Source: an optimization exercise on an open RTL-to-GDS flow (aim: small area, a short achievable clock period and few clock cycles per item). Production flows keep margins and buffers that such runs may drop.
At most, simulation tests tie the RTL to the original design; equivalence was not proved.
The series may have gaps, and a smaller design here may also do less where the tests do not look.
Only the layout flow was run in runs 4 to 6, 12, 13, 17 and 18; the RTL was not checked for function there.
Power and IR-drop figures of this design are not reliable: the tool's default activity estimate is inflated in some of its runs.

==> flow/design.v <==
`timescale 1ns / 1ps
module fpm(
  input clk,
  input rst,
  input [31:0] number_in,
  input number_a_valid,
  output number_a_ready,
  input number_b_valid,
  output number_b_ready,
  output [31:0] number_out,
  output result_valid
);
  reg phase;             
  reg nrm_a, nrm_b;      
  reg vx, vy, vz, vw;    
  reg slow;              
  reg rv;
  reg ar_q, br_q;        
  reg [31:0] ra, rb;
  reg        hb;         
  reg [4:0]  k;          
  reg [12:0] mm;         
  reg [36:0] tsn, tcn;   
  reg        c13, stlo;  
  reg [9:0]  s1_e;       
  reg        s1_s, s1_nan, s1_inf, s1_zero, s1_slow;
  reg [25:0] sig;        
  reg [9:0]  e;          
  reg        le0;        
  reg        s2_s, s2_nan, s2_inf, s2_zero;
  reg [31:0] out;
  wire [7:0] ea = ra[30:23];
  wire [7:0] eb = rb[30:23];
  wire ha = |ea;
  wire hb_e = |eb;
  wire [23:0] ma = {ha, ra[22:0]};
  wire [23:0] mb = {hb, rb[22:0]};
  wire fa0 = ~|ra[22:0];
  wire fb0 = ~|rb[22:0];
  wire a_zero = ~ha & fa0;
  wire b_zero = ~hb_e & fb0;
  wire a_max = &ea;
  wire b_max = &eb;
  wire a_nan = a_max & ~fa0;
  wire b_nan = b_max & ~fb0;
  wire a_inf = a_max & fa0;
  wire b_inf = b_max & fb0;
  wire [7:0] ein = number_in[30:23];
  wire in_f0 = ~|number_in[22:0];
  wire in_sub = ~|ein & ~in_f0;
  wire in_spec = (~|ein & in_f0) | &ein;
  wire a_sub = ~ha & ~fa0;
  wire a_spec = a_zero | a_max;
  wire go_a = a_sub & ~in_sub & ~in_spec;
  wire go_b = in_sub & ~a_sub & ~a_spec;
  wire normalising = nrm_a | nrm_b;
  wire vx_next;
  wire a_fire = number_a_valid & ar_q;
  wire b_fire = number_b_valid & br_q;
  assign number_a_ready = ar_q;
  assign number_b_ready = br_q;
  assign result_valid = rv;
  assign number_out = out;
  wire phase_n = a_fire | (phase & ~b_fire);
  wire nrm_a_n = b_fire ? go_a : (nrm_a & ~ra[22]);
  wire nrm_b_n = b_fire ? go_b : (nrm_b & ~rb[22]);
  wire [8:0] esum = {1'b0, ea | {7'd0, ~ha}} + {1'b0, eb | {7'd0, ~hb_e}};
  wire slow_set = vx & ((k != 5'd0) | (esum <= 9'd127));
  wire slow_n = slow_set | (slow & ~(vw & ~busy & ~vx & ~vy & ~vz & ~normalising));
  assign vx_next = rst & ((b_fire & ~go_a & ~go_b) | (nrm_a & ra[22]) | (nrm_b & rb[22]));
  wire [23:0] acc_s = ~tsn[36:13] & {24{~vx}};
  wire [23:0] acc_c = ~tcn[36:13] & {24{~vx}};
  wire [36:0] tree_sn, tree_cn;
  wire t1 = ~(mb[0] & mm[0]);
  wire t2 = ~(acc_s[0]);
  wire t3 = ~(acc_c[0]);
  wire t4 = ~(mb[1] & mm[0]);
  wire t5 = ~(mb[0] & mm[1]);
  wire t6 = ~(acc_s[1]);
  wire t7 = ~(acc_c[1]);
  wire t8 = ~(mb[2] & mm[0]);
  wire t9 = ~(mb[1] & mm[1]);
  wire t10 = ~(mb[0] & mm[2]);
  wire t11 = ~(acc_s[2]);
  wire t12 = ~(acc_c[2]);
  wire t13 = ~(mb[3] & mm[0]);
  wire t14 = ~(mb[2] & mm[1]);
  wire t15 = ~(mb[1] & mm[2]);
  wire t16 = ~(mb[0] & mm[3]);
  wire t17 = ~(acc_s[3]);
  wire t18 = ~(acc_c[3]);
  wire t19 = ~(mb[4] & mm[0]);
  wire t20 = ~(mb[3] & mm[1]);
  wire t21 = ~(mb[2] & mm[2]);
  wire t22 = ~(mb[1] & mm[3]);
  wire t23 = ~(mb[0] & mm[4]);
  wire t24 = ~(acc_s[4]);
  wire t25 = ~(acc_c[4]);
  wire t26 = ~(mb[5] & mm[0]);
  wire t27 = ~(mb[4] & mm[1]);
  wire t28 = ~(mb[3] & mm[2]);
  wire t29 = ~(mb[2] & mm[3]);
  wire t30 = ~(mb[1] & mm[4]);
  wire t31 = ~(mb[0] & mm[5]);
  wire t32 = ~(acc_s[5]);
  wire t33 = ~(acc_c[5]);
  wire t34 = ~(mb[6] & mm[0]);
  wire t35 = ~(mb[5] & mm[1]);
  wire t36 = ~(mb[4] & mm[2]);
  wire t37 = ~(mb[3] & mm[3]);
  wire t38 = ~(mb[2] & mm[4]);
  wire t39 = ~(mb[1] & mm[5]);
  wire t40 = ~(mb[0] & mm[6]);
  wire t41 = ~(acc_s[6]);
  wire t42 = ~(acc_c[6]);
  wire t43 = ~(mb[7] & mm[0]);
  wire t44 = ~(mb[6] & mm[1]);
  wire t45 = ~(mb[5] & mm[2]);
  wire t46 = ~(mb[4] & mm[3]);
  wire t47 = ~(mb[3] & mm[4]);
  wire t48 = ~(mb[2] & mm[5]);
  wire t49 = ~(mb[1] & mm[6]);
  wire t50 = ~(mb[0] & mm[7]);
  wire t51 = ~(acc_s[7]);
  wire t52 = ~(acc_c[7]);
  wire t53 = ~(mb[8] & mm[0]);
  wire t54 = ~(mb[7] & mm[1]);
  wire t55 = ~(mb[6] & mm[2]);
  wire t56 = ~(mb[5] & mm[3]);
  wire t57 = ~(mb[4] & mm[4]);
  wire t58 = ~(mb[3] & mm[5]);
  wire t59 = ~(mb[2] & mm[6]);
  wire t60 = ~(mb[1] & mm[7]);
  wire t61 = ~(mb[0] & mm[8]);
  wire t62 = ~(acc_s[8]);
  wire t63 = ~(acc_c[8]);
  wire t64 = ~(mb[9] & mm[0]);
  wire t65 = ~(mb[8] & mm[1]);
  wire t66 = ~(mb[7] & mm[2]);
  wire t67 = ~(mb[6] & mm[3]);
  wire t68 = ~(mb[5] & mm[4]);
  wire t69 = ~(mb[4] & mm[5]);
  wire t70 = ~(mb[3] & mm[6]);
  wire t71 = ~(mb[2] & mm[7]);
  wire t72 = ~(mb[1] & mm[8]);
  wire t73 = ~(mb[0] & mm[9]);
  wire t74 = ~(acc_s[9]);
  wire t75 = ~(acc_c[9]);
  wire t76 = ~(mb[10] & mm[0]);
  wire t77 = ~(mb[9] & mm[1]);
  wire t78 = ~(mb[8] & mm[2]);
  wire t79 = ~(mb[7] & mm[3]);
  wire t80 = ~(mb[6] & mm[4]);
  wire t81 = ~(mb[5] & mm[5]);
  wire t82 = ~(mb[4] & mm[6]);
  wire t83 = ~(mb[3] & mm[7]);
  wire t84 = ~(mb[2] & mm[8]);
  wire t85 = ~(mb[1] & mm[9]);
  wire t86 = ~(mb[0] & mm[10]);
  wire t87 = ~(acc_s[10]);
  wire t88 = ~(acc_c[10]);
  wire t89 = ~((mb[0] & mm[11]) | (acc_s[11]));
  wire t90 = ~(mb[11] & mm[0]);
  wire t91 = ~(mb[10] & mm[1]);
  wire t92 = ~(mb[9] & mm[2]);
  wire t93 = ~(mb[8] & mm[3]);
  wire t94 = ~(mb[7] & mm[4]);
  wire t95 = ~(mb[6] & mm[5]);
  wire t96 = ~(mb[5] & mm[6]);
  wire t97 = ~(mb[4] & mm[7]);
  wire t98 = ~(mb[3] & mm[8]);
  wire t99 = ~(mb[2] & mm[9]);
  wire t100 = ~(mb[1] & mm[10]);
  wire t101 = ~(acc_c[11]);
  wire t102 = ~((mb[1] & mm[11]) | (acc_s[12]));
  wire t103 = ~((mb[0] & mm[12]) | (acc_c[12]));
  wire t104 = ~(mb[12] & mm[0]);
  wire t105 = ~(mb[11] & mm[1]);
  wire t106 = ~(mb[10] & mm[2]);
  wire t107 = ~(mb[9] & mm[3]);
  wire t108 = ~(mb[8] & mm[4]);
  wire t109 = ~(mb[7] & mm[5]);
  wire t110 = ~(mb[6] & mm[6]);
  wire t111 = ~(mb[5] & mm[7]);
  wire t112 = ~(mb[4] & mm[8]);
  wire t113 = ~(mb[3] & mm[9]);
  wire t114 = ~(mb[2] & mm[10]);
  wire t115 = ~((mb[2] & mm[11]) | (acc_s[13]));
  wire t116 = ~((mb[1] & mm[12]) | (acc_c[13]));
  wire t117 = ~(mb[13] & mm[0]);
  wire t118 = ~(mb[12] & mm[1]);
  wire t119 = ~(mb[11] & mm[2]);
  wire t120 = ~(mb[10] & mm[3]);
  wire t121 = ~(mb[9] & mm[4]);
  wire t122 = ~(mb[8] & mm[5]);
  wire t123 = ~(mb[7] & mm[6]);
  wire t124 = ~(mb[6] & mm[7]);
  wire t125 = ~(mb[5] & mm[8]);
  wire t126 = ~(mb[4] & mm[9]);
  wire t127 = ~(mb[3] & mm[10]);
  wire t128 = ~((mb[3] & mm[11]) | (acc_s[14]));
  wire t129 = ~((mb[2] & mm[12]) | (acc_c[14]));
  wire t130 = ~(mb[14] & mm[0]);
  wire t131 = ~(mb[13] & mm[1]);
  wire t132 = ~(mb[12] & mm[2]);
  wire t133 = ~(mb[11] & mm[3]);
  wire t134 = ~(mb[10] & mm[4]);
  wire t135 = ~(mb[9] & mm[5]);
  wire t136 = ~(mb[8] & mm[6]);
  wire t137 = ~(mb[7] & mm[7]);
  wire t138 = ~(mb[6] & mm[8]);
  wire t139 = ~(mb[5] & mm[9]);
  wire t140 = ~(mb[4] & mm[10]);
  wire t141 = ~((mb[4] & mm[11]) | (acc_s[15]));
  wire t142 = ~((mb[3] & mm[12]) | (acc_c[15]));
  wire t143 = ~(mb[15] & mm[0]);
  wire t144 = ~(mb[14] & mm[1]);
  wire t145 = ~(mb[13] & mm[2]);
  wire t146 = ~(mb[12] & mm[3]);
  wire t147 = ~(mb[11] & mm[4]);
  wire t148 = ~(mb[10] & mm[5]);
  wire t149 = ~(mb[9] & mm[6]);
  wire t150 = ~(mb[8] & mm[7]);
  wire t151 = ~(mb[7] & mm[8]);
  wire t152 = ~(mb[6] & mm[9]);
  wire t153 = ~(mb[5] & mm[10]);
  wire t154 = ~((mb[5] & mm[11]) | (acc_s[16]));
  wire t155 = ~((mb[4] & mm[12]) | (acc_c[16]));
  wire t156 = ~(mb[16] & mm[0]);
  wire t157 = ~(mb[15] & mm[1]);
  wire t158 = ~(mb[14] & mm[2]);
  wire t159 = ~(mb[13] & mm[3]);
  wire t160 = ~(mb[12] & mm[4]);
  wire t161 = ~(mb[11] & mm[5]);
  wire t162 = ~(mb[10] & mm[6]);
  wire t163 = ~(mb[9] & mm[7]);
  wire t164 = ~(mb[8] & mm[8]);
  wire t165 = ~(mb[7] & mm[9]);
  wire t166 = ~(mb[6] & mm[10]);
  wire t167 = ~((mb[6] & mm[11]) | (acc_s[17]));
  wire t168 = ~((mb[5] & mm[12]) | (acc_c[17]));
  wire t169 = ~(mb[17] & mm[0]);
  wire t170 = ~(mb[16] & mm[1]);
  wire t171 = ~(mb[15] & mm[2]);
  wire t172 = ~(mb[14] & mm[3]);
  wire t173 = ~(mb[13] & mm[4]);
  wire t174 = ~(mb[12] & mm[5]);
  wire t175 = ~(mb[11] & mm[6]);
  wire t176 = ~(mb[10] & mm[7]);
  wire t177 = ~(mb[9] & mm[8]);
  wire t178 = ~(mb[8] & mm[9]);
  wire t179 = ~(mb[7] & mm[10]);
  wire t180 = ~((mb[7] & mm[11]) | (acc_s[18]));
  wire t181 = ~((mb[6] & mm[12]) | (acc_c[18]));
  wire t182 = ~(mb[18] & mm[0]);
  wire t183 = ~(mb[17] & mm[1]);
  wire t184 = ~(mb[16] & mm[2]);
  wire t185 = ~(mb[15] & mm[3]);
  wire t186 = ~(mb[14] & mm[4]);
  wire t187 = ~(mb[13] & mm[5]);
  wire t188 = ~(mb[12] & mm[6]);
  wire t189 = ~(mb[11] & mm[7]);
  wire t190 = ~(mb[10] & mm[8]);
  wire t191 = ~(mb[9] & mm[9]);
  wire t192 = ~(mb[8] & mm[10]);
  wire t193 = ~((mb[8] & mm[11]) | (acc_s[19]));
  wire t194 = ~((mb[7] & mm[12]) | (acc_c[19]));
  wire t195 = ~(mb[19] & mm[0]);
  wire t196 = ~(mb[18] & mm[1]);
  wire t197 = ~(mb[17] & mm[2]);
  wire t198 = ~(mb[16] & mm[3]);
  wire t199 = ~(mb[15] & mm[4]);
  wire t200 = ~(mb[14] & mm[5]);
  wire t201 = ~(mb[13] & mm[6]);
  wire t202 = ~(mb[12] & mm[7]);
  wire t203 = ~(mb[11] & mm[8]);
  wire t204 = ~(mb[10] & mm[9]);
  wire t205 = ~(mb[9] & mm[10]);
  wire t206 = ~((mb[9] & mm[11]) | (acc_s[20]));
  wire t207 = ~((mb[8] & mm[12]) | (acc_c[20]));
  wire t208 = ~(mb[20] & mm[0]);
  wire t209 = ~(mb[19] & mm[1]);
  wire t210 = ~(mb[18] & mm[2]);
  wire t211 = ~(mb[17] & mm[3]);
  wire t212 = ~(mb[16] & mm[4]);
  wire t213 = ~(mb[15] & mm[5]);
  wire t214 = ~(mb[14] & mm[6]);
  wire t215 = ~(mb[13] & mm[7]);
  wire t216 = ~(mb[12] & mm[8]);
  wire t217 = ~(mb[11] & mm[9]);
  wire t218 = ~(mb[10] & mm[10]);
  wire t219 = ~((mb[10] & mm[11]) | (acc_s[21]));
  wire t220 = ~((mb[9] & mm[12]) | (acc_c[21]));
  wire t221 = ~(mb[21] & mm[0]);
  wire t222 = ~(mb[20] & mm[1]);
  wire t223 = ~(mb[19] & mm[2]);
  wire t224 = ~(mb[18] & mm[3]);
  wire t225 = ~(mb[17] & mm[4]);
  wire t226 = ~(mb[16] & mm[5]);
  wire t227 = ~(mb[15] & mm[6]);
  wire t228 = ~(mb[14] & mm[7]);
  wire t229 = ~(mb[13] & mm[8]);
  wire t230 = ~(mb[12] & mm[9]);
  wire t231 = ~(mb[11] & mm[10]);
  wire t232 = ~((mb[11] & mm[11]) | (acc_s[22]));
  wire t233 = ~((mb[10] & mm[12]) | (acc_c[22]));
  wire t234 = ~(mb[22] & mm[0]);
  wire t235 = ~(mb[21] & mm[1]);
  wire t236 = ~(mb[20] & mm[2]);
  wire t237 = ~(mb[19] & mm[3]);
  wire t238 = ~(mb[18] & mm[4]);
  wire t239 = ~(mb[17] & mm[5]);
  wire t240 = ~(mb[16] & mm[6]);
  wire t241 = ~(mb[15] & mm[7]);
  wire t242 = ~(mb[14] & mm[8]);
  wire t243 = ~(mb[13] & mm[9]);
  wire t244 = ~(mb[12] & mm[10]);
  wire t245 = ~((mb[12] & mm[11]) | (acc_s[23]));
  wire t246 = ~((mb[11] & mm[12]) | (acc_c[23]));
  wire t247 = ~(mb[23] & mm[0]);
  wire t248 = ~(mb[22] & mm[1]);
  wire t249 = ~(mb[21] & mm[2]);
  wire t250 = ~(mb[20] & mm[3]);
  wire t251 = ~(mb[19] & mm[4]);
  wire t252 = ~(mb[18] & mm[5]);
  wire t253 = ~(mb[17] & mm[6]);
  wire t254 = ~(mb[16] & mm[7]);
  wire t255 = ~(mb[15] & mm[8]);
  wire t256 = ~(mb[14] & mm[9]);
  wire t257 = ~(mb[13] & mm[10]);
  wire t258 = ~(mb[23] & mm[1]);
  wire t259 = ~(mb[22] & mm[2]);
  wire t260 = ~(mb[21] & mm[3]);
  wire t261 = ~(mb[20] & mm[4]);
  wire t262 = ~(mb[19] & mm[5]);
  wire t263 = ~(mb[18] & mm[6]);
  wire t264 = ~(mb[17] & mm[7]);
  wire t265 = ~(mb[16] & mm[8]);
  wire t266 = ~(mb[15] & mm[9]);
  wire t267 = ~(mb[14] & mm[10]);
  wire t268 = ~(mb[13] & mm[11]);
  wire t269 = ~(mb[12] & mm[12]);
  wire t270 = ~(mb[23] & mm[2]);
  wire t271 = ~(mb[22] & mm[3]);
  wire t272 = ~(mb[21] & mm[4]);
  wire t273 = ~(mb[20] & mm[5]);
  wire t274 = ~(mb[19] & mm[6]);
  wire t275 = ~(mb[18] & mm[7]);
  wire t276 = ~(mb[17] & mm[8]);
  wire t277 = ~(mb[16] & mm[9]);
  wire t278 = ~(mb[15] & mm[10]);
  wire t279 = ~(mb[14] & mm[11]);
  wire t280 = ~(mb[13] & mm[12]);
  wire t281 = ~(mb[23] & mm[3]);
  wire t282 = ~(mb[22] & mm[4]);
  wire t283 = ~(mb[21] & mm[5]);
  wire t284 = ~(mb[20] & mm[6]);
  wire t285 = ~(mb[19] & mm[7]);
  wire t286 = ~(mb[18] & mm[8]);
  wire t287 = ~(mb[17] & mm[9]);
  wire t288 = ~(mb[16] & mm[10]);
  wire t289 = ~(mb[15] & mm[11]);
  wire t290 = ~(mb[14] & mm[12]);
  wire t291 = ~(mb[23] & mm[4]);
  wire t292 = ~(mb[22] & mm[5]);
  wire t293 = ~(mb[21] & mm[6]);
  wire t294 = ~(mb[20] & mm[7]);
  wire t295 = ~(mb[19] & mm[8]);
  wire t296 = ~(mb[18] & mm[9]);
  wire t297 = ~(mb[17] & mm[10]);
  wire t298 = ~(mb[16] & mm[11]);
  wire t299 = ~(mb[15] & mm[12]);
  wire t300 = ~(mb[23] & mm[5]);
  wire t301 = ~(mb[22] & mm[6]);
  wire t302 = ~(mb[21] & mm[7]);
  wire t303 = ~(mb[20] & mm[8]);
  wire t304 = ~(mb[19] & mm[9]);
  wire t305 = ~(mb[18] & mm[10]);
  wire t306 = ~(mb[17] & mm[11]);
  wire t307 = ~(mb[16] & mm[12]);
  wire t308 = ~(mb[23] & mm[6]);
  wire t309 = ~(mb[22] & mm[7]);
  wire t310 = ~(mb[21] & mm[8]);
  wire t311 = ~(mb[20] & mm[9]);
  wire t312 = ~(mb[19] & mm[10]);
  wire t313 = ~(mb[18] & mm[11]);
  wire t314 = ~(mb[17] & mm[12]);
  wire t315 = ~(mb[23] & mm[7]);
  wire t316 = ~(mb[22] & mm[8]);
  wire t317 = ~(mb[21] & mm[9]);
  wire t318 = ~(mb[20] & mm[10]);
  wire t319 = ~(mb[19] & mm[11]);
  wire t320 = ~(mb[18] & mm[12]);
  wire t321 = ~(mb[23] & mm[8]);
  wire t322 = ~(mb[22] & mm[9]);
  wire t323 = ~(mb[21] & mm[10]);
  wire t324 = ~(mb[20] & mm[11]);
  wire t325 = ~(mb[19] & mm[12]);
  wire t326 = ~(mb[23] & mm[9]);
  wire t327 = ~(mb[22] & mm[10]);
  wire t328 = ~(mb[21] & mm[11]);
  wire t329 = ~(mb[20] & mm[12]);
  wire t330 = ~(mb[23] & mm[10]);
  wire t331 = ~(mb[22] & mm[11]);
  wire t332 = ~(mb[21] & mm[12]);
  wire t333 = ~(mb[23] & mm[11]);
  wire t334 = ~(mb[22] & mm[12]);
  wire t335 = ~(mb[23] & mm[12]);
  wire t336, t337;
  fpm_han u_t336 (.an(t43), .bn(t44), .sn(t336), .con(t337));
  wire t338, t339;
  fpm_fa u_t338 (.a(t53), .b(t54), .c(t55), .s(t338), .co(t339));
  wire t340, t341;
  fpm_han u_t340 (.an(t56), .bn(t57), .sn(t340), .con(t341));
  wire t342, t343;
  fpm_fa u_t342 (.a(t64), .b(t65), .c(t66), .s(t342), .co(t343));
  wire t344, t345;
  fpm_fa u_t344 (.a(t67), .b(t68), .c(t69), .s(t344), .co(t345));
  wire t346, t347;
  fpm_han u_t346 (.an(t70), .bn(t71), .sn(t346), .con(t347));
  wire t348, t349;
  fpm_fa u_t348 (.a(t76), .b(t77), .c(t78), .s(t348), .co(t349));
  wire t350, t351;
  fpm_fa u_t350 (.a(t79), .b(t80), .c(t81), .s(t350), .co(t351));
  wire t352, t353;
  fpm_fa u_t352 (.a(t82), .b(t83), .c(t84), .s(t352), .co(t353));
  wire t354, t355;
  fpm_han u_t354 (.an(t85), .bn(t86), .sn(t354), .con(t355));
  wire t356, t357;
  fpm_fa u_t356 (.a(t89), .b(t90), .c(t91), .s(t356), .co(t357));
  wire t358, t359;
  fpm_fa u_t358 (.a(t92), .b(t93), .c(t94), .s(t358), .co(t359));
  wire t360, t361;
  fpm_fa u_t360 (.a(t95), .b(t96), .c(t97), .s(t360), .co(t361));
  wire t362, t363;
  fpm_fa u_t362 (.a(t98), .b(t99), .c(t100), .s(t362), .co(t363));
  wire t364, t365;
  fpm_fa u_t364 (.a(t102), .b(t103), .c(t104), .s(t364), .co(t365));
  wire t366, t367;
  fpm_fa u_t366 (.a(t105), .b(t106), .c(t107), .s(t366), .co(t367));
  wire t368, t369;
  fpm_fa u_t368 (.a(t108), .b(t109), .c(t110), .s(t368), .co(t369));
  wire t370, t371;
  fpm_fa u_t370 (.a(t111), .b(t112), .c(t113), .s(t370), .co(t371));
  wire t372, t373;
  fpm_fa u_t372 (.a(t115), .b(t116), .c(t117), .s(t372), .co(t373));
  wire t374, t375;
  fpm_fa u_t374 (.a(t118), .b(t119), .c(t120), .s(t374), .co(t375));
  wire t376, t377;
  fpm_fa u_t376 (.a(t121), .b(t122), .c(t123), .s(t376), .co(t377));
  wire t378, t379;
  fpm_fa u_t378 (.a(t124), .b(t125), .c(t126), .s(t378), .co(t379));
  wire t380, t381;
  fpm_fa u_t380 (.a(t128), .b(t129), .c(t130), .s(t380), .co(t381));
  wire t382, t383;
  fpm_fa u_t382 (.a(t131), .b(t132), .c(t133), .s(t382), .co(t383));
  wire t384, t385;
  fpm_fa u_t384 (.a(t134), .b(t135), .c(t136), .s(t384), .co(t385));
  wire t386, t387;
  fpm_fa u_t386 (.a(t137), .b(t138), .c(t139), .s(t386), .co(t387));
  wire t388, t389;
  fpm_fa u_t388 (.a(t141), .b(t142), .c(t143), .s(t388), .co(t389));
  wire t390, t391;
  fpm_fa u_t390 (.a(t144), .b(t145), .c(t146), .s(t390), .co(t391));
  wire t392, t393;
  fpm_fa u_t392 (.a(t147), .b(t148), .c(t149), .s(t392), .co(t393));
  wire t394, t395;
  fpm_fa u_t394 (.a(t150), .b(t151), .c(t152), .s(t394), .co(t395));
  wire t396, t397;
  fpm_fa u_t396 (.a(t154), .b(t155), .c(t156), .s(t396), .co(t397));
  wire t398, t399;
  fpm_fa u_t398 (.a(t157), .b(t158), .c(t159), .s(t398), .co(t399));
  wire t400, t401;
  fpm_fa u_t400 (.a(t160), .b(t161), .c(t162), .s(t400), .co(t401));
  wire t402, t403;
  fpm_fa u_t402 (.a(t163), .b(t164), .c(t165), .s(t402), .co(t403));
  wire t404, t405;
  fpm_fa u_t404 (.a(t167), .b(t168), .c(t169), .s(t404), .co(t405));
  wire t406, t407;
  fpm_fa u_t406 (.a(t170), .b(t171), .c(t172), .s(t406), .co(t407));
  wire t408, t409;
  fpm_fa u_t408 (.a(t173), .b(t174), .c(t175), .s(t408), .co(t409));
  wire t410, t411;
  fpm_fa u_t410 (.a(t176), .b(t177), .c(t178), .s(t410), .co(t411));
  wire t412, t413;
  fpm_fa u_t412 (.a(t180), .b(t181), .c(t182), .s(t412), .co(t413));
  wire t414, t415;
  fpm_fa u_t414 (.a(t183), .b(t184), .c(t185), .s(t414), .co(t415));
  wire t416, t417;
  fpm_fa u_t416 (.a(t186), .b(t187), .c(t188), .s(t416), .co(t417));
  wire t418, t419;
  fpm_fa u_t418 (.a(t189), .b(t190), .c(t191), .s(t418), .co(t419));
  wire t420, t421;
  fpm_fa u_t420 (.a(t193), .b(t194), .c(t195), .s(t420), .co(t421));
  wire t422, t423;
  fpm_fa u_t422 (.a(t196), .b(t197), .c(t198), .s(t422), .co(t423));
  wire t424, t425;
  fpm_fa u_t424 (.a(t199), .b(t200), .c(t201), .s(t424), .co(t425));
  wire t426, t427;
  fpm_fa u_t426 (.a(t202), .b(t203), .c(t204), .s(t426), .co(t427));
  wire t428, t429;
  fpm_fa u_t428 (.a(t206), .b(t207), .c(t208), .s(t428), .co(t429));
  wire t430, t431;
  fpm_fa u_t430 (.a(t209), .b(t210), .c(t211), .s(t430), .co(t431));
  wire t432, t433;
  fpm_fa u_t432 (.a(t212), .b(t213), .c(t214), .s(t432), .co(t433));
  wire t434, t435;
  fpm_fa u_t434 (.a(t215), .b(t216), .c(t217), .s(t434), .co(t435));
  wire t436, t437;
  fpm_fa u_t436 (.a(t219), .b(t220), .c(t221), .s(t436), .co(t437));
  wire t438, t439;
  fpm_fa u_t438 (.a(t222), .b(t223), .c(t224), .s(t438), .co(t439));
  wire t440, t441;
  fpm_fa u_t440 (.a(t225), .b(t226), .c(t227), .s(t440), .co(t441));
  wire t442, t443;
  fpm_fa u_t442 (.a(t228), .b(t229), .c(t230), .s(t442), .co(t443));
  wire t444, t445;
  fpm_fa u_t444 (.a(t232), .b(t233), .c(t234), .s(t444), .co(t445));
  wire t446, t447;
  fpm_fa u_t446 (.a(t235), .b(t236), .c(t237), .s(t446), .co(t447));
  wire t448, t449;
  fpm_fa u_t448 (.a(t238), .b(t239), .c(t240), .s(t448), .co(t449));
  wire t450, t451;
  fpm_fa u_t450 (.a(t241), .b(t242), .c(t243), .s(t450), .co(t451));
  wire t452, t453;
  fpm_fa u_t452 (.a(t245), .b(t246), .c(t247), .s(t452), .co(t453));
  wire t454, t455;
  fpm_fa u_t454 (.a(t248), .b(t249), .c(t250), .s(t454), .co(t455));
  wire t456, t457;
  fpm_fa u_t456 (.a(t251), .b(t252), .c(t253), .s(t456), .co(t457));
  wire t458, t459;
  fpm_fa u_t458 (.a(t254), .b(t255), .c(t256), .s(t458), .co(t459));
  wire t460, t461;
  fpm_fa u_t460 (.a(t258), .b(t259), .c(t260), .s(t460), .co(t461));
  wire t462, t463;
  fpm_fa u_t462 (.a(t261), .b(t262), .c(t263), .s(t462), .co(t463));
  wire t464, t465;
  fpm_fa u_t464 (.a(t264), .b(t265), .c(t266), .s(t464), .co(t465));
  wire t466, t467;
  fpm_han u_t466 (.an(t267), .bn(t268), .sn(t466), .con(t467));
  wire t468, t469;
  fpm_fa u_t468 (.a(t270), .b(t271), .c(t272), .s(t468), .co(t469));
  wire t470, t471;
  fpm_fa u_t470 (.a(t273), .b(t274), .c(t275), .s(t470), .co(t471));
  wire t472, t473;
  fpm_fa u_t472 (.a(t276), .b(t277), .c(t278), .s(t472), .co(t473));
  wire t474, t475;
  fpm_fa u_t474 (.a(t281), .b(t282), .c(t283), .s(t474), .co(t475));
  wire t476, t477;
  fpm_fa u_t476 (.a(t284), .b(t285), .c(t286), .s(t476), .co(t477));
  wire t478, t479;
  fpm_fa u_t478 (.a(t291), .b(t292), .c(t293), .s(t478), .co(t479));
  wire t480, t481;
  fpm_han u_t480 (.an(t19), .bn(t20), .sn(t480), .con(t481));
  wire t482, t483;
  fpm_fa u_t482 (.a(t26), .b(t27), .c(t28), .s(t482), .co(t483));
  wire t484, t485;
  fpm_han u_t484 (.an(t29), .bn(t30), .sn(t484), .con(t485));
  wire t486, t487;
  fpm_fa u_t486 (.a(t34), .b(t35), .c(t36), .s(t486), .co(t487));
  wire t488, t489;
  fpm_fa u_t488 (.a(t37), .b(t38), .c(t39), .s(t488), .co(t489));
  wire t490, t491;
  fpm_han u_t490 (.an(t40), .bn(t41), .sn(t490), .con(t491));
  wire t492, t493;
  fpm_fa u_t492 (.a(t336), .b(t45), .c(t46), .s(t492), .co(t493));
  wire t494, t495;
  fpm_fa u_t494 (.a(t47), .b(t48), .c(t49), .s(t494), .co(t495));
  wire t496, t497;
  fpm_fa u_t496 (.a(t50), .b(t51), .c(t52), .s(t496), .co(t497));
  wire t498, t499;
  fpm_fa u_t498 (.a(t337), .b(t338), .c(t340), .s(t498), .co(t499));
  wire t500, t501;
  fpm_fa u_t500 (.a(t58), .b(t59), .c(t60), .s(t500), .co(t501));
  wire t502, t503;
  fpm_fa u_t502 (.a(t61), .b(t62), .c(t63), .s(t502), .co(t503));
  wire t504, t505;
  fpm_fa u_t504 (.a(t339), .b(t341), .c(t342), .s(t504), .co(t505));
  wire t506, t507;
  fpm_fa u_t506 (.a(t344), .b(t346), .c(t72), .s(t506), .co(t507));
  wire t508, t509;
  fpm_fa u_t508 (.a(t73), .b(t74), .c(t75), .s(t508), .co(t509));
  wire t510, t511;
  fpm_fa u_t510 (.a(t343), .b(t345), .c(t347), .s(t510), .co(t511));
  wire t512, t513;
  fpm_fa u_t512 (.a(t348), .b(t350), .c(t352), .s(t512), .co(t513));
  wire t514, t515;
  fpm_fa u_t514 (.a(t354), .b(t87), .c(t88), .s(t514), .co(t515));
  wire t516, t517;
  fpm_fa u_t516 (.a(t349), .b(t351), .c(t353), .s(t516), .co(t517));
  wire t518, t519;
  fpm_fa u_t518 (.a(t355), .b(t356), .c(t358), .s(t518), .co(t519));
  wire t520, t521;
  fpm_fa u_t520 (.a(t360), .b(t362), .c(t101), .s(t520), .co(t521));
  wire t522, t523;
  fpm_fa u_t522 (.a(t357), .b(t359), .c(t361), .s(t522), .co(t523));
  wire t524, t525;
  fpm_fa u_t524 (.a(t363), .b(t364), .c(t366), .s(t524), .co(t525));
  wire t526, t527;
  fpm_fa u_t526 (.a(t368), .b(t370), .c(t114), .s(t526), .co(t527));
  wire t528, t529;
  fpm_fa u_t528 (.a(t365), .b(t367), .c(t369), .s(t528), .co(t529));
  wire t530, t531;
  fpm_fa u_t530 (.a(t371), .b(t372), .c(t374), .s(t530), .co(t531));
  wire t532, t533;
  fpm_fa u_t532 (.a(t376), .b(t378), .c(t127), .s(t532), .co(t533));
  wire t534, t535;
  fpm_fa u_t534 (.a(t373), .b(t375), .c(t377), .s(t534), .co(t535));
  wire t536, t537;
  fpm_fa u_t536 (.a(t379), .b(t380), .c(t382), .s(t536), .co(t537));
  wire t538, t539;
  fpm_fa u_t538 (.a(t384), .b(t386), .c(t140), .s(t538), .co(t539));
  wire t540, t541;
  fpm_fa u_t540 (.a(t381), .b(t383), .c(t385), .s(t540), .co(t541));
  wire t542, t543;
  fpm_fa u_t542 (.a(t387), .b(t388), .c(t390), .s(t542), .co(t543));
  wire t544, t545;
  fpm_fa u_t544 (.a(t392), .b(t394), .c(t153), .s(t544), .co(t545));
  wire t546, t547;
  fpm_fa u_t546 (.a(t389), .b(t391), .c(t393), .s(t546), .co(t547));
  wire t548, t549;
  fpm_fa u_t548 (.a(t395), .b(t396), .c(t398), .s(t548), .co(t549));
  wire t550, t551;
  fpm_fa u_t550 (.a(t400), .b(t402), .c(t166), .s(t550), .co(t551));
  wire t552, t553;
  fpm_fa u_t552 (.a(t397), .b(t399), .c(t401), .s(t552), .co(t553));
  wire t554, t555;
  fpm_fa u_t554 (.a(t403), .b(t404), .c(t406), .s(t554), .co(t555));
  wire t556, t557;
  fpm_fa u_t556 (.a(t408), .b(t410), .c(t179), .s(t556), .co(t557));
  wire t558, t559;
  fpm_fa u_t558 (.a(t405), .b(t407), .c(t409), .s(t558), .co(t559));
  wire t560, t561;
  fpm_fa u_t560 (.a(t411), .b(t412), .c(t414), .s(t560), .co(t561));
  wire t562, t563;
  fpm_fa u_t562 (.a(t416), .b(t418), .c(t192), .s(t562), .co(t563));
  wire t564, t565;
  fpm_fa u_t564 (.a(t413), .b(t415), .c(t417), .s(t564), .co(t565));
  wire t566, t567;
  fpm_fa u_t566 (.a(t419), .b(t420), .c(t422), .s(t566), .co(t567));
  wire t568, t569;
  fpm_fa u_t568 (.a(t424), .b(t426), .c(t205), .s(t568), .co(t569));
  wire t570, t571;
  fpm_fa u_t570 (.a(t421), .b(t423), .c(t425), .s(t570), .co(t571));
  wire t572, t573;
  fpm_fa u_t572 (.a(t427), .b(t428), .c(t430), .s(t572), .co(t573));
  wire t574, t575;
  fpm_fa u_t574 (.a(t432), .b(t434), .c(t218), .s(t574), .co(t575));
  wire t576, t577;
  fpm_fa u_t576 (.a(t429), .b(t431), .c(t433), .s(t576), .co(t577));
  wire t578, t579;
  fpm_fa u_t578 (.a(t435), .b(t436), .c(t438), .s(t578), .co(t579));
  wire t580, t581;
  fpm_fa u_t580 (.a(t440), .b(t442), .c(t231), .s(t580), .co(t581));
  wire t582, t583;
  fpm_fa u_t582 (.a(t437), .b(t439), .c(t441), .s(t582), .co(t583));
  wire t584, t585;
  fpm_fa u_t584 (.a(t443), .b(t444), .c(t446), .s(t584), .co(t585));
  wire t586, t587;
  fpm_fa u_t586 (.a(t448), .b(t450), .c(t244), .s(t586), .co(t587));
  wire t588, t589;
  fpm_fa u_t588 (.a(t445), .b(t447), .c(t449), .s(t588), .co(t589));
  wire t590, t591;
  fpm_fa u_t590 (.a(t451), .b(t452), .c(t454), .s(t590), .co(t591));
  wire t592, t593;
  fpm_fa u_t592 (.a(t456), .b(t458), .c(t257), .s(t592), .co(t593));
  wire t594, t595;
  fpm_fa u_t594 (.a(t453), .b(t455), .c(t457), .s(t594), .co(t595));
  wire t596, t597;
  fpm_fa u_t596 (.a(t459), .b(t460), .c(t462), .s(t596), .co(t597));
  wire t598, t599;
  fpm_fa u_t598 (.a(t464), .b(t466), .c(t269), .s(t598), .co(t599));
  wire t600, t601;
  fpm_fa u_t600 (.a(t461), .b(t463), .c(t465), .s(t600), .co(t601));
  wire t602, t603;
  fpm_fa u_t602 (.a(t467), .b(t468), .c(t470), .s(t602), .co(t603));
  wire t604, t605;
  fpm_fa u_t604 (.a(t472), .b(t279), .c(t280), .s(t604), .co(t605));
  wire t606, t607;
  fpm_fa u_t606 (.a(t469), .b(t471), .c(t473), .s(t606), .co(t607));
  wire t608, t609;
  fpm_fa u_t608 (.a(t474), .b(t476), .c(t287), .s(t608), .co(t609));
  wire t610, t611;
  fpm_fa u_t610 (.a(t288), .b(t289), .c(t290), .s(t610), .co(t611));
  wire t612, t613;
  fpm_fa u_t612 (.a(t475), .b(t477), .c(t478), .s(t612), .co(t613));
  wire t614, t615;
  fpm_fa u_t614 (.a(t294), .b(t295), .c(t296), .s(t614), .co(t615));
  wire t616, t617;
  fpm_fa u_t616 (.a(t297), .b(t298), .c(t299), .s(t616), .co(t617));
  wire t618, t619;
  fpm_fa u_t618 (.a(t479), .b(t300), .c(t301), .s(t618), .co(t619));
  wire t620, t621;
  fpm_fa u_t620 (.a(t302), .b(t303), .c(t304), .s(t620), .co(t621));
  wire t622, t623;
  fpm_fa u_t622 (.a(t305), .b(t306), .c(t307), .s(t622), .co(t623));
  wire t624, t625;
  fpm_fa u_t624 (.a(t308), .b(t309), .c(t310), .s(t624), .co(t625));
  wire t626, t627;
  fpm_fa u_t626 (.a(t311), .b(t312), .c(t313), .s(t626), .co(t627));
  wire t628, t629;
  fpm_fa u_t628 (.a(t315), .b(t316), .c(t317), .s(t628), .co(t629));
  wire t630, t631;
  fpm_han u_t630 (.an(t8), .bn(t9), .sn(t630), .con(t631));
  wire t632, t633;
  fpm_fa u_t632 (.a(t13), .b(t14), .c(t15), .s(t632), .co(t633));
  wire t634, t635;
  fpm_han u_t634 (.an(t16), .bn(t17), .sn(t634), .con(t635));
  wire t636, t637;
  fpm_fa u_t636 (.a(t480), .b(t21), .c(t22), .s(t636), .co(t637));
  wire t638, t639;
  fpm_fa u_t638 (.a(t23), .b(t24), .c(t25), .s(t638), .co(t639));
  wire t640, t641;
  fpm_fa u_t640 (.a(t481), .b(t482), .c(t484), .s(t640), .co(t641));
  wire t642, t643;
  fpm_fa u_t642 (.a(t31), .b(t32), .c(t33), .s(t642), .co(t643));
  wire t644, t645;
  fpm_fa u_t644 (.a(t483), .b(t485), .c(t486), .s(t644), .co(t645));
  wire t646, t647;
  fpm_fa u_t646 (.a(t488), .b(t490), .c(t42), .s(t646), .co(t647));
  wire t648, t649;
  fpm_fa u_t648 (.a(t487), .b(t489), .c(t491), .s(t648), .co(t649));
  wire t650, t651;
  fpm_fa u_t650 (.a(t492), .b(t494), .c(t496), .s(t650), .co(t651));
  wire t652, t653;
  fpm_fa u_t652 (.a(t493), .b(t495), .c(t497), .s(t652), .co(t653));
  wire t654, t655;
  fpm_fa u_t654 (.a(t498), .b(t500), .c(t502), .s(t654), .co(t655));
  wire t656, t657;
  fpm_fa u_t656 (.a(t499), .b(t501), .c(t503), .s(t656), .co(t657));
  wire t658, t659;
  fpm_fa u_t658 (.a(t504), .b(t506), .c(t508), .s(t658), .co(t659));
  wire t660, t661;
  fpm_fa u_t660 (.a(t505), .b(t507), .c(t509), .s(t660), .co(t661));
  wire t662, t663;
  fpm_fa u_t662 (.a(t510), .b(t512), .c(t514), .s(t662), .co(t663));
  wire t664, t665;
  fpm_fa u_t664 (.a(t511), .b(t513), .c(t515), .s(t664), .co(t665));
  wire t666, t667;
  fpm_fa u_t666 (.a(t516), .b(t518), .c(t520), .s(t666), .co(t667));
  wire t668, t669;
  fpm_fa u_t668 (.a(t517), .b(t519), .c(t521), .s(t668), .co(t669));
  wire t670, t671;
  fpm_fa u_t670 (.a(t522), .b(t524), .c(t526), .s(t670), .co(t671));
  wire t672, t673;
  fpm_fa u_t672 (.a(t523), .b(t525), .c(t527), .s(t672), .co(t673));
  wire t674, t675;
  fpm_fa u_t674 (.a(t528), .b(t530), .c(t532), .s(t674), .co(t675));
  wire t676, t677;
  fpm_fa u_t676 (.a(t529), .b(t531), .c(t533), .s(t676), .co(t677));
  wire t678, t679;
  fpm_fa u_t678 (.a(t534), .b(t536), .c(t538), .s(t678), .co(t679));
  wire t680, t681;
  fpm_fa u_t680 (.a(t535), .b(t537), .c(t539), .s(t680), .co(t681));
  wire t682, t683;
  fpm_fa u_t682 (.a(t540), .b(t542), .c(t544), .s(t682), .co(t683));
  wire t684, t685;
  fpm_fa u_t684 (.a(t541), .b(t543), .c(t545), .s(t684), .co(t685));
  wire t686, t687;
  fpm_fa u_t686 (.a(t546), .b(t548), .c(t550), .s(t686), .co(t687));
  wire t688, t689;
  fpm_fa u_t688 (.a(t547), .b(t549), .c(t551), .s(t688), .co(t689));
  wire t690, t691;
  fpm_fa u_t690 (.a(t552), .b(t554), .c(t556), .s(t690), .co(t691));
  wire t692, t693;
  fpm_fa u_t692 (.a(t553), .b(t555), .c(t557), .s(t692), .co(t693));
  wire t694, t695;
  fpm_fa u_t694 (.a(t558), .b(t560), .c(t562), .s(t694), .co(t695));
  wire t696, t697;
  fpm_fa u_t696 (.a(t559), .b(t561), .c(t563), .s(t696), .co(t697));
  wire t698, t699;
  fpm_fa u_t698 (.a(t564), .b(t566), .c(t568), .s(t698), .co(t699));
  wire t700, t701;
  fpm_fa u_t700 (.a(t565), .b(t567), .c(t569), .s(t700), .co(t701));
  wire t702, t703;
  fpm_fa u_t702 (.a(t570), .b(t572), .c(t574), .s(t702), .co(t703));
  wire t704, t705;
  fpm_fa u_t704 (.a(t571), .b(t573), .c(t575), .s(t704), .co(t705));
  wire t706, t707;
  fpm_fa u_t706 (.a(t576), .b(t578), .c(t580), .s(t706), .co(t707));
  wire t708, t709;
  fpm_fa u_t708 (.a(t577), .b(t579), .c(t581), .s(t708), .co(t709));
  wire t710, t711;
  fpm_fa u_t710 (.a(t582), .b(t584), .c(t586), .s(t710), .co(t711));
  wire t712, t713;
  fpm_fa u_t712 (.a(t583), .b(t585), .c(t587), .s(t712), .co(t713));
  wire t714, t715;
  fpm_fa u_t714 (.a(t588), .b(t590), .c(t592), .s(t714), .co(t715));
  wire t716, t717;
  fpm_fa u_t716 (.a(t589), .b(t591), .c(t593), .s(t716), .co(t717));
  wire t718, t719;
  fpm_fa u_t718 (.a(t594), .b(t596), .c(t598), .s(t718), .co(t719));
  wire t720, t721;
  fpm_fa u_t720 (.a(t595), .b(t597), .c(t599), .s(t720), .co(t721));
  wire t722, t723;
  fpm_fa u_t722 (.a(t600), .b(t602), .c(t604), .s(t722), .co(t723));
  wire t724, t725;
  fpm_fa u_t724 (.a(t601), .b(t603), .c(t605), .s(t724), .co(t725));
  wire t726, t727;
  fpm_fa u_t726 (.a(t606), .b(t608), .c(t610), .s(t726), .co(t727));
  wire t728, t729;
  fpm_fa u_t728 (.a(t607), .b(t609), .c(t611), .s(t728), .co(t729));
  wire t730, t731;
  fpm_fa u_t730 (.a(t612), .b(t614), .c(t616), .s(t730), .co(t731));
  wire t732, t733;
  fpm_fa u_t732 (.a(t613), .b(t615), .c(t617), .s(t732), .co(t733));
  wire t734, t735;
  fpm_fa u_t734 (.a(t618), .b(t620), .c(t622), .s(t734), .co(t735));
  wire t736, t737;
  fpm_fa u_t736 (.a(t619), .b(t621), .c(t623), .s(t736), .co(t737));
  wire t738, t739;
  fpm_fa u_t738 (.a(t624), .b(t626), .c(t314), .s(t738), .co(t739));
  wire t740, t741;
  fpm_fa u_t740 (.a(t625), .b(t627), .c(t628), .s(t740), .co(t741));
  wire t742, t743;
  fpm_fa u_t742 (.a(t318), .b(t319), .c(t320), .s(t742), .co(t743));
  wire t744, t745;
  fpm_fa u_t744 (.a(t629), .b(t321), .c(t322), .s(t744), .co(t745));
  wire t746, t747;
  fpm_fa u_t746 (.a(t323), .b(t324), .c(t325), .s(t746), .co(t747));
  wire t748, t749;
  fpm_fa u_t748 (.a(t326), .b(t327), .c(t328), .s(t748), .co(t749));
  wire t750, t751;
  fpm_han u_t750 (.an(t4), .bn(t5), .sn(t750), .con(t751));
  wire t752, t753;
  fpm_fa u_t752 (.a(t630), .b(t10), .c(t11), .s(t752), .co(t753));
  wire t754, t755;
  fpm_fa u_t754 (.a(t631), .b(t632), .c(t634), .s(t754), .co(t755));
  wire t756, t757;
  fpm_fa u_t756 (.a(t633), .b(t635), .c(t636), .s(t756), .co(t757));
  wire t758, t759;
  fpm_fa u_t758 (.a(t637), .b(t639), .c(t640), .s(t758), .co(t759));
  wire t760, t761;
  fpm_fa u_t760 (.a(t641), .b(t643), .c(t644), .s(t760), .co(t761));
  wire t762, t763;
  fpm_fa u_t762 (.a(t645), .b(t647), .c(t648), .s(t762), .co(t763));
  wire t764, t765;
  fpm_fa u_t764 (.a(t649), .b(t651), .c(t652), .s(t764), .co(t765));
  wire t766, t767;
  fpm_fa u_t766 (.a(t653), .b(t655), .c(t656), .s(t766), .co(t767));
  wire t768, t769;
  fpm_fa u_t768 (.a(t657), .b(t659), .c(t660), .s(t768), .co(t769));
  wire t770, t771;
  fpm_fa u_t770 (.a(t661), .b(t663), .c(t664), .s(t770), .co(t771));
  wire t772, t773;
  fpm_fa u_t772 (.a(t665), .b(t667), .c(t668), .s(t772), .co(t773));
  wire t774, t775;
  fpm_fa u_t774 (.a(t669), .b(t671), .c(t672), .s(t774), .co(t775));
  wire t776, t777;
  fpm_fa u_t776 (.a(t673), .b(t675), .c(t676), .s(t776), .co(t777));
  wire t778, t779;
  fpm_fa u_t778 (.a(t677), .b(t679), .c(t680), .s(t778), .co(t779));
  wire t780, t781;
  fpm_fa u_t780 (.a(t681), .b(t683), .c(t684), .s(t780), .co(t781));
  wire t782, t783;
  fpm_fa u_t782 (.a(t685), .b(t687), .c(t688), .s(t782), .co(t783));
  wire t784, t785;
  fpm_fa u_t784 (.a(t689), .b(t691), .c(t692), .s(t784), .co(t785));
  wire t786, t787;
  fpm_fa u_t786 (.a(t693), .b(t695), .c(t696), .s(t786), .co(t787));
  wire t788, t789;
  fpm_fa u_t788 (.a(t697), .b(t699), .c(t700), .s(t788), .co(t789));
  wire t790, t791;
  fpm_fa u_t790 (.a(t701), .b(t703), .c(t704), .s(t790), .co(t791));
  wire t792, t793;
  fpm_fa u_t792 (.a(t705), .b(t707), .c(t708), .s(t792), .co(t793));
  wire t794, t795;
  fpm_fa u_t794 (.a(t709), .b(t711), .c(t712), .s(t794), .co(t795));
  wire t796, t797;
  fpm_fa u_t796 (.a(t713), .b(t715), .c(t716), .s(t796), .co(t797));
  wire t798, t799;
  fpm_fa u_t798 (.a(t717), .b(t719), .c(t720), .s(t798), .co(t799));
  wire t800, t801;
  fpm_fa u_t800 (.a(t721), .b(t723), .c(t724), .s(t800), .co(t801));
  wire t802, t803;
  fpm_fa u_t802 (.a(t725), .b(t727), .c(t728), .s(t802), .co(t803));
  wire t804, t805;
  fpm_fa u_t804 (.a(t729), .b(t731), .c(t732), .s(t804), .co(t805));
  wire t806, t807;
  fpm_fa u_t806 (.a(t733), .b(t735), .c(t736), .s(t806), .co(t807));
  wire t808, t809;
  fpm_fa u_t808 (.a(t737), .b(t739), .c(t740), .s(t808), .co(t809));
  wire t810, t811;
  fpm_fa u_t810 (.a(t741), .b(t743), .c(t744), .s(t810), .co(t811));
  wire t812, t813;
  fpm_fa u_t812 (.a(t745), .b(t747), .c(t748), .s(t812), .co(t813));
  wire t814, t815;
  fpm_fa u_t814 (.a(t749), .b(t330), .c(t331), .s(t814), .co(t815));
  wire t816, t817;
  fpm_han u_t816 (.an(t1), .bn(t2), .sn(t816), .con(t817));
  wire t818, t819;
  fpm_fa u_t818 (.a(t750), .b(t6), .c(t7), .s(t818), .co(t819));
  wire t820, t821;
  fpm_fa u_t820 (.a(t751), .b(t752), .c(t12), .s(t820), .co(t821));
  wire t822, t823;
  fpm_fa u_t822 (.a(t753), .b(t754), .c(t18), .s(t822), .co(t823));
  wire t824, t825;
  fpm_fa u_t824 (.a(t755), .b(t756), .c(t638), .s(t824), .co(t825));
  wire t826, t827;
  fpm_fa u_t826 (.a(t757), .b(t758), .c(t642), .s(t826), .co(t827));
  wire t828, t829;
  fpm_fa u_t828 (.a(t759), .b(t760), .c(t646), .s(t828), .co(t829));
  wire t830, t831;
  fpm_fa u_t830 (.a(t761), .b(t762), .c(t650), .s(t830), .co(t831));
  wire t832, t833;
  fpm_fa u_t832 (.a(t763), .b(t764), .c(t654), .s(t832), .co(t833));
  wire t834, t835;
  fpm_fa u_t834 (.a(t765), .b(t766), .c(t658), .s(t834), .co(t835));
  wire t836, t837;
  fpm_fa u_t836 (.a(t767), .b(t768), .c(t662), .s(t836), .co(t837));
  wire t838, t839;
  fpm_fa u_t838 (.a(t769), .b(t770), .c(t666), .s(t838), .co(t839));
  wire t840, t841;
  fpm_fa u_t840 (.a(t771), .b(t772), .c(t670), .s(t840), .co(t841));
  wire t842, t843;
  fpm_fa u_t842 (.a(t773), .b(t774), .c(t674), .s(t842), .co(t843));
  wire t844, t845;
  fpm_fa u_t844 (.a(t775), .b(t776), .c(t678), .s(t844), .co(t845));
  wire t846, t847;
  fpm_fa u_t846 (.a(t777), .b(t778), .c(t682), .s(t846), .co(t847));
  wire t848, t849;
  fpm_fa u_t848 (.a(t779), .b(t780), .c(t686), .s(t848), .co(t849));
  wire t850, t851;
  fpm_fa u_t850 (.a(t781), .b(t782), .c(t690), .s(t850), .co(t851));
  wire t852, t853;
  fpm_fa u_t852 (.a(t783), .b(t784), .c(t694), .s(t852), .co(t853));
  wire t854, t855;
  fpm_fa u_t854 (.a(t785), .b(t786), .c(t698), .s(t854), .co(t855));
  wire t856, t857;
  fpm_fa u_t856 (.a(t787), .b(t788), .c(t702), .s(t856), .co(t857));
  wire t858, t859;
  fpm_fa u_t858 (.a(t789), .b(t790), .c(t706), .s(t858), .co(t859));
  wire t860, t861;
  fpm_fa u_t860 (.a(t791), .b(t792), .c(t710), .s(t860), .co(t861));
  wire t862, t863;
  fpm_fa u_t862 (.a(t793), .b(t794), .c(t714), .s(t862), .co(t863));
  wire t864, t865;
  fpm_fa u_t864 (.a(t795), .b(t796), .c(t718), .s(t864), .co(t865));
  wire t866, t867;
  fpm_fa u_t866 (.a(t797), .b(t798), .c(t722), .s(t866), .co(t867));
  wire t868, t869;
  fpm_fa u_t868 (.a(t799), .b(t800), .c(t726), .s(t868), .co(t869));
  wire t870, t871;
  fpm_fa u_t870 (.a(t801), .b(t802), .c(t730), .s(t870), .co(t871));
  wire t872, t873;
  fpm_fa u_t872 (.a(t803), .b(t804), .c(t734), .s(t872), .co(t873));
  wire t874, t875;
  fpm_fa u_t874 (.a(t805), .b(t806), .c(t738), .s(t874), .co(t875));
  wire t876, t877;
  fpm_fa u_t876 (.a(t807), .b(t808), .c(t742), .s(t876), .co(t877));
  wire t878, t879;
  fpm_fa u_t878 (.a(t809), .b(t810), .c(t746), .s(t878), .co(t879));
  wire t880, t881;
  fpm_fa u_t880 (.a(t811), .b(t812), .c(t329), .s(t880), .co(t881));
  wire t882, t883;
  fpm_fa u_t882 (.a(t813), .b(t814), .c(t332), .s(t882), .co(t883));
  wire t884, t885;
  fpm_fa u_t884 (.a(t815), .b(t333), .c(t334), .s(t884), .co(t885));
  assign tree_sn = {1'b1, t885, t883, t881, t879, t877, t875, t873, t871, t869, t867, t865, t863, t861, t859, t857, t855, t853, t851, t849, t847, t845, t843, t841, t839, t837, t835, t833, t831, t829, t827, t825, t823, t821, t819, t817, t816};
  assign tree_cn = {1'b1, t335, t884, t882, t880, t878, t876, t874, t872, t870, t868, t866, t864, t862, t860, t858, t856, t854, t852, t850, t848, t846, t844, t842, t840, t838, t836, t834, t832, t830, t828, t826, t824, t822, t820, t818, t3};
  wire [9:0] ex = {2'b00, ea | {7'd0, ~ha}} + {2'b00, eb | {7'd0, ~hb_e}} - 10'd126 - {5'd0, k};
  wire x_nan = a_nan | b_nan | (a_inf & b_zero) | (b_inf & a_zero);
  wire x_inf = (a_inf | b_inf) & ~x_nan;
  wire x_zero = (a_zero | b_zero) & ~x_nan & ~x_inf;
  wire [13:0] lo = {1'b0, ~tsn[12:0]} + {1'b0, ~tcn[12:0]};
  wire [34:0] phn = tsn[34:0] + tcn[34:0] + {34'd0, ~c13};
  wire [34:0] ph = ~phn;   
  wire        p47 = ph[34];
  wire [25:0] sig_z = p47 ? {ph[34:10], stlo | |ph[9:0]} : {ph[33:9], stlo | |ph[8:0]};
  wire [9:0]  s1_em1 = s1_e - 10'd1;
  wire [9:0]  e_z = p47 ? s1_e : s1_em1;
  wire        le0_z = p47 ? (s1_e[9] | (s1_e == 10'd0)) : (s1_em1[9] | (s1_em1 == 10'd0));
  wire busy = vw & ~s2_nan & ~s2_inf & ~s2_zero & le0;
  wire [22:0] mant = sig[24:2];
  wire        inc  = sig[1] & (sig[0] | mant[0]);
  wire [9:0]  fe   = e & {10{sig[25]}};
  wire [32:0] rnd  = {fe, mant} + {32'd0, inc};
  wire        ovf  = rnd[32:23] >= 10'd255;
  wire [31:0] res_w = s2_nan  ? {s2_s, 31'h7fc00000} :
                      s2_zero ? {s2_s, 31'd0} :
                      (s2_inf | ovf) ? {s2_s, 8'hff, 23'd0} :
                      {s2_s, rnd[30:0]};
  always @(posedge clk) begin
    if (ar_q)
      ra <= number_in;
    else if (nrm_a) begin
      ra[22:0] <= {ra[21:0], 1'b0};
      if (ra[22]) ra[30:23] <= 8'd1;
    end
    if (phase)
      rb <= number_in;
    else if (nrm_b) begin
      rb[22:0] <= {rb[21:0], 1'b0};
      if (rb[22]) rb[30:23] <= 8'd1;
    end
    if (phase)
      hb <= |ein;
    else if (nrm_b & rb[22])
      hb <= 1'b1;
    if (phase)
      k <= 5'd0;
    else if (normalising)
      k <= k + 5'd1;
    if (vx) begin
      s1_e <= ex;
      s1_s <= (ra[31] ^ rb[31]) & ~(a_nan | b_nan);
      s1_nan <= x_nan;
      s1_inf <= x_inf;
      s1_zero <= x_zero;
    end
    tsn <= tree_sn;
    tcn <= tree_cn;
    c13 <= lo[13];
    stlo <= |lo[12:0];
    if (vx)
      mm <= {2'b00, ma[23:13]};
    else if (nrm_a)
      mm <= {ra[11:0], 1'b0};
    else
      mm <= ra[12:0];
    if (!busy) begin
      sig <= sig_z;
      e <= e_z;
      le0 <= le0_z;
      s2_s <= s1_s;
    end else begin
      sig <= {1'b0, sig[25:2], sig[1] | sig[0]};
      e <= e + 10'd1;
      le0 <= e[9];
    end
    s2_nan <= s1_nan & ~busy;
    s2_inf <= s1_inf & ~busy;
    s2_zero <= s1_zero & ~busy;
    out <= res_w;
    if (rst == 0) begin
      phase <= 1'b0;
      nrm_a <= 1'b0;
      nrm_b <= 1'b0;
      vx <= 1'b0;
      vy <= 1'b0;
      vz <= 1'b0;
      vw <= 1'b0;
      slow <= 1'b0;
      rv <= 1'b0;
      ar_q <= 1'b1;      
      br_q <= 1'b0;
    end else begin
      phase <= phase_n;
      nrm_a <= nrm_a_n;
      nrm_b <= nrm_b_n;
      vx <= vx_next;
      vy <= vx;
      vz <= vy;
      vw <= vz | busy;
      rv <= vw & ~busy;
      slow <= slow_n;
      ar_q <= ~phase_n & ~nrm_a_n & ~nrm_b_n;
      br_q <= phase_n & ~slow_n;
    end
  end
endmodule
module fpm_fa(input a, input b, input c, output s, output co);
  assign s = a ^ b ^ c;
  assign co = (a & b) | (a & c) | (b & c);
endmodule
module fpm_han(input an, input bn, output sn, output con);
  assign sn = ~(an ^ bn);
  assign con = an | bn;
endmodule
==> flow/flow/run.sh <==
#!/bin/bash
set -euo pipefail
bash standard.sh SETUP_SLACK_MARGIN=5.8 BUFFER_PORTS_ARGS=-buffer_cell\ sky130_fd_sc_hd__buf_2 CTS_ARGS=-sink_clustering_enable\ -repair_clock_nets\ -dont_use_dummy_load\ -buf_list\ sky130_fd_sc_hd__clkbuf_8\ -sink_clustering_size\ 25 finish > standard.log 2>&1
==> flow/standard.sh <==
#!/bin/bash
# synth_recipe.tcl (not shown) runs the flow's synth.tcl, then flattens the netlist and writes it again
# the make line also repeats each setting of config.mk as NAME=value (left out here)
make -C /OpenROAD-flow-scripts/flow DESIGN_CONFIG=/design/flow/config.mk WORK_HOME=/design/flow/orfs CLKGATE_MAP_FILE= SYNTH_SCRIPT=/design/flow/synth_recipe.tcl "${@:-finish}"
==> flow/config.mk <==
export PLATFORM = sky130hd
export DESIGN_NAME = fpm
export DESIGN_NICKNAME = fpm
export VERILOG_FILES = /design/flow/design.v
export SDC_FILE = /design/flow/constraint.sdc
export NUM_CORES = 4
export LEC_CHECK = 0
export CAP_MARGIN = 20
export CORE_MARGIN = 2
export CORE_UTILIZATION = 40
export SETUP_SLACK_MARGIN = 5
export SLEW_MARGIN = 20
export SYNTH_HIERARCHICAL = 1
==> flow/constraint.sdc <==
create_clock -name core_clock -period 9.0 [get_ports {clk}]
set_input_delay 1.8000 -clock core_clock [delete_from_list [all_inputs] [get_ports {clk}]]
set_output_delay 1.8000 -clock core_clock [all_outputs]
set_load 0.01 [all_outputs]
**Run 1: register map, names as in the netlist**

Scale bar: 50 um.
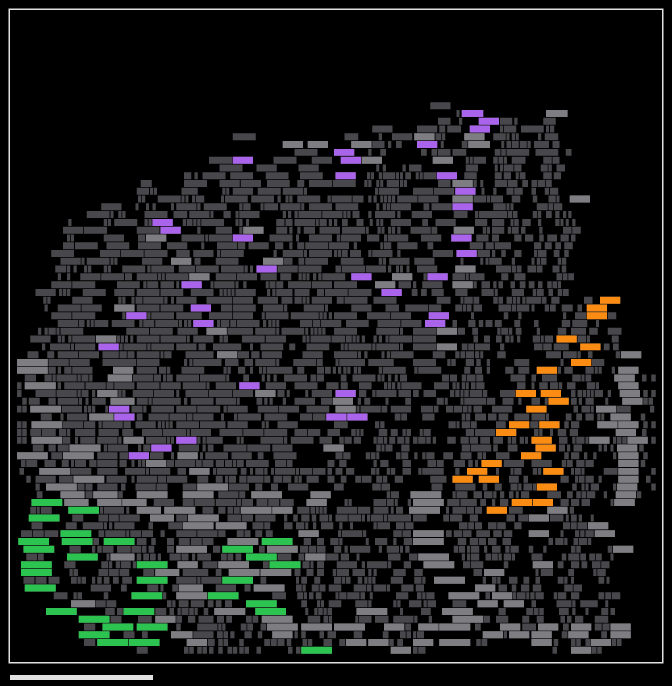
color	name in the netlist	flops
green	ra	32
orange	sig	26
purple	tsn	36

**Run 1: the clock tree on the layout**

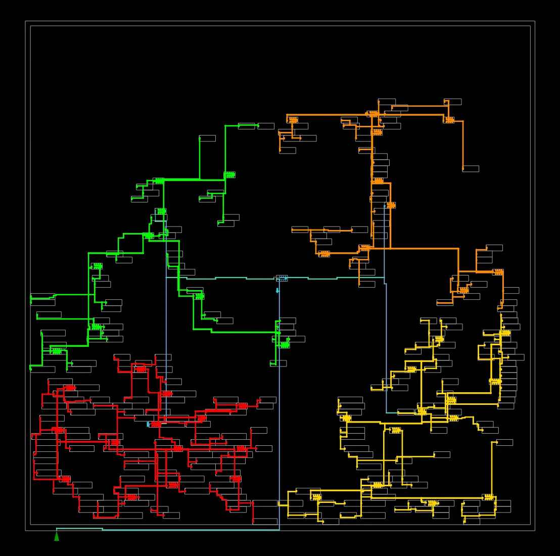
FF+latch count: 255
H-Tree Depth: 2
CTS Sinks: 255

==> impl_metrics.tcl, run 1 <==
set metrics [dict create \
    busiest_layer "met2" \
    clk_latency_ns 0.64 \
    avgSynthCellArea_um2 9.97 \
    antenna_found_initial 2 \
    timing.rr.end "tcn[19]$_DFF_P_" \
    drv_cap 0 \
    crit_path_start "rb[6]$_DFFE_PP_" \
    final_cells 2888 \
    clock-skew-final_ns 0.0695 \
    tightest_slew_ns 0.699 \
    grt_max_degree 49 \
    setup_ws_ns 5.67 \
    postCtsHoldBufs 0 \
    cts_buffers 47 \
    crit_top_cell "fa_2" \
    cp_slowest_cell "fa_2" \
    worst_setup_path_end_kind "flip-flop" \
    criticalPathCategory "flip-flop to flip-flop" \
    max_stage_delay_ns 0.55 \
    io_buffers 70 \
    r2r_cells 8 \
    rr_startpoint "rb[6]$_DFFE_PP_" \
    required_ns 9.47 \
    startpoint_type "flip-flop" \
    pre_cts_ws_ns 5.05 \
    post_drt_wl_per_cell_um 21.3 \
    critPathCapture "tcn[19]$_DFF_P_" \
    setup_viol 0 \
    arrival_ns 3.79 \
    drive_above_1_share_pct 29.9 \
    grt_pass1_vias 16000 \
    slew_headroom_pct 53.0 \
    initial_core_util_pct 40.2 \
    first_iter_violations 1173 \
    dpl.hpwl_um 39100 \
    die-height_um 228 \
    place_inst 2663 \
    grt_pass1_wl_um 91000 \
    rsz0062_at_grt "true" \
    wl_um 61500 \
    max_freq_mhz 300 \
    vias 15800 \
    cts-root-buf "clkbuf_8" \
    ys_types 69 \
    area_growth_pct 24.2 \
    synth_edf_count 80 \
    cp_cell_sequence "buf_12, buf_4, a21oi_2, fa_1, fa_2, fa_2, fa_2, fa_1" \
    finalCriticalPeriod_ns 3.33 \
    via_per_inst 5.46 \
    coreArea_um2 49900 \
    synthTopCellsByArea "fa_1 (27%), dfxtp_1 (17%), edfxtp_1 (12%), nand2_1 (7.0%), ha_1 (5.6%)" \
    reg2reg_slack_ns 5.67 \
    ys_async_sr_fraction_pct 0 \
    grt_overflow 0 \
    syn_inst 2012 \
    layout.nets 2614 \
    synthMostInstantiatedCell "nand2_1" \
    die_area_um2 52000 \
    ant_nets 0 \
    grtUsageMet3_pct 5.08 \
    final.setup.tns_ns 0 \
    firstDrtPassIters 7 \
    synth_top_area_share_pct 27.2 \
    cts_tree "yes" \
    gp_congestion 0.876 \
    clkTransAtPathRegs_ns 0.06 \
    clockBufferDepth 3 \
    hold_viol_final 0 \
    synth_top_cell_by_area "fa_1" \
    synthTopCellsByCount "nand2_1 (373), fa_1 (273), dfxtp_1 (175)" \
    path_max_fanout 13 \
    remaining_drc_errors 0 \
    finalCritPeriodShare_pct 37.0 \
    status "no timing/DRC/antenna violations" \
    use_met2_pct 36.4 \
    rows 82 \
    ys_seq_area_share_pct 29.4 \
]
Testbench counts for the RTL of run 1, summed over its fixed seeds: cycles 6,440, items 3,200.
**Run 1: gate-type map**

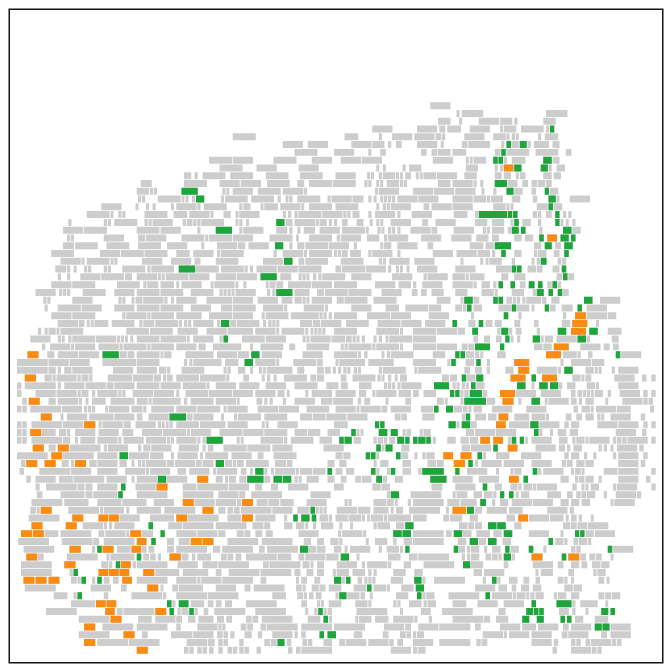
color	family	cells	most used
orange	mux cells	82	mux2_2
green	aoi and oai cells	219	a21oi_1

run 1: timing repair:
| item | CTS | global route |
|---|---|---|
| buffers inserted | 101 | 60 |
| pin swaps | 14 | 119 |
| endpoints found under the setup margin | 97 | 92 |
| cloned | 7 | 8 |
| gates resized for setup | 106 | 180 |
run 1: sequential cells by signal, summed over array words and instances, names as in the netlist, 10 cells and up:
signal and count:
e 10, mm 13, out 32, ra 32, rb 32, s1_e 10
sig 26, tcn 36, tsn 36
run 1: worst max-delay path, delay by kind of cell, from the launching register on:
kind | cells | cell delay (ns)
buffers and inverters | 2 | 0.33
flip-flops | 1 | 0.42
adder cells (fa/ha/maj) | 5 | 2.28
AO/OA/AOI/OAI | 1 | 0.13
run 1: per-module statistics from Yosys (local to each module, per instance):
module   cells inside  cell area, um^2  flip-flops and latches
fpm_han             5             27.5                       0
fpm_fa              1             20.0                       0
fpm              1689            14500                     255
run 1: final cells by class:
cell class,count,area (um^2)
clock buffers,47,647
inverters,135,507
multi-input cells,1519,14100
repair buffers,258,2830
diodes,2,5.00
fillers,4476,25000
flip-flops and latches,255,5960
well taps,672,841
run 1: metal layers:
| metal | wire length, um | up-vias | part of all wire (%) |
|---|---|---|---|
| met4 | 3030 | 0 | 4.9 |
| met2 | 28600 | 784 | 47 |
| li1 | - | 7042 | - |
| met3 | 5180 | 215 | 8.4 |
| met5 | 0 | - | 0 |
| met1 | 24600 | 7740 | 40 |
run 1: layout by cell type (no fill, tap or decap), drive strengths merged, types with 55 or more instances in the layout:
cell type,count
a21oi,107
ha,89
mux2,59
edfxtp,80
buf,249
inv,135
fa,273
xnor2,61
nand2,375
o21ai,56
dfxtp,175
nor2,122
clkbuf,55
run 1: cells by family after synthesis:
logic type | synth area share, %
simple gates | 15.8
fa+ha+maj | 32.8
compound gates | 8.44
flops | 29.4
buf+inv | 4.77
xor+xnor | 4.28
mux | 4.46
run 1: how the worst min path moves through the flow:
stage,from,to,slack (ns),cells after the start
floorplan,s2_s$_DFFE_PN_,out[31]$_DFF_P_,0.32,0
global placement,s2_s$_DFFE_PN_,out[31]$_DFF_P_,0.33,0
detailed placement,s2_s$_DFFE_PN_,out[31]$_DFF_P_,0.35,0
CTS,s2_s$_DFFE_PN_,out[31]$_DFF_P_,0.36,0
global route,s2_s$_DFFE_PN_,out[31]$_DFF_P_,0.37,0
finish,s2_s$_DFFE_PN_,out[31]$_DFF_P_,0.36,0
run 1: per-stage QoR:
step / hold WS [ns] / cell area [um^2] / util, %
final: 0.361 / 24900 / 50.0
after global placement: 0.334 / 21100 / 42.3
after detailed placement: 0.351 / 21100 / 42.3
after CTS: 0.364 / 23500 / 47.2
after floorplan: 0.323 / 20400 / -
after global routing: 0.374 / 24900 / 50.0
==> run 1 -> run 2 <==
==> flow/flow/run.sh (replaced) <==
#!/bin/bash
set -euo pipefail
bash standard.sh SETUP_SLACK_MARGIN=5.5 "BUFFER_PORTS_ARGS=-buffer_cell sky130_fd_sc_hd__buf_2" "CTS_ARGS=-sink_clustering_enable -repair_clock_nets -dont_use_dummy_load -buf_list sky130_fd_sc_hd__clkbuf_8 -sink_clustering_size 25" finish > standard.log 2>&1
**Run 2: the clock tree on the layout**

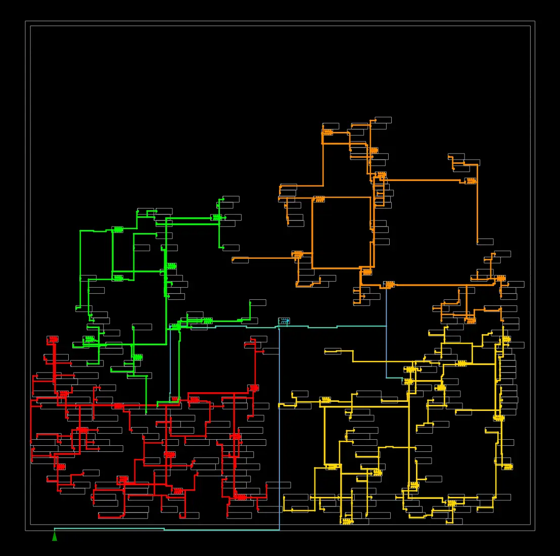
root buf cell: clkbuf_8
CTS Buf Count: 45

**Run 2: met3 routing**

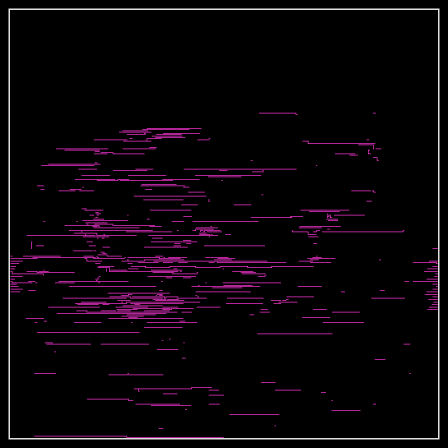
share of all routed wire	7.7%
main direction	horizontal
nets with wire on the layer	198
wire length on this layer	4,270 um

==> impl_metrics.tcl, run 2 <==
set metrics [dict create \
    setup_ws_ns 5.59 \
    io_buffers 70 \
    finalCriticalPeriod_ns 3.41 \
    final_area_um2 22400 \
    slew_violations 0 \
    initial_core_util_pct 40.2 \
    tightest_slew_ns 1.00 \
    ant_nets 0 \
    wl_um 55400 \
    grt_pass1_wl_um 88100 \
    fin_util_pct 44.9 \
    vias 15100 \
    crit_top_cell "fa_1" \
    rsz0062_at_grt "false" \
    hold_ws_ns 0.349 \
    synth_edf_count 80 \
    slew_headroom_pct 33.1 \
    cp_slowest_cell "fa_1" \
    ys_types 69 \
    avgSynthCellArea_um2 9.97 \
    finalCritPeriodShare_pct 37.9 \
    nFillCells 4716 \
    max_freq_mhz 293 \
    firstDrtPassIters 8 \
    placed_cell_area_um2 20900 \
    r2r_cells 7 \
    synthTopCellsByArea "fa_1 (27%), dfxtp_1 (17%), edfxtp_1 (12%), nand2_1 (7.0%), ha_1 (5.6%)" \
    postCtsHoldBufs 0 \
    final_common_cell "nand2_1" \
    post_drt_wl_per_cell_um 20.0 \
    arrival_ns 3.79 \
    worst_setup_path_end_kind "flip-flop" \
    reg2reg_slack_ns 5.59 \
    timing.rr.end "tcn[29]$_DFF_P_" \
    startpoint_type "flip-flop" \
    multi_input_area_um2 13300 \
    seqCellArea_um2 5910 \
    status "no timing/DRC/antenna violations" \
    grt_overflow 0 \
    criticalPathCategory "flip-flop to flip-flop" \
    clockBufferDepth 3 \
    die_area_um2 52000 \
    critical_path.top_delay_family "adder cells" \
    rr_startpoint "mm[4]$_DFF_P_" \
    layout_common_cells "nand2_1 (373), fa_1 (273), dfxtp_1 (173)" \
    cp_cell_sequence "buf_6, nand2_1, fa_1, fa_1, fa_1, fa_1, fa_1" \
    rows 82 \
    drive_above_1_share_pct 14.4 \
    antenna-diode-count 0 \
    worstSetupPathDepth 7 \
    critPathCapture "tcn[29]$_DFF_P_" \
    syn_inst 2012 \
    die-height_um 228 \
    coreArea_um2 49900 \
    synth_top_area_share_pct 27.2 \
    cts_htree_levels 2 \
    final_cells 2777 \
    area_growth_pct 11.7 \
    place_inst 2667 \
    dpl.hpwl_um 38800 \
    antenna_found_initial 0 \
    path_max_fanout 24 \
    drv_cap 0 \
    pre_cts_ws_ns 5.13 \
    hold_start "s2_s$_DFFE_PN_" \
    cts_tree "yes" \
    required_ns 9.38 \
    grt_max_degree 47 \
    clkTransAtPathRegs_ns 0.05 \
    synth_top_cell_by_area "fa_1" \
    reg_top3 "tcn x36, tsn x36" \
    gp_congestion 0.870 \
    final.setup.tns_ns 0 \
    grt_pass1_vias 15900 \
    path_buf_inv 1 \
    max_stage_delay_ns 0.58 \
    netlist_area_um2 20100 \
    clk_latency_ns 0.59 \
    setup_viol 0 \
    synthTopCellsByCount "nand2_1 (373), fa_1 (273), dfxtp_1 (175)" \
    ys_async_sr_fraction_pct 0 \
    remaining_drc_errors 0 \
    first_iter_violations 1157 \
    crit_path_start "mm[4]$_DFF_P_" \
    clock-skew-final_ns 0.0740 \
    cts_sinks 255 \
    via_per_inst 5.44 \
    layout.nets 2505 \
    hold_viol_final 0 \
    ys_seq_area_share_pct 29.4 \
    synthMostInstantiatedCell "nand2_1" \
]
**Run 2: IR drop map**

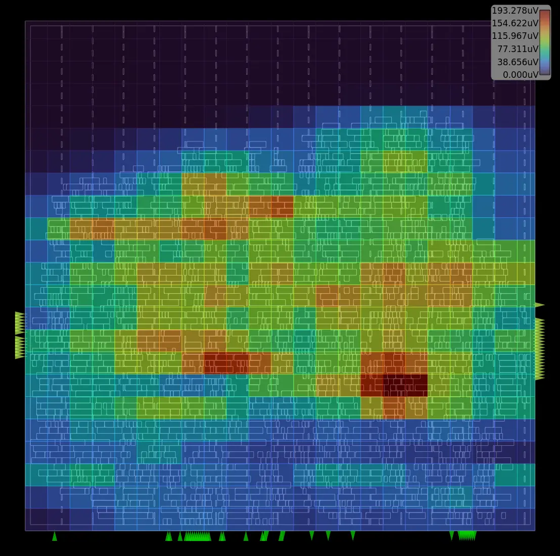

-- run 2: cell families (layout without fill, tap and decap cells) --
logic type	after synthesis	in the layout	synth area share, %
buf+inv	239	331	4.77
xor+xnor	98	98	4.28
fa+ha+maj	362	362	32.8
mux	82	82	4.46
compound gates	270	270	8.44
flops	255	255	29.4
simple gates	706	707	15.8
-- run 2: cell type report --
class,instances,share of cell area [%]
repair buffers,151,5.62
clock buffers,45,2.76
flip-flops and latches,255,26.4
inverters,135,2.26
well taps,672,3.75
multi-input cells,1519,59.2
-- run 2: worst min path at each step --
stage / endpoint / cells past startpoint
2_1_floorplan: out[31]$_DFF_P_ / 0
4_1_cts: out[31]$_DFF_P_ / 0
5_1_grt: out[31]$_DFF_P_ / 0
6_report: out[31]$_DFF_P_ / 0
3_3_place_gp: out[31]$_DFF_P_ / 0
3_5_place_dp: out[31]$_DFF_P_ / 0
-- run 2: what timing repair did --
item | in CTS | in global routing
gates resized for setup | 8 | 17
setup endpoints to repair | 79 | 58
setup buffers | 60 | 4
pin swaps | 0 | 1
cloned | 0 | 1
-- run 2: routing by layer --
layer	up-vias	track usage, %	routed length (um)
met1	7513	27.9	23400
li1	6813	-	-
met2	623	35.6	25900
met3	151	4.29	4270
met4	0	7.07	1800
met5	-	0	0
-- run 2: Yosys stat by module, one instance, submodules excluded --
module,cell area (um^2),flip-flops and latches,times used,cells inside
fpm_fa,20.0,0,263,1
fpm_han,27.5,0,12,5
fpm,14500,255,1,1689
==> run 2 -> run 3 <==
==> flow/flow/run.sh (replaced) <==
#!/bin/bash
set -euo pipefail
bash standard.sh SETUP_SLACK_MARGIN=5.5 BUFFER_PORTS_ARGS=-buffer_cell\ sky130_fd_sc_hd__buf_2 CTS_ARGS=-sink_clustering_enable\ -repair_clock_nets\ -dont_use_dummy_load\ -buf_list\ sky130_fd_sc_hd__clkbuf_8\ -sink_clustering_size\ 25 finish > standard.log 2>&1
--- a/flow/config.mk
+++ b/flow/config.mk
@@ -8,5 +8,6 @@
 export CAP_MARGIN = 20
 export CORE_MARGIN = 2
-export CORE_UTILIZATION = 40
+export CORE_UTILIZATION = 65
+export PLACE_DENSITY = 0.75
 export SETUP_SLACK_MARGIN = 5
 export SLEW_MARGIN = 20
**Run 3: IR drop map**

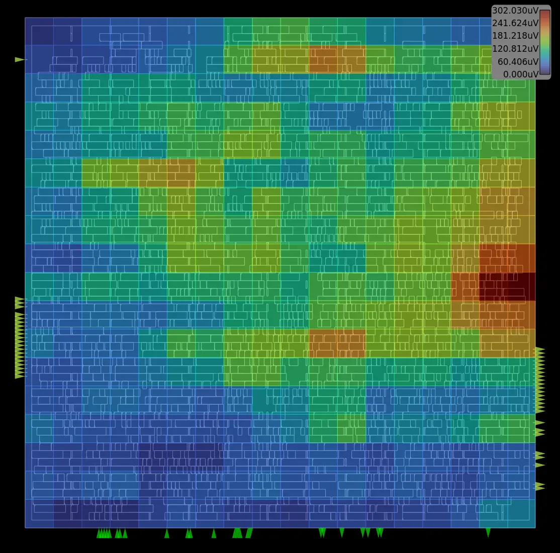

**Run 3: the clock tree on the layout**

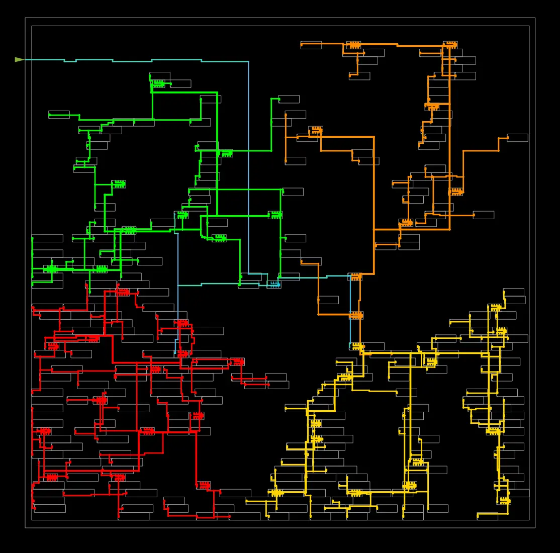

==> impl_metrics.tcl, run 3 <==
set metrics [dict create \
    max_freq_mhz 288 \
    synthMostInstantiatedCell "nand2_1" \
    drive_above_1_share_pct 14.1 \
    synthTopCellsByArea "fa_1 (27%), dfxtp_1 (17%), edfxtp_1 (12%), nand2_1 (7.0%), ha_1 (5.6%)" \
    worst_setup_path_end_kind "flip-flop" \
    hold_viol_final 0 \
    rsz0062_at_grt "true" \
    finalCritPeriodShare_pct 38.6 \
    synth_top_cell_by_area "fa_1" \
    finalCriticalPeriod_ns 3.47 \
    die_area_um2 32300 \
    path_max_fanout 24 \
    layout.nets 2493 \
    die-height_um 180 \
    nFillCells 2220 \
    cts_sinks 255 \
    grtUsageMet3_pct 5.92 \
    synth_edf_count 80 \
    reg_top3 "tcn x36, tsn x36" \
    clkTransAtPathRegs_ns 0.05 \
    ant_nets 0 \
    netlist_area_um2 20100 \
    status "no timing/DRC/antenna violations" \
    drv_cap 0 \
    busiest_layer "met2" \
    cts_htree_levels 2 \
    arrival_ns 3.87 \
    firstDrtPassIters 5 \
    dpl.hpwl_um 37200 \
    tightest_slew_ns 1.04 \
    cts_tree "yes" \
    grt_max_degree 44 \
    syn_inst 2012 \
    clock-skew-final_ns 0.0827 \
    first_iter_violations 1388 \
    synth_top_area_share_pct 27.2 \
    final.setup.tns_ns 0 \
    antenna_found_initial 1 \
    avgSynthCellArea_um2 9.97 \
    setup_ws_ns 5.53 \
    startpoint_type "flip-flop" \
    initial_core_util_pct 65.7 \
    remaining_drc_errors 0 \
    area_growth_pct 9.33 \
    cts-root-buf "clkbuf_8" \
    final_common_cell "nand2_1" \
    criticalPathCategory "flip-flop to flip-flop" \
    postCtsHoldBufs 0 \
    wl_um 53600 \
    grt_pass1_wl_um 85700 \
    ys_types 69 \
    gp_congestion 0.927 \
]
**Run 3: register map, names as in the netlist**

Scale bar: 50 um.
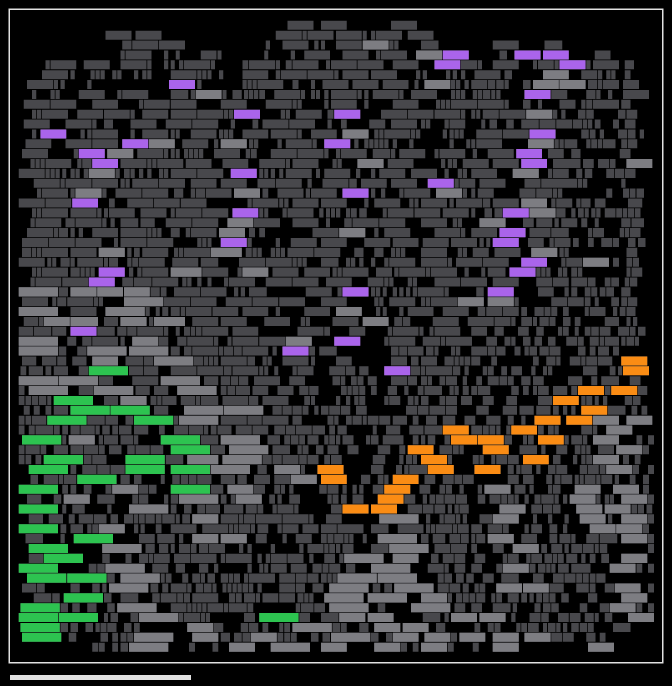
color	name in the netlist	flops
green	ra	32
orange	sig	26
purple	tsn	36

## run 3: changes by cell type in the layout (fill, tap and decap cells not counted)
| cell | change |
|---|---|
| buf_12 | -2 |
| buf_6 | -4 |
| dfxtp_2 | +1 |
| diode_2 | +1 |
| buf_4 | -3 |
| buf_8 | -3 |
| dfxtp_4 | +2 |
| a31oi_2 | +1 |
| a31oi_1 | -1 |
| dfxtp_1 | -3 |
## run 3: area by class of cell
cell class	instances	area, um^2	share of cell area (%)
sequential	255	5920	27.0
inverter	135	507	2.31
clock buffer	45	619	2.82
multi-input combinational	1519	13300	60.5
antenna	1	2.50	0.0114
tap	396	495	2.26
timing repair buffer	139	1110	5.05
## run 3: metrics by stage
| stage | util [%] | hold slack, ns | instance area (um^2) |
|---|---|---|---|
| after floorplan | - | 0.323 | 20100 |
| after global placement | 67.5 | 0.327 | 20600 |
| final | 71.9 | 0.339 | 21900 |
| after global routing | 71.9 | 0.356 | 21900 |
| after CTS | 71.5 | 0.340 | 21800 |
| after detailed placement | 67.5 | 0.333 | 20600 |
## run 3: per-layer routing
metal / up-vias / routed length (um)
met2: 843 / 25200
met4: 0 / 2770
met5: - / 0
met3: 216 / 4820
met1: 7431 / 20900
li1: 6794 / -
## run 3: cells by family after synthesis
logic type,count (synthesis),share of synthesized area [%]
DFF,255,29.4
and+or+nand+nor,706,15.8
AOI/OAI and AO/OA,270,8.44
adders and majority gates,362,32.8
xor gates and xnor gates,98,4.28
muxes,82,4.46
buffers and inverters,239,4.77
## run 3: modules after synthesis (local to each module, per instance)
module / times used / area [um^2]
fpm_han: 12 / 27.5
fpm_fa: 263 / 20.0
fpm: 1 / 14500
## run 3: worst max-delay path, stage by stage, from the launching register on
cell and delay, ns:
dfxtp_1 0.31, buf_4 0.35, a21oi_1 0.18, fa_1 0.61, fa_1 0.47, fa_1 0.44, fa_1 0.56, fa_1 0.41
## run 3: timing repair
item | CTS | global route
resized for setup | 10 | 11
setup endpoints to repair | 78 | 87
gates cloned | 0 | 1
setup buffers | 48 | 4
pin swaps | 0 | 1
## run 3: final timing paths
check / from / depth (start not counted) / slack, ns / to
worst min-delay path: s2_s$_DFFE_PN_ / 0 / 0.34 / out[31]$_DFF_P_
worst min register to register: s2_s$_DFFE_PN_ / 0 / 0.34 / out[31]$_DFF_P_
worst max register to register: mm[11]$_SDFF_PP0_ / 7 / 5.53 / tcn[12]$_DFF_P_
worst max-delay path: mm[11]$_SDFF_PP0_ / 7 / 5.53 / tcn[12]$_DFF_P_
==> run 3 -> run 4 <==
--- a/flow/design.v
+++ b/flow/design.v
@@ -12,5 +12,5 @@
 );
   reg phase;             
-  reg nrm_a, nrm_b;      
+  reg nrm_a;             
   reg vx, vy, vz, vw;    
   reg slow;              
@@ -54,19 +54,14 @@
   wire go_a = a_sub & ~in_sub & ~in_spec;
   wire go_b = in_sub & ~a_sub & ~a_spec;
-  wire normalising = nrm_a | nrm_b;
+  wire normalising = nrm_a;
   wire vx_next;
   wire a_fire = number_a_valid & ar_q;
   wire b_fire = number_b_valid & br_q;
+  wire swap = b_fire & go_b;
   assign number_a_ready = ar_q;
   assign number_b_ready = br_q;
   assign result_valid = rv;
   assign number_out = out;
-  wire phase_n = a_fire | (phase & ~b_fire);
-  wire nrm_a_n = b_fire ? go_a : (nrm_a & ~ra[22]);
-  wire nrm_b_n = b_fire ? go_b : (nrm_b & ~rb[22]);
-  wire [8:0] esum = {1'b0, ea | {7'd0, ~ha}} + {1'b0, eb | {7'd0, ~hb_e}};
-  wire slow_set = vx & ((k != 5'd0) | (esum <= 9'd127));
-  wire slow_n = slow_set | (slow & ~(vw & ~busy & ~vx & ~vy & ~vz & ~normalising));
-  assign vx_next = rst & ((b_fire & ~go_a & ~go_b) | (nrm_a & ra[22]) | (nrm_b & rb[22]));
+  assign vx_next = rst & ((b_fire & ~go_a & ~go_b) | (nrm_a & ra[22]));
   wire [23:0] acc_s = ~tsn[36:13] & {24{~vx}};
   wire [23:0] acc_c = ~tcn[36:13] & {24{~vx}};
@@ -981,6 +976,11 @@
                       (s2_inf | ovf) ? {s2_s, 8'hff, 23'd0} :
                       {s2_s, rnd[30:0]};
+  wire phase_n = a_fire | (phase & ~b_fire);
+  wire nrm_a_n = b_fire ? (go_a | go_b) : (nrm_a & ~ra[22]);
+  wire [8:0] esum = {1'b0, ea | {7'd0, ~ha}} + {1'b0, eb | {7'd0, ~hb_e}};
+  wire slow_set = vx & ((k != 5'd0) | (esum <= 9'd127));
+  wire slow_n = slow_set | (slow & ~(vw & ~busy & ~vx & ~vy & ~vz & ~normalising));
   always @(posedge clk) begin
-    if (ar_q)
+    if (ar_q | swap)
       ra <= number_in;
     else if (nrm_a) begin
@@ -988,14 +988,12 @@
       if (ra[22]) ra[30:23] <= 8'd1;
     end
-    if (phase)
+    if (swap)
+      rb <= ra;
+    else if (phase)
       rb <= number_in;
-    else if (nrm_b) begin
-      rb[22:0] <= {rb[21:0], 1'b0};
-      if (rb[22]) rb[30:23] <= 8'd1;
-    end
-    if (phase)
-      hb <= |ein;
-    else if (nrm_b & rb[22])
+    if (swap)
       hb <= 1'b1;
+    else if (phase)
+      hb <= |ein;
     if (phase)
       k <= 5'd0;
@@ -1036,5 +1034,4 @@
       phase <= 1'b0;
       nrm_a <= 1'b0;
-      nrm_b <= 1'b0;
       vx <= 1'b0;
       vy <= 1'b0;
@@ -1048,5 +1045,4 @@
       phase <= phase_n;
       nrm_a <= nrm_a_n;
-      nrm_b <= nrm_b_n;
       vx <= vx_next;
       vy <= vx;
@@ -1055,5 +1051,5 @@
       rv <= vw & ~busy;
       slow <= slow_n;
-      ar_q <= ~phase_n & ~nrm_a_n & ~nrm_b_n;
+      ar_q <= ~phase_n & ~nrm_a_n;
       br_q <= phase_n & ~slow_n;
     end
--- a/flow/config.mk
+++ b/flow/config.mk
@@ -8,6 +8,5 @@
 export CAP_MARGIN = 20
 export CORE_MARGIN = 2
-export CORE_UTILIZATION = 65
-export PLACE_DENSITY = 0.75
+export CORE_UTILIZATION = 40
 export SETUP_SLACK_MARGIN = 5
 export SLEW_MARGIN = 20
**Run 4: close-up of the layout**

Scale bar: 10 um. Window x 102 to 127, y 148 to 173 um. Cells in gray, sequential cells in the stronger gray; small squares are vias.
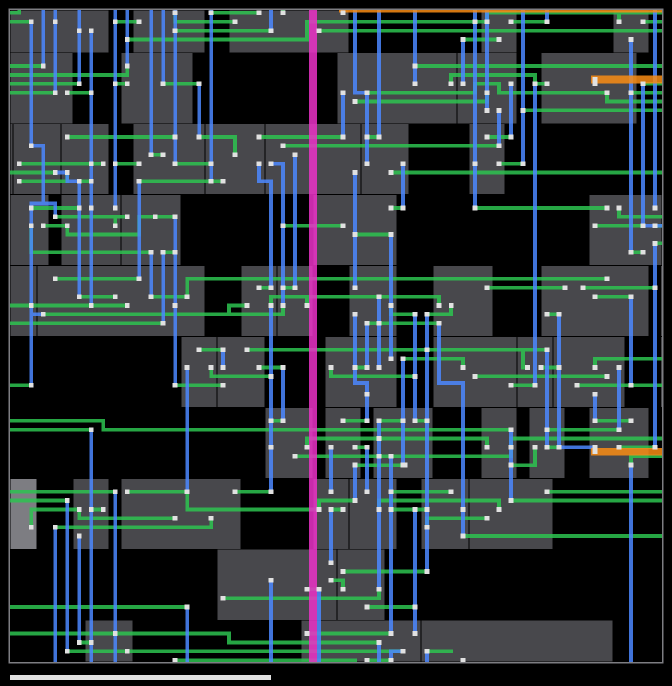
color	layer
magenta	M4
orange	M3
green	M1
blue	M2
sequential cells in the window	0
cells with their middle in the window	51
most frequent	a21oi_1 (9), nand2_1 (6), nor2_1 (5)

**Run 4: met3 routing**

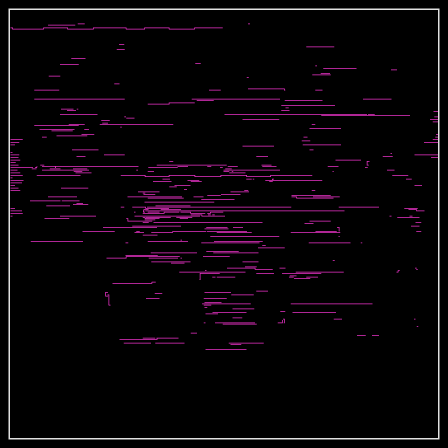
wire length on this layer	3,530 um
nets with wire on the layer	185
main direction	horizontal
longest straight run	106 um

==> impl_metrics.tcl, run 4 <==
set metrics [dict create \
    status "no timing/DRC/antenna violations" \
    synth_top_area_share_pct 27.0 \
    slew_violations 0 \
    synthMostInstantiatedCell "nand2_1" \
    hold_viol_final 0 \
    cts_htree_levels 2 \
    grt_pass1_vias 16200 \
    grt_overflow 0 \
    busiest_layer "met2" \
    remaining_drc_errors 0 \
    grt_max_degree 44 \
    clock-skew-final_ns 0.0472 \
    syn_inst 2122 \
    die-height_um 229 \
    synthTopCellsByArea "fa_1 (27%), dfxtp_1 (17%), edfxtp_1 (12%), nand2_1 (8.5%), ha_1 (5.5%)" \
    clockBufferDepth 3 \
    synth_edf_count 79 \
    area_growth_pct 13.4 \
    cts-root-buf "clkbuf_8" \
    grtUsageMet3_pct 3.27 \
    cts_tree "yes" \
    max_freq_mhz 291 \
    reg_top3 "tcn x36, tsn x36" \
    finalCritPeriodShare_pct 38.2 \
    final_common_cell "nand2_1" \
    layout.nets 2620 \
    ys_async_sr_fraction_pct 0 \
    use_met2_pct 36.4 \
    rsz0062_at_grt "true" \
    final.setup.tns_ns 0 \
    first_iter_violations 949 \
    path_max_fanout 27 \
    finalCriticalPeriod_ns 3.43 \
    dpl.hpwl_um 39100 \
    netlist_area_um2 20200 \
    clkTransAtPathRegs_ns 0.06 \
    ys_types 68 \
    worst_setup_path_end_kind "flip-flop" \
]
**Run 4: register map, names as in the netlist**

Scale bar: 50 um.
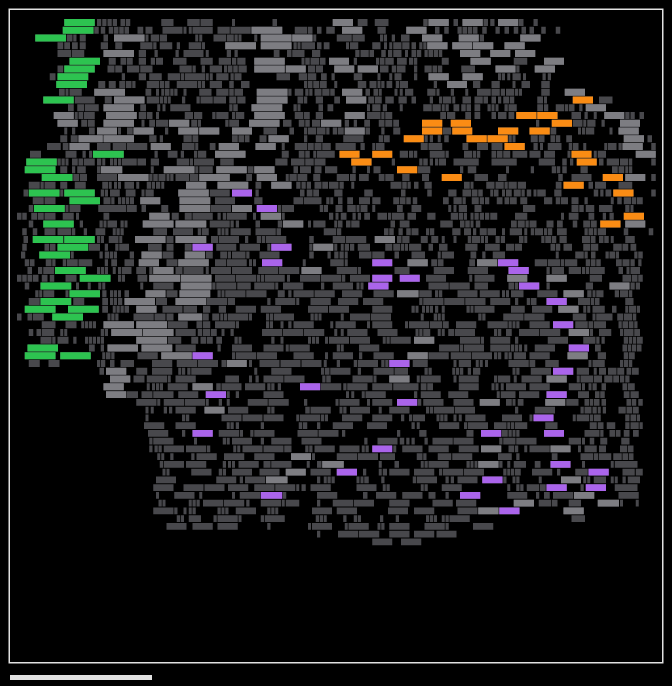
color	name in the netlist	flops
purple	tsn	36
orange	sig	26
green	ra	32
not colored	160

-- run 4: changes by cell type after synthesis, moves of 12 or more --
| cell | before | now |
|---|---|---|
| xnor2_1 | 61 | 42 |
| nor2_1 | 121 | 141 |
| inv_1 | 135 | 147 |
| nand2_1 | 373 | 456 |
| mux2_2 | 59 | 24 |
| nor3_1 | 18 | 33 |
| and2_1 | 30 | 9 |
-- run 4: logic make-up (layout without fill, tap and decap cells) --
group | after synthesis | count (layout) | synth area share, %
and+or+nand+nor | 833 | 836 | 18.2
adders and majority gates | 362 | 362 | 32.5
AOI/OAI and AO/OA | 296 | 296 | 9.43
DFF | 254 | 254 | 29.1
buffers and inverters | 252 | 347 | 4.93
xor gates and xnor gates | 80 | 80 | 3.47
muxes | 45 | 45 | 2.38
-- run 4: Yosys stat by module, one instance, submodules excluded --
| module | cell area [um^2] | copies in the design |
|---|---|---|
| fpm_han | 27.5 | 12 |
| fpm | 14600 | 1 |
| fpm_fa | 20.0 | 263 |
-- run 4: layout make-up --
cell class / instances / area [um^2] / area share, %
multi-input cells: 1619 / 13600 / 59.5
flip-flops and latches: 254 / 5890 / 25.7
repair buffers: 157 / 1410 / 6.14
well taps: 672 / 841 / 3.67
clock buffers: 43 / 592 / 2.58
inverters: 147 / 552 / 2.41
-- run 4: final timing paths --
| check | slack [ns] | endpoint | from | cells after the start |
|---|---|---|---|---|
| setup / recovery | 5.57 | rb[30]$_DFFE_PP_ | number_in[23] | 8 |
| hold / removal | 0.34 | out[31]$_DFF_P_ | s2_s$_DFFE_PN_ | 0 |
| setup reg to reg | 5.59 | sig[22]$_DFF_P_ | c13$_DFF_P_ | 14 |
| hold reg to reg | 0.34 | out[31]$_DFF_P_ | s2_s$_DFFE_PN_ | 0 |
-- run 4: repair_timing --
item	in CTS	in global routing
endpoints found under the setup margin	144	160
cloned	1	4
gates resized for setup	22	59
buffers inserted	50	18
pin swaps	4	16
-- run 4: per-layer routing --
layer,vias up,part of all wire (%)
met1,7726,42
li1,7217,-
met5,-,0
met3,109,6.3
met2,522,48
met4,0,2.9
-- run 4: metrics by stage --
| stage | cells | util, % | setup slack (ns) | instance area (um^2) | hold WS (ns) |
|---|---|---|---|---|---|
| finish | 2892 | 45.8 | 5.57 | 22900 | 0.338 |
| global route | 2892 | 45.8 | 5.46 | 22900 | 0.344 |
| CTS | 2870 | 44.9 | 5.50 | 22500 | 0.340 |
| detailed placement | 2776 | 42.2 | 4.40 | 21100 | 0.327 |
| global placement | 2776 | 42.2 | 4.45 | 21100 | 0.332 |
| floorplan | 2122 | - | 5.50 | 20300 | 0.323 |
-- run 4: critical path, stage by stage --
cell and delay, ns:
buf_2 0.13, nor4_2 0.34, nand2_1 0.14, nor2_1 0.13
o211ai_1 0.15, buf_4 0.18, or2_4 0.37, nand2b_2 0.40
==> run 4 -> run 5 <==
--- a/flow/design.v
+++ b/flow/design.v
@@ -978,6 +978,5 @@
   wire phase_n = a_fire | (phase & ~b_fire);
   wire nrm_a_n = b_fire ? (go_a | go_b) : (nrm_a & ~ra[22]);
-  wire [8:0] esum = {1'b0, ea | {7'd0, ~ha}} + {1'b0, eb | {7'd0, ~hb_e}};
-  wire slow_set = vx & ((k != 5'd0) | (esum <= 9'd127));
+  wire slow_set = vx & ((k != 5'd0) | ex[9] | (ex[9:1] == 9'd0));
   wire slow_n = slow_set | (slow & ~(vw & ~busy & ~vx & ~vy & ~vz & ~normalising));
   always @(posedge clk) begin
==> flow/flow/run.sh (replaced) <==
#!/bin/bash
set -euo pipefail
bash standard.sh SETUP_SLACK_MARGIN=5.5 "BUFFER_PORTS_ARGS=-buffer_cell sky130_fd_sc_hd__buf_2" "CTS_ARGS=-sink_clustering_enable -repair_clock_nets -dont_use_dummy_load -buf_list sky130_fd_sc_hd__clkbuf_8 -sink_clustering_size 25" finish > standard.log 2>&1
**Run 5: the clock tree on the layout**

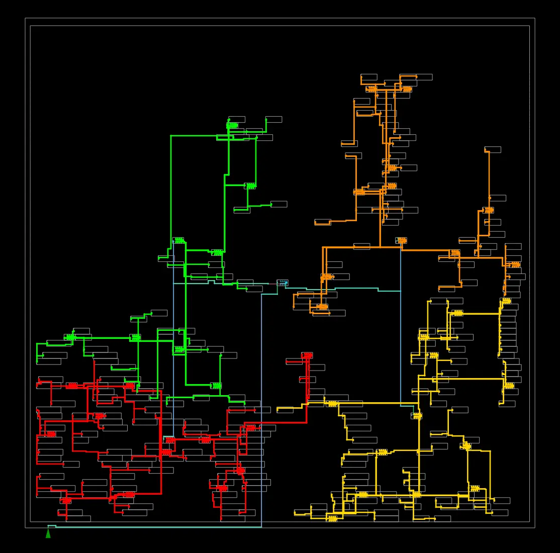
CTS Sinks: 254
CTS Buf Count: 46
FF+latch count: 254

**Run 5: register map, names as in the netlist**

Scale bar: 50 um.
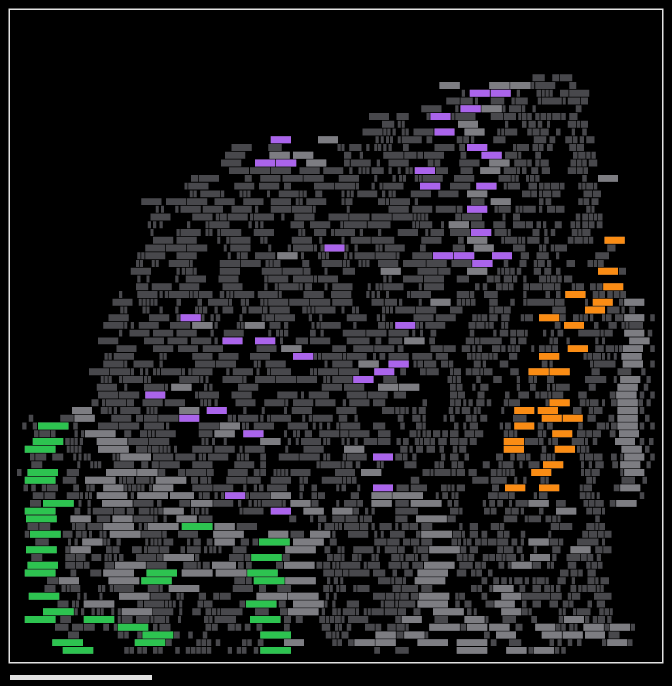
color	name in the netlist	flops
purple	tsn	36
orange	sig	26
green	ra	32
not colored	160

==> impl_metrics.tcl, run 5 <==
set metrics [dict create \
    firstDrtPassIters 7 \
    cts-root-buf "clkbuf_8" \
    seqCellArea_um2 5880 \
    remaining_drc_errors 0 \
    drv_cap 0 \
    grt_overflow 0 \
    postCtsHoldBufs 0 \
    cp_slowest_cell "or4_4" \
    rows 82 \
    max_stage_delay_ns 0.55 \
    synthTopCellsByCount "nand2_1 (448), fa_1 (272), dfxtp_1 (175)" \
    area_growth_pct 12.5 \
    cts_tree "yes" \
    synth_top_cell_by_area "fa_1" \
    final_area_um2 22800 \
    slew_violations 0 \
    post_drt_wl_per_cell_um 19.4 \
    final.setup.tns_ns 0 \
    rsz0062_at_grt "true" \
    slew_headroom_pct 26.6 \
    grt_max_degree 61 \
    grt_pass1_wl_um 89300 \
    status "no timing/DRC/antenna violations" \
    hold_viol_final 0 \
    required_ns 9.51 \
    clkTransAtPathRegs_ns 0.06 \
    gp_congestion 0.868 \
    maxUsedRoutingLayer "met4" \
    synthTopCellsByArea "fa_1 (27%), dfxtp_1 (17%), edfxtp_1 (12%), nand2_1 (8.3%), ha_1 (5.0%)" \
    max_freq_mhz 270 \
    layout_common_cells "nand2_1 (446), fa_1 (265), dfxtp_1 (172)" \
    nFillCells 4799 \
    clk_latency_ns 0.63 \
    synthMostInstantiatedCell "nand2_1" \
    coreArea_um2 50100 \
    avgSynthCellArea_um2 9.57 \
    synth_top_area_share_pct 26.8 \
    ys_types 75 \
    setup_viol 0 \
    tightest_slew_ns 1.10 \
    clock-skew-final_ns 0.0725 \
    cp_cell_sequence "or4_4, nor2_2, nor2_1, ha_2, fa_1, inv_1, ha_2, fa_2, a21o_1, a21oi_2, o21bai_1, a21oi_2, xnor2_2, o41ai_2, a21oi_2, and2_1" \
    first_iter_violations 1095 \
    arrival_ns 4.21 \
    drive_above_1_share_pct 14.8 \
    hold_ws_ns 0.350 \
    syn_inst 2119 \
    criticalPathCategory "flip-flop to flip-flop" \
    wl_met1_um 23800 \
    cts_htree_levels 2 \
    synth_edf_count 79 \
    crit_top_cell "a21oi_2" \
    layout.nets 2597 \
    multi_input_area_um2 13700 \
    die-height_um 229 \
    ant_nets 0 \
    finalCritPeriodShare_pct 41.1 \
    die_area_um2 52500 \
    initial_core_util_pct 40.5 \
    wl_met3_um 4020 \
]
**Run 5: IR drop map**

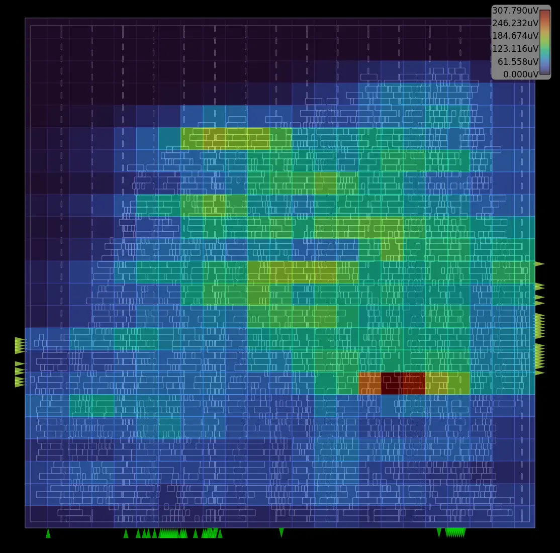

==> run 5: kinds of logic after synthesis <==
group / count (synthesis) / synth area share, %
xor+xnor: 91 / 3.93
mux: 40 / 2.12
compound gates: 291 / 9.36
fa+ha+maj: 353 / 31.8
buf+inv: 247 / 4.72
flops: 254 / 29.0
simple gates: 843 / 19.1
==> run 5: critical path: cells and delay by family (launching register included) <==
family / cells / cell delay [ns]
buffers and inverters: 1 / 0.04
adder cells (fa/ha/maj): 4 / 1.16
flip-flops: 1 / 0.38
AO/OA/AOI/OAI: 6 / 1.02
AND/OR/NAND/NOR: 4 / 0.86
XOR/XNOR: 1 / 0.10
==> run 5: path summary, 6_finish.rpt <==
kind                                       start               to  slack [ns]  depth (start not counted)
worst max-delay path            rb[23]$_DFFE_PP_  br_q$_SDFF_PN0_        5.30                         16
worst min-delay path              s2_s$_DFFE_PN_  out[31]$_DFF_P_        0.35                          0
worst max register to register  rb[23]$_DFFE_PP_  br_q$_SDFF_PN0_        5.30                         16
worst min register to register    s2_s$_DFFE_PN_  out[31]$_DFF_P_        0.35                          0
==> run 5: Yosys stat by module (local to each module, per instance) <==
module   copies in the design  cell area (um^2)  cells
fpm                         1             14700   1796
fpm_fa                    263              20.0      1
fpm_han                    12              27.5      5
==> run 5: final cells by class <==
class | instances | share of cell area (%)
timing repair buffer | 155 | 5.69
tap | 672 | 3.69
inverter | 133 | 2.19
multi-input combinational | 1618 | 59.9
sequential | 254 | 25.8
clock buffer | 46 | 2.78
==> run 5: metrics by stage <==
| step | cells | setup slack (ns) |
|---|---|---|
| detailed placement | 2765 | 4.70 |
| floorplan | 2119 | 5.48 |
| CTS | 2870 | 5.32 |
| global route | 2878 | 5.13 |
| global placement | 2765 | 4.68 |
| finish | 2878 | 5.30 |
==> run 5: timing repair <==
action,4_1_cts,5_1_grt
gates resized for setup,13,36
pin swaps,4,10
endpoints found under the setup margin,123,92
buffers inserted,59,8
==> run 5: metal layers <==
layer / up-vias / GRT usage (%)
met5: - / 0
met4: 0 / 7.31
met3: 106 / 4.18
met2: 568 / 35.2
met1: 7832 / 28.1
li1: 7214 / -
==> run 5 -> run 6 <==
--- a/flow/design.v
+++ b/flow/design.v
@@ -403,9 +403,9 @@
   wire t335 = ~(mb[23] & mm[12]);
   wire t336, t337;
-  fpm_han u_t336 (.an(t43), .bn(t44), .sn(t336), .con(t337));
+  fpm_fa u_t336 (.a(t43), .b(t44), .c(1'b1), .s(t336), .co(t337));
   wire t338, t339;
   fpm_fa u_t338 (.a(t53), .b(t54), .c(t55), .s(t338), .co(t339));
   wire t340, t341;
-  fpm_han u_t340 (.an(t56), .bn(t57), .sn(t340), .con(t341));
+  fpm_fa u_t340 (.a(t56), .b(t57), .c(1'b1), .s(t340), .co(t341));
   wire t342, t343;
   fpm_fa u_t342 (.a(t64), .b(t65), .c(t66), .s(t342), .co(t343));
@@ -413,5 +413,5 @@
   fpm_fa u_t344 (.a(t67), .b(t68), .c(t69), .s(t344), .co(t345));
   wire t346, t347;
-  fpm_han u_t346 (.an(t70), .bn(t71), .sn(t346), .con(t347));
+  fpm_fa u_t346 (.a(t70), .b(t71), .c(1'b1), .s(t346), .co(t347));
   wire t348, t349;
   fpm_fa u_t348 (.a(t76), .b(t77), .c(t78), .s(t348), .co(t349));
@@ -421,5 +421,5 @@
   fpm_fa u_t352 (.a(t82), .b(t83), .c(t84), .s(t352), .co(t353));
   wire t354, t355;
-  fpm_han u_t354 (.an(t85), .bn(t86), .sn(t354), .con(t355));
+  fpm_fa u_t354 (.a(t85), .b(t86), .c(1'b1), .s(t354), .co(t355));
   wire t356, t357;
   fpm_fa u_t356 (.a(t89), .b(t90), .c(t91), .s(t356), .co(t357));
@@ -533,5 +533,5 @@
   fpm_fa u_t464 (.a(t264), .b(t265), .c(t266), .s(t464), .co(t465));
   wire t466, t467;
-  fpm_han u_t466 (.an(t267), .bn(t268), .sn(t466), .con(t467));
+  fpm_fa u_t466 (.a(t267), .b(t268), .c(1'b1), .s(t466), .co(t467));
   wire t468, t469;
   fpm_fa u_t468 (.a(t270), .b(t271), .c(t272), .s(t468), .co(t469));
@@ -547,9 +547,9 @@
   fpm_fa u_t478 (.a(t291), .b(t292), .c(t293), .s(t478), .co(t479));
   wire t480, t481;
-  fpm_han u_t480 (.an(t19), .bn(t20), .sn(t480), .con(t481));
+  fpm_fa u_t480 (.a(t19), .b(t20), .c(1'b1), .s(t480), .co(t481));
   wire t482, t483;
   fpm_fa u_t482 (.a(t26), .b(t27), .c(t28), .s(t482), .co(t483));
   wire t484, t485;
-  fpm_han u_t484 (.an(t29), .bn(t30), .sn(t484), .con(t485));
+  fpm_fa u_t484 (.a(t29), .b(t30), .c(1'b1), .s(t484), .co(t485));
   wire t486, t487;
   fpm_fa u_t486 (.a(t34), .b(t35), .c(t36), .s(t486), .co(t487));
@@ -557,5 +557,5 @@
   fpm_fa u_t488 (.a(t37), .b(t38), .c(t39), .s(t488), .co(t489));
   wire t490, t491;
-  fpm_han u_t490 (.an(t40), .bn(t41), .sn(t490), .con(t491));
+  fpm_fa u_t490 (.a(t40), .b(t41), .c(1'b1), .s(t490), .co(t491));
   wire t492, t493;
   fpm_fa u_t492 (.a(t336), .b(t45), .c(t46), .s(t492), .co(t493));
@@ -697,9 +697,9 @@
   fpm_fa u_t628 (.a(t315), .b(t316), .c(t317), .s(t628), .co(t629));
   wire t630, t631;
-  fpm_han u_t630 (.an(t8), .bn(t9), .sn(t630), .con(t631));
+  fpm_fa u_t630 (.a(t8), .b(t9), .c(1'b1), .s(t630), .co(t631));
   wire t632, t633;
   fpm_fa u_t632 (.a(t13), .b(t14), .c(t15), .s(t632), .co(t633));
   wire t634, t635;
-  fpm_han u_t634 (.an(t16), .bn(t17), .sn(t634), .con(t635));
+  fpm_fa u_t634 (.a(t16), .b(t17), .c(1'b1), .s(t634), .co(t635));
   wire t636, t637;
   fpm_fa u_t636 (.a(t480), .b(t21), .c(t22), .s(t636), .co(t637));
@@ -817,5 +817,5 @@
   fpm_fa u_t748 (.a(t326), .b(t327), .c(t328), .s(t748), .co(t749));
   wire t750, t751;
-  fpm_han u_t750 (.an(t4), .bn(t5), .sn(t750), .con(t751));
+  fpm_fa u_t750 (.a(t4), .b(t5), .c(1'b1), .s(t750), .co(t751));
   wire t752, t753;
   fpm_fa u_t752 (.a(t630), .b(t10), .c(t11), .s(t752), .co(t753));
@@ -883,5 +883,5 @@
   fpm_fa u_t814 (.a(t749), .b(t330), .c(t331), .s(t814), .co(t815));
   wire t816, t817;
-  fpm_han u_t816 (.an(t1), .bn(t2), .sn(t816), .con(t817));
+  fpm_fa u_t816 (.a(t1), .b(t2), .c(1'b1), .s(t816), .co(t817));
   wire t818, t819;
   fpm_fa u_t818 (.a(t750), .b(t6), .c(t7), .s(t818), .co(t819));
@@ -978,5 +978,6 @@
   wire phase_n = a_fire | (phase & ~b_fire);
   wire nrm_a_n = b_fire ? (go_a | go_b) : (nrm_a & ~ra[22]);
-  wire slow_set = vx & ((k != 5'd0) | ex[9] | (ex[9:1] == 9'd0));
+  wire [8:0] esum = {1'b0, ea | {7'd0, ~ha}} + {1'b0, eb | {7'd0, ~hb_e}};
+  wire slow_set = vx & ((k != 5'd0) | (esum <= 9'd127));
   wire slow_n = slow_set | (slow & ~(vw & ~busy & ~vx & ~vy & ~vz & ~normalising));
   always @(posedge clk) begin
@@ -1059,6 +1060,2 @@
   assign co = (a & b) | (a & c) | (b & c);
 endmodule
-module fpm_han(input an, input bn, output sn, output con);
-  assign sn = ~(an ^ bn);
-  assign con = an | bn;
-endmodule
==> flow/flow/run.sh (replaced) <==
#!/bin/bash
set -euo pipefail
bash standard.sh SETUP_SLACK_MARGIN=5.5 BUFFER_PORTS_ARGS=-buffer_cell\ sky130_fd_sc_hd__buf_2 CTS_ARGS=-sink_clustering_enable\ -repair_clock_nets\ -dont_use_dummy_load\ -buf_list\ sky130_fd_sc_hd__clkbuf_8\ -sink_clustering_size\ 25 finish > standard.log 2>&1
**Run 6: the clock tree on the layout**

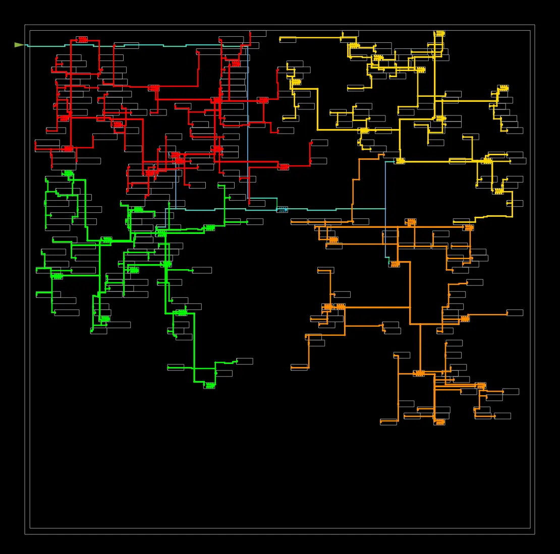

**Run 6: close-up of the layout**

Scale bar: 10 um. Window x 102 to 127, y 147 to 172 um. Cells in gray, sequential cells in the stronger gray; small squares are vias.
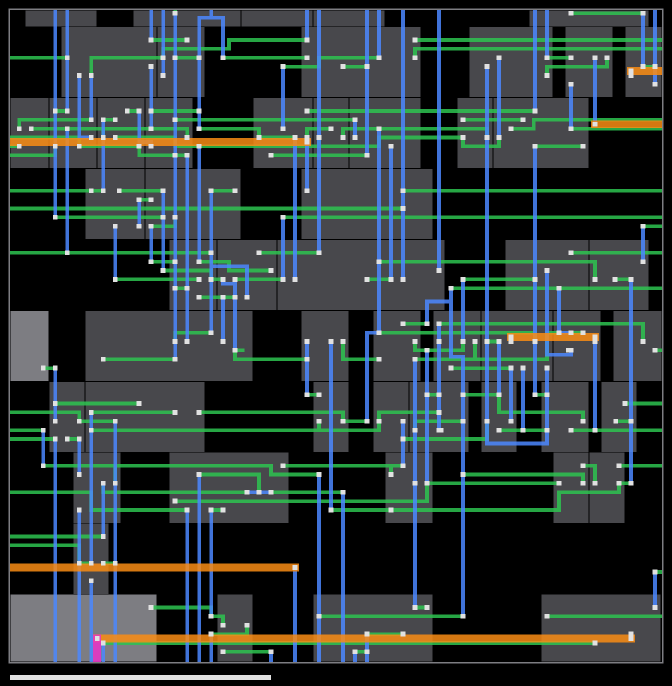
color	layer
orange	M3
blue	M2
green	M1
magenta	M4
sequential cells in the window	1
netlist names of flops here include	tcn (1)
cells with their middle in the window	47
most frequent	a21oi_1 (11), nor2_1 (5), nand2_1 (5)

==> impl_metrics.tcl, run 6 <==
set metrics [dict create \
    grt_max_degree 44 \
    criticalPathCategory "input pin to flip-flop" \
    first_iter_violations 980 \
    clockBufferDepth 3 \
    status "no timing/DRC/antenna violations" \
    remaining_drc_errors 0 \
    postCtsHoldBufs 0 \
    hold_viol_final 0 \
    cts-root-buf "clkbuf_8" \
    ys_types 69 \
    vias 15600 \
    cp_cell_sequence "buf_2, nor4_1, nand4_1, o211ai_1, nor2_2, buf_8, nor2_4, buf_12, mux2_2" \
    io_buffers 70 \
    clkTransAtPathRegs_ns 0.05 \
    grt_pass1_wl_um 89700 \
    reg2reg_slack_ns 5.54 \
    synth_top_area_share_pct 28.3 \
    rsz0062_at_grt "true" \
    ys_async_sr_fraction_pct 0 \
    slew_headroom_pct 23.9 \
    cp_slowest_cell "o211ai_1" \
    cts_tree "yes" \
    timing.rr.end "tcn[23]$_DFF_P_" \
    ant_nets 0 \
    max_freq_mhz 289 \
    synth_edf_count 79 \
    layout_common_cells "nand2_1 (454), fa_1 (282), dfxtp_1 (169)" \
    cts_sinks 254 \
    drv_cap 0 \
    netlist_area_um2 20100 \
    rows 82 \
    firstDrtPassIters 7 \
    worstSetupPathDepth 9 \
    pre_cts_ws_ns 4.37 \
    rr_startpoint "mm[11]$_SDFF_PP0_" \
    layout.nets 2589 \
    area_growth_pct 13.9 \
    multi_input_area_um2 13800 \
    critPathCapture "ra[11]$_DFFE_PP_" \
    finalCriticalPeriod_ns 3.46 \
    crit_path_start "number_in[17]" \
    die_area_um2 52100 \
    setup_ws_ns 5.54 \
    path_buf_inv 3 \
    synth_top_cell_by_area "fa_1" \
    via_per_inst 5.44 \
    setup_viol 0 \
    ys_seq_area_share_pct 29.2 \
    wl_um 56400 \
    syn_inst 2075 \
    reg_top3 "tcn x36, tsn x36" \
    post_drt_wl_per_cell_um 19.7 \
    cts_htree_levels 2 \
    final_common_cell "nand2_1" \
    seqCellArea_um2 5900 \
    slew_violations 0 \
    avgSynthCellArea_um2 9.70 \
    grt_overflow 0 \
]
**Run 6: gate-type map**

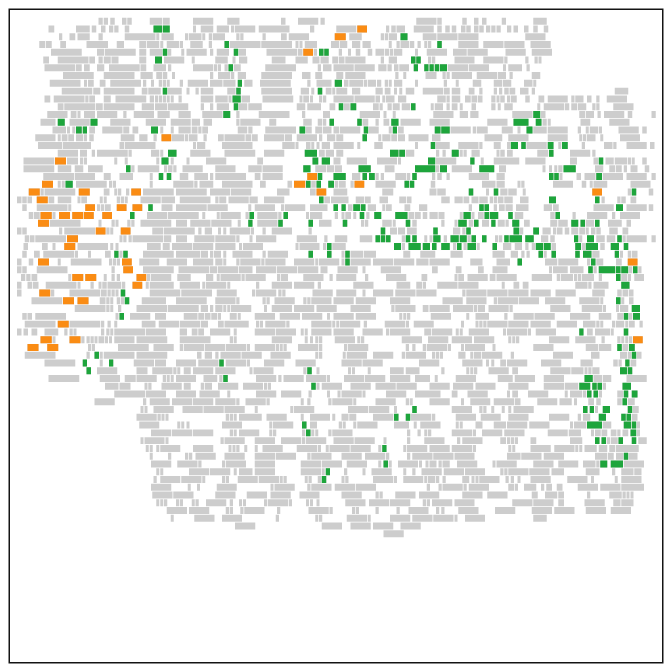
color	family	cells	most used
orange	mux cells	45	mux2_2
green	aoi and oai cells	240	a21oi_1

## run 6: cell count changes in the layout (fill, tap and decap cells not counted), sizes merged, moves of 9 or more
cell / delta
conb: +12
a21oi: +13
a31oi: -9
fa: +13
inv: -34
xnor2: -12
a211oi: +9
## run 6: how the worst min path moves through the flow
stage,depth (start not counted),startpoint,endpoint,slack (ns)
final,0,s2_s$_DFFE_PN_,out[31]$_DFF_P_,0.35
after global routing,0,s2_s$_DFFE_PN_,out[31]$_DFF_P_,0.35
after CTS,0,s2_s$_DFFE_PN_,out[31]$_DFF_P_,0.35
after detailed placement,0,s2_s$_DFFE_PN_,out[31]$_DFF_P_,0.34
after global placement,0,s2_s$_DFFE_PN_,out[31]$_DFF_P_,0.33
after floorplan,0,s2_s$_DFFE_PN_,out[31]$_DFF_P_,0.32
## run 6: logic make-up (layout without fill, tap and decap cells)
kind of cell,count (synthesis),after routing,synth area share [%]
multiplexers,45,45,2.39
XOR/XNOR,80,80,3.48
flip-flops,254,254,29.2
other,1,12,0.0186
buffers and inverters,204,302,4.05
AO/OA/AOI/OAI,296,296,9.47
AND/OR/NAND/NOR,833,838,18.3
adder cells (fa/ha/maj),362,362,33.1
## run 6: timing repair
item | CTS | global route
buffers inserted | 58 | 15
gates resized for setup | 26 | 54
pin swaps | 7 | 14
endpoints found under the setup margin | 165 | 142
cloned | 3 | 3
## run 6: layer usage
layer  part of all wire [%]  global-route usage [%]  vias to the layer above
li1                       -                       -                     7144
met1                     42                    27.8                     7699
met2                     48                    37.0                      564
met3                    6.4                    3.51                      156
met4                    3.6                    7.41                        0
met5                      0                       0                        -
## run 6: modules after synthesis (local to each module, per instance)
module	flip-flops and latches	cells inside	times used	area (um^2)
fpm	254	1800	1	14600
fpm_fa	0	1	275	20.0
## run 6: cell type report
cell class | count | share of cell area (%)
Multi-Input combinational cell | 1633 | 60.2
Sequential cell | 254 | 25.7
Timing Repair Buffer | 157 | 6.06
Tap cell | 672 | 3.67
Clock buffer | 46 | 2.76
Inverter | 99 | 1.62
## run 6: per-stage QoR
step	std cells	utilization, %	cell area [um^2]	hold slack (ns)
2_1_floorplan	2086	-	20200	0.323
3_5_place_dp	2736	42.2	21100	0.337
4_1_cts	2843	45.1	22500	0.349
3_3_place_gp	2736	42.2	21100	0.332
5_1_grt	2861	45.9	22900	0.353
6_report	2861	45.9	22900	0.347
==> run 6 -> run 7 <==
--- a/flow/design.v
+++ b/flow/design.v
@@ -12,5 +12,5 @@
 );
   reg phase;             
-  reg nrm_a;             
+  reg nrm_a, nrm_b;      
   reg vx, vy, vz, vw;    
   reg slow;              
@@ -54,14 +54,13 @@
   wire go_a = a_sub & ~in_sub & ~in_spec;
   wire go_b = in_sub & ~a_sub & ~a_spec;
-  wire normalising = nrm_a;
+  wire normalising = nrm_a | nrm_b;
   wire vx_next;
   wire a_fire = number_a_valid & ar_q;
   wire b_fire = number_b_valid & br_q;
-  wire swap = b_fire & go_b;
   assign number_a_ready = ar_q;
   assign number_b_ready = br_q;
   assign result_valid = rv;
   assign number_out = out;
-  assign vx_next = rst & ((b_fire & ~go_a & ~go_b) | (nrm_a & ra[22]));
+  assign vx_next = rst & ((b_fire & ~go_a & ~go_b) | (nrm_a & ra[22]) | (nrm_b & rb[22]));
   wire [23:0] acc_s = ~tsn[36:13] & {24{~vx}};
   wire [23:0] acc_c = ~tcn[36:13] & {24{~vx}};
@@ -977,10 +976,11 @@
                       {s2_s, rnd[30:0]};
   wire phase_n = a_fire | (phase & ~b_fire);
-  wire nrm_a_n = b_fire ? (go_a | go_b) : (nrm_a & ~ra[22]);
+  wire nrm_a_n = b_fire ? go_a : (nrm_a & ~ra[22]);
+  wire nrm_b_n = b_fire ? go_b : (nrm_b & ~rb[22]);
   wire [8:0] esum = {1'b0, ea | {7'd0, ~ha}} + {1'b0, eb | {7'd0, ~hb_e}};
   wire slow_set = vx & ((k != 5'd0) | (esum <= 9'd127));
   wire slow_n = slow_set | (slow & ~(vw & ~busy & ~vx & ~vy & ~vz & ~normalising));
   always @(posedge clk) begin
-    if (ar_q | swap)
+    if (ar_q)
       ra <= number_in;
     else if (nrm_a) begin
@@ -988,12 +988,14 @@
       if (ra[22]) ra[30:23] <= 8'd1;
     end
-    if (swap)
-      rb <= ra;
-    else if (phase)
+    if (phase)
       rb <= number_in;
-    if (swap)
-      hb <= 1'b1;
-    else if (phase)
+    else if (nrm_b) begin
+      rb[22:0] <= {rb[21:0], 1'b0};
+      if (rb[22]) rb[30:23] <= 8'd1;
+    end
+    if (phase)
       hb <= |ein;
+    else if (nrm_b & rb[22])
+      hb <= 1'b1;
     if (phase)
       k <= 5'd0;
@@ -1034,4 +1036,5 @@
       phase <= 1'b0;
       nrm_a <= 1'b0;
+      nrm_b <= 1'b0;
       vx <= 1'b0;
       vy <= 1'b0;
@@ -1045,4 +1048,5 @@
       phase <= phase_n;
       nrm_a <= nrm_a_n;
+      nrm_b <= nrm_b_n;
       vx <= vx_next;
       vy <= vx;
@@ -1051,5 +1055,5 @@
       rv <= vw & ~busy;
       slow <= slow_n;
-      ar_q <= ~phase_n & ~nrm_a_n;
+      ar_q <= ~phase_n & ~nrm_a_n & ~nrm_b_n;
       br_q <= phase_n & ~slow_n;
     end
--- a/flow/config.mk
+++ b/flow/config.mk
@@ -12,2 +12,3 @@
 export SLEW_MARGIN = 20
 export SYNTH_HIERARCHICAL = 1
+export TNS_END_PERCENT = 5
**Run 7: register map, names as in the netlist**

Scale bar: 50 um.
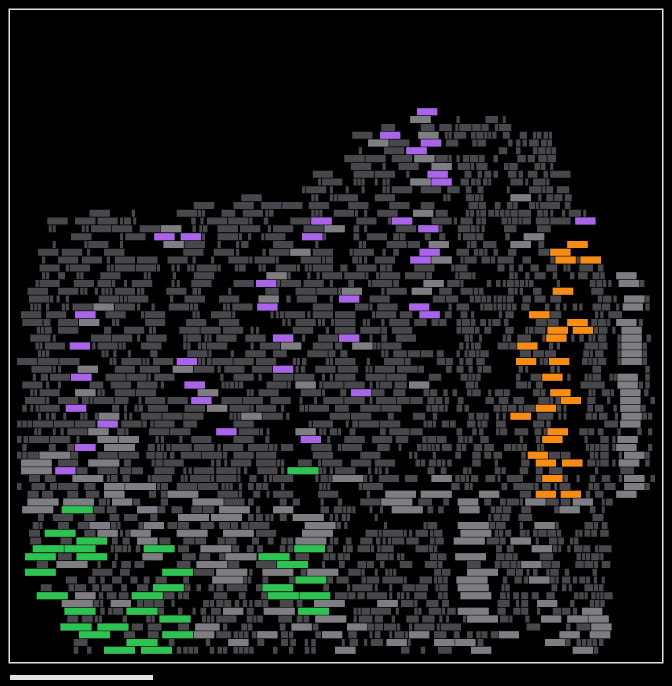
color	name in the netlist	flops
orange	sig	26
green	ra	32
purple	tsn	36

**Run 7: close-up of the layout**

Scale bar: 10 um. Window x 101 to 126, y 147 to 172 um. Cells in gray, sequential cells in the stronger gray; small squares are vias.
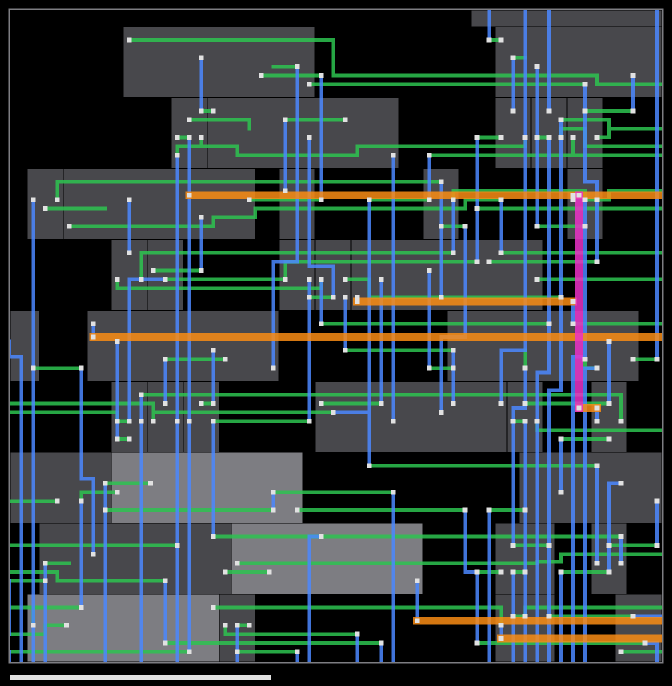
color	layer
magenta	M4
blue	M2
orange	M3
green	M1
sequential cells in the window	3
most frequent	nand2_1 (17), fa_1 (11), dfxtp_1 (3)
cells with their middle in the window	35
netlist names of flops here include	tsn (2), tcn (1)

==> impl_metrics.tcl, run 7 <==
set metrics [dict create \
    status "no timing/DRC/antenna violations" \
    critical_path.top_delay_family "adder cells" \
    clock-skew-final_ns 0.0511 \
    ys_async_sr_fraction_pct 0 \
    cp_slowest_cell "edfxtp_1" \
    max_freq_mhz 282 \
    die_area_um2 51600 \
    criticalPathCategory "flip-flop to flip-flop" \
    finalCritPeriodShare_pct 39.4 \
    pre_cts_ws_ns 5.10 \
    drive_above_1_share_pct 14.9 \
    synthMostInstantiatedCell "nand2_1" \
    synth_top_cell_by_area "fa_1" \
    ys_types 66 \
    fin_util_pct 45.4 \
    post_drt_wl_per_cell_um 20.1 \
    antenna_found_initial 0 \
    grt_pass1_wl_um 87000 \
    hold_viol_final 0 \
    gp_congestion 0.851 \
    netlist_area_um2 19900 \
    clk_latency_ns 0.62 \
    grt_pass1_vias 16000 \
    startpoint_type "flip-flop" \
    cts_sinks 255 \
    grt_max_degree 54 \
    layout_common_cells "nand2_1 (370), fa_1 (285), dfxtp_1 (174)" \
    worst_setup_path_end_kind "flip-flop" \
    max_stage_delay_ns 0.77 \
    io_buffers 70 \
    ys_seq_area_share_pct 29.6 \
    met1_usage_pct 28.4 \
    path_buf_inv 0 \
    first_iter_violations 910 \
    path_max_fanout 15 \
    coreArea_um2 49100 \
    slew_headroom_pct 42.8 \
    arrival_ns 4.01 \
    synth_top_area_share_pct 28.6 \
    place_inst 2624 \
    initial_core_util_pct 40.6 \
    tightest_slew_ns 0.856 \
    clkTransAtPathRegs_ns 0.07 \
    vias 14800 \
    r2r_cells 6 \
    avgSynthCellArea_um2 10.2 \
    cts-root-buf "clkbuf_8" \
    setup_ws_ns 5.46 \
    cts_tree "yes" \
    grtUsageMet3_pct 4.28 \
    area_growth_pct 11.6 \
    rsz0062_at_grt "true" \
    synthTopCellsByArea "fa_1 (29%), dfxtp_1 (18%), edfxtp_1 (12%), nand2_1 (7.0%), ha_1 (4.8%)" \
    crit_top_cell "fa_1" \
    final.setup.tns_ns 0 \
    syn_inst 1962 \
    busiest_layer "met2" \
    clockBufferDepth 3 \
    rows 81 \
    wl_um 54800 \
    required_ns 9.47 \
    setup_viol 0 \
    via_per_inst 5.43 \
    drv_cap 0 \
    grt_overflow 0 \
    die-height_um 227 \
    nFillCells 4657 \
    cp_cell_sequence "nand2_1, fa_1, fa_1, fa_1, fa_1, fa_1" \
    final_common_cell "nand2_1" \
    cts_buffers 46 \
    remaining_drc_errors 0 \
    slew_violations 0 \
    firstDrtPassIters 5 \
]
Testbench counts for the RTL of run 7, summed over its fixed seeds: cycles 6,440, items 3,200.
**Run 7: met3 routing**

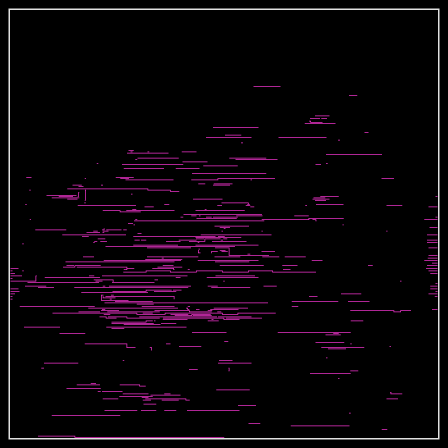
longest straight run	86.5 um
nets with wire on the layer	191
wire length on this layer	4,260 um
main direction	horizontal
share of all routed wire	7.8%

[run 7: cell types whose count changed after synthesis, sizes merged, moves of 11 or more]
cell,previous run,this run
a211oi,16,1
and2,9,28
buf,9,20
clkbuf,96,80
mux2,24,66
nand2,456,370
nor2,141,117
xnor2,42,56
[run 7: per-module statistics from Yosys (local to each module, per instance)]
module | cells inside | flops+latches | copies in the design | cell area (um^2)
fpm | 1687 | 255 | 1 | 14400
fpm_fa | 1 | 0 | 275 | 20.0
[run 7: repair_timing]
item | CTS | global route
gates cloned | 1 | 0
setup endpoints to repair | 75 | 66
pin swaps | 1 | 1
hold buffers | 0 | 0
setup buffers | 59 | 3
gates resized for setup | 1 | 3
[run 7: through the flow]
step,instance area (um^2)
finish,22300
detailed placement,20900
CTS,22200
global placement,20900
floorplan,20000
global route,22300
[run 7: worst reg2reg max path: cells and delay by family, from the launching register on]
family	cells	cell delay, ns
and+or+nand+nor	1	0.17
DFF	1	0.77
adders and majority gates	5	2.45
[run 7: logic make-up (layout without fill, tap and decap cells)]
| logic type | count (synthesis) | in the layout | share of synthesized area [%] |
|---|---|---|---|
| AO/OA/AOI/OAI | 255 | 255 | 7.80 |
| XOR/XNOR | 91 | 91 | 4.00 |
| flip-flops | 255 | 255 | 29.6 |
| AND/OR/NAND/NOR | 720 | 721 | 16.5 |
| buffers and inverters | 191 | 286 | 3.84 |
| multiplexers | 87 | 87 | 4.78 |
| adder cells (fa/ha/maj) | 362 | 362 | 33.5 |
| other | 1 | 12 | 0.0188 |
[run 7: path summary, 6_finish.rpt]
kind	startpoint	endpoint	slack, ns
worst max-delay path	rb[21]$_DFFE_PP_	tcn[24]$_DFF_P_	5.46
worst min-delay path	s1_s$_DFFE_PP_	s2_s$_DFFE_PN_	0.42
worst min register to register	s1_s$_DFFE_PP_	s2_s$_DFFE_PN_	0.42
worst max register to register	rb[21]$_DFFE_PP_	tcn[24]$_DFF_P_	5.46
[run 7: routing by layer]
| metal | vias to the layer above | wire (um) |
|---|---|---|
| met4 | 0 | 1580 |
| li1 | 6727 | - |
| met5 | - | 0 |
| met2 | 573 | 25900 |
| met3 | 142 | 4260 |
| met1 | 7389 | 23100 |
[run 7: final cells by class]
cell class / count / area (um^2) / share of cell area [%]
clock buffers: 46 / 633 / 2.84
inverters: 91 / 342 / 1.53
multi-input cells: 1528 / 13300 / 59.9
flip-flops and latches: 255 / 5910 / 26.6
well taps: 664 / 831 / 3.73
repair buffers: 149 / 1200 / 5.40
==> run 7 -> run 8 <==
--- a/flow/config.mk
+++ b/flow/config.mk
@@ -12,3 +12,2 @@
 export SLEW_MARGIN = 20
 export SYNTH_HIERARCHICAL = 1
-export TNS_END_PERCENT = 5
**Run 8: close-up of the layout**

Scale bar: 10 um. Window x 101 to 126, y 147 to 172 um. Cells in gray, sequential cells in the stronger gray; small squares are vias.
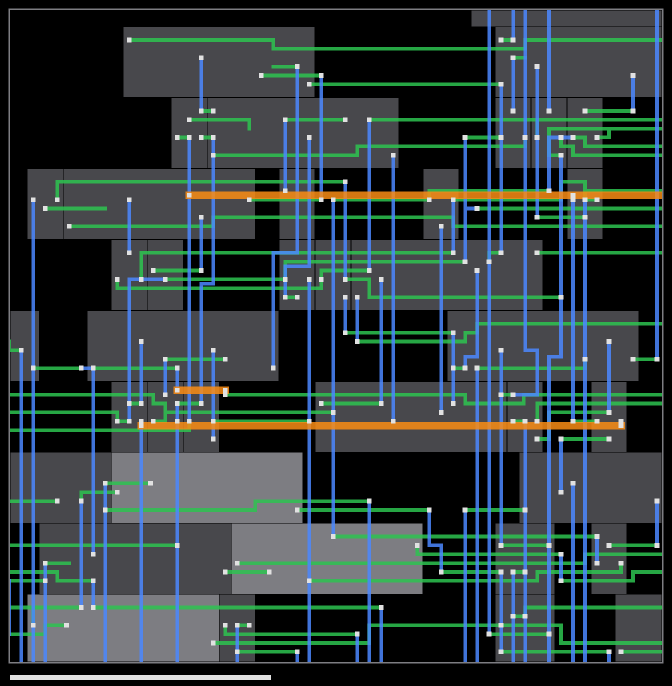
color	layer
blue	M2
orange	M3
green	M1
netlist names of flops here include	tsn (2), tcn (1)
cells with their middle in the window	35
most frequent	nand2_1 (17), fa_1 (11), dfxtp_1 (3)
sequential cells in the window	3

**Run 8: gate-type map**

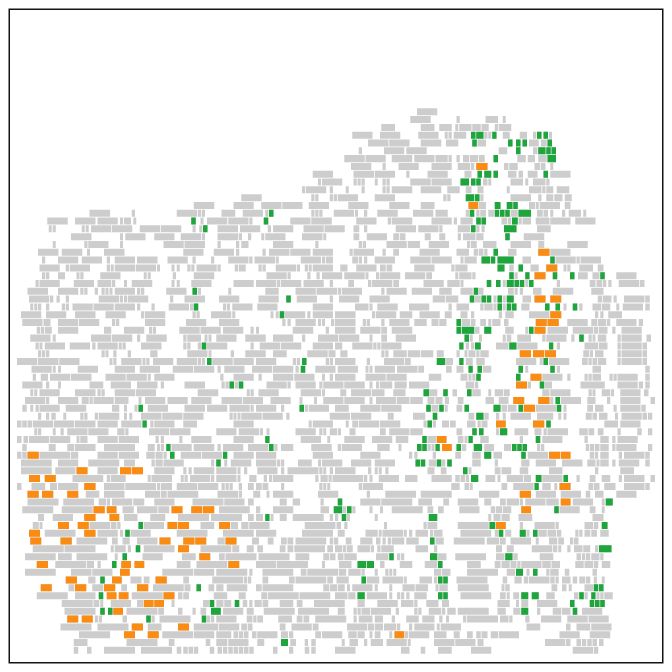
color	family	cells	most used
green	aoi and oai cells	209	a21oi_1
orange	mux cells	87	mux2_2

==> impl_metrics.tcl, run 8 <==
set metrics [dict create \
    required_ns 9.45 \
    synthTopCellsByArea "fa_1 (29%), dfxtp_1 (18%), edfxtp_1 (12%), nand2_1 (7.0%), ha_1 (4.8%)" \
    path_max_fanout 24 \
    path_buf_inv 1 \
    slew_headroom_pct 42.7 \
    setup_viol 0 \
    ys_seq_area_share_pct 29.6 \
    initial_core_util_pct 40.6 \
    post_drt_wl_per_cell_um 20.1 \
    die_x_um 227 \
    wl_um 55100 \
    synth_top_area_share_pct 28.6 \
    final.setup.tns_ns 0 \
    gp_congestion 0.851 \
    drive_above_1_share_pct 15.7 \
    drv_cap 0 \
    antenna_found_initial 0 \
    grt_max_degree 54 \
    cp_slowest_cell "fa_1" \
    die_area_um2 51600 \
    cts_buffers 46 \
    first_iter_violations 925 \
    slew_violations 0 \
    syn_inst 1962 \
    avgSynthCellArea_um2 10.2 \
    clockBufferDepth 3 \
    clk_latency_ns 0.62 \
    startpoint_type "flip-flop" \
    firstDrtPassIters 5 \
    reg_top3 "tcn x36, tsn x36" \
    layout_common_cells "nand2_1 (370), fa_1 (285), dfxtp_1 (174)" \
    postCtsHoldBufs 0 \
    tightest_slew_ns 0.858 \
    antenna-diode-count 0 \
    cts_htree_levels 2 \
    cts_sinks 255 \
    via_per_inst 5.43 \
    yosys_warnings 7 \
    rows 81 \
    finalCritPeriodShare_pct 38.0 \
    synthMostInstantiatedCell "nand2_1" \
    synth-seq-cells 255 \
    max_freq_mhz 293 \
    finalCriticalPeriod_ns 3.42 \
    area_growth_pct 12.7 \
    clock-skew-final_ns 0.0446 \
    cp_cell_sequence "buf_6, nand2_1, fa_1, fa_1, fa_1, fa_1, fa_1" \
    synth_edf_count 80 \
    clkTransAtPathRegs_ns 0.06 \
    grt_pass1_wl_um 87100 \
    cts-root-buf "clkbuf_8" \
    grt_pass1_vias 16000 \
    ios 71 \
    io_buffers 70 \
    remaining_drc_errors 0 \
    netlist_area_um2 19900 \
    fin_util_pct 45.8 \
    synth_top_cell_by_area "fa_1" \
    synthTopCellsByCount "nand2_1 (370), fa_1 (285), dfxtp_1 (175)" \
    final_common_cell "nand2_1" \
    die-height_um 227 \
    layout.nets 2482 \
    cts_tree "yes" \
    ys_types 66 \
    ant_nets 0 \
    grt_overflow 0 \
    crit_top_cell "fa_1" \
    rsz0062_at_grt "false" \
    status "no timing/DRC/antenna violations" \
    critical_path.top_delay_family "adder cells" \
    criticalPathCategory "flip-flop to flip-flop" \
    arrival_ns 3.87 \
    ys_async_sr_fraction_pct 0 \
    synthFlopType "dfxtp_1" \
    hold_path_class "flip-flop to flip-flop" \
    hold_viol_final 0 \
    coreArea_um2 49100 \
    worst_setup_path_end_kind "flip-flop" \
    dpl.hpwl_um 38600 \
    vias 14900 \
    grt_use_total_pct 21.9 \
    hold_ws_ns 0.420 \
    max_stage_delay_ns 0.53 \
]
**Run 8: met3 routing**

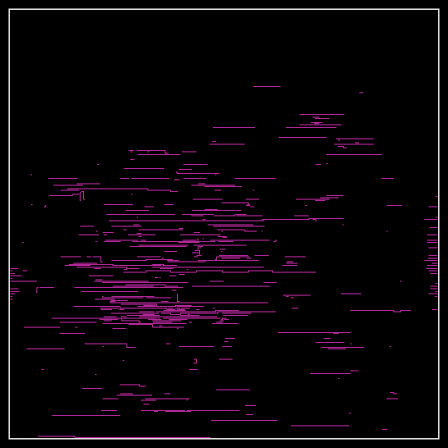
longest straight run	83.7 um
main direction	horizontal
share of all routed wire	7.2%

==> run 8: cell counts after synthesis <==
Identical to the previous run, type by type.
==> run 8: layout make-up <==
type	instances	area, um^2
Fill cell	4633	26600
Tap cell	664	831
Clock buffer	46	633
Inverter	91	342
Multi-Input combinational cell	1528	13400
Timing Repair Buffer	162	1390
Sequential cell	255	5910
==> run 8: worst reg2reg max path, stage by stage (launching register included) <==
cell and delay [ns]:
dfxtp_1 0.34, buf_6 0.29, nand2_1 0.15, fa_1 0.53
fa_1 0.51, fa_1 0.42, fa_1 0.50, fa_1 0.51
==> run 8: path summary, 6_finish.rpt <==
kind | from | endpoint | slack [ns] | cells after the start
max | mm[9]$_DFF_P_ | tcn[11]$_DFF_P_ | 5.58 | 7
min | s1_s$_DFFE_PP_ | s2_s$_DFFE_PN_ | 0.42 | 0
max reg2reg | mm[9]$_DFF_P_ | tcn[11]$_DFF_P_ | 5.58 | 7
min reg2reg | s1_s$_DFFE_PP_ | s2_s$_DFFE_PN_ | 0.42 | 0
==> run 8: repair_timing <==
action / 4_1_cts / 5_1_grt
cloned: 1 / 0
buffers inserted: 65 / 10
endpoints found under the setup margin: 75 / 53
gates resized for setup: 2 / 24
pin swaps: 2 / 0
==> run 8: per-layer routing <==
metal	global-route usage [%]	routed length [um]	share of wire (%)
met2	36.5	26100	47
met3	4.35	3980	7.2
met4	7.99	1660	3.0
met1	28.3	23400	42
met5	0	0	0
==> run 8: Yosys stat by module (local to each module, per instance) <==
module | flops+latches | cells inside
fpm | 255 | 1687
fpm_fa | 0 | 1
==> run 8: cells by family after synthesis <==
group | Yosys count | synth area share, %
muxes | 87 | 4.78
buffers and inverters | 191 | 3.84
adders and majority gates | 362 | 33.5
xor gates and xnor gates | 91 | 4.00
other | 1 | 0.0188
DFF | 255 | 29.6
AOI/OAI and AO/OA | 255 | 7.80
and+or+nand+nor | 720 | 16.5
==> run 8: through the flow <==
stage	instances	setup slack (ns)	area, um^2
after floorplan	1973	5.53	20000
after global placement	2624	5.17	20900
after detailed placement	2624	5.10	20900
after CTS	2736	5.50	22300
after global routing	2746	5.50	22500
final	2746	5.58	22500
==> run 8 -> run 9 <==
==> flow/flow/run.sh (replaced) <==
#!/bin/bash
set -euo pipefail
bash standard.sh SETUP_SLACK_MARGIN=5.5 BUFFER_PORTS_ARGS=-buffer_cell\ sky130_fd_sc_hd__buf_1 CTS_ARGS=-sink_clustering_enable\ -repair_clock_nets\ -dont_use_dummy_load\ -buf_list\ \{sky130_fd_sc_hd__clkbuf_16\ sky130_fd_sc_hd__clkbuf_8\}\ -sink_clustering_size\ 30 finish > standard.log 2>&1
**Run 9: IR drop map**

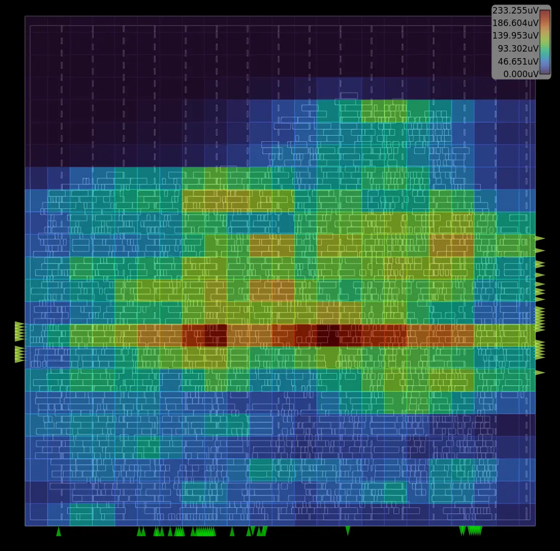

**Run 9: gate-type map**

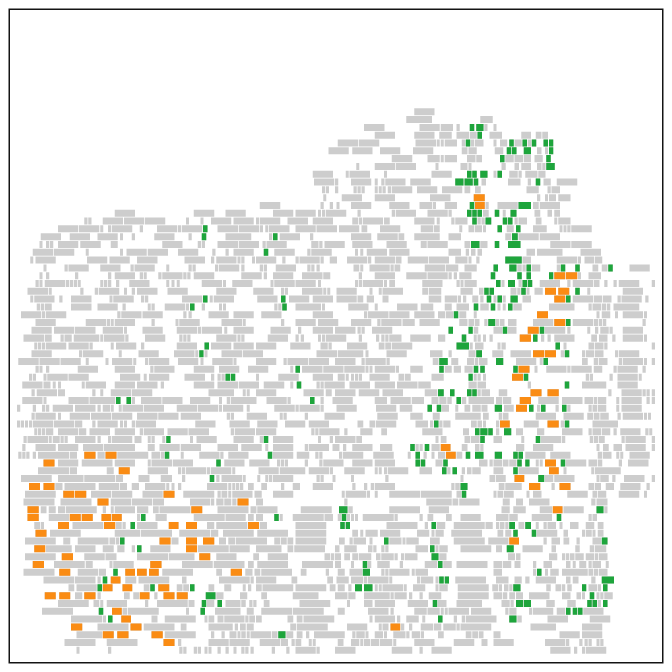
color	family	cells	most used
orange	mux cells	87	mux2_2
green	aoi and oai cells	209	a21oi_1

==> impl_metrics.tcl, run 9 <==
set metrics [dict create \
    status "no timing/DRC/antenna violations" \
    cts-root-buf "clkbuf_16" \
    finalCritPeriodShare_pct 37.8 \
    cts_htree_levels 1 \
    layout_common_cells "nand2_1 (370), fa_1 (285), dfxtp_1 (174)" \
    io_buffers 70 \
    path_max_fanout 24 \
    die_x_um 227 \
    dpl.hpwl_um 38500 \
    initial_core_util_pct 40.6 \
    vias 14800 \
    max_freq_mhz 294 \
    cts_sinks 255 \
    synthTopCellsByCount "nand2_1 (370), fa_1 (285), dfxtp_1 (175)" \
    synthMuxAreaShare_pct 4.78 \
    ios 71 \
    ys_types 66 \
    worst_setup_path_end_kind "flip-flop" \
    yosys.area_share.xor_xnor_pct 4.00 \
    rows 81 \
    synth_top_area_share_pct 28.6 \
    drv_cap 0 \
    startpoint_type "flip-flop" \
    first_iter_violations 942 \
    slew_headroom_pct 48.2 \
    rsz0062_at_grt "false" \
    wl_um 53900 \
    arrival_ns 3.85 \
    grt_pass1_wl_um 85200 \
    slew_violations 0 \
    firstDrtPassIters 5 \
    layout.nets 2457 \
    synth_top_cell_by_area "fa_1" \
    place_inst 2626 \
    die_area_um2 51600 \
    area_growth_pct 12.0 \
    die-height_um 227 \
    ys_seq_area_share_pct 29.6 \
    coreArea_um2 49100 \
    drive_above_1_share_pct 11.0 \
    final_common_cell "nand2_1" \
    post_drt_wl_per_cell_um 19.8 \
    required_ns 9.44 \
    grt_max_degree 52 \
    grt_use_total_pct 21.4 \
    gp_congestion 0.864 \
    netlist_area_um2 19900 \
    setup_viol 0 \
    synth_compound_area_share_pct 7.80 \
    synth_top_family_by_area "adder cells" \
    avgSynthCellArea_um2 10.2 \
    synthTopCellsByArea "fa_1 (29%), dfxtp_1 (18%), edfxtp_1 (12%), nand2_1 (7.0%), ha_1 (4.8%)" \
    hold_viol_final 0 \
    synth-seq-cells 255 \
    synthMostInstantiatedCell "nand2_1" \
    grt_pass1_vias 15700 \
    remaining_drc_errors 0 \
    tightest_slew_ns 0.775 \
    synthFlopType "dfxtp_1" \
    cts_buffers 30 \
    yosys_warnings 7 \
    syn_inst 1962 \
    grt_overflow 0 \
    via_per_inst 5.42 \
    ant_nets 0 \
    reg_top3 "tcn x36, tsn x36" \
    clkTransAtPathRegs_ns 0.06 \
    final.setup.tns_ns 0 \
    clock-skew-final_ns 0.0355 \
    synth_edf_count 80 \
    synth-adder-area-share_pct 33.5 \
    cts_tree "yes" \
    hold_path_class "flip-flop to flip-flop" \
    postCtsHoldBufs 0 \
    ys_async_sr_fraction_pct 0 \
    antenna_found_initial 2 \
    finalCriticalPeriod_ns 3.41 \
    clk_latency_ns 0.58 \
    clockBufferDepth 3 \
    final_cells 2723 \
    criticalPathCategory "flip-flop to flip-flop" \
    yosys.area_share.simple_pct 16.5 \
]
**Run 9: register map, names as in the netlist**

Scale bar: 50 um.
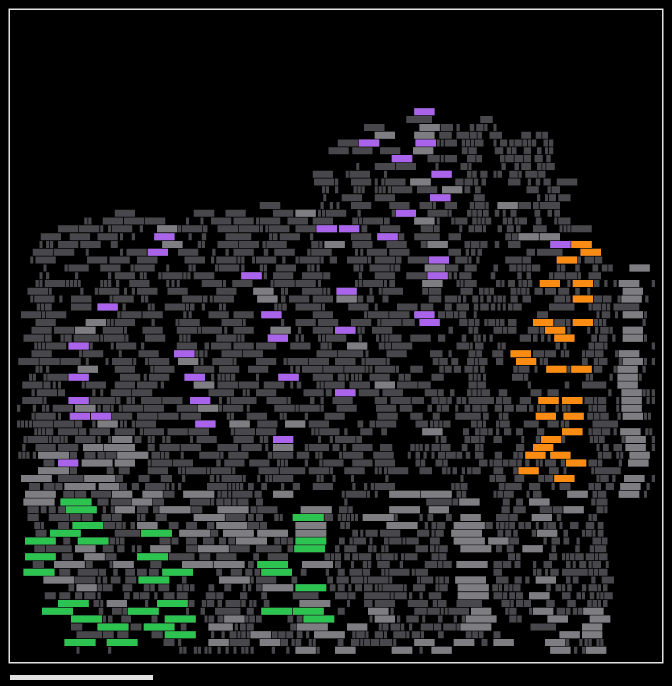
color	name in the netlist	flops
green	ra	32
orange	sig	26
purple	tsn	36
not colored	161

run 9: cell types whose count changed in the layout (fill, tap and decap cells not counted), moves of 2 or more:
cell | before | now
clkbuf_8 | 46 | 0
buf_2 | 70 | 0
buf_1 | 0 | 70
buf_12 | 23 | 18
clkbuf_16 | 0 | 30
buf_8 | 4 | 2
diode_2 | 0 | 2
run 9: final cells by class:
| type | instances | area (um^2) |
|---|---|---|
| Sequential cell | 255 | 5910 |
| Fill cell | 4626 | 26700 |
| Multi-Input combinational cell | 1527 | 13300 |
| Timing Repair Buffer | 154 | 1160 |
| Clock buffer | 30 | 751 |
| Tap cell | 664 | 831 |
| Antenna cell | 2 | 5.00 |
| Inverter | 91 | 342 |
run 9: Yosys stat by module (local to each module, per instance):
module | area (um^2) | flip-flops and latches | cells | copies in the design
fpm | 14400 | 255 | 1687 | 1
fpm_fa | 20.0 | 0 | 1 | 275
run 9: cell families after synthesis:
group | after synthesis
and+or+nand+nor | 720
adders and majority gates | 362
AOI/OAI and AO/OA | 255
DFF | 255
buffers and inverters | 191
xor gates and xnor gates | 91
muxes | 87
other | 1
run 9: worst paths after layout:
| check | endpoint | cells after the start | slack [ns] | from |
|---|---|---|---|---|
| worst max-delay path | tcn[18]$_DFF_P_ | 7 | 5.59 | mm[11]$_SDFF_PP0_ |
| worst min-delay path | s2_s$_DFFE_PN_ | 0 | 0.41 | s1_s$_DFFE_PP_ |
| worst max register to register | tcn[18]$_DFF_P_ | 7 | 5.59 | mm[11]$_SDFF_PP0_ |
| worst min register to register | s2_s$_DFFE_PN_ | 0 | 0.41 | s1_s$_DFFE_PP_ |
run 9: metal layers:
metal / up-vias / part of all wire [%] / track usage, %
li1: 6698 / - / -
met3: 130 / 8.0 / 4.80
met5: - / 0 / 0
met4: 0 / 3.3 / 7.44
met1: 7361 / 41 / 27.3
met2: 566 / 47 / 35.9
run 9: worst max-delay path, cell delays in order (launching register included):
cell     delay, ns
dfxtp_1       0.30
buf_4         0.34
a21oi_1       0.17
fa_1          0.47
fa_1          0.48
fa_1          0.49
fa_1          0.59
fa_1          0.42
run 9: stage by stage:
| stage | worst slack, ns | hold WS, ns | cell area [um^2] | utilization (%) |
|---|---|---|---|---|
| 6_report | 5.59 | 0.414 | 22300 | 45.5 |
| 5_1_grt | 5.45 | 0.435 | 22300 | 45.5 |
| 4_1_cts | 5.53 | 0.416 | 22300 | 45.4 |
| 3_5_place_dp | 5.13 | 0.405 | 20800 | 42.4 |
| 3_3_place_gp | 5.16 | 0.416 | 20800 | 42.4 |
| 2_1_floorplan | 5.53 | 0.323 | 20000 | - |
run 9: what timing repair did:
item	CTS	global route
resized for setup	1	11
pin swaps	1	0
setup endpoints to repair	65	25
setup buffers	62	3
==> run 9 -> run 10 <==
==> flow/flow/run.sh (replaced) <==
#!/bin/bash
set -euo pipefail
bash standard.sh SETUP_SLACK_MARGIN=5.5 BUFFER_PORTS_ARGS=-buffer_cell\ sky130_fd_sc_hd__buf_1 CTS_ARGS=-sink_clustering_enable\ -repair_clock_nets\ -dont_use_dummy_load\ -buf_list\ sky130_fd_sc_hd__clkbuf_16\ -sink_clustering_size\ 40\ -sink_clustering_max_diameter\ 80 finish > standard.log 2>&1
**Run 10: IR drop map**

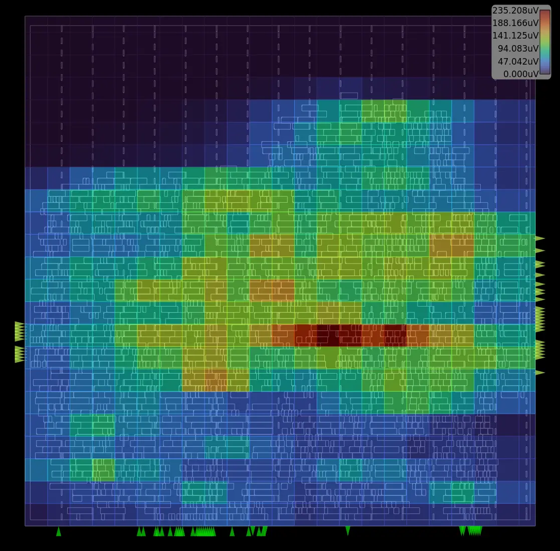

**Run 10: the clock tree on the layout**

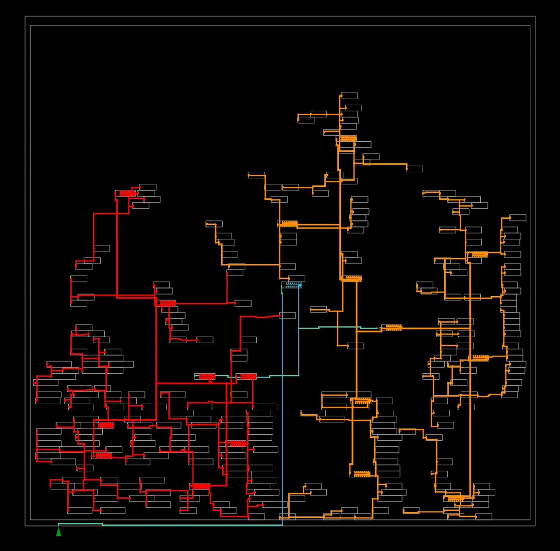
FF+latch count: 255
CTS Sinks: 255
H-Tree Depth: 1
CTS Buf Count: 18
root buf cell: clkbuf_16

==> impl_metrics.tcl, run 10 <==
set metrics [dict create \
    clockBufferDepth 3 \
    clkTransAtPathRegs_ns 0.11 \
    cts_tree "yes" \
    hold_path_class "flip-flop to flip-flop" \
    finalCriticalPeriod_ns 3.41 \
    timing.rr.end "tcn[21]$_DFF_P_" \
    avgSynthCellArea_um2 10.2 \
    die-height_um 227 \
    slew_headroom_pct 40.4 \
    antenna_found_initial 1 \
    post_drt_wl_per_cell_um 19.9 \
    vias 14700 \
    ys_async_sr_fraction_pct 0 \
    synthTopCellsByCount "nand2_1 (370), fa_1 (285), dfxtp_1 (175)" \
    synthFlopType "dfxtp_1" \
    pre_cts_ws_ns 5.13 \
    status "no timing/DRC/antenna violations" \
    grt_max_degree 52 \
    reg2reg_slack_ns 5.59 \
    criticalPathCategory "flip-flop to flip-flop" \
    tightest_slew_ns 0.891 \
    drive_above_1_share_pct 10.6 \
    worstHoldPathCells 0 \
    postCtsHoldBufs 0 \
    layout_common_cells "nand2_1 (370), fa_1 (285), dfxtp_1 (174)" \
    setup_ws_ns 5.59 \
    gp_congestion 0.864 \
    hold_end "out[31]$_DFF_P_" \
    io_buffers 70 \
    setup_viol 0 \
    first_iter_violations 979 \
    firstDrtPassIters 6 \
    coreArea_um2 49100 \
    synth_top_cell_by_area "fa_1" \
    die_area_um2 51600 \
    required_ns 9.37 \
    hold_viol_final 0 \
    rr_startpoint "mm[7]$_DFF_P_" \
    grt_use_total_pct 21.4 \
    r2r_cells 7 \
    final_common_cell "nand2_1" \
    syn_inst 1962 \
    grt_pass1_vias 15500 \
    drv_cap 0 \
    netlist_area_um2 19900 \
    path_max_fanout 24 \
    synth-seq-cells 255 \
    dpl.hpwl_um 38500 \
    synthTopCellsByArea "fa_1 (29%), dfxtp_1 (18%), edfxtp_1 (12%), nand2_1 (7.0%), ha_1 (4.8%)" \
    hold_start "s2_s$_DFFE_PN_" \
    final.setup.tns_ns 0 \
    area_growth_pct 11.0 \
    grt_pass1_wl_um 84900 \
    remaining_drc_errors 0 \
    clk_latency_ns 0.55 \
    worst_setup_path_end_kind "flip-flop" \
    finalCritPeriodShare_pct 37.9 \
    via_per_inst 5.41 \
    arrival_ns 3.78 \
    initial_core_util_pct 40.6 \
    ys_seq_area_share_pct 29.6 \
    rows 81 \
    ys_types 66 \
    reg_top3 "tcn x36, tsn x36" \
    clock-skew-final_ns 0.0655 \
    yosys_warnings 7 \
    die_x_um 227 \
    layout.nets 2448 \
    ant_nets 0 \
    startpoint_type "flip-flop" \
    ios 71 \
    grt_overflow 0 \
    max_freq_mhz 293 \
    synth_edf_count 80 \
    slew_violations 0 \
    synthMostInstantiatedCell "nand2_1" \
    wl_um 53900 \
    rsz0062_at_grt "false" \
    synth_top_area_share_pct 28.6 \
]
**Run 10: register map, names as in the netlist**

Scale bar: 50 um.
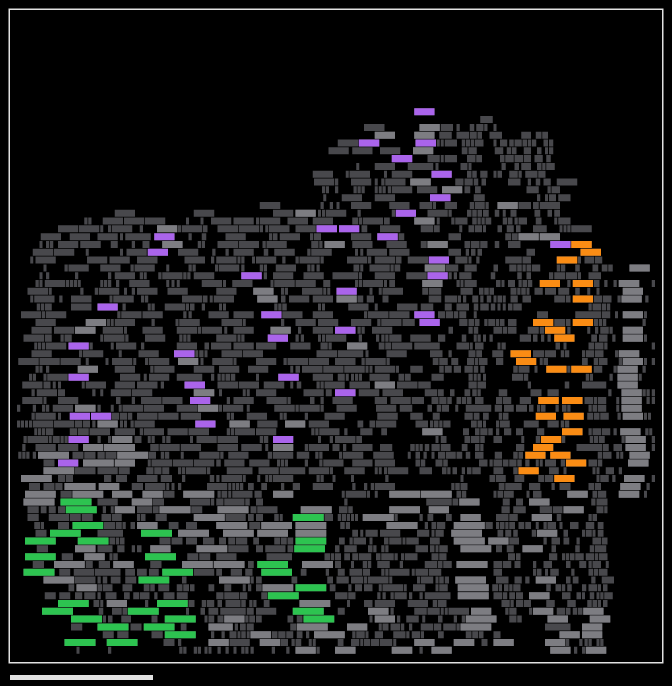
color	name in the netlist	flops
green	ra	32
purple	tsn	36
orange	sig	26

run 10: layer usage:
metal / vias to the layer above / global-route usage, % / routed length, um
met2: 574 / 35.7 / 25300
met4: 2 / 7.53 / 1800
li1: 6684 / - / -
met3: 135 / 4.27 / 4310
met1: 7290 / 27.5 / 22400
met5: - / 1.04 / 63
run 10: per-module statistics from Yosys, one instance, submodules excluded:
module,area (um^2),times used
fpm,14400,1
fpm_fa,20.0,275
run 10: logic make-up (layout without fill, tap and decap cells):
| logic type | count (synthesis) | in the layout | share of synthesized area (%) |
|---|---|---|---|
| AOI/OAI and AO/OA | 255 | 255 | 7.80 |
| xor gates and xnor gates | 91 | 91 | 4.00 |
| adders and majority gates | 362 | 362 | 33.5 |
| buffers and inverters | 191 | 266 | 3.84 |
| DFF | 255 | 255 | 29.6 |
| muxes | 87 | 87 | 4.78 |
| other | 1 | 13 | 0.0188 |
| and+or+nand+nor | 720 | 720 | 16.5 |
run 10: timing repair:
action / CTS / global route
buffers inserted: 64 / 4
resized for setup: 2 / 18
endpoints found under the setup margin: 69 / 35
gates cloned: 0 / 0
pin swaps: 1 / 0
run 10: worst max-delay path: stages, from the launching register on:
cell and delay, ns:
dfxtp_1 0.35, buf_6 0.27, nand2_1 0.14, fa_1 0.59, fa_1 0.46, fa_1 0.43, fa_1 0.57, fa_1 0.43
run 10: how the worst max path moves through the flow:
stage | slack, ns | cells after the start | start | end
6_report | 5.59 | 7 | mm[7]$_DFF_P_ | tcn[21]$_DFF_P_
5_1_grt | 5.48 | 7 | mm[6]$_DFF_P_ | tcn[27]$_DFF_P_
4_1_cts | 5.52 | 7 | mm[4]$_DFF_P_ | tcn[26]$_DFF_P_
3_5_place_dp | 5.13 | 7 | vx$_SDFF_PN0_ | tcn[18]$_DFF_P_
3_3_place_gp | 5.16 | 12 | tsn[0]$_DFF_P_ | sig[1]$_DFF_P_
2_1_floorplan | 5.53 | 9 | vx$_SDFF_PN0_ | tcn[15]$_DFF_P_
run 10: stage by stage:
step	hold slack [ns]	utilization, %	cell area, um^2	std cells
floorplan	0.323	-	20000	1973
global route	0.373	45.1	22100	2712
CTS	0.373	44.8	22000	2708
global placement	0.416	42.4	20800	2625
detailed placement	0.405	42.4	20800	2626
finish	0.359	45.1	22100	2713
run 10: cell type report:
cell class,count,area (um^2)
Multi-Input combinational cell,1527,13300
Inverter,91,342
Antenna cell,1,2.50
Clock buffer,18,450
Fill cell,4641,26900
Tap cell,664,831
Sequential cell,255,5910
Timing Repair Buffer,157,1250
==> run 10 -> run 11 <==
==> flow/flow/run.sh (replaced) <==
#!/bin/bash
set -euo pipefail
bash standard.sh SETUP_SLACK_MARGIN=5.5 BUFFER_PORTS_ARGS=-buffer_cell\ sky130_fd_sc_hd__buf_1 CTS_ARGS=-sink_clustering_enable\ -repair_clock_nets\ -dont_use_dummy_load\ -buf_list\ sky130_fd_sc_hd__clkbuf_16\ -sink_clustering_size\ 35\ -sink_clustering_max_diameter\ 80 finish > standard.log 2>&1
**Run 11: close-up of the layout**

Scale bar: 10 um. Window x 101 to 126, y 147 to 172 um. Cells in gray, sequential cells in the stronger gray; small squares are vias.
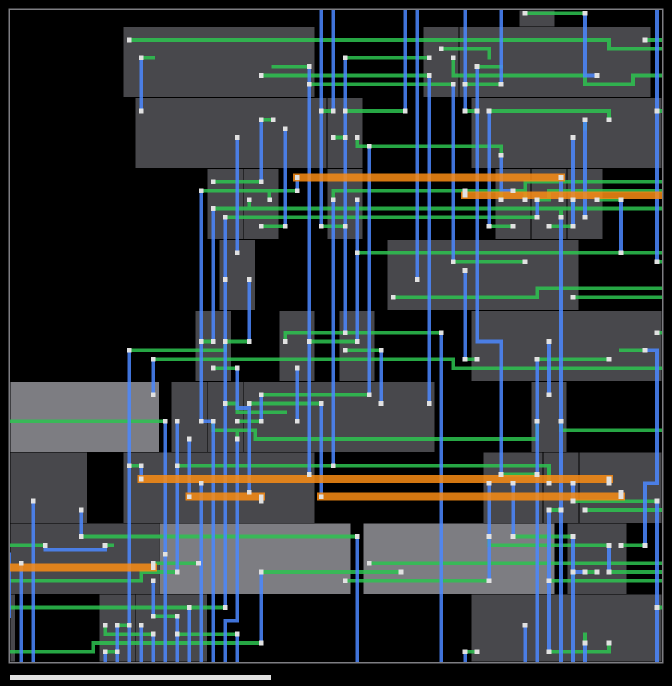
color	layer
green	M1
blue	M2
orange	M3
netlist names of flops here include	tsn (2), tcn (1)
cells with their middle in the window	33
most frequent	nand2_1 (15), fa_1 (10), dfxtp_1 (3)
sequential cells in the window	3

**Run 11: met3 routing**

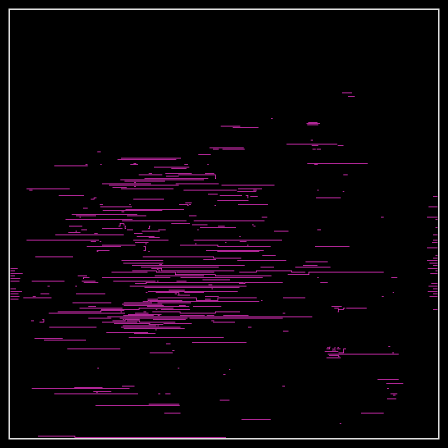
wire length on this layer	4,310 um
main direction	horizontal

==> impl_metrics.tcl, run 11 <==
set metrics [dict create \
    max_freq_mhz 293 \
    die_area_um2 51600 \
    ys_async_sr_fraction_pct 0 \
    ys_types 66 \
    cts_tree "yes" \
    clock-skew-final_ns 0.0655 \
    remaining_drc_errors 0 \
    rsz0062_at_grt "false" \
    final.setup.tns_ns 0 \
    finalCritPeriodShare_pct 37.9 \
    postCtsHoldBufs 0 \
    avgSynthCellArea_um2 10.2 \
    tightest_slew_ns 0.891 \
    cts_buffers 18 \
    clockBufferDepth 3 \
    rows 81 \
    critical_path.top_delay_family "adder cells" \
    hold_path_class "flip-flop to flip-flop" \
    synthTopCellsByCount "nand2_1 (370), fa_1 (285), dfxtp_1 (175)" \
    slew_violations 0 \
    synth_top_cell_by_area "fa_1" \
    cts_htree_levels 1 \
    cp_slowest_cell "fa_1" \
    antenna_found_initial 1 \
    max_stage_delay_ns 0.59 \
    grt_overflow 0 \
    nFillCells 4641 \
    clk_latency_ns 0.55 \
    final_common_cell "nand2_1" \
    grt_use_total_pct 21.4 \
    area_growth_pct 11.0 \
    reg2reg_slack_ns 5.59 \
    placed_cell_area_um2 20800 \
    required_ns 9.37 \
    io_buffers 70 \
    status "no timing/DRC/antenna violations" \
    cts_sinks 255 \
    first_iter_violations 979 \
    die-height_um 227 \
    ios 71 \
    grt_pass1_vias 15500 \
]
**Run 11: gate-type map**

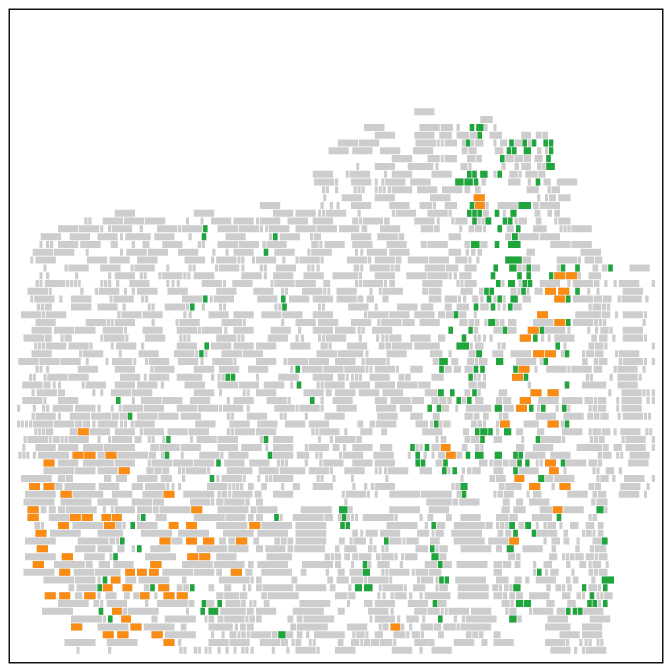
color	family	cells	most used
orange	mux cells	87	mux2_2
green	aoi and oai cells	209	a21oi_1

run 11: cell counts after synthesis:
No cell type changed its count.
run 11: cell families (layout without fill, tap and decap cells):
group                    Yosys count  after routing  share of synthesized area, %
AND/OR/NAND/NOR                  720            720                          16.5
adder cells (fa/ha/maj)          362            362                          33.5
AO/OA/AOI/OAI                    255            255                          7.80
flip-flops                       255            255                          29.6
buffers and inverters            191            266                          3.84
XOR/XNOR                          91             91                          4.00
multiplexers                      87             87                          4.78
other                              1             13                        0.0188
run 11: modules after synthesis (local to each module, per instance):
module | cell area (um^2) | flops+latches | times used | cells
fpm_fa | 20.0 | 0 | 275 | 1
fpm | 14400 | 255 | 1 | 1687
run 11: through the flow:
| stage | cells | hold slack, ns | utilization [%] |
|---|---|---|---|
| after global placement | 2625 | 0.416 | 42.4 |
| final | 2713 | 0.359 | 45.1 |
| after detailed placement | 2626 | 0.405 | 42.4 |
| after floorplan | 1973 | 0.323 | - |
| after CTS | 2708 | 0.373 | 44.8 |
| after global routing | 2712 | 0.373 | 45.1 |
run 11: final cells by class:
| class | instances | area, um^2 | area share [%] |
|---|---|---|---|
| antenna | 1 | 2.50 | 0.0113 |
| clock buffer | 18 | 450 | 2.04 |
| inverter | 91 | 342 | 1.54 |
| multi-input combinational | 1527 | 13300 | 60.3 |
| sequential | 255 | 5910 | 26.7 |
| tap | 664 | 831 | 3.76 |
| timing repair buffer | 157 | 1250 | 5.65 |
run 11: worst paths after layout:
check / startpoint / end / cells past startpoint
worst max-delay path: mm[7]$_DFF_P_ / tcn[21]$_DFF_P_ / 7
worst min-delay path: s2_s$_DFFE_PN_ / out[31]$_DFF_P_ / 0
worst max register to register: mm[7]$_DFF_P_ / tcn[21]$_DFF_P_ / 7
worst min register to register: s2_s$_DFFE_PN_ / out[31]$_DFF_P_ / 0
run 11: metal layers:
metal  routed length, um  vias up  global-route usage, %
met5                  63        -                   1.04
met4                1800        2                   7.53
met3                4310      135                   4.27
met2               25300      574                   35.7
met1               22400     7290                   27.5
li1                    -     6684                      -
run 11: worst reg2reg max path, delay by kind of cell (launching register included):
kind,cells,cell delay [ns]
adder cells (fa/ha/maj),5,2.48
buffers and inverters,1,0.27
AND/OR/NAND/NOR,1,0.15
flip-flops,1,0.35
run 11: repair_timing:
item	CTS	global route
pin swaps	1	0
resized for setup	2	18
setup endpoints to repair	69	35
buffers inserted	64	4
==> run 11 -> run 12 <==
--- a/flow/design.v
+++ b/flow/design.v
@@ -957,27 +957,74 @@
   wire x_inf = (a_inf | b_inf) & ~x_nan;
   wire x_zero = (a_zero | b_zero) & ~x_nan & ~x_inf;
-  wire [13:0] lo = {1'b0, ~tsn[12:0]} + {1'b0, ~tcn[12:0]};
+  wire [12:0] lo_a = ~tsn[12:0];
+  wire [12:0] lo_b = ~tcn[12:0];
+  wire [12:0] lo_p = lo_a ^ lo_b;
+  wire [12:0] lo_g = lo_a & lo_b;
+  wire [12:0] lo_k = lo_a | lo_b;
+  wire [13:0] lo_c;
+  assign lo_c[0] = 1'b0;
+  genvar gl;
+  generate
+    for (gl = 0; gl < 13; gl = gl + 1) begin : g_lo
+      assign lo_c[gl+1] = lo_g[gl] | (lo_p[gl] & lo_c[gl]);
+    end
+  endgenerate
+  wire lo_nz = |(lo_p ^ {lo_k[11:0], 1'b0});
   wire [34:0] phn = tsn[34:0] + tcn[34:0] + {34'd0, ~c13};
   wire [34:0] ph = ~phn;   
   wire        p47 = ph[34];
   wire [25:0] sig_z = p47 ? {ph[34:10], stlo | |ph[9:0]} : {ph[33:9], stlo | |ph[8:0]};
-  wire [9:0]  s1_em1 = s1_e - 10'd1;
+  wire [10:0] em1_b;
+  wire [9:0]  s1_em1;
+  assign em1_b[0] = 1'b1;
+  generate
+    for (gl = 0; gl < 10; gl = gl + 1) begin : g_em1
+      assign s1_em1[gl] = s1_e[gl] ^ em1_b[gl];
+      assign em1_b[gl+1] = em1_b[gl] & ~s1_e[gl];
+    end
+  endgenerate
   wire [9:0]  e_z = p47 ? s1_e : s1_em1;
-  wire        le0_z = p47 ? (s1_e[9] | (s1_e == 10'd0)) : (s1_em1[9] | (s1_em1 == 10'd0));
+  wire        le0_z = s1_e[9] | (~|s1_e[8:1] & (~s1_e[0] | ~p47));
   wire busy = vw & ~s2_nan & ~s2_inf & ~s2_zero & le0;
   wire [22:0] mant = sig[24:2];
   wire        inc  = sig[1] & (sig[0] | mant[0]);
   wire [9:0]  fe   = e & {10{sig[25]}};
-  wire [32:0] rnd  = {fe, mant} + {32'd0, inc};
-  wire        ovf  = rnd[32:23] >= 10'd255;
+  wire [32:0] rnd_x = {fe, mant};
+  wire [33:0] rnd_c;
+  wire [32:0] rnd;
+  assign rnd_c[0] = inc;
+  generate
+    for (gl = 0; gl < 33; gl = gl + 1) begin : g_rnd
+      assign rnd[gl] = rnd_x[gl] ^ rnd_c[gl];
+      assign rnd_c[gl+1] = rnd_c[gl] & rnd_x[gl];
+    end
+  endgenerate
+  wire        ovf  = rnd[32] | rnd[31] | &rnd[30:23];
   wire [31:0] res_w = s2_nan  ? {s2_s, 31'h7fc00000} :
                       s2_zero ? {s2_s, 31'd0} :
                       (s2_inf | ovf) ? {s2_s, 8'hff, 23'd0} :
                       {s2_s, rnd[30:0]};
+  wire [10:0] einc_c;
+  wire [9:0]  e_inc;
+  assign einc_c[0] = 1'b1;
+  generate
+    for (gl = 0; gl < 10; gl = gl + 1) begin : g_einc
+      assign e_inc[gl] = e[gl] ^ einc_c[gl];
+      assign einc_c[gl+1] = einc_c[gl] & e[gl];
+    end
+  endgenerate
   wire phase_n = a_fire | (phase & ~b_fire);
   wire nrm_a_n = b_fire ? go_a : (nrm_a & ~ra[22]);
   wire nrm_b_n = b_fire ? go_b : (nrm_b & ~rb[22]);
-  wire [8:0] esum = {1'b0, ea | {7'd0, ~ha}} + {1'b0, eb | {7'd0, ~hb_e}};
-  wire slow_set = vx & ((k != 5'd0) | (esum <= 9'd127));
+  wire [7:0] ea1 = ea | {7'd0, ~ha};
+  wire [7:0] eb1 = eb | {7'd0, ~hb_e};
+  wire [7:0] es_c;
+  assign es_c[0] = 1'b0;
+  generate
+    for (gl = 0; gl < 7; gl = gl + 1) begin : g_es
+      assign es_c[gl+1] = (ea1[gl] & eb1[gl]) | ((ea1[gl] | eb1[gl]) & es_c[gl]);
+    end
+  endgenerate
+  wire slow_set = vx & ((k != 5'd0) | (~ea1[7] & ~eb1[7] & ~es_c[7]));
   wire slow_n = slow_set | (slow & ~(vw & ~busy & ~vx & ~vy & ~vz & ~normalising));
   always @(posedge clk) begin
@@ -1001,5 +1048,5 @@
       k <= 5'd0;
     else if (normalising)
-      k <= k + 5'd1;
+      k <= {k[4] ^ &k[3:0], k[3] ^ &k[2:0], k[2] ^ &k[1:0], k[1] ^ k[0], ~k[0]};
     if (vx) begin
       s1_e <= ex;
@@ -1011,6 +1058,6 @@
     tsn <= tree_sn;
     tcn <= tree_cn;
-    c13 <= lo[13];
-    stlo <= |lo[12:0];
+    c13 <= lo_c[13];
+    stlo <= lo_nz;
     if (vx)
       mm <= {2'b00, ma[23:13]};
@@ -1026,5 +1073,5 @@
     end else begin
       sig <= {1'b0, sig[25:2], sig[1] | sig[0]};
-      e <= e + 10'd1;
+      e <= e_inc;
       le0 <= e[9];
     end
**Run 12: IR drop map**

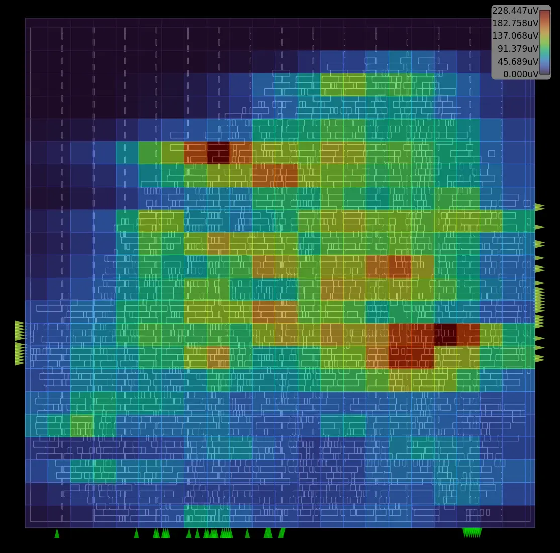

**Run 12: the clock tree on the layout**

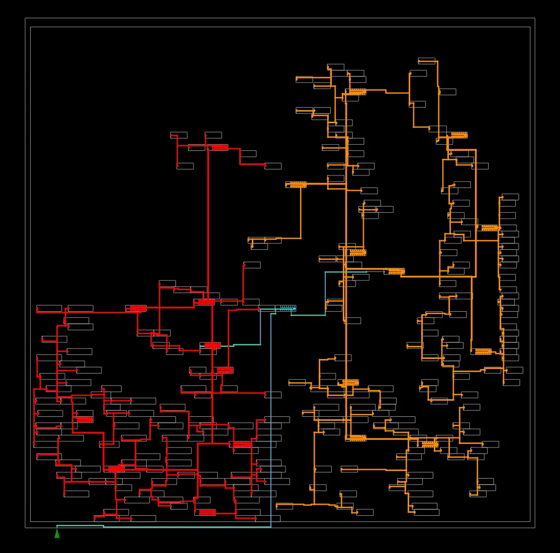
CTS Buf Count: 20

==> impl_metrics.tcl, run 12 <==
set metrics [dict create \
    ant_nets 0 \
    slew_headroom_pct 25.1 \
    place_inst 2422 \
    rows 80 \
    remaining_drc_errors 0 \
    drv_cap 0 \
    fin_util_pct 46.6 \
    startpoint_type "flip-flop" \
    clkTransAtPathRegs_ns 0.10 \
    synth_top_cell_by_area "fa_1" \
    criticalPathCategory "flip-flop to flip-flop" \
    tightest_slew_ns 1.12 \
    vias 13600 \
    synth_edf_count 80 \
    hold_viol_final 0 \
    r2r_cells 38 \
    netlist_area_um2 19400 \
    finalCritPeriodShare_pct 68.1 \
    final_common_cell "nand2_1" \
    clk_latency_ns 0.55 \
    post_drt_wl_per_cell_um 20.4 \
    via_per_inst 5.39 \
    worstSetupPathDepth 38 \
    syn_inst 1807 \
    setup_ws_ns 2.87 \
    max_freq_mhz 163 \
    crit_path_start "sig[2]$_DFF_P_" \
    antenna_found_initial 0 \
    hold_path_class "flip-flop to flip-flop" \
    firstDrtPassIters 5 \
    setup_viol 0 \
    drive_above_1_share_pct 13.9 \
    seqCellArea_um2 5930 \
    cts_htree_levels 1 \
    status "no timing/DRC/antenna violations" \
    critPathCapture "out[5]$_SDFF_PP0_" \
    layout_common_cells "nand2_1 (334), fa_1 (290), dfxtp_1 (166)" \
    path_max_fanout 12 \
    gp_congestion 0.856 \
    die-height_um 224 \
    cts_tree "yes" \
    ys_async_sr_fraction_pct 0 \
    cts-root-buf "clkbuf_16" \
    hold_ws_ns 0.371 \
    synth-seq-cells 255 \
    pre_cts_ws_ns 2.24 \
    grt_pass1_vias 14800 \
    coreArea_um2 47800 \
    io_buffers 70 \
    avgSynthCellArea_um2 10.7 \
    clock-skew-final_ns 0.0663 \
    dpl.hpwl_um 36000 \
    ios 71 \
    reg2reg_slack_ns 2.87 \
]
**Run 12: gate-type map**

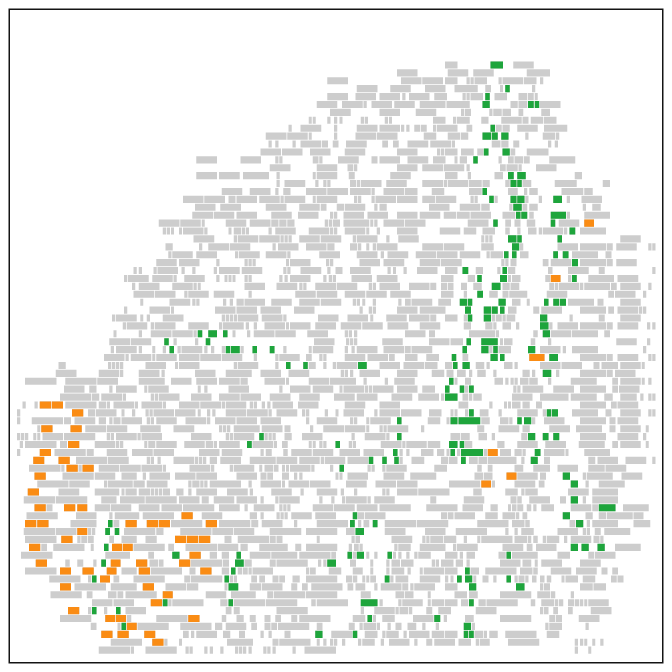
color	family	cells	most used
green	aoi and oai cells	169	a21oi_1
orange	mux cells	61	mux2_2

run 12: cell types whose count changed after synthesis, moves of 10 or more:
cell	delta
a21o_1	-10
a21oi_1	-32
and2_1	+27
ha_1	+42
mux2_2	-22
nand2_1	-36
nand3_1	-32
nor2_1	-18
nor3_1	+16
o211ai_1	-10
o21ai_0	-39
xnor2_1	-30
xor2_1	-15
run 12: modules after synthesis (local to each module, per instance):
module	cells	cell area, um^2
fpm	1532	13900
fpm_fa	1	20.0
run 12: worst min path at each step:
stage	start	endpoint	slack, ns
after CTS	s2_s$_DFFE_PN_	out[31]$_DFF_P_	0.37
after global routing	s2_s$_DFFE_PN_	out[31]$_DFF_P_	0.38
final	s2_s$_DFFE_PN_	out[31]$_DFF_P_	0.37
after floorplan	s2_s$_DFFE_PN_	out[31]$_DFF_P_	0.32
after detailed placement	s2_s$_DFFE_PN_	out[31]$_DFF_P_	0.41
after global placement	s2_s$_DFFE_PN_	out[31]$_DFF_P_	0.41
run 12: cell families after synthesis:
| logic type | after synthesis | share of synthesized area (%) |
|---|---|---|
| AOI/OAI and AO/OA | 202 | 7.03 |
| adders and majority gates | 416 | 38.2 |
| DFF | 255 | 30.4 |
| xor gates and xnor gates | 47 | 2.16 |
| other | 1 | 0.0193 |
| buffers and inverters | 179 | 3.59 |
| muxes | 61 | 3.46 |
| and+or+nand+nor | 646 | 15.2 |
run 12: routing by layer:
layer  part of all wire [%]  track usage (%)  up-vias
met5                      0                0        -
li1                       -                -     6189
met3                    7.3             4.05      118
met1                     44             28.4     6779
met2                     46             33.7      540
met4                    3.3             6.64        0
run 12: timing repair:
item                                    4_1_cts  5_1_grt
pin swaps                                    12       13
setup buffers                                70       12
gates cloned                                  4        0
endpoints found under the setup margin      115       91
resized for setup                            15       26
run 12: cell type report:
cell class	instances	share of cell area, %
Clock buffer	20	2.24
Inverter	86	1.47
Tap cell	615	3.45
Timing Repair Buffer	164	6.07
Sequential cell	255	26.6
Antenna cell	2	0.0224
Multi-Input combinational cell	1388	60.1
==> run 12 -> run 13 <==
--- a/flow/design.v
+++ b/flow/design.v
@@ -971,5 +971,16 @@
   endgenerate
   wire lo_nz = |(lo_p ^ {lo_k[11:0], 1'b0});
-  wire [34:0] phn = tsn[34:0] + tcn[34:0] + {34'd0, ~c13};
+  wire [34:0] ph_p = tsn[34:0] ^ tcn[34:0];
+  wire [34:0] ph_g = tsn[34:0] & tcn[34:0];
+  wire [35:0] ph_c;
+  wire [34:0] phn;
+  assign ph_c[0] = ~c13;
+  genvar gp;
+  generate
+    for (gp = 0; gp < 35; gp = gp + 1) begin : g_ph
+      assign phn[gp] = ph_p[gp] ^ ph_c[gp];
+      assign ph_c[gp+1] = ph_g[gp] | (ph_p[gp] & ph_c[gp]);
+    end
+  endgenerate
   wire [34:0] ph = ~phn;   
   wire        p47 = ph[34];
**Run 13: gate-type map**

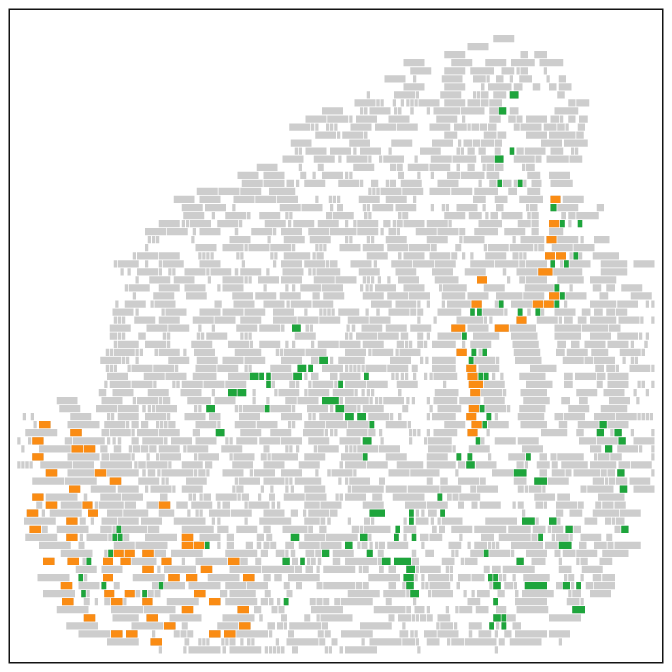
color	family	cells	most used
orange	mux cells	79	mux2_2
green	aoi and oai cells	119	o21ai_1

**Run 13: IR drop map**

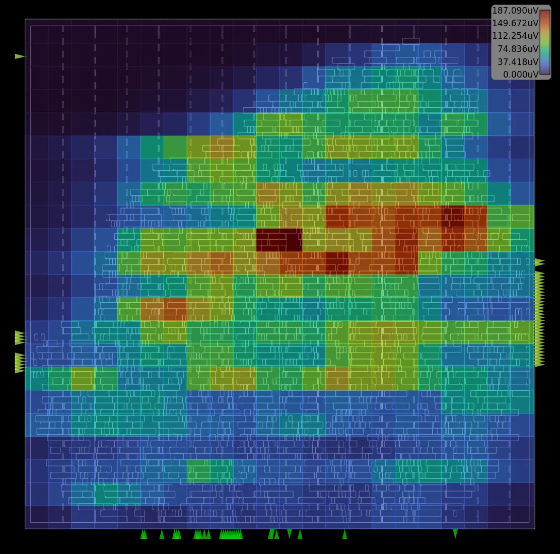

==> impl_metrics.tcl, run 13 <==
set metrics [dict create \
    status "finished with violations" \
    so.violations "negative setup slack" \
    seqCellArea_um2 5930 \
    grt_overflow 0 \
    finalCritPeriodShare_pct 149 \
    cts_htree_levels 1 \
    criticalPathCategory "flip-flop to flip-flop" \
    rsz0062_at_grt "true" \
    drive_above_1_share_pct 21.1 \
    path_max_fanout 21 \
    crit_path_start "tsn[0]$_DFF_P_" \
    grt_pass1_wl_um 77200 \
    clk_latency_ns 0.55 \
    slew_headroom_pct 49.6 \
    final_area_um2 22300 \
    gp_congestion 0.844 \
    via_per_inst 5.27 \
    wl_um 49200 \
    post_drt_wl_per_cell_um 20.1 \
    synthTopCellsByCount "nand2_1 (344), fa_1 (315), dfxtp_1 (175)" \
    grt_pass1_vias 14200 \
    rows 79 \
    pre_cts_ws_ns -4.52 \
    clockBufferDepth 3 \
    setup_ws_ns -4.40 \
    synthMostInstantiatedCell "nand2_1" \
    required_ns 9.37 \
    synth-adder-area-share_pct 40.1 \
    cp_slowest_cell "fa_2" \
    worstHoldPathCells 0 \
    grt_use_total_pct 20.6 \
    setup_viol 37 \
    firstDrtPassIters 5 \
    die_x_um 220 \
    cts-root-buf "clkbuf_16" \
    synthMuxAreaShare_pct 4.51 \
    first_iter_violations 839 \
    hold_start "s2_s$_DFFE_PN_" \
    yosys.area_share.xor_xnor_pct 1.21 \
    yosys.area_share.simple_pct 13.6 \
    synth_edf_count 80 \
    synth-seq-cells 255 \
    synth_top_cell_by_area "fa_1" \
    clock-skew-final_ns 0.0794 \
    ant_nets 0 \
    hold_path_class "flip-flop to flip-flop" \
    die_area_um2 48600 \
    arrival_ns 13.77 \
    ys_async_sr_fraction_pct 0 \
    layout_common_cells "nand2_1 (344), fa_1 (275), dfxtp_1 (166)" \
    avgSynthCellArea_um2 11.1 \
    reg_top3 "tcn x36, tsn x36" \
    synth_top_area_share_pct 33.6 \
    initial_core_util_pct 40.4 \
    finalCriticalPeriod_ns 13.40 \
    crit_top_cell "fa_2" \
    syn_inst 1686 \
    die-height_um 220 \
    ios 71 \
    cts_buffers 18 \
    synth_top_family_by_area "adder cells" \
    antenna-diode-count 0 \
    area_growth_pct 19.1 \
    tightest_slew_ns 0.751 \
    cts_sinks 255 \
    worst_setup_path_end_kind "flip-flop" \
    grt_max_degree 52 \
    yosys_warnings 7 \
]
**Run 13: close-up of the layout**

Scale bar: 10 um. Window x 98 to 123, y 142 to 167 um. Cells in gray, sequential cells in the stronger gray; small squares are vias.
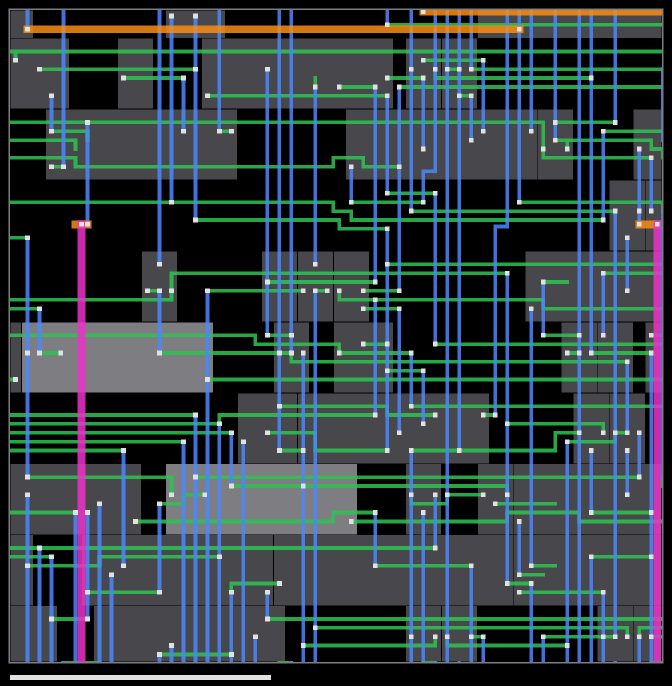
color	layer
magenta	M4
orange	M3
blue	M2
green	M1
most frequent	nand2_1 (17), fa_1 (10)
netlist names of flops here include	tcn (1), tsn (1)
cells with their middle in the window	36
sequential cells in the window	2

==> run 13: cell count changes after synthesis, moves of 15 or more <==
| cell | delta |
|---|---|
| mux2i_1 | +19 |
| fa_1 | +21 |
| ha_1 | -22 |
| o21ai_0 | +25 |
| nor3_1 | -27 |
| inv_1 | +33 |
| a21oi_1 | -36 |
| xnor2_1 | -15 |
| nor2_1 | -36 |
==> run 13: final timing paths <==
check | to | slack [ns]
setup / recovery | le0$_DFF_P_ | -4.40
hold / removal | out[31]$_DFF_P_ | 0.35
setup reg to reg | le0$_DFF_P_ | -4.40
hold reg to reg | out[31]$_DFF_P_ | 0.35
==> run 13: cell type report <==
type,count,share of cell area (%)
clock buffers,18,2.02
well taps,607,3.40
multi-input cells,1237,57.8
repair buffers,208,8.19
flip-flops and latches,255,26.6
inverters,118,1.98
==> run 13: per-module statistics from Yosys, one instance, submodules excluded <==
module / cells / copies in the design / flip-flops and latches
fpm: 1411 / 1 / 255
fpm_fa: 1 / 275 / 0
==> run 13: critical path, delay by kind of cell (launching register included) <==
| family | cells | cell delay, ns |
|---|---|---|
| adder cells (fa/ha/maj) | 34 | 11.90 |
| buffers and inverters | 3 | 0.36 |
| flip-flops | 1 | 0.33 |
| XOR/XNOR | 2 | 0.32 |
| AO/OA/AOI/OAI | 2 | 0.19 |
| AND/OR/NAND/NOR | 1 | 0.15 |
==> run 13: logic make-up after synthesis <==
| group | after synthesis |
|---|---|
| flip-flops | 255 |
| adder cells (fa/ha/maj) | 412 |
| XOR/XNOR | 25 |
| AO/OA/AOI/OAI | 143 |
| other | 1 |
| multiplexers | 79 |
| buffers and inverters | 206 |
| AND/OR/NAND/NOR | 565 |
==> run 13: metal layers <==
layer,GRT usage [%],vias to the layer above,part of all wire [%]
li1,-,5725,-
met1,27.2,6536,42
met2,34.2,497,47
met3,4.52,110,7.8
met4,6.26,0,3.5
met5,0,-,0
==> run 13: timing repair <==
item | CTS | global route
cloned | 3 | 3
endpoints found under the setup margin | 118 | 106
setup buffers | 75 | 18
hold endpoints to repair | 0 | 0
pin swaps | 5 | 9
gates resized for setup | 56 | 78
==> run 13: through the flow <==
step	setup TNS (ns)
floorplan	-147.35
global placement	-157.37
detailed placement	-163.98
CTS	-161.50
global route	-172.42
finish	-160.65
==> run 13 -> run 14 <==
--- a/flow/design.v
+++ b/flow/design.v
@@ -971,58 +971,148 @@
   endgenerate
   wire lo_nz = |(lo_p ^ {lo_k[11:0], 1'b0});
-  wire [34:0] ph_p = tsn[34:0] ^ tcn[34:0];
-  wire [34:0] ph_g = tsn[34:0] & tcn[34:0];
-  wire [35:0] ph_c;
-  wire [34:0] phn;
-  assign ph_c[0] = ~c13;
-  genvar gp;
-  generate
-    for (gp = 0; gp < 35; gp = gp + 1) begin : g_ph
-      assign phn[gp] = ph_p[gp] ^ ph_c[gp];
-      assign ph_c[gp+1] = ph_g[gp] | (ph_p[gp] & ph_c[gp]);
-    end
-  endgenerate
+  wire [34:0] phn = tsn[34:0] + tcn[34:0] + {34'd0, ~c13};
   wire [34:0] ph = ~phn;   
   wire        p47 = ph[34];
   wire [25:0] sig_z = p47 ? {ph[34:10], stlo | |ph[9:0]} : {ph[33:9], stlo | |ph[8:0]};
-  wire [10:0] em1_b;
-  wire [9:0]  s1_em1;
-  assign em1_b[0] = 1'b1;
-  generate
-    for (gl = 0; gl < 10; gl = gl + 1) begin : g_em1
-      assign s1_em1[gl] = s1_e[gl] ^ em1_b[gl];
-      assign em1_b[gl+1] = em1_b[gl] & ~s1_e[gl];
-    end
-  endgenerate
+  wire [9:0]  s1_ez;   
+  wire s1_ez_0_1 = ~s1_e[1] & ~s1_e[0];
+  wire s1_ez_0_3 = ~s1_e[3] & ~s1_e[2];
+  wire s1_ez_0_5 = ~s1_e[5] & ~s1_e[4];
+  wire s1_ez_0_7 = ~s1_e[7] & ~s1_e[6];
+  wire s1_ez_0_9 = ~s1_e[9] & ~s1_e[8];
+  wire s1_ez_1_2 = ~s1_e[2] & s1_ez_0_1;
+  wire s1_ez_1_3 = s1_ez_0_3 & s1_ez_0_1;
+  wire s1_ez_1_6 = ~s1_e[6] & s1_ez_0_5;
+  wire s1_ez_1_7 = s1_ez_0_7 & s1_ez_0_5;
+  wire s1_ez_2_4 = ~s1_e[4] & s1_ez_1_3;
+  wire s1_ez_2_5 = s1_ez_0_5 & s1_ez_1_3;
+  wire s1_ez_2_6 = s1_ez_1_6 & s1_ez_1_3;
+  wire s1_ez_2_7 = s1_ez_1_7 & s1_ez_1_3;
+  wire s1_ez_3_8 = ~s1_e[8] & s1_ez_2_7;
+  wire s1_ez_3_9 = s1_ez_0_9 & s1_ez_2_7;
+  assign s1_ez[0] = ~s1_e[0];
+  assign s1_ez[1] = s1_ez_0_1;
+  assign s1_ez[2] = s1_ez_1_2;
+  assign s1_ez[3] = s1_ez_1_3;
+  assign s1_ez[4] = s1_ez_2_4;
+  assign s1_ez[5] = s1_ez_2_5;
+  assign s1_ez[6] = s1_ez_2_6;
+  assign s1_ez[7] = s1_ez_2_7;
+  assign s1_ez[8] = s1_ez_3_8;
+  assign s1_ez[9] = s1_ez_3_9;
+  wire [9:0]  s1_em1 = s1_e ^ {s1_ez[8:0], 1'b1};
   wire [9:0]  e_z = p47 ? s1_e : s1_em1;
   wire        le0_z = s1_e[9] | (~|s1_e[8:1] & (~s1_e[0] | ~p47));
+  wire [9:0]  e_ones;   
+  wire e_ones_0_1 = e[1] & e[0];
+  wire e_ones_0_3 = e[3] & e[2];
+  wire e_ones_0_5 = e[5] & e[4];
+  wire e_ones_0_7 = e[7] & e[6];
+  wire e_ones_0_9 = e[9] & e[8];
+  wire e_ones_1_2 = e[2] & e_ones_0_1;
+  wire e_ones_1_3 = e_ones_0_3 & e_ones_0_1;
+  wire e_ones_1_6 = e[6] & e_ones_0_5;
+  wire e_ones_1_7 = e_ones_0_7 & e_ones_0_5;
+  wire e_ones_2_4 = e[4] & e_ones_1_3;
+  wire e_ones_2_5 = e_ones_0_5 & e_ones_1_3;
+  wire e_ones_2_6 = e_ones_1_6 & e_ones_1_3;
+  wire e_ones_2_7 = e_ones_1_7 & e_ones_1_3;
+  wire e_ones_3_8 = e[8] & e_ones_2_7;
+  wire e_ones_3_9 = e_ones_0_9 & e_ones_2_7;
+  assign e_ones[0] = e[0];
+  assign e_ones[1] = e_ones_0_1;
+  assign e_ones[2] = e_ones_1_2;
+  assign e_ones[3] = e_ones_1_3;
+  assign e_ones[4] = e_ones_2_4;
+  assign e_ones[5] = e_ones_2_5;
+  assign e_ones[6] = e_ones_2_6;
+  assign e_ones[7] = e_ones_2_7;
+  assign e_ones[8] = e_ones_3_8;
+  assign e_ones[9] = e_ones_3_9;
+  wire [9:0]  e_inc = e ^ {e_ones[8:0], 1'b1};
   wire busy = vw & ~s2_nan & ~s2_inf & ~s2_zero & le0;
   wire [22:0] mant = sig[24:2];
   wire        inc  = sig[1] & (sig[0] | mant[0]);
   wire [9:0]  fe   = e & {10{sig[25]}};
-  wire [32:0] rnd_x = {fe, mant};
-  wire [33:0] rnd_c;
-  wire [32:0] rnd;
-  assign rnd_c[0] = inc;
-  generate
-    for (gl = 0; gl < 33; gl = gl + 1) begin : g_rnd
-      assign rnd[gl] = rnd_x[gl] ^ rnd_c[gl];
-      assign rnd_c[gl+1] = rnd_c[gl] & rnd_x[gl];
-    end
-  endgenerate
-  wire        ovf  = rnd[32] | rnd[31] | &rnd[30:23];
+  wire [22:0] mant_ones;   
+  wire mant_ones_0_1 = mant[1] & mant[0];
+  wire mant_ones_0_3 = mant[3] & mant[2];
+  wire mant_ones_0_5 = mant[5] & mant[4];
+  wire mant_ones_0_7 = mant[7] & mant[6];
+  wire mant_ones_0_9 = mant[9] & mant[8];
+  wire mant_ones_0_11 = mant[11] & mant[10];
+  wire mant_ones_0_13 = mant[13] & mant[12];
+  wire mant_ones_0_15 = mant[15] & mant[14];
+  wire mant_ones_0_17 = mant[17] & mant[16];
+  wire mant_ones_0_19 = mant[19] & mant[18];
+  wire mant_ones_0_21 = mant[21] & mant[20];
+  wire mant_ones_1_2 = mant[2] & mant_ones_0_1;
+  wire mant_ones_1_3 = mant_ones_0_3 & mant_ones_0_1;
+  wire mant_ones_1_6 = mant[6] & mant_ones_0_5;
+  wire mant_ones_1_7 = mant_ones_0_7 & mant_ones_0_5;
+  wire mant_ones_1_10 = mant[10] & mant_ones_0_9;
+  wire mant_ones_1_11 = mant_ones_0_11 & mant_ones_0_9;
+  wire mant_ones_1_14 = mant[14] & mant_ones_0_13;
+  wire mant_ones_1_15 = mant_ones_0_15 & mant_ones_0_13;
+  wire mant_ones_1_18 = mant[18] & mant_ones_0_17;
+  wire mant_ones_1_19 = mant_ones_0_19 & mant_ones_0_17;
+  wire mant_ones_1_22 = mant[22] & mant_ones_0_21;
+  wire mant_ones_2_4 = mant[4] & mant_ones_1_3;
+  wire mant_ones_2_5 = mant_ones_0_5 & mant_ones_1_3;
+  wire mant_ones_2_6 = mant_ones_1_6 & mant_ones_1_3;
+  wire mant_ones_2_7 = mant_ones_1_7 & mant_ones_1_3;
+  wire mant_ones_2_12 = mant[12] & mant_ones_1_11;
+  wire mant_ones_2_13 = mant_ones_0_13 & mant_ones_1_11;
+  wire mant_ones_2_14 = mant_ones_1_14 & mant_ones_1_11;
+  wire mant_ones_2_15 = mant_ones_1_15 & mant_ones_1_11;
+  wire mant_ones_2_20 = mant[20] & mant_ones_1_19;
+  wire mant_ones_2_21 = mant_ones_0_21 & mant_ones_1_19;
+  wire mant_ones_2_22 = mant_ones_1_22 & mant_ones_1_19;
+  wire mant_ones_3_8 = mant[8] & mant_ones_2_7;
+  wire mant_ones_3_9 = mant_ones_0_9 & mant_ones_2_7;
+  wire mant_ones_3_10 = mant_ones_1_10 & mant_ones_2_7;
+  wire mant_ones_3_11 = mant_ones_1_11 & mant_ones_2_7;
+  wire mant_ones_3_12 = mant_ones_2_12 & mant_ones_2_7;
+  wire mant_ones_3_13 = mant_ones_2_13 & mant_ones_2_7;
+  wire mant_ones_3_14 = mant_ones_2_14 & mant_ones_2_7;
+  wire mant_ones_3_15 = mant_ones_2_15 & mant_ones_2_7;
+  wire mant_ones_4_16 = mant[16] & mant_ones_3_15;
+  wire mant_ones_4_17 = mant_ones_0_17 & mant_ones_3_15;
+  wire mant_ones_4_18 = mant_ones_1_18 & mant_ones_3_15;
+  wire mant_ones_4_19 = mant_ones_1_19 & mant_ones_3_15;
+  wire mant_ones_4_20 = mant_ones_2_20 & mant_ones_3_15;
+  wire mant_ones_4_21 = mant_ones_2_21 & mant_ones_3_15;
+  wire mant_ones_4_22 = mant_ones_2_22 & mant_ones_3_15;
+  assign mant_ones[0] = mant[0];
+  assign mant_ones[1] = mant_ones_0_1;
+  assign mant_ones[2] = mant_ones_1_2;
+  assign mant_ones[3] = mant_ones_1_3;
+  assign mant_ones[4] = mant_ones_2_4;
+  assign mant_ones[5] = mant_ones_2_5;
+  assign mant_ones[6] = mant_ones_2_6;
+  assign mant_ones[7] = mant_ones_2_7;
+  assign mant_ones[8] = mant_ones_3_8;
+  assign mant_ones[9] = mant_ones_3_9;
+  assign mant_ones[10] = mant_ones_3_10;
+  assign mant_ones[11] = mant_ones_3_11;
+  assign mant_ones[12] = mant_ones_3_12;
+  assign mant_ones[13] = mant_ones_3_13;
+  assign mant_ones[14] = mant_ones_3_14;
+  assign mant_ones[15] = mant_ones_3_15;
+  assign mant_ones[16] = mant_ones_4_16;
+  assign mant_ones[17] = mant_ones_4_17;
+  assign mant_ones[18] = mant_ones_4_18;
+  assign mant_ones[19] = mant_ones_4_19;
+  assign mant_ones[20] = mant_ones_4_20;
+  assign mant_ones[21] = mant_ones_4_21;
+  assign mant_ones[22] = mant_ones_4_22;
+  wire [22:0] mant_r = mant ^ {mant_ones[21:0] & {22{inc}}, inc};
+  wire        mant_co = inc & mant_ones[22];
+  wire [9:0]  fe_r = mant_co ? (sig[25] ? e_inc : 10'd1) : fe;
+  wire        ovf  = fe_r[9] | fe_r[8] | &fe_r[7:0];
   wire [31:0] res_w = s2_nan  ? {s2_s, 31'h7fc00000} :
                       s2_zero ? {s2_s, 31'd0} :
                       (s2_inf | ovf) ? {s2_s, 8'hff, 23'd0} :
-                      {s2_s, rnd[30:0]};
-  wire [10:0] einc_c;
-  wire [9:0]  e_inc;
-  assign einc_c[0] = 1'b1;
-  generate
-    for (gl = 0; gl < 10; gl = gl + 1) begin : g_einc
-      assign e_inc[gl] = e[gl] ^ einc_c[gl];
-      assign einc_c[gl+1] = einc_c[gl] & e[gl];
-    end
-  endgenerate
+                      {s2_s, fe_r[7:0], mant_r};
   wire phase_n = a_fire | (phase & ~b_fire);
   wire nrm_a_n = b_fire ? go_a : (nrm_a & ~ra[22]);
**Run 14: register map, names as in the netlist**

Scale bar: 50 um.
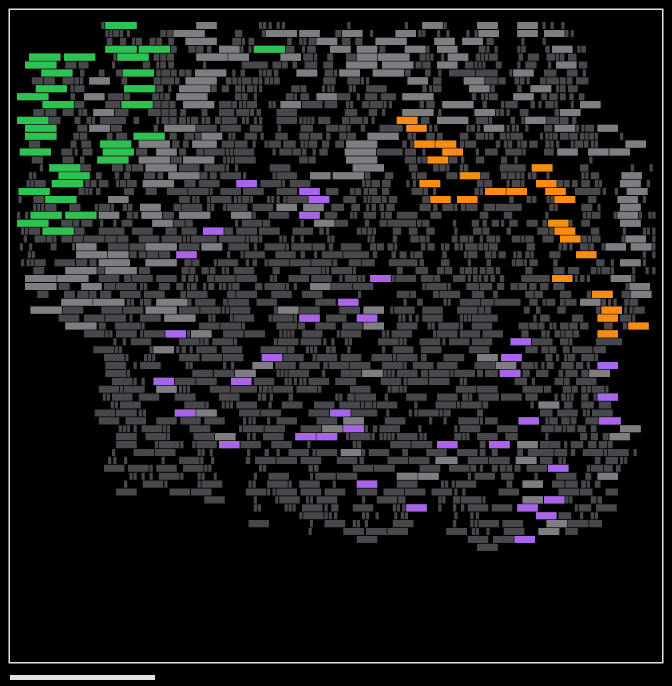
color	name in the netlist	flops
green	ra	32
purple	tsn	36
orange	sig	26
not colored	161

**Run 14: the clock tree on the layout**

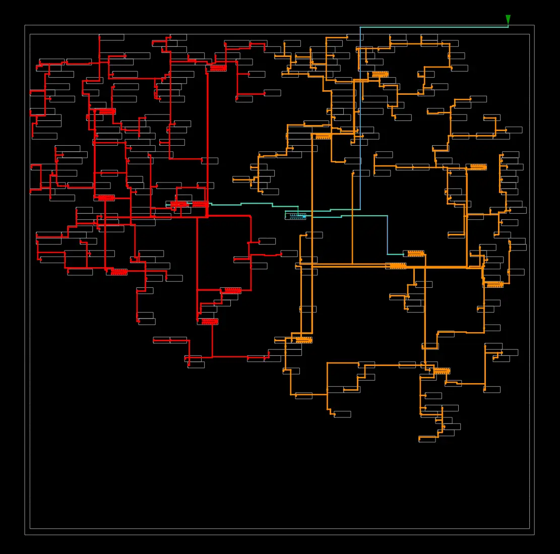
CTS Buf Count: 17

==> impl_metrics.tcl, run 14 <==
set metrics [dict create \
    coreArea_um2 47800 \
    cp_cell_sequence "buf_6, a21oi_1, fa_1, fa_1, fa_1, fa_1, fa_1" \
    via_per_inst 5.49 \
    ys_async_sr_fraction_pct 0 \
    syn_inst 1845 \
    drv_cap 0 \
    cts_sinks 255 \
    finalCriticalPeriod_ns 3.44 \
    grt_pass1_wl_um 83600 \
    clock-skew-final_ns 0.0743 \
    synthTopCellsByCount "nand2_1 (361), fa_1 (294), dfxtp_1 (175)" \
    rsz0062_at_grt "true" \
    ios 71 \
    cts_htree_levels 1 \
    crit_top_cell "fa_1" \
    synth-seq-cells 255 \
    ys_types 74 \
    cts-root-buf "clkbuf_16" \
    required_ns 9.36 \
    synth_top_area_share_pct 30.3 \
    wl_um 53400 \
    layout.nets 2362 \
    slew_violations 0 \
    area_growth_pct 12.2 \
    die_area_um2 50300 \
    synthMostInstantiatedCell "nand2_1" \
    io_buffers 70 \
    status "no timing/DRC/antenna violations" \
    max_freq_mhz 291 \
    cp_slowest_cell "fa_1" \
    die_x_um 224 \
    hold_viol_final 0 \
    final.setup.tns_ns 0 \
    antenna_found_initial 0 \
    vias 14100 \
    max_stage_delay_ns 0.58 \
    postCtsHoldBufs 0 \
    startpoint_type "flip-flop" \
    firstDrtPassIters 5 \
    synthFlopType "dfxtp_1" \
    ys_seq_area_share_pct 30.4 \
    synth_edf_count 80 \
    die-height_um 224 \
    post_drt_wl_per_cell_um 20.8 \
]
Testbench counts for the RTL of run 14, summed over its fixed seeds: cycles 6,440, items 3,200.
**Run 14: met3 routing**

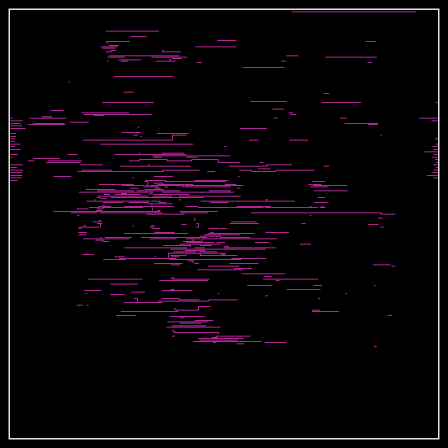
share of all routed wire	7.5%
main direction	horizontal
longest straight run	68.1 um

## run 14: cell count changes after synthesis, moves of 23 or more
cell	change
xnor2_1	+34
and2_1	-25
a21oi_1	+54
mux2_2	+23
inv_1	-33
nor2_1	+57
## run 14: kinds of logic after synthesis
| logic type | Yosys count | share of synthesized area, % |
|---|---|---|
| AOI/OAI and AO/OA | 211 | 6.81 |
| xor gates and xnor gates | 78 | 3.56 |
| DFF | 255 | 30.4 |
| buffers and inverters | 178 | 3.69 |
| adders and majority gates | 375 | 35.5 |
| muxes | 83 | 4.71 |
| other | 1 | 0.0193 |
| and+or+nand+nor | 664 | 15.3 |
## run 14: metal layers
layer | global-route usage (%) | up-vias | wire, um
met4 | 6.62 | 0 | 1640
met2 | 36.0 | 615 | 25500
met1 | 28.4 | 7075 | 22300
met3 | 3.59 | 106 | 4020
li1 | - | 6285 | -
met5 | 0 | - | 0
## run 14: cell type report
cell class              count  area (um^2)
repair buffers            169         1420
multi-input cells        1423        12900
fillers                  4435        26100
clock buffers              17          425
well taps                 615          769
inverters                  86          323
flip-flops and latches    255         5910
## run 14: per-module statistics from Yosys (local to each module, per instance)
module | cell area (um^2) | cells inside | flops+latches
fpm | 13900 | 1570 | 255
fpm_fa | 20.0 | 1 | 0
## run 14: final timing paths
check | start | end | cells after the start
worst max-delay path | mm[11]$_SDFF_PP0_ | tcn[21]$_DFF_P_ | 7
worst min-delay path | s2_s$_DFFE_PN_ | out[31]$_DFF_P_ | 0
worst max register to register | mm[11]$_SDFF_PP0_ | tcn[21]$_DFF_P_ | 7
worst min register to register | s2_s$_DFFE_PN_ | out[31]$_DFF_P_ | 0
## run 14: timing repair
| item | in CTS | in global routing |
|---|---|---|
| gates resized for setup | 8 | 34 |
| gates cloned | 0 | 2 |
| endpoints found under the setup margin | 84 | 69 |
| pin swaps | 3 | 9 |
| buffers inserted | 57 | 21 |
## run 14: stage by stage
stage / cell area (um^2) / setup WS, ns / cells
finish: 21800 / 5.56 / 2565
global route: 21800 / 5.35 / 2565
CTS: 21400 / 5.47 / 2542
detailed placement: 20300 / 5.00 / 2468
global placement: 20300 / 5.09 / 2468
floorplan: 19500 / 5.54 / 1856
==> run 14 -> run 15 <==
--- a/flow/design.v
+++ b/flow/design.v
@@ -24,5 +24,5 @@
   reg        c13, stlo;  
   reg [9:0]  s1_e;       
-  reg        s1_s, s1_nan, s1_inf, s1_zero, s1_slow;
+  reg        s1_s, s1_nan, s1_inf, s1_zero;
   reg [25:0] sig;        
   reg [9:0]  e;          
==> flow/flow/run.sh (replaced) <==
#!/bin/bash
set -euo pipefail
bash standard.sh SETUP_SLACK_MARGIN=5.5 BUFFER_PORTS_ARGS=-buffer_cell\ sky130_fd_sc_hd__buf_1 CTS_ARGS=-sink_clustering_enable\ -repair_clock_nets\ -dont_use_dummy_load\ -buf_list\ sky130_fd_sc_hd__clkbuf_16\ -sink_clustering_size\ 30\ -sink_clustering_max_diameter\ 70 finish > standard.log 2>&1
--- a/flow/config.mk
+++ b/flow/config.mk
@@ -8,5 +8,5 @@
 export CAP_MARGIN = 20
 export CORE_MARGIN = 2
-export CORE_UTILIZATION = 40
+export CORE_UTILIZATION = 55
 export SETUP_SLACK_MARGIN = 5
 export SLEW_MARGIN = 20
**Run 15: met3 routing**

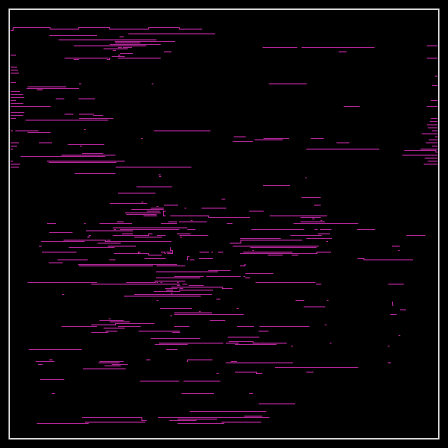
nets with wire on the layer	189
share of all routed wire	6.4%
wire length on this layer	3,410 um
main direction	horizontal
longest straight run	49.7 um

**Run 15: the clock tree on the layout**

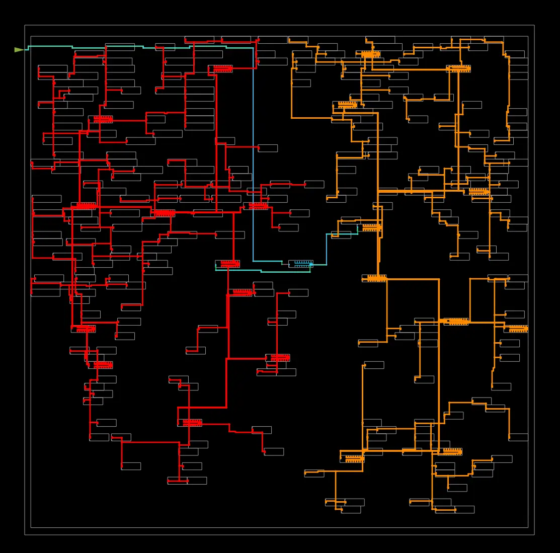
CTS Buf Count: 22

==> impl_metrics.tcl, run 15 <==
set metrics [dict create \
    status "no timing/DRC/antenna violations" \
    cp_cell_sequence "buf_4, nand2_1, fa_1, fa_1, fa_1, fa_1, fa_1" \
    ys_seq_area_share_pct 30.4 \
    timing.rr.end "tcn[11]$_DFF_P_" \
    remaining_drc_errors 0 \
    drv_cap 0 \
    clk_latency_ns 0.55 \
    finalCritPeriodShare_pct 38.1 \
    synthFlopType "dfxtp_1" \
    cts_htree_levels 1 \
    hold_path_class "flip-flop to flip-flop" \
    hold_ws_ns 0.347 \
    ant_nets 0 \
    io_buffers 70 \
    firstDrtPassIters 6 \
    clockBufferDepth 3 \
    worstHoldPathCells 0 \
    finalCriticalPeriod_ns 3.43 \
    hold_end "out[31]$_DFF_P_" \
    critical_path.top_delay_family "adder cells" \
    fin_util_pct 62.5 \
    first_iter_violations 905 \
    die_area_um2 36800 \
    setup_viol 0 \
    tightest_slew_ns 0.905 \
    vias 13800 \
    ys_async_sr_fraction_pct 0 \
    die_x_um 192 \
    required_ns 9.37 \
    setup_ws_ns 5.57 \
    cts-root-buf "clkbuf_16" \
    cts_tree "yes" \
    r2r_cells 7 \
    yosys_warnings 7 \
    synth_top_cell_by_area "fa_1" \
    synth_top_area_share_pct 30.3 \
    syn_inst 1845 \
    netlist_area_um2 19400 \
    clock-skew-final_ns 0.0570 \
    synthTopCellsByArea "fa_1 (30%), dfxtp_1 (18%), edfxtp_1 (12%), nand2_1 (7.0%), ha_1 (5.2%)" \
    final.setup.tns_ns 0 \
    final_cells 2407 \
    max_stage_delay_ns 0.58 \
    crit_top_cell "fa_1" \
    placed_cell_area_um2 20000 \
    grt_pass1_vias 14300 \
    layout.nets 2364 \
    antenna_found_initial 0 \
    cp_slowest_cell "fa_1" \
    synthTopCellsByCount "nand2_1 (361), fa_1 (294), dfxtp_1 (175)" \
    ys_types 74 \
    area_growth_pct 11.6 \
    clkTransAtPathRegs_ns 0.07 \
    postCtsHoldBufs 0 \
    drive_above_1_share_pct 12.6 \
    grt_max_degree 48 \
    final_common_cell "nand2_1" \
    rsz0062_at_grt "true" \
    place_inst 2307 \
    nFillCells 2907 \
    criticalPathCategory "flip-flop to flip-flop" \
    slew_violations 0 \
    reg_top3 "tcn x36, tsn x36" \
    ios 71 \
    avgSynthCellArea_um2 10.5 \
    die-height_um 192 \
    synthMostInstantiatedCell "nand2_1" \
    final_area_um2 21700 \
    arrival_ns 3.80 \
    worst_setup_path_end_kind "flip-flop" \
    dpl.hpwl_um 36800 \
    synth-seq-cells 255 \
    initial_core_util_pct 56.1 \
    antenna-diode-count 0 \
    reg2reg_slack_ns 5.57 \
    hold_viol_final 0 \
    max_freq_mhz 292 \
    synth_edf_count 80 \
    wl_um 53000 \
    rows 68 \
    coreArea_um2 34600 \
    via_per_inst 5.75 \
    rr_startpoint "mm[6]$_DFF_P_" \
    gp_congestion 0.882 \
    pre_cts_ws_ns 4.93 \
]
Testbench counts for the RTL of run 15, summed over its fixed seeds: cycles 6,440, items 3,200.
**Run 15: gate-type map**

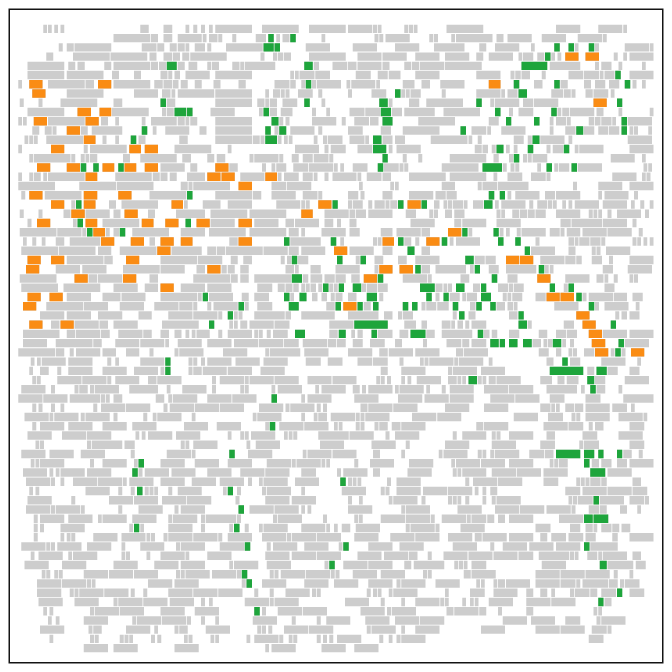
color	family	cells	most used
orange	mux cells	83	mux2_2
green	aoi and oai cells	173	a21oi_1

## run 15: how the worst max path moves through the flow
stage                   startpoint         endpoint  slack, ns  cells after the start
floorplan            vx$_SDFF_PN0_  tcn[15]$_DFF_P_       5.54                      9
global placement    tsn[0]$_DFF_P_      le0$_DFF_P_       4.99                     16
detailed placement  tsn[0]$_DFF_P_     e[6]$_DFF_P_       4.93                     14
CTS                 tsn[0]$_DFF_P_      le0$_DFF_P_       5.40                     16
global route           c13$_DFF_P_      le0$_DFF_P_       5.47                     18
finish               mm[6]$_DFF_P_  tcn[11]$_DFF_P_       5.57                      7
## run 15: cell type report
type | instances | area [um^2] | share of cell area, %
Sequential cell | 255 | 5920 | 27.3
Multi-Input combinational cell | 1423 | 13000 | 59.8
Tap cell | 455 | 569 | 2.63
Timing Repair Buffer | 166 | 1340 | 6.20
Inverter | 86 | 323 | 1.49
Clock buffer | 22 | 551 | 2.54
## run 15: cells by family (layout without fill, tap and decap cells)
kind of cell	Yosys count	in the layout	share of synthesized area, %
fa+ha+maj	375	375	35.5
mux	83	83	4.71
simple gates	664	664	15.3
flops	255	255	30.4
compound gates	211	211	6.81
buf+inv	178	274	3.69
xor+xnor	78	78	3.56
other cells	1	12	0.0193
## run 15: Yosys stat by module (local to each module, per instance)
module / times used / flip-flops and latches
fpm_fa: 275 / 0
fpm: 1 / 255
## run 15: timing repair
item                                    in CTS  in global routing
resized for setup                           11                 27
endpoints found under the setup margin      88                 67
pin swaps                                    2                 10
buffers inserted                            56                 20
cloned                                       0                  2
## run 15: routing by layer
layer	vias to the layer above	share of wire (%)	GRT usage, %
met5	-	0	0
met4	0	3.6	10.1
met3	118	6.4	4.31
met2	521	48	49.3
met1	6926	42	39.1
li1	6277	-	-
==> run 15 -> run 16 <==
--- a/flow/config.mk
+++ b/flow/config.mk
@@ -8,5 +8,5 @@
 export CAP_MARGIN = 20
 export CORE_MARGIN = 2
-export CORE_UTILIZATION = 55
+export CORE_UTILIZATION = 40
 export SETUP_SLACK_MARGIN = 5
 export SLEW_MARGIN = 20
**Run 16: register map, names as in the netlist**

Scale bar: 50 um.
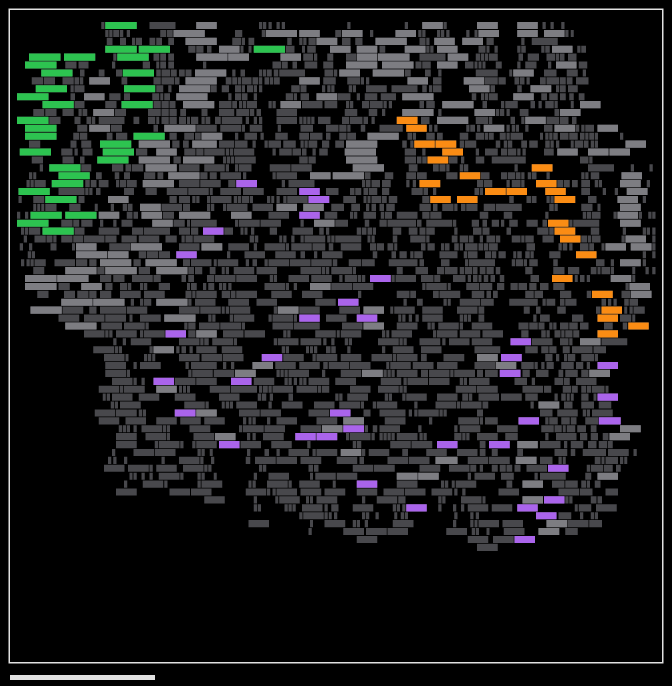
color	name in the netlist	flops
purple	tsn	36
orange	sig	26
green	ra	32
not colored	161

**Run 16: gate-type map**

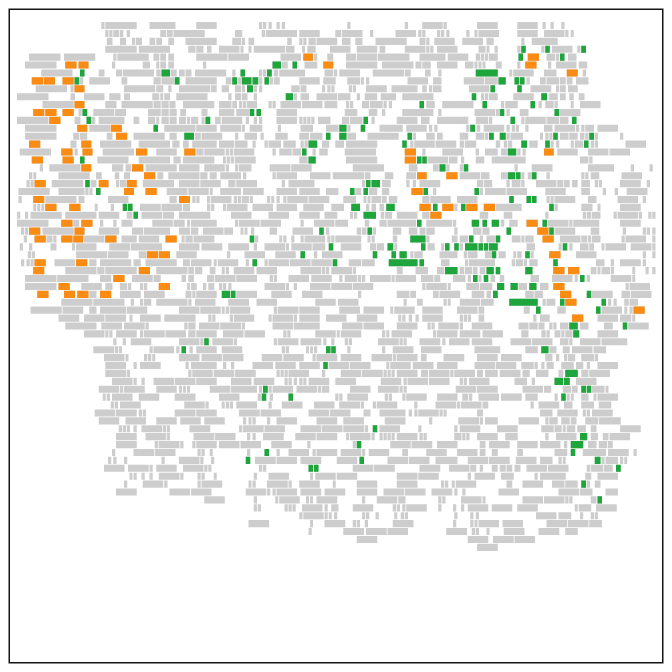
color	family	cells	most used
green	aoi and oai cells	173	a21oi_1
orange	mux cells	83	mux2_2

==> impl_metrics.tcl, run 16 <==
set metrics [dict create \
    drv_cap 0 \
    synth_edf_count 80 \
    cts_buffers 23 \
    finalCriticalPeriod_ns 3.42 \
    placed_cell_area_um2 20300 \
    hold_path_class "flip-flop to flip-flop" \
    drive_above_1_share_pct 12.6 \
    ant_nets 0 \
    place_inst 2468 \
    yosys.area_share.xor_xnor_pct 3.56 \
    reg_top3 "tcn x36, tsn x36" \
    arrival_ns 3.83 \
    cts_sinks 255 \
    yosys.area_share.simple_pct 15.3 \
    cts-root-buf "clkbuf_16" \
    cts_htree_levels 1 \
    wl_met3_um 4030 \
    syn_inst 1845 \
    synthFlopType "dfxtp_1" \
    antenna-diode-count 0 \
    synth-seq-cells 255 \
    synth_top_cell_by_area "fa_1" \
    criticalPathCategory "flip-flop to flip-flop" \
    gp_congestion 0.898 \
    final_cells 2567 \
    synth-adder-area-share_pct 35.5 \
    rows 80 \
    area_growth_pct 12.9 \
    antenna_found_initial 0 \
    clkTransAtPathRegs_ns 0.08 \
    tightest_slew_ns 0.958 \
    ys_types 74 \
    pre_cts_ws_ns 5.00 \
    vias 14100 \
    required_ns 9.41 \
    layout.nets 2364 \
    synth_compound_area_share_pct 6.81 \
    ys_seq_area_share_pct 30.4 \
    grt_use_total_pct 21.5 \
    initial_core_util_pct 40.6 \
    maxUsedRoutingLayer "met4" \
    finalCritPeriodShare_pct 38.0 \
    coreArea_um2 47800 \
    clock-skew-final_ns 0.0411 \
    grt_overflow 0 \
    synth_top_family_by_area "adder cells" \
    hold_ws_ns 0.350 \
    grt_pass1_vias 14800 \
    io_buffers 70 \
    via_per_inst 5.49 \
    remaining_drc_errors 0 \
    nFillCells 4435 \
    cts_tree "yes" \
    die_x_um 224 \
    yosys_warnings 7 \
    grt_pass1_wl_um 84100 \
    slew_violations 0 \
    grt_max_degree 61 \
    path_max_fanout 24 \
    synthTopCellsByCount "nand2_1 (361), fa_1 (294), dfxtp_1 (175)" \
    synthMostInstantiatedCell "nand2_1" \
    layout_common_cells "nand2_1 (361), fa_1 (292), dfxtp_1 (172)" \
    avgSynthCellArea_um2 10.5 \
    ys_async_sr_fraction_pct 0 \
    die-height_um 224 \
    postCtsHoldBufs 0 \
    setup_viol 0 \
    dpl.hpwl_um 37500 \
    synth_top_area_share_pct 30.3 \
    wl_met1_um 22300 \
    final.setup.tns_ns 0 \
    status "no timing/DRC/antenna violations" \
    first_iter_violations 1155 \
    firstDrtPassIters 5 \
    clockBufferDepth 3 \
    worst_setup_path_end_kind "flip-flop" \
    die_area_um2 50300 \
    wl_met2_um 25500 \
    ios 71 \
    final_area_um2 21900 \
    final_common_cell "nand2_1" \
    clk_latency_ns 0.55 \
    max_freq_mhz 292 \
    wl_um 53700 \
    synthTopCellsByArea "fa_1 (30%), dfxtp_1 (18%), edfxtp_1 (12%), nand2_1 (7.0%), ha_1 (5.2%)" \
    startpoint_type "flip-flop" \
    synthMuxAreaShare_pct 4.71 \
    netlist_area_um2 19400 \
    post_drt_wl_per_cell_um 20.9 \
    hold_viol_final 0 \
    fin_util_pct 45.8 \
    slew_headroom_pct 36.0 \
    rsz0062_at_grt "true" \
    setup_ws_ns 5.58 \
]
**Run 16: close-up of the layout**

Scale bar: 10 um. Window x 100 to 125, y 145 to 170 um. Cells in gray, sequential cells in the stronger gray; small squares are vias.
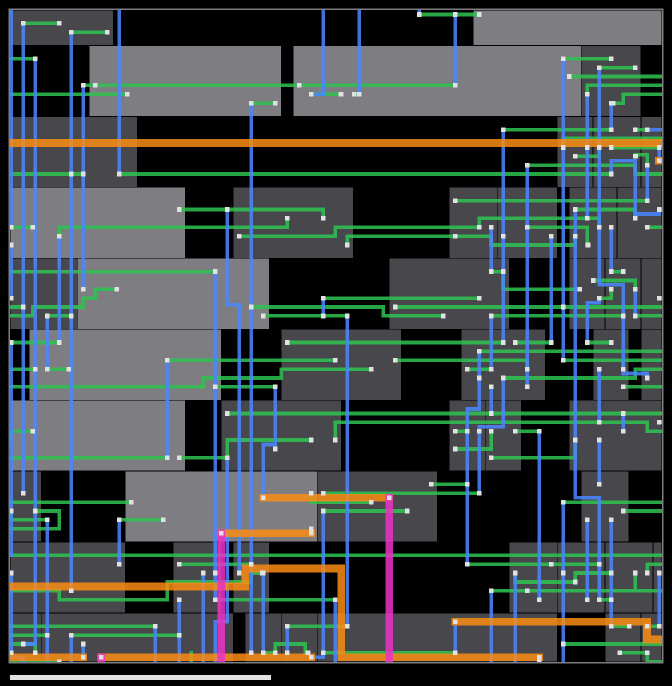
color	layer
orange	M3
magenta	M4
green	M1
blue	M2
cells with their middle in the window	42
netlist names of flops here include	tcn (3), tsn (3)
sequential cells in the window	7
most frequent	nor2_1 (7), dfxtp_1 (6), ha_1 (5)

## run 16: cell counts after synthesis
No cell type changed its count.
## run 16: cell type report
cell class,count,area [um^2],share of cell area (%)
multi-input cells,1423,12900,59.1
flip-flops and latches,255,5910,27.0
repair buffers,165,1390,6.35
well taps,615,769,3.51
clock buffers,23,576,2.63
inverters,86,323,1.47
## run 16: modules after synthesis, one instance, submodules excluded
| module | flip-flops and latches | cells | cell area, um^2 | times used |
|---|---|---|---|---|
| fpm_fa | 0 | 1 | 20.0 | 275 |
| fpm | 255 | 1570 | 13900 | 1 |
## run 16: path summary, 6_finish.rpt
| path | slack [ns] | depth (start not counted) | end | startpoint |
|---|---|---|---|---|
| setup / recovery | 5.58 | 7 | tcn[29]$_DFF_P_ | mm[5]$_DFF_P_ |
| hold / removal | 0.35 | 0 | out[31]$_DFF_P_ | s2_s$_DFFE_PN_ |
| hold reg to reg | 0.35 | 0 | out[31]$_DFF_P_ | s2_s$_DFFE_PN_ |
| setup reg to reg | 5.58 | 7 | tcn[29]$_DFF_P_ | mm[5]$_DFF_P_ |
## run 16: cell families after synthesis
logic type	count (synthesis)
AOI/OAI and AO/OA	211
other	1
muxes	83
xor gates and xnor gates	78
and+or+nand+nor	664
buffers and inverters	178
DFF	255
adders and majority gates	375
## run 16: timing repair
item                       CTS  global route
pin swaps                    5            10
gates cloned                 1             1
setup endpoints to repair   86            67
setup buffers               56            18
resized for setup            8            31
## run 16: worst max-delay path, stage by stage (launching register included)
cell,delay (ns)
dfxtp_1,0.30
buf_4,0.36
nand2_1,0.13
fa_1,0.50
fa_1,0.41
fa_1,0.49
fa_1,0.66
fa_1,0.43
## run 16: layer usage
layer / up-vias / global-route usage (%)
met2: 565 / 36.1
met1: 7108 / 28.6
li1: 6289 / -
met5: - / 0
met3: 138 / 3.62
met4: 0 / 6.77
==> run 16 -> run 17 <==
--- a/flow/design.v
+++ b/flow/design.v
@@ -12,5 +12,5 @@
 );
   reg phase;             
-  reg nrm_a, nrm_b;      
+  reg nrm_b;             
   reg vx, vy, vz, vw;    
   reg slow;              
@@ -24,5 +24,5 @@
   reg        c13, stlo;  
   reg [9:0]  s1_e;       
-  reg        s1_s, s1_nan, s1_inf, s1_zero;
+  reg        s1_s, s1_nan, s1_inf, s1_zero, s1_slow;
   reg [25:0] sig;        
   reg [9:0]  e;          
@@ -54,13 +54,14 @@
   wire go_a = a_sub & ~in_sub & ~in_spec;
   wire go_b = in_sub & ~a_sub & ~a_spec;
-  wire normalising = nrm_a | nrm_b;
+  wire normalising = nrm_b;
   wire vx_next;
   wire a_fire = number_a_valid & ar_q;
   wire b_fire = number_b_valid & br_q;
+  wire swap = b_fire & a_sub;
   assign number_a_ready = ar_q;
   assign number_b_ready = br_q;
   assign result_valid = rv;
   assign number_out = out;
-  assign vx_next = rst & ((b_fire & ~go_a & ~go_b) | (nrm_a & ra[22]) | (nrm_b & rb[22]));
+  assign vx_next = rst & ((b_fire & ~go_a & ~go_b) | (nrm_b & rb[22]));
   wire [23:0] acc_s = ~tsn[36:13] & {24{~vx}};
   wire [23:0] acc_c = ~tcn[36:13] & {24{~vx}};
@@ -1116,6 +1117,5 @@
                       {s2_s, fe_r[7:0], mant_r};
   wire phase_n = a_fire | (phase & ~b_fire);
-  wire nrm_a_n = b_fire ? go_a : (nrm_a & ~ra[22]);
-  wire nrm_b_n = b_fire ? go_b : (nrm_b & ~rb[22]);
+  wire nrm_b_n = b_fire ? (go_a | go_b) : (nrm_b & ~rb[22]);
   wire [7:0] ea1 = ea | {7'd0, ~ha};
   wire [7:0] eb1 = eb | {7'd0, ~hb_e};
@@ -1130,11 +1130,9 @@
   wire slow_n = slow_set | (slow & ~(vw & ~busy & ~vx & ~vy & ~vz & ~normalising));
   always @(posedge clk) begin
-    if (ar_q)
+    if (ar_q | swap)
       ra <= number_in;
-    else if (nrm_a) begin
-      ra[22:0] <= {ra[21:0], 1'b0};
-      if (ra[22]) ra[30:23] <= 8'd1;
-    end
-    if (phase)
+    if (swap)
+      rb <= ra;
+    else if (phase)
       rb <= number_in;
     else if (nrm_b) begin
@@ -1142,5 +1140,7 @@
       if (rb[22]) rb[30:23] <= 8'd1;
     end
-    if (phase)
+    if (swap)
+      hb <= 1'b0;
+    else if (phase)
       hb <= |ein;
     else if (nrm_b & rb[22])
@@ -1163,6 +1163,4 @@
     if (vx)
       mm <= {2'b00, ma[23:13]};
-    else if (nrm_a)
-      mm <= {ra[11:0], 1'b0};
     else
       mm <= ra[12:0];
@@ -1183,5 +1181,4 @@
     if (rst == 0) begin
       phase <= 1'b0;
-      nrm_a <= 1'b0;
       nrm_b <= 1'b0;
       vx <= 1'b0;
@@ -1195,5 +1192,4 @@
     end else begin
       phase <= phase_n;
-      nrm_a <= nrm_a_n;
       nrm_b <= nrm_b_n;
       vx <= vx_next;
@@ -1203,5 +1199,5 @@
       rv <= vw & ~busy;
       slow <= slow_n;
-      ar_q <= ~phase_n & ~nrm_a_n & ~nrm_b_n;
+      ar_q <= ~phase_n & ~nrm_b_n;
       br_q <= phase_n & ~slow_n;
     end
**Run 17: close-up of the layout**

Scale bar: 10 um. Window x 99 to 124, y 144 to 169 um. Cells in gray, sequential cells in the stronger gray; small squares are vias.
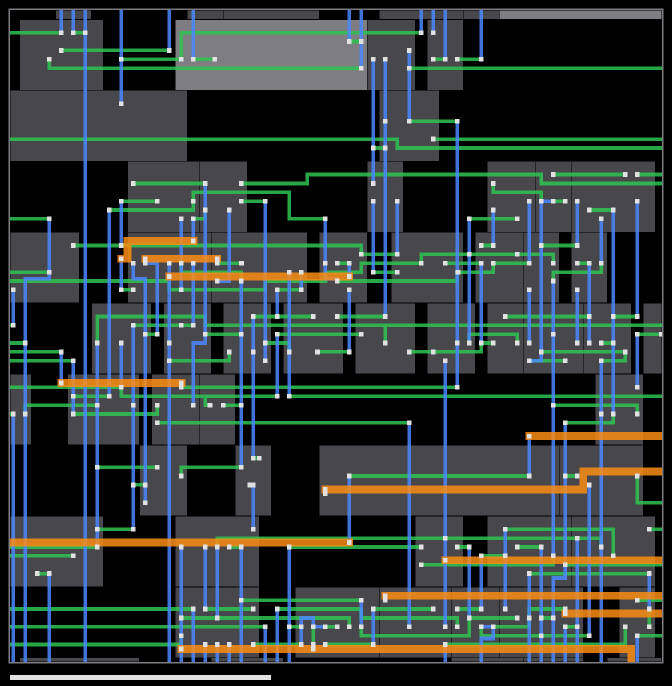
color	layer
orange	M3
green	M1
blue	M2
sequential cells in the window	1
most frequent	nor3_1 (5), a21oi_1 (4), nor2_1 (4)
netlist names of flops here include	k (1)
cells with their middle in the window	48

**Run 17: met3 routing**

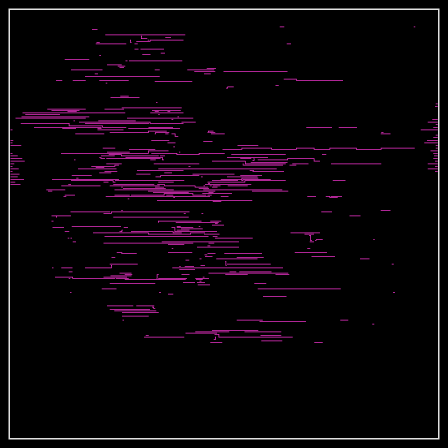
longest straight run	61.6 um
wire length on this layer	4,250 um
share of all routed wire	7.7%
nets with wire on the layer	216

==> impl_metrics.tcl, run 17 <==
set metrics [dict create \
    synth-seq-cells 254 \
    final_cells 2591 \
    nFillCells 4490 \
    status "no timing/DRC/antenna violations" \
    io_buffers 70 \
    rows 80 \
    ys_types 73 \
    drv_cap 0 \
    die-height_um 223 \
    antenna-diode-count 0 \
    reg_top3 "tcn x36, tsn x36" \
    final.setup.tns_ns 0 \
    setup_ws_ns 5.53 \
    clkTransAtPathRegs_ns 0.08 \
    max_freq_mhz 288 \
    avgSynthCellArea_um2 10.3 \
    first_iter_violations 1170 \
    path_max_fanout 24 \
    yosys.area_share.simple_pct 16.1 \
    synthMostInstantiatedCell "nand2_1" \
    tightest_slew_ns 0.995 \
    drive_above_1_share_pct 9.97 \
    busiest_layer "met2" \
    synthMuxAreaShare_pct 2.69 \
    hold_ws_ns 0.345 \
    cts-root-buf "clkbuf_16" \
    cts_htree_levels 1 \
    grtUsageMet3_pct 4.04 \
    cts_sinks 254 \
    hold_path_class "flip-flop to flip-flop" \
    synthTopCellsByArea "fa_1 (31%), dfxtp_1 (18%), edfxtp_1 (12%), nand2_1 (7.4%), ha_1 (5.2%)" \
    wl_um 55500 \
    clock-skew-final_ns 0.0487 \
    grt_pass1_vias 15100 \
    ant_nets 0 \
    layout.nets 2388 \
    required_ns 9.35 \
    synth_top_area_share_pct 30.6 \
    hold_viol_final 0 \
    gp_congestion 0.870 \
    area_growth_pct 13.2 \
    ys_seq_area_share_pct 30.5 \
    cts_buffers 21 \
    yosys.area_share.xor_xnor_pct 3.31 \
    ios 71 \
    post_drt_wl_per_cell_um 21.4 \
    rsz0062_at_grt "true" \
    met1_usage_pct 29.7 \
    die_area_um2 49900 \
    setup_viol 0 \
    worst_setup_path_end_kind "flip-flop" \
    syn_inst 1878 \
    synth_top_cell_by_area "fa_1" \
    slew_headroom_pct 33.6 \
    finalCritPeriodShare_pct 38.5 \
    cts_tree "yes" \
    slew_violations 0 \
    synthFlopType "dfxtp_1" \
    startpoint_type "flip-flop" \
    finalCriticalPeriod_ns 3.47 \
    antenna_found_initial 0 \
    dpl.hpwl_um 38300 \
    synth-adder-area-share_pct 35.8 \
    reg2reg_slack_ns 5.53 \
    clk_latency_ns 0.54 \
    grt_use_total_pct 22.3 \
    firstDrtPassIters 5 \
    coreArea_um2 47600 \
    die_x_um 223 \
    via_per_inst 5.57 \
    final_common_cell "nand2_1" \
    layout_common_cells "nand2_1 (379), fa_1 (292), dfxtp_1 (168)" \
    arrival_ns 3.82 \
    grt_max_degree 59 \
    vias 14400 \
    synth_edf_count 79 \
    seqCellArea_um2 5890 \
    pre_cts_ws_ns 4.63 \
    ys_async_sr_fraction_pct 0 \
    criticalPathCategory "flip-flop to flip-flop" \
    synth_compound_area_share_pct 7.80 \
    synth_top_family_by_area "adder cells" \
    place_inst 2495 \
    remaining_drc_errors 0 \
    grt_overflow 0 \
    grt_pass1_wl_um 85700 \
    yosys_warnings 7 \
    synthTopCellsByCount "nand2_1 (379), fa_1 (294), dfxtp_1 (175)" \
    netlist_area_um2 19300 \
    use_met2_pct 36.9 \
    multi_input_area_um2 12800 \
]
**Run 17: register map, names as in the netlist**

Scale bar: 50 um.
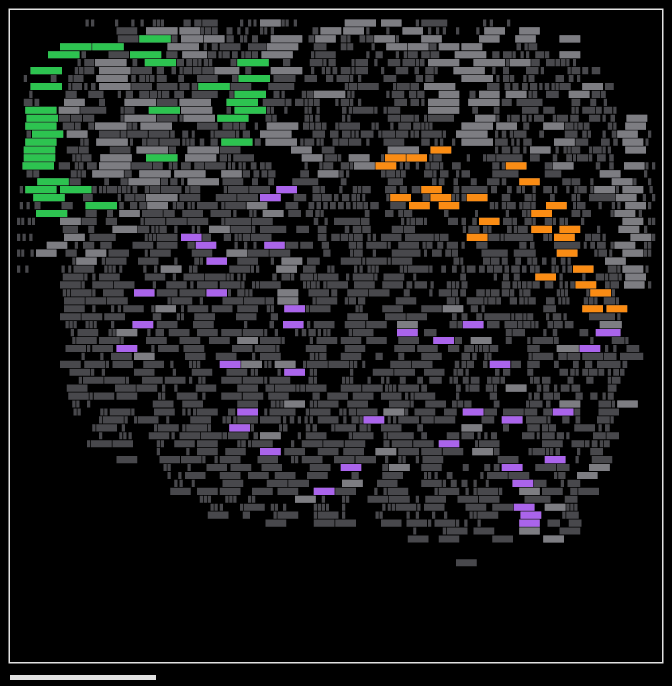
color	name in the netlist	flops
orange	sig	26
purple	tsn	36
green	ra	32

## run 17: cell types whose count changed after synthesis, sizes merged, moves of 10 or more
cell,previous run,this run
mux2i,16,27
xnor2,46,34
mux2,67,22
and2,27,12
nand2,361,379
nor2,120,130
a21oi,87,111
## run 17: timing repair
| action | CTS | global route |
|---|---|---|
| hold buffers | 0 | 0 |
| pin swaps | 3 | 10 |
| setup buffers | 63 | 10 |
| endpoints found under the setup margin | 123 | 97 |
| gates cloned | 1 | 1 |
| gates resized for setup | 11 | 51 |
## run 17: worst max-delay path: stages, from the launching register on
cell	delay (ns)
dfxtp_1	0.35
buf_8	0.26
nand2_1	0.13
fa_1	0.53
fa_1	0.48
fa_1	0.48
fa_1	0.60
fa_1	0.47
## run 17: logic make-up after synthesis
family | after synthesis
AOI/OAI and AO/OA | 240
xor gates and xnor gates | 72
adders and majority gates | 374
buffers and inverters | 187
DFF | 254
muxes | 49
other | 1
and+or+nand+nor | 701
## run 17: per-stage QoR
step           area (um^2)  utilization, %
2_1_floorplan        19300               -
3_3_place_gp         20100            42.2
3_5_place_dp         20100            42.2
4_1_cts              21500            45.1
5_1_grt              21800            45.8
6_report             21800            45.8
## run 17: Yosys stat by module (local to each module, per instance)
module | flip-flops and latches | times used | cells inside
fpm | 254 | 1 | 1603
fpm_fa | 0 | 275 | 1
## run 17: final cells by class
cell class / count / share of cell area (%)
Multi-Input combinational cell: 1448 / 58.9
Inverter: 92 / 1.64
Timing Repair Buffer: 161 / 6.50
Clock buffer: 21 / 2.41
Sequential cell: 254 / 27.0
Tap cell: 615 / 3.53
## run 17: worst paths after layout
kind	from	to	cells past startpoint
max	mm[3]$_DFF_P_	tcn[28]$_DFF_P_	7
max reg2reg	mm[3]$_DFF_P_	tcn[28]$_DFF_P_	7
min reg2reg	s2_s$_DFFE_PN_	out[31]$_DFF_P_	0
min	s2_s$_DFFE_PN_	out[31]$_DFF_P_	0
## run 17: metal layers
| metal | vias up | routed length (um) |
|---|---|---|
| met2 | 631 | 26300 |
| met4 | 0 | 1940 |
| met5 | - | 0 |
| li1 | 6401 | - |
| met1 | 7272 | 23000 |
| met3 | 125 | 4250 |
==> run 17 -> run 18 <==
--- a/flow/design.v
+++ b/flow/design.v
@@ -24,5 +24,5 @@
   reg        c13, stlo;  
   reg [9:0]  s1_e;       
-  reg        s1_s, s1_nan, s1_inf, s1_zero, s1_slow;
+  reg        s1_s, s1_nan, s1_inf, s1_zero;
   reg [25:0] sig;        
   reg [9:0]  e;          
@@ -954,5 +954,62 @@
   assign tree_sn = {1'b1, t885, t883, t881, t879, t877, t875, t873, t871, t869, t867, t865, t863, t861, t859, t857, t855, t853, t851, t849, t847, t845, t843, t841, t839, t837, t835, t833, t831, t829, t827, t825, t823, t821, t819, t817, t816};
   assign tree_cn = {1'b1, t335, t884, t882, t880, t878, t876, t874, t872, t870, t868, t866, t864, t862, t860, t858, t856, t854, t852, t850, t848, t846, t844, t842, t840, t838, t836, t834, t832, t830, t828, t826, t824, t822, t820, t818, t3};
-  wire [9:0] ex = {2'b00, ea | {7'd0, ~ha}} + {2'b00, eb | {7'd0, ~hb_e}} - 10'd126 - {5'd0, k};
+  wire [9:0] ex_a = {2'b00, ea | {7'd0, ~ha}};
+  wire [9:0] ex_b = {2'b00, eb | {7'd0, ~hb_e}};
+  wire [9:0] ex_k = ~(10'd125 + {5'd0, k});
+  wire       ex_0 = 1'b0;
+  wire [9:0] ex_ab_p = ex_a ^ ex_b;
+  wire [9:0] ex_ab_g0 = ex_a & ex_b;
+  wire ex_ab_g1_1 = ex_ab_g0[0] | (ex_ab_p[0] & ex_0);
+  wire ex_ab_g1_3 = ex_ab_g0[2] | (ex_ab_p[2] & ex_ab_g0[1]);
+  wire ex_ab_q1_3 = ex_ab_p[2] & ex_ab_p[1];
+  wire ex_ab_g1_5 = ex_ab_g0[4] | (ex_ab_p[4] & ex_ab_g0[3]);
+  wire ex_ab_q1_5 = ex_ab_p[4] & ex_ab_p[3];
+  wire ex_ab_g1_7 = ex_ab_g0[6] | (ex_ab_p[6] & ex_ab_g0[5]);
+  wire ex_ab_q1_7 = ex_ab_p[6] & ex_ab_p[5];
+  wire ex_ab_g1_9 = ex_ab_g0[8] | (ex_ab_p[8] & ex_ab_g0[7]);
+  wire ex_ab_q1_9 = ex_ab_p[8] & ex_ab_p[7];
+  wire ex_ab_g2_2 = ex_ab_g0[1] | (ex_ab_p[1] & ex_ab_g1_1);
+  wire ex_ab_g2_3 = ex_ab_g1_3 | (ex_ab_q1_3 & ex_ab_g1_1);
+  wire ex_ab_g2_6 = ex_ab_g0[5] | (ex_ab_p[5] & ex_ab_g1_5);
+  wire ex_ab_q2_6 = ex_ab_p[5] & ex_ab_q1_5;
+  wire ex_ab_g2_7 = ex_ab_g1_7 | (ex_ab_q1_7 & ex_ab_g1_5);
+  wire ex_ab_q2_7 = ex_ab_q1_7 & ex_ab_q1_5;
+  wire ex_ab_g2_10 = ex_ab_g0[9] | (ex_ab_p[9] & ex_ab_g1_9);
+  wire ex_ab_q2_10 = ex_ab_p[9] & ex_ab_q1_9;
+  wire ex_ab_g3_4 = ex_ab_g0[3] | (ex_ab_p[3] & ex_ab_g2_3);
+  wire ex_ab_g3_5 = ex_ab_g1_5 | (ex_ab_q1_5 & ex_ab_g2_3);
+  wire ex_ab_g3_6 = ex_ab_g2_6 | (ex_ab_q2_6 & ex_ab_g2_3);
+  wire ex_ab_g3_7 = ex_ab_g2_7 | (ex_ab_q2_7 & ex_ab_g2_3);
+  wire ex_ab_g4_8 = ex_ab_g0[7] | (ex_ab_p[7] & ex_ab_g3_7);
+  wire ex_ab_g4_9 = ex_ab_g1_9 | (ex_ab_q1_9 & ex_ab_g3_7);
+  wire ex_ab_g4_10 = ex_ab_g2_10 | (ex_ab_q2_10 & ex_ab_g3_7);
+  wire [9:0] ex_ab = ex_ab_p ^ {ex_ab_g4_9, ex_ab_g4_8, ex_ab_g3_7, ex_ab_g3_6, ex_ab_g3_5, ex_ab_g3_4, ex_ab_g2_3, ex_ab_g2_2, ex_ab_g1_1, ex_0};
+  wire [9:0] ex_p = ex_ab ^ ex_k;
+  wire [9:0] ex_g0 = ex_ab & ex_k;
+  wire ex_g1_1 = ex_g0[0] | (ex_p[0] & ex_0);
+  wire ex_g1_3 = ex_g0[2] | (ex_p[2] & ex_g0[1]);
+  wire ex_q1_3 = ex_p[2] & ex_p[1];
+  wire ex_g1_5 = ex_g0[4] | (ex_p[4] & ex_g0[3]);
+  wire ex_q1_5 = ex_p[4] & ex_p[3];
+  wire ex_g1_7 = ex_g0[6] | (ex_p[6] & ex_g0[5]);
+  wire ex_q1_7 = ex_p[6] & ex_p[5];
+  wire ex_g1_9 = ex_g0[8] | (ex_p[8] & ex_g0[7]);
+  wire ex_q1_9 = ex_p[8] & ex_p[7];
+  wire ex_g2_2 = ex_g0[1] | (ex_p[1] & ex_g1_1);
+  wire ex_g2_3 = ex_g1_3 | (ex_q1_3 & ex_g1_1);
+  wire ex_g2_6 = ex_g0[5] | (ex_p[5] & ex_g1_5);
+  wire ex_q2_6 = ex_p[5] & ex_q1_5;
+  wire ex_g2_7 = ex_g1_7 | (ex_q1_7 & ex_g1_5);
+  wire ex_q2_7 = ex_q1_7 & ex_q1_5;
+  wire ex_g2_10 = ex_g0[9] | (ex_p[9] & ex_g1_9);
+  wire ex_q2_10 = ex_p[9] & ex_q1_9;
+  wire ex_g3_4 = ex_g0[3] | (ex_p[3] & ex_g2_3);
+  wire ex_g3_5 = ex_g1_5 | (ex_q1_5 & ex_g2_3);
+  wire ex_g3_6 = ex_g2_6 | (ex_q2_6 & ex_g2_3);
+  wire ex_g3_7 = ex_g2_7 | (ex_q2_7 & ex_g2_3);
+  wire ex_g4_8 = ex_g0[7] | (ex_p[7] & ex_g3_7);
+  wire ex_g4_9 = ex_g1_9 | (ex_q1_9 & ex_g3_7);
+  wire ex_g4_10 = ex_g2_10 | (ex_q2_10 & ex_g3_7);
+  wire [9:0] ex = ex_p ^ {ex_g4_9, ex_g4_8, ex_g3_7, ex_g3_6, ex_g3_5, ex_g3_4, ex_g2_3, ex_g2_2, ex_g1_1, ex_0};
   wire x_nan = a_nan | b_nan | (a_inf & b_zero) | (b_inf & a_zero);
   wire x_inf = (a_inf | b_inf) & ~x_nan;
@@ -972,5 +1029,149 @@
   endgenerate
   wire lo_nz = |(lo_p ^ {lo_k[11:0], 1'b0});
-  wire [34:0] phn = tsn[34:0] + tcn[34:0] + {34'd0, ~c13};
+  wire c13n = ~c13;
+  wire [34:0] phn_p = tsn[34:0] ^ tcn[34:0];
+  wire [34:0] phn_g0 = tsn[34:0] & tcn[34:0];
+  wire phn_g1_1 = phn_g0[0] | (phn_p[0] & c13n);
+  wire phn_g1_3 = phn_g0[2] | (phn_p[2] & phn_g0[1]);
+  wire phn_q1_3 = phn_p[2] & phn_p[1];
+  wire phn_g1_5 = phn_g0[4] | (phn_p[4] & phn_g0[3]);
+  wire phn_q1_5 = phn_p[4] & phn_p[3];
+  wire phn_g1_7 = phn_g0[6] | (phn_p[6] & phn_g0[5]);
+  wire phn_q1_7 = phn_p[6] & phn_p[5];
+  wire phn_g1_9 = phn_g0[8] | (phn_p[8] & phn_g0[7]);
+  wire phn_q1_9 = phn_p[8] & phn_p[7];
+  wire phn_g1_11 = phn_g0[10] | (phn_p[10] & phn_g0[9]);
+  wire phn_q1_11 = phn_p[10] & phn_p[9];
+  wire phn_g1_13 = phn_g0[12] | (phn_p[12] & phn_g0[11]);
+  wire phn_q1_13 = phn_p[12] & phn_p[11];
+  wire phn_g1_15 = phn_g0[14] | (phn_p[14] & phn_g0[13]);
+  wire phn_q1_15 = phn_p[14] & phn_p[13];
+  wire phn_g1_17 = phn_g0[16] | (phn_p[16] & phn_g0[15]);
+  wire phn_q1_17 = phn_p[16] & phn_p[15];
+  wire phn_g1_19 = phn_g0[18] | (phn_p[18] & phn_g0[17]);
+  wire phn_q1_19 = phn_p[18] & phn_p[17];
+  wire phn_g1_21 = phn_g0[20] | (phn_p[20] & phn_g0[19]);
+  wire phn_q1_21 = phn_p[20] & phn_p[19];
+  wire phn_g1_23 = phn_g0[22] | (phn_p[22] & phn_g0[21]);
+  wire phn_q1_23 = phn_p[22] & phn_p[21];
+  wire phn_g1_25 = phn_g0[24] | (phn_p[24] & phn_g0[23]);
+  wire phn_q1_25 = phn_p[24] & phn_p[23];
+  wire phn_g1_27 = phn_g0[26] | (phn_p[26] & phn_g0[25]);
+  wire phn_q1_27 = phn_p[26] & phn_p[25];
+  wire phn_g1_29 = phn_g0[28] | (phn_p[28] & phn_g0[27]);
+  wire phn_q1_29 = phn_p[28] & phn_p[27];
+  wire phn_g1_31 = phn_g0[30] | (phn_p[30] & phn_g0[29]);
+  wire phn_q1_31 = phn_p[30] & phn_p[29];
+  wire phn_g1_33 = phn_g0[32] | (phn_p[32] & phn_g0[31]);
+  wire phn_q1_33 = phn_p[32] & phn_p[31];
+  wire phn_g1_35 = phn_g0[34] | (phn_p[34] & phn_g0[33]);
+  wire phn_q1_35 = phn_p[34] & phn_p[33];
+  wire phn_g2_2 = phn_g0[1] | (phn_p[1] & phn_g1_1);
+  wire phn_g2_3 = phn_g1_3 | (phn_q1_3 & phn_g1_1);
+  wire phn_g2_6 = phn_g0[5] | (phn_p[5] & phn_g1_5);
+  wire phn_q2_6 = phn_p[5] & phn_q1_5;
+  wire phn_g2_7 = phn_g1_7 | (phn_q1_7 & phn_g1_5);
+  wire phn_q2_7 = phn_q1_7 & phn_q1_5;
+  wire phn_g2_10 = phn_g0[9] | (phn_p[9] & phn_g1_9);
+  wire phn_q2_10 = phn_p[9] & phn_q1_9;
+  wire phn_g2_11 = phn_g1_11 | (phn_q1_11 & phn_g1_9);
+  wire phn_q2_11 = phn_q1_11 & phn_q1_9;
+  wire phn_g2_14 = phn_g0[13] | (phn_p[13] & phn_g1_13);
+  wire phn_q2_14 = phn_p[13] & phn_q1_13;
+  wire phn_g2_15 = phn_g1_15 | (phn_q1_15 & phn_g1_13);
+  wire phn_q2_15 = phn_q1_15 & phn_q1_13;
+  wire phn_g2_18 = phn_g0[17] | (phn_p[17] & phn_g1_17);
+  wire phn_q2_18 = phn_p[17] & phn_q1_17;
+  wire phn_g2_19 = phn_g1_19 | (phn_q1_19 & phn_g1_17);
+  wire phn_q2_19 = phn_q1_19 & phn_q1_17;
+  wire phn_g2_22 = phn_g0[21] | (phn_p[21] & phn_g1_21);
+  wire phn_q2_22 = phn_p[21] & phn_q1_21;
+  wire phn_g2_23 = phn_g1_23 | (phn_q1_23 & phn_g1_21);
+  wire phn_q2_23 = phn_q1_23 & phn_q1_21;
+  wire phn_g2_26 = phn_g0[25] | (phn_p[25] & phn_g1_25);
+  wire phn_q2_26 = phn_p[25] & phn_q1_25;
+  wire phn_g2_27 = phn_g1_27 | (phn_q1_27 & phn_g1_25);
+  wire phn_q2_27 = phn_q1_27 & phn_q1_25;
+  wire phn_g2_30 = phn_g0[29] | (phn_p[29] & phn_g1_29);
+  wire phn_q2_30 = phn_p[29] & phn_q1_29;
+  wire phn_g2_31 = phn_g1_31 | (phn_q1_31 & phn_g1_29);
+  wire phn_q2_31 = phn_q1_31 & phn_q1_29;
+  wire phn_g2_34 = phn_g0[33] | (phn_p[33] & phn_g1_33);
+  wire phn_q2_34 = phn_p[33] & phn_q1_33;
+  wire phn_g2_35 = phn_g1_35 | (phn_q1_35 & phn_g1_33);
+  wire phn_q2_35 = phn_q1_35 & phn_q1_33;
+  wire phn_g3_4 = phn_g0[3] | (phn_p[3] & phn_g2_3);
+  wire phn_g3_5 = phn_g1_5 | (phn_q1_5 & phn_g2_3);
+  wire phn_g3_6 = phn_g2_6 | (phn_q2_6 & phn_g2_3);
+  wire phn_g3_7 = phn_g2_7 | (phn_q2_7 & phn_g2_3);
+  wire phn_g3_12 = phn_g0[11] | (phn_p[11] & phn_g2_11);
+  wire phn_q3_12 = phn_p[11] & phn_q2_11;
+  wire phn_g3_13 = phn_g1_13 | (phn_q1_13 & phn_g2_11);
+  wire phn_q3_13 = phn_q1_13 & phn_q2_11;
+  wire phn_g3_14 = phn_g2_14 | (phn_q2_14 & phn_g2_11);
+  wire phn_q3_14 = phn_q2_14 & phn_q2_11;
+  wire phn_g3_15 = phn_g2_15 | (phn_q2_15 & phn_g2_11);
+  wire phn_q3_15 = phn_q2_15 & phn_q2_11;
+  wire phn_g3_20 = phn_g0[19] | (phn_p[19] & phn_g2_19);
+  wire phn_q3_20 = phn_p[19] & phn_q2_19;
+  wire phn_g3_21 = phn_g1_21 | (phn_q1_21 & phn_g2_19);
+  wire phn_q3_21 = phn_q1_21 & phn_q2_19;
+  wire phn_g3_22 = phn_g2_22 | (phn_q2_22 & phn_g2_19);
+  wire phn_q3_22 = phn_q2_22 & phn_q2_19;
+  wire phn_g3_23 = phn_g2_23 | (phn_q2_23 & phn_g2_19);
+  wire phn_q3_23 = phn_q2_23 & phn_q2_19;
+  wire phn_g3_28 = phn_g0[27] | (phn_p[27] & phn_g2_27);
+  wire phn_q3_28 = phn_p[27] & phn_q2_27;
+  wire phn_g3_29 = phn_g1_29 | (phn_q1_29 & phn_g2_27);
+  wire phn_q3_29 = phn_q1_29 & phn_q2_27;
+  wire phn_g3_30 = phn_g2_30 | (phn_q2_30 & phn_g2_27);
+  wire phn_q3_30 = phn_q2_30 & phn_q2_27;
+  wire phn_g3_31 = phn_g2_31 | (phn_q2_31 & phn_g2_27);
+  wire phn_q3_31 = phn_q2_31 & phn_q2_27;
+  wire phn_g4_8 = phn_g0[7] | (phn_p[7] & phn_g3_7);
+  wire phn_g4_9 = phn_g1_9 | (phn_q1_9 & phn_g3_7);
+  wire phn_g4_10 = phn_g2_10 | (phn_q2_10 & phn_g3_7);
+  wire phn_g4_11 = phn_g2_11 | (phn_q2_11 & phn_g3_7);
+  wire phn_g4_12 = phn_g3_12 | (phn_q3_12 & phn_g3_7);
+  wire phn_g4_13 = phn_g3_13 | (phn_q3_13 & phn_g3_7);
+  wire phn_g4_14 = phn_g3_14 | (phn_q3_14 & phn_g3_7);
+  wire phn_g4_15 = phn_g3_15 | (phn_q3_15 & phn_g3_7);
+  wire phn_g4_24 = phn_g0[23] | (phn_p[23] & phn_g3_23);
+  wire phn_q4_24 = phn_p[23] & phn_q3_23;
+  wire phn_g4_25 = phn_g1_25 | (phn_q1_25 & phn_g3_23);
+  wire phn_q4_25 = phn_q1_25 & phn_q3_23;
+  wire phn_g4_26 = phn_g2_26 | (phn_q2_26 & phn_g3_23);
+  wire phn_q4_26 = phn_q2_26 & phn_q3_23;
+  wire phn_g4_27 = phn_g2_27 | (phn_q2_27 & phn_g3_23);
+  wire phn_q4_27 = phn_q2_27 & phn_q3_23;
+  wire phn_g4_28 = phn_g3_28 | (phn_q3_28 & phn_g3_23);
+  wire phn_q4_28 = phn_q3_28 & phn_q3_23;
+  wire phn_g4_29 = phn_g3_29 | (phn_q3_29 & phn_g3_23);
+  wire phn_q4_29 = phn_q3_29 & phn_q3_23;
+  wire phn_g4_30 = phn_g3_30 | (phn_q3_30 & phn_g3_23);
+  wire phn_q4_30 = phn_q3_30 & phn_q3_23;
+  wire phn_g4_31 = phn_g3_31 | (phn_q3_31 & phn_g3_23);
+  wire phn_q4_31 = phn_q3_31 & phn_q3_23;
+  wire phn_g5_16 = phn_g0[15] | (phn_p[15] & phn_g4_15);
+  wire phn_g5_17 = phn_g1_17 | (phn_q1_17 & phn_g4_15);
+  wire phn_g5_18 = phn_g2_18 | (phn_q2_18 & phn_g4_15);
+  wire phn_g5_19 = phn_g2_19 | (phn_q2_19 & phn_g4_15);
+  wire phn_g5_20 = phn_g3_20 | (phn_q3_20 & phn_g4_15);
+  wire phn_g5_21 = phn_g3_21 | (phn_q3_21 & phn_g4_15);
+  wire phn_g5_22 = phn_g3_22 | (phn_q3_22 & phn_g4_15);
+  wire phn_g5_23 = phn_g3_23 | (phn_q3_23 & phn_g4_15);
+  wire phn_g5_24 = phn_g4_24 | (phn_q4_24 & phn_g4_15);
+  wire phn_g5_25 = phn_g4_25 | (phn_q4_25 & phn_g4_15);
+  wire phn_g5_26 = phn_g4_26 | (phn_q4_26 & phn_g4_15);
+  wire phn_g5_27 = phn_g4_27 | (phn_q4_27 & phn_g4_15);
+  wire phn_g5_28 = phn_g4_28 | (phn_q4_28 & phn_g4_15);
+  wire phn_g5_29 = phn_g4_29 | (phn_q4_29 & phn_g4_15);
+  wire phn_g5_30 = phn_g4_30 | (phn_q4_30 & phn_g4_15);
+  wire phn_g5_31 = phn_g4_31 | (phn_q4_31 & phn_g4_15);
+  wire phn_g6_32 = phn_g0[31] | (phn_p[31] & phn_g5_31);
+  wire phn_g6_33 = phn_g1_33 | (phn_q1_33 & phn_g5_31);
+  wire phn_g6_34 = phn_g2_34 | (phn_q2_34 & phn_g5_31);
+  wire phn_g6_35 = phn_g2_35 | (phn_q2_35 & phn_g5_31);
+  wire [34:0] phn = phn_p ^ {phn_g6_34, phn_g6_33, phn_g6_32, phn_g5_31, phn_g5_30, phn_g5_29, phn_g5_28, phn_g5_27, phn_g5_26, phn_g5_25, phn_g5_24, phn_g5_23, phn_g5_22, phn_g5_21, phn_g5_20, phn_g5_19, phn_g5_18, phn_g5_17, phn_g5_16, phn_g4_15, phn_g4_14, phn_g4_13, phn_g4_12, phn_g4_11, phn_g4_10, phn_g4_9, phn_g4_8, phn_g3_7, phn_g3_6, phn_g3_5, phn_g3_4, phn_g2_3, phn_g2_2, phn_g1_1, c13n};
   wire [34:0] ph = ~phn;   
   wire        p47 = ph[34];
**Run 18: the clock tree on the layout**

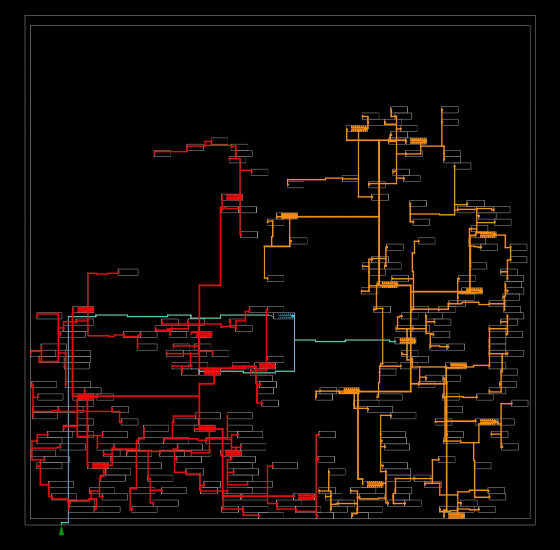
FF+latch count: 254
CTS Sinks: 254
CTS Buf Count: 23

**Run 18: close-up of the layout**

Scale bar: 10 um. Window x 99 to 124, y 143 to 168 um. Cells in gray, sequential cells in the stronger gray; small squares are vias.
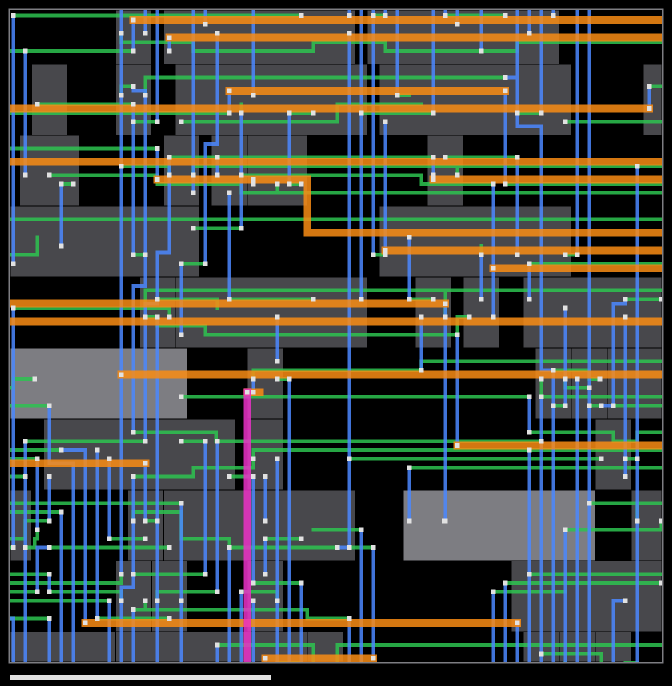
color	layer
blue	M2
green	M1
orange	M3
magenta	M4
sequential cells in the window	2
cells with their middle in the window	34
netlist names of flops here include	tcn (1), tsn (1)
most frequent	nand2_1 (17), fa_1 (10), or2_2 (3)

==> impl_metrics.tcl, run 18 <==
set metrics [dict create \
    cts-root-buf "clkbuf_16" \
    grt_overflow 0 \
    fin_util_pct 46.6 \
    layout.nets 2361 \
    drive_above_1_share_pct 12.7 \
    syn_inst 1817 \
    antenna-diode-count 0 \
    ios 71 \
    grt_max_degree 51 \
    synth_top_area_share_pct 30.8 \
    tapCellCount 607 \
    die-height_um 222 \
    multi_input_area_share_pct 58.7 \
    path_max_fanout 3 \
    synth_edf_count 79 \
    post-cts-setup-buffers 88 \
    multi_input_area_um2 12800 \
    rsz0062_at_grt "true" \
    arrival_ns 3.85 \
    criticalPathCategory "flip-flop to flip-flop" \
    final_cells 2557 \
    max_freq_mhz 281 \
    status "no timing/DRC/antenna violations" \
    gp_congestion 0.847 \
    yosys_warnings 7 \
    via_per_inst 5.38 \
    hold_end "out[31]$_DFF_P_" \
    ys_types 62 \
    hold_viol_final 0 \
    grt_use_total_pct 21.3 \
    io_buffers 70 \
    synthFlopType "dfxtp_1" \
    synth-seq-cells 254 \
    pre_cts_ws_ns 4.95 \
    ys_seq_area_share_pct 30.9 \
    hold_path_class "flip-flop to flip-flop" \
    n_all_buffers 186 \
    seq_share_pct 27.0 \
    setup_ws_ns 5.45 \
    synthTopCellsByArea "fa_1 (31%), dfxtp_1 (18%), edfxtp_1 (12%), nand2_1 (7.4%), ha_1 (5.3%)" \
    first_iter_violations 912 \
    synthMostInstantiatedCell "nand2_1" \
    startpoint_type "flip-flop" \
    timing.rr.end "s1_e[8]$_DFFE_PP_" \
    drv_cap 0 \
    vias 13800 \
    clock-skew-final_ns 0.0544 \
]
**Run 18: IR drop map**

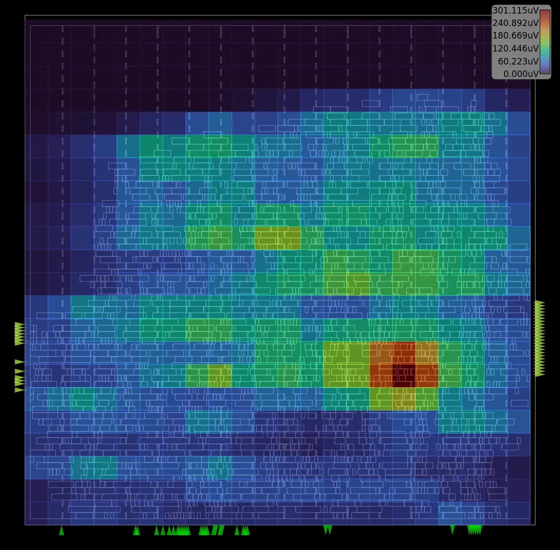

==> run 18: cell types whose count changed in the layout (fill, tap and decap cells not counted), moves of 7 or more <==
cell / previous run / this run
a21oi_1: 103 / 53
xor2_1: 37 / 47
fa_2: 2 / 12
fa_1: 292 / 281
buf_4: 45 / 80
a211oi_1: 2 / 10
o21ai_0: 21 / 49
o21ai_1: 15 / 2
inv_1: 89 / 77
buf_12: 29 / 22
nor2_1: 130 / 115
==> run 18: stage by stage <==
| step | instance area [um^2] | hold slack (ns) |
|---|---|---|
| 2_1_floorplan | 19100 | 0.323 |
| 6_report | 21800 | 0.337 |
| 4_1_cts | 21500 | 0.339 |
| 5_1_grt | 21800 | 0.341 |
| 3_5_place_dp | 19900 | 0.329 |
| 3_3_place_gp | 19900 | 0.328 |
==> run 18: worst max-delay path by stage <==
stage / from / to / slack (ns) / cells past startpoint
floorplan: ra[25]$_DFFE_PP_ / s1_e[8]$_DFFE_PP_ / 5.50 / 15
global placement: tsn[0]$_DFF_P_ / le0$_DFF_P_ / 4.99 / 14
detailed placement: tcn[27]$_DFF_P_ / le0$_DFF_P_ / 4.95 / 13
CTS: tsn[0]$_DFF_P_ / le0$_DFF_P_ / 5.43 / 14
global route: ra[29]$_DFFE_PP_ / s1_e[8]$_DFFE_PP_ / 5.24 / 15
finish: rb[23]$_DFFE_PP_ / s1_e[8]$_DFFE_PP_ / 5.45 / 15
==> run 18: worst max-delay path: stages, from the launching register on <==
cell	delay [ns]
edfxtp_1	0.46
nor4_4	0.31
nand2_1	0.11
nand2b_1	0.10
ha_2	0.20
fa_1	0.46
ha_1	0.31
a21o_1	0.17
a21oi_2	0.15
o21bai_1	0.10
a21oi_2	0.17
nor2b_2	0.06
o21ai_1	0.12
nand2b_1	0.10
fa_2	0.34
xor2_1	0.16
==> run 18: cell families after synthesis <==
| kind of cell | after synthesis | share of synthesized area [%] |
|---|---|---|
| compound gates | 208 | 7.02 |
| xor+xnor | 82 | 3.77 |
| fa+ha+maj | 373 | 36.1 |
| buf+inv | 167 | 3.45 |
| flops | 254 | 30.9 |
| mux | 52 | 3.02 |
| other cells | 1 | 0.0197 |
| simple gates | 680 | 15.7 |
==> run 18: metal layers <==
metal | part of all wire, % | track usage [%] | vias up
met5 | 0 | 0 | -
met4 | 3.6 | 7.04 | 0
met3 | 7.9 | 4.73 | 116
met2 | 47 | 34.9 | 548
met1 | 42 | 28.0 | 6857
li1 | - | - | 6248

-- what the ideal ports hide --
The results above use ideal ports. As a check the final layouts listed here were re-extracted and re-timed, cells and wires unchanged.
Step 1 assumes that a clkbuf_16 drives the clock port and a buf_2 every other input.
Step 2 moves the port delays by t, midway between the first and last clock arrival at a register: inputs arrive t later, outputs are due t later. That takes back most of the time a late clock gives input paths.
Three values: ideal, step 1, step 2; two values: the first two.
| run | t, ns | slack for setup (ns) | worst slew at a driven data input, ns |
|---|---|---|---|
| run 1 | 0.657 | 5.671 / 5.671 / 5.372 | 0.03 |
| run 2 | 0.599 | 5.590 / 5.590 / 5.555 | 0.04 |
| run 3 | 0.598 | 5.526 / 5.526 / 5.525 | 0.05 |
| run 4 | 0.607 | 5.565 / 5.592 / 4.990 | 0.03 |
| run 5 | 0.643 | 5.303 / 5.303 / 5.004 | 0.04 |
| run 6 | 0.611 | 5.543 / 5.543 / 4.964 | 0.05 |
| run 7 | 0.643 | 5.458 / 5.458 / 5.458 | 0.05 |
| run 8 | 0.641 | 5.581 / 5.581 / 5.496 | 0.05 |
| run 9 | 0.619 | 5.594 / 5.594 / 5.504 | 0.05 |
| run 10 | 0.571 | 5.590 / 5.590 / 5.463 | 0.05 |
| run 11 | 0.571 | 5.590 / 5.590 / 5.463 | 0.05 |
| run 12 | 0.567 | 2.871 / 2.871 / 2.871 | 0.05 |
| run 13 | 0.567 | -4.399 / -4.399 / -4.399 | 0.04 |
| run 14 | 0.563 | 5.562 / 5.562 / 5.482 | 0.04 |
| run 15 | 0.575 | 5.574 / 5.574 / 5.529 | 0.05 |
| run 16 | 0.583 | 5.580 / 5.580 / 5.471 | 0.04 |
| run 17 | 0.567 | 5.533 / 5.533 / 5.143 | 0.06 |
| run 18 | 0.590 | 5.446 / 5.446 / 5.232 | 0.07 |
The setup slack of run 6, which loses most, moves by 0.000 ns with the drivers and by -0.579 ns with both steps.
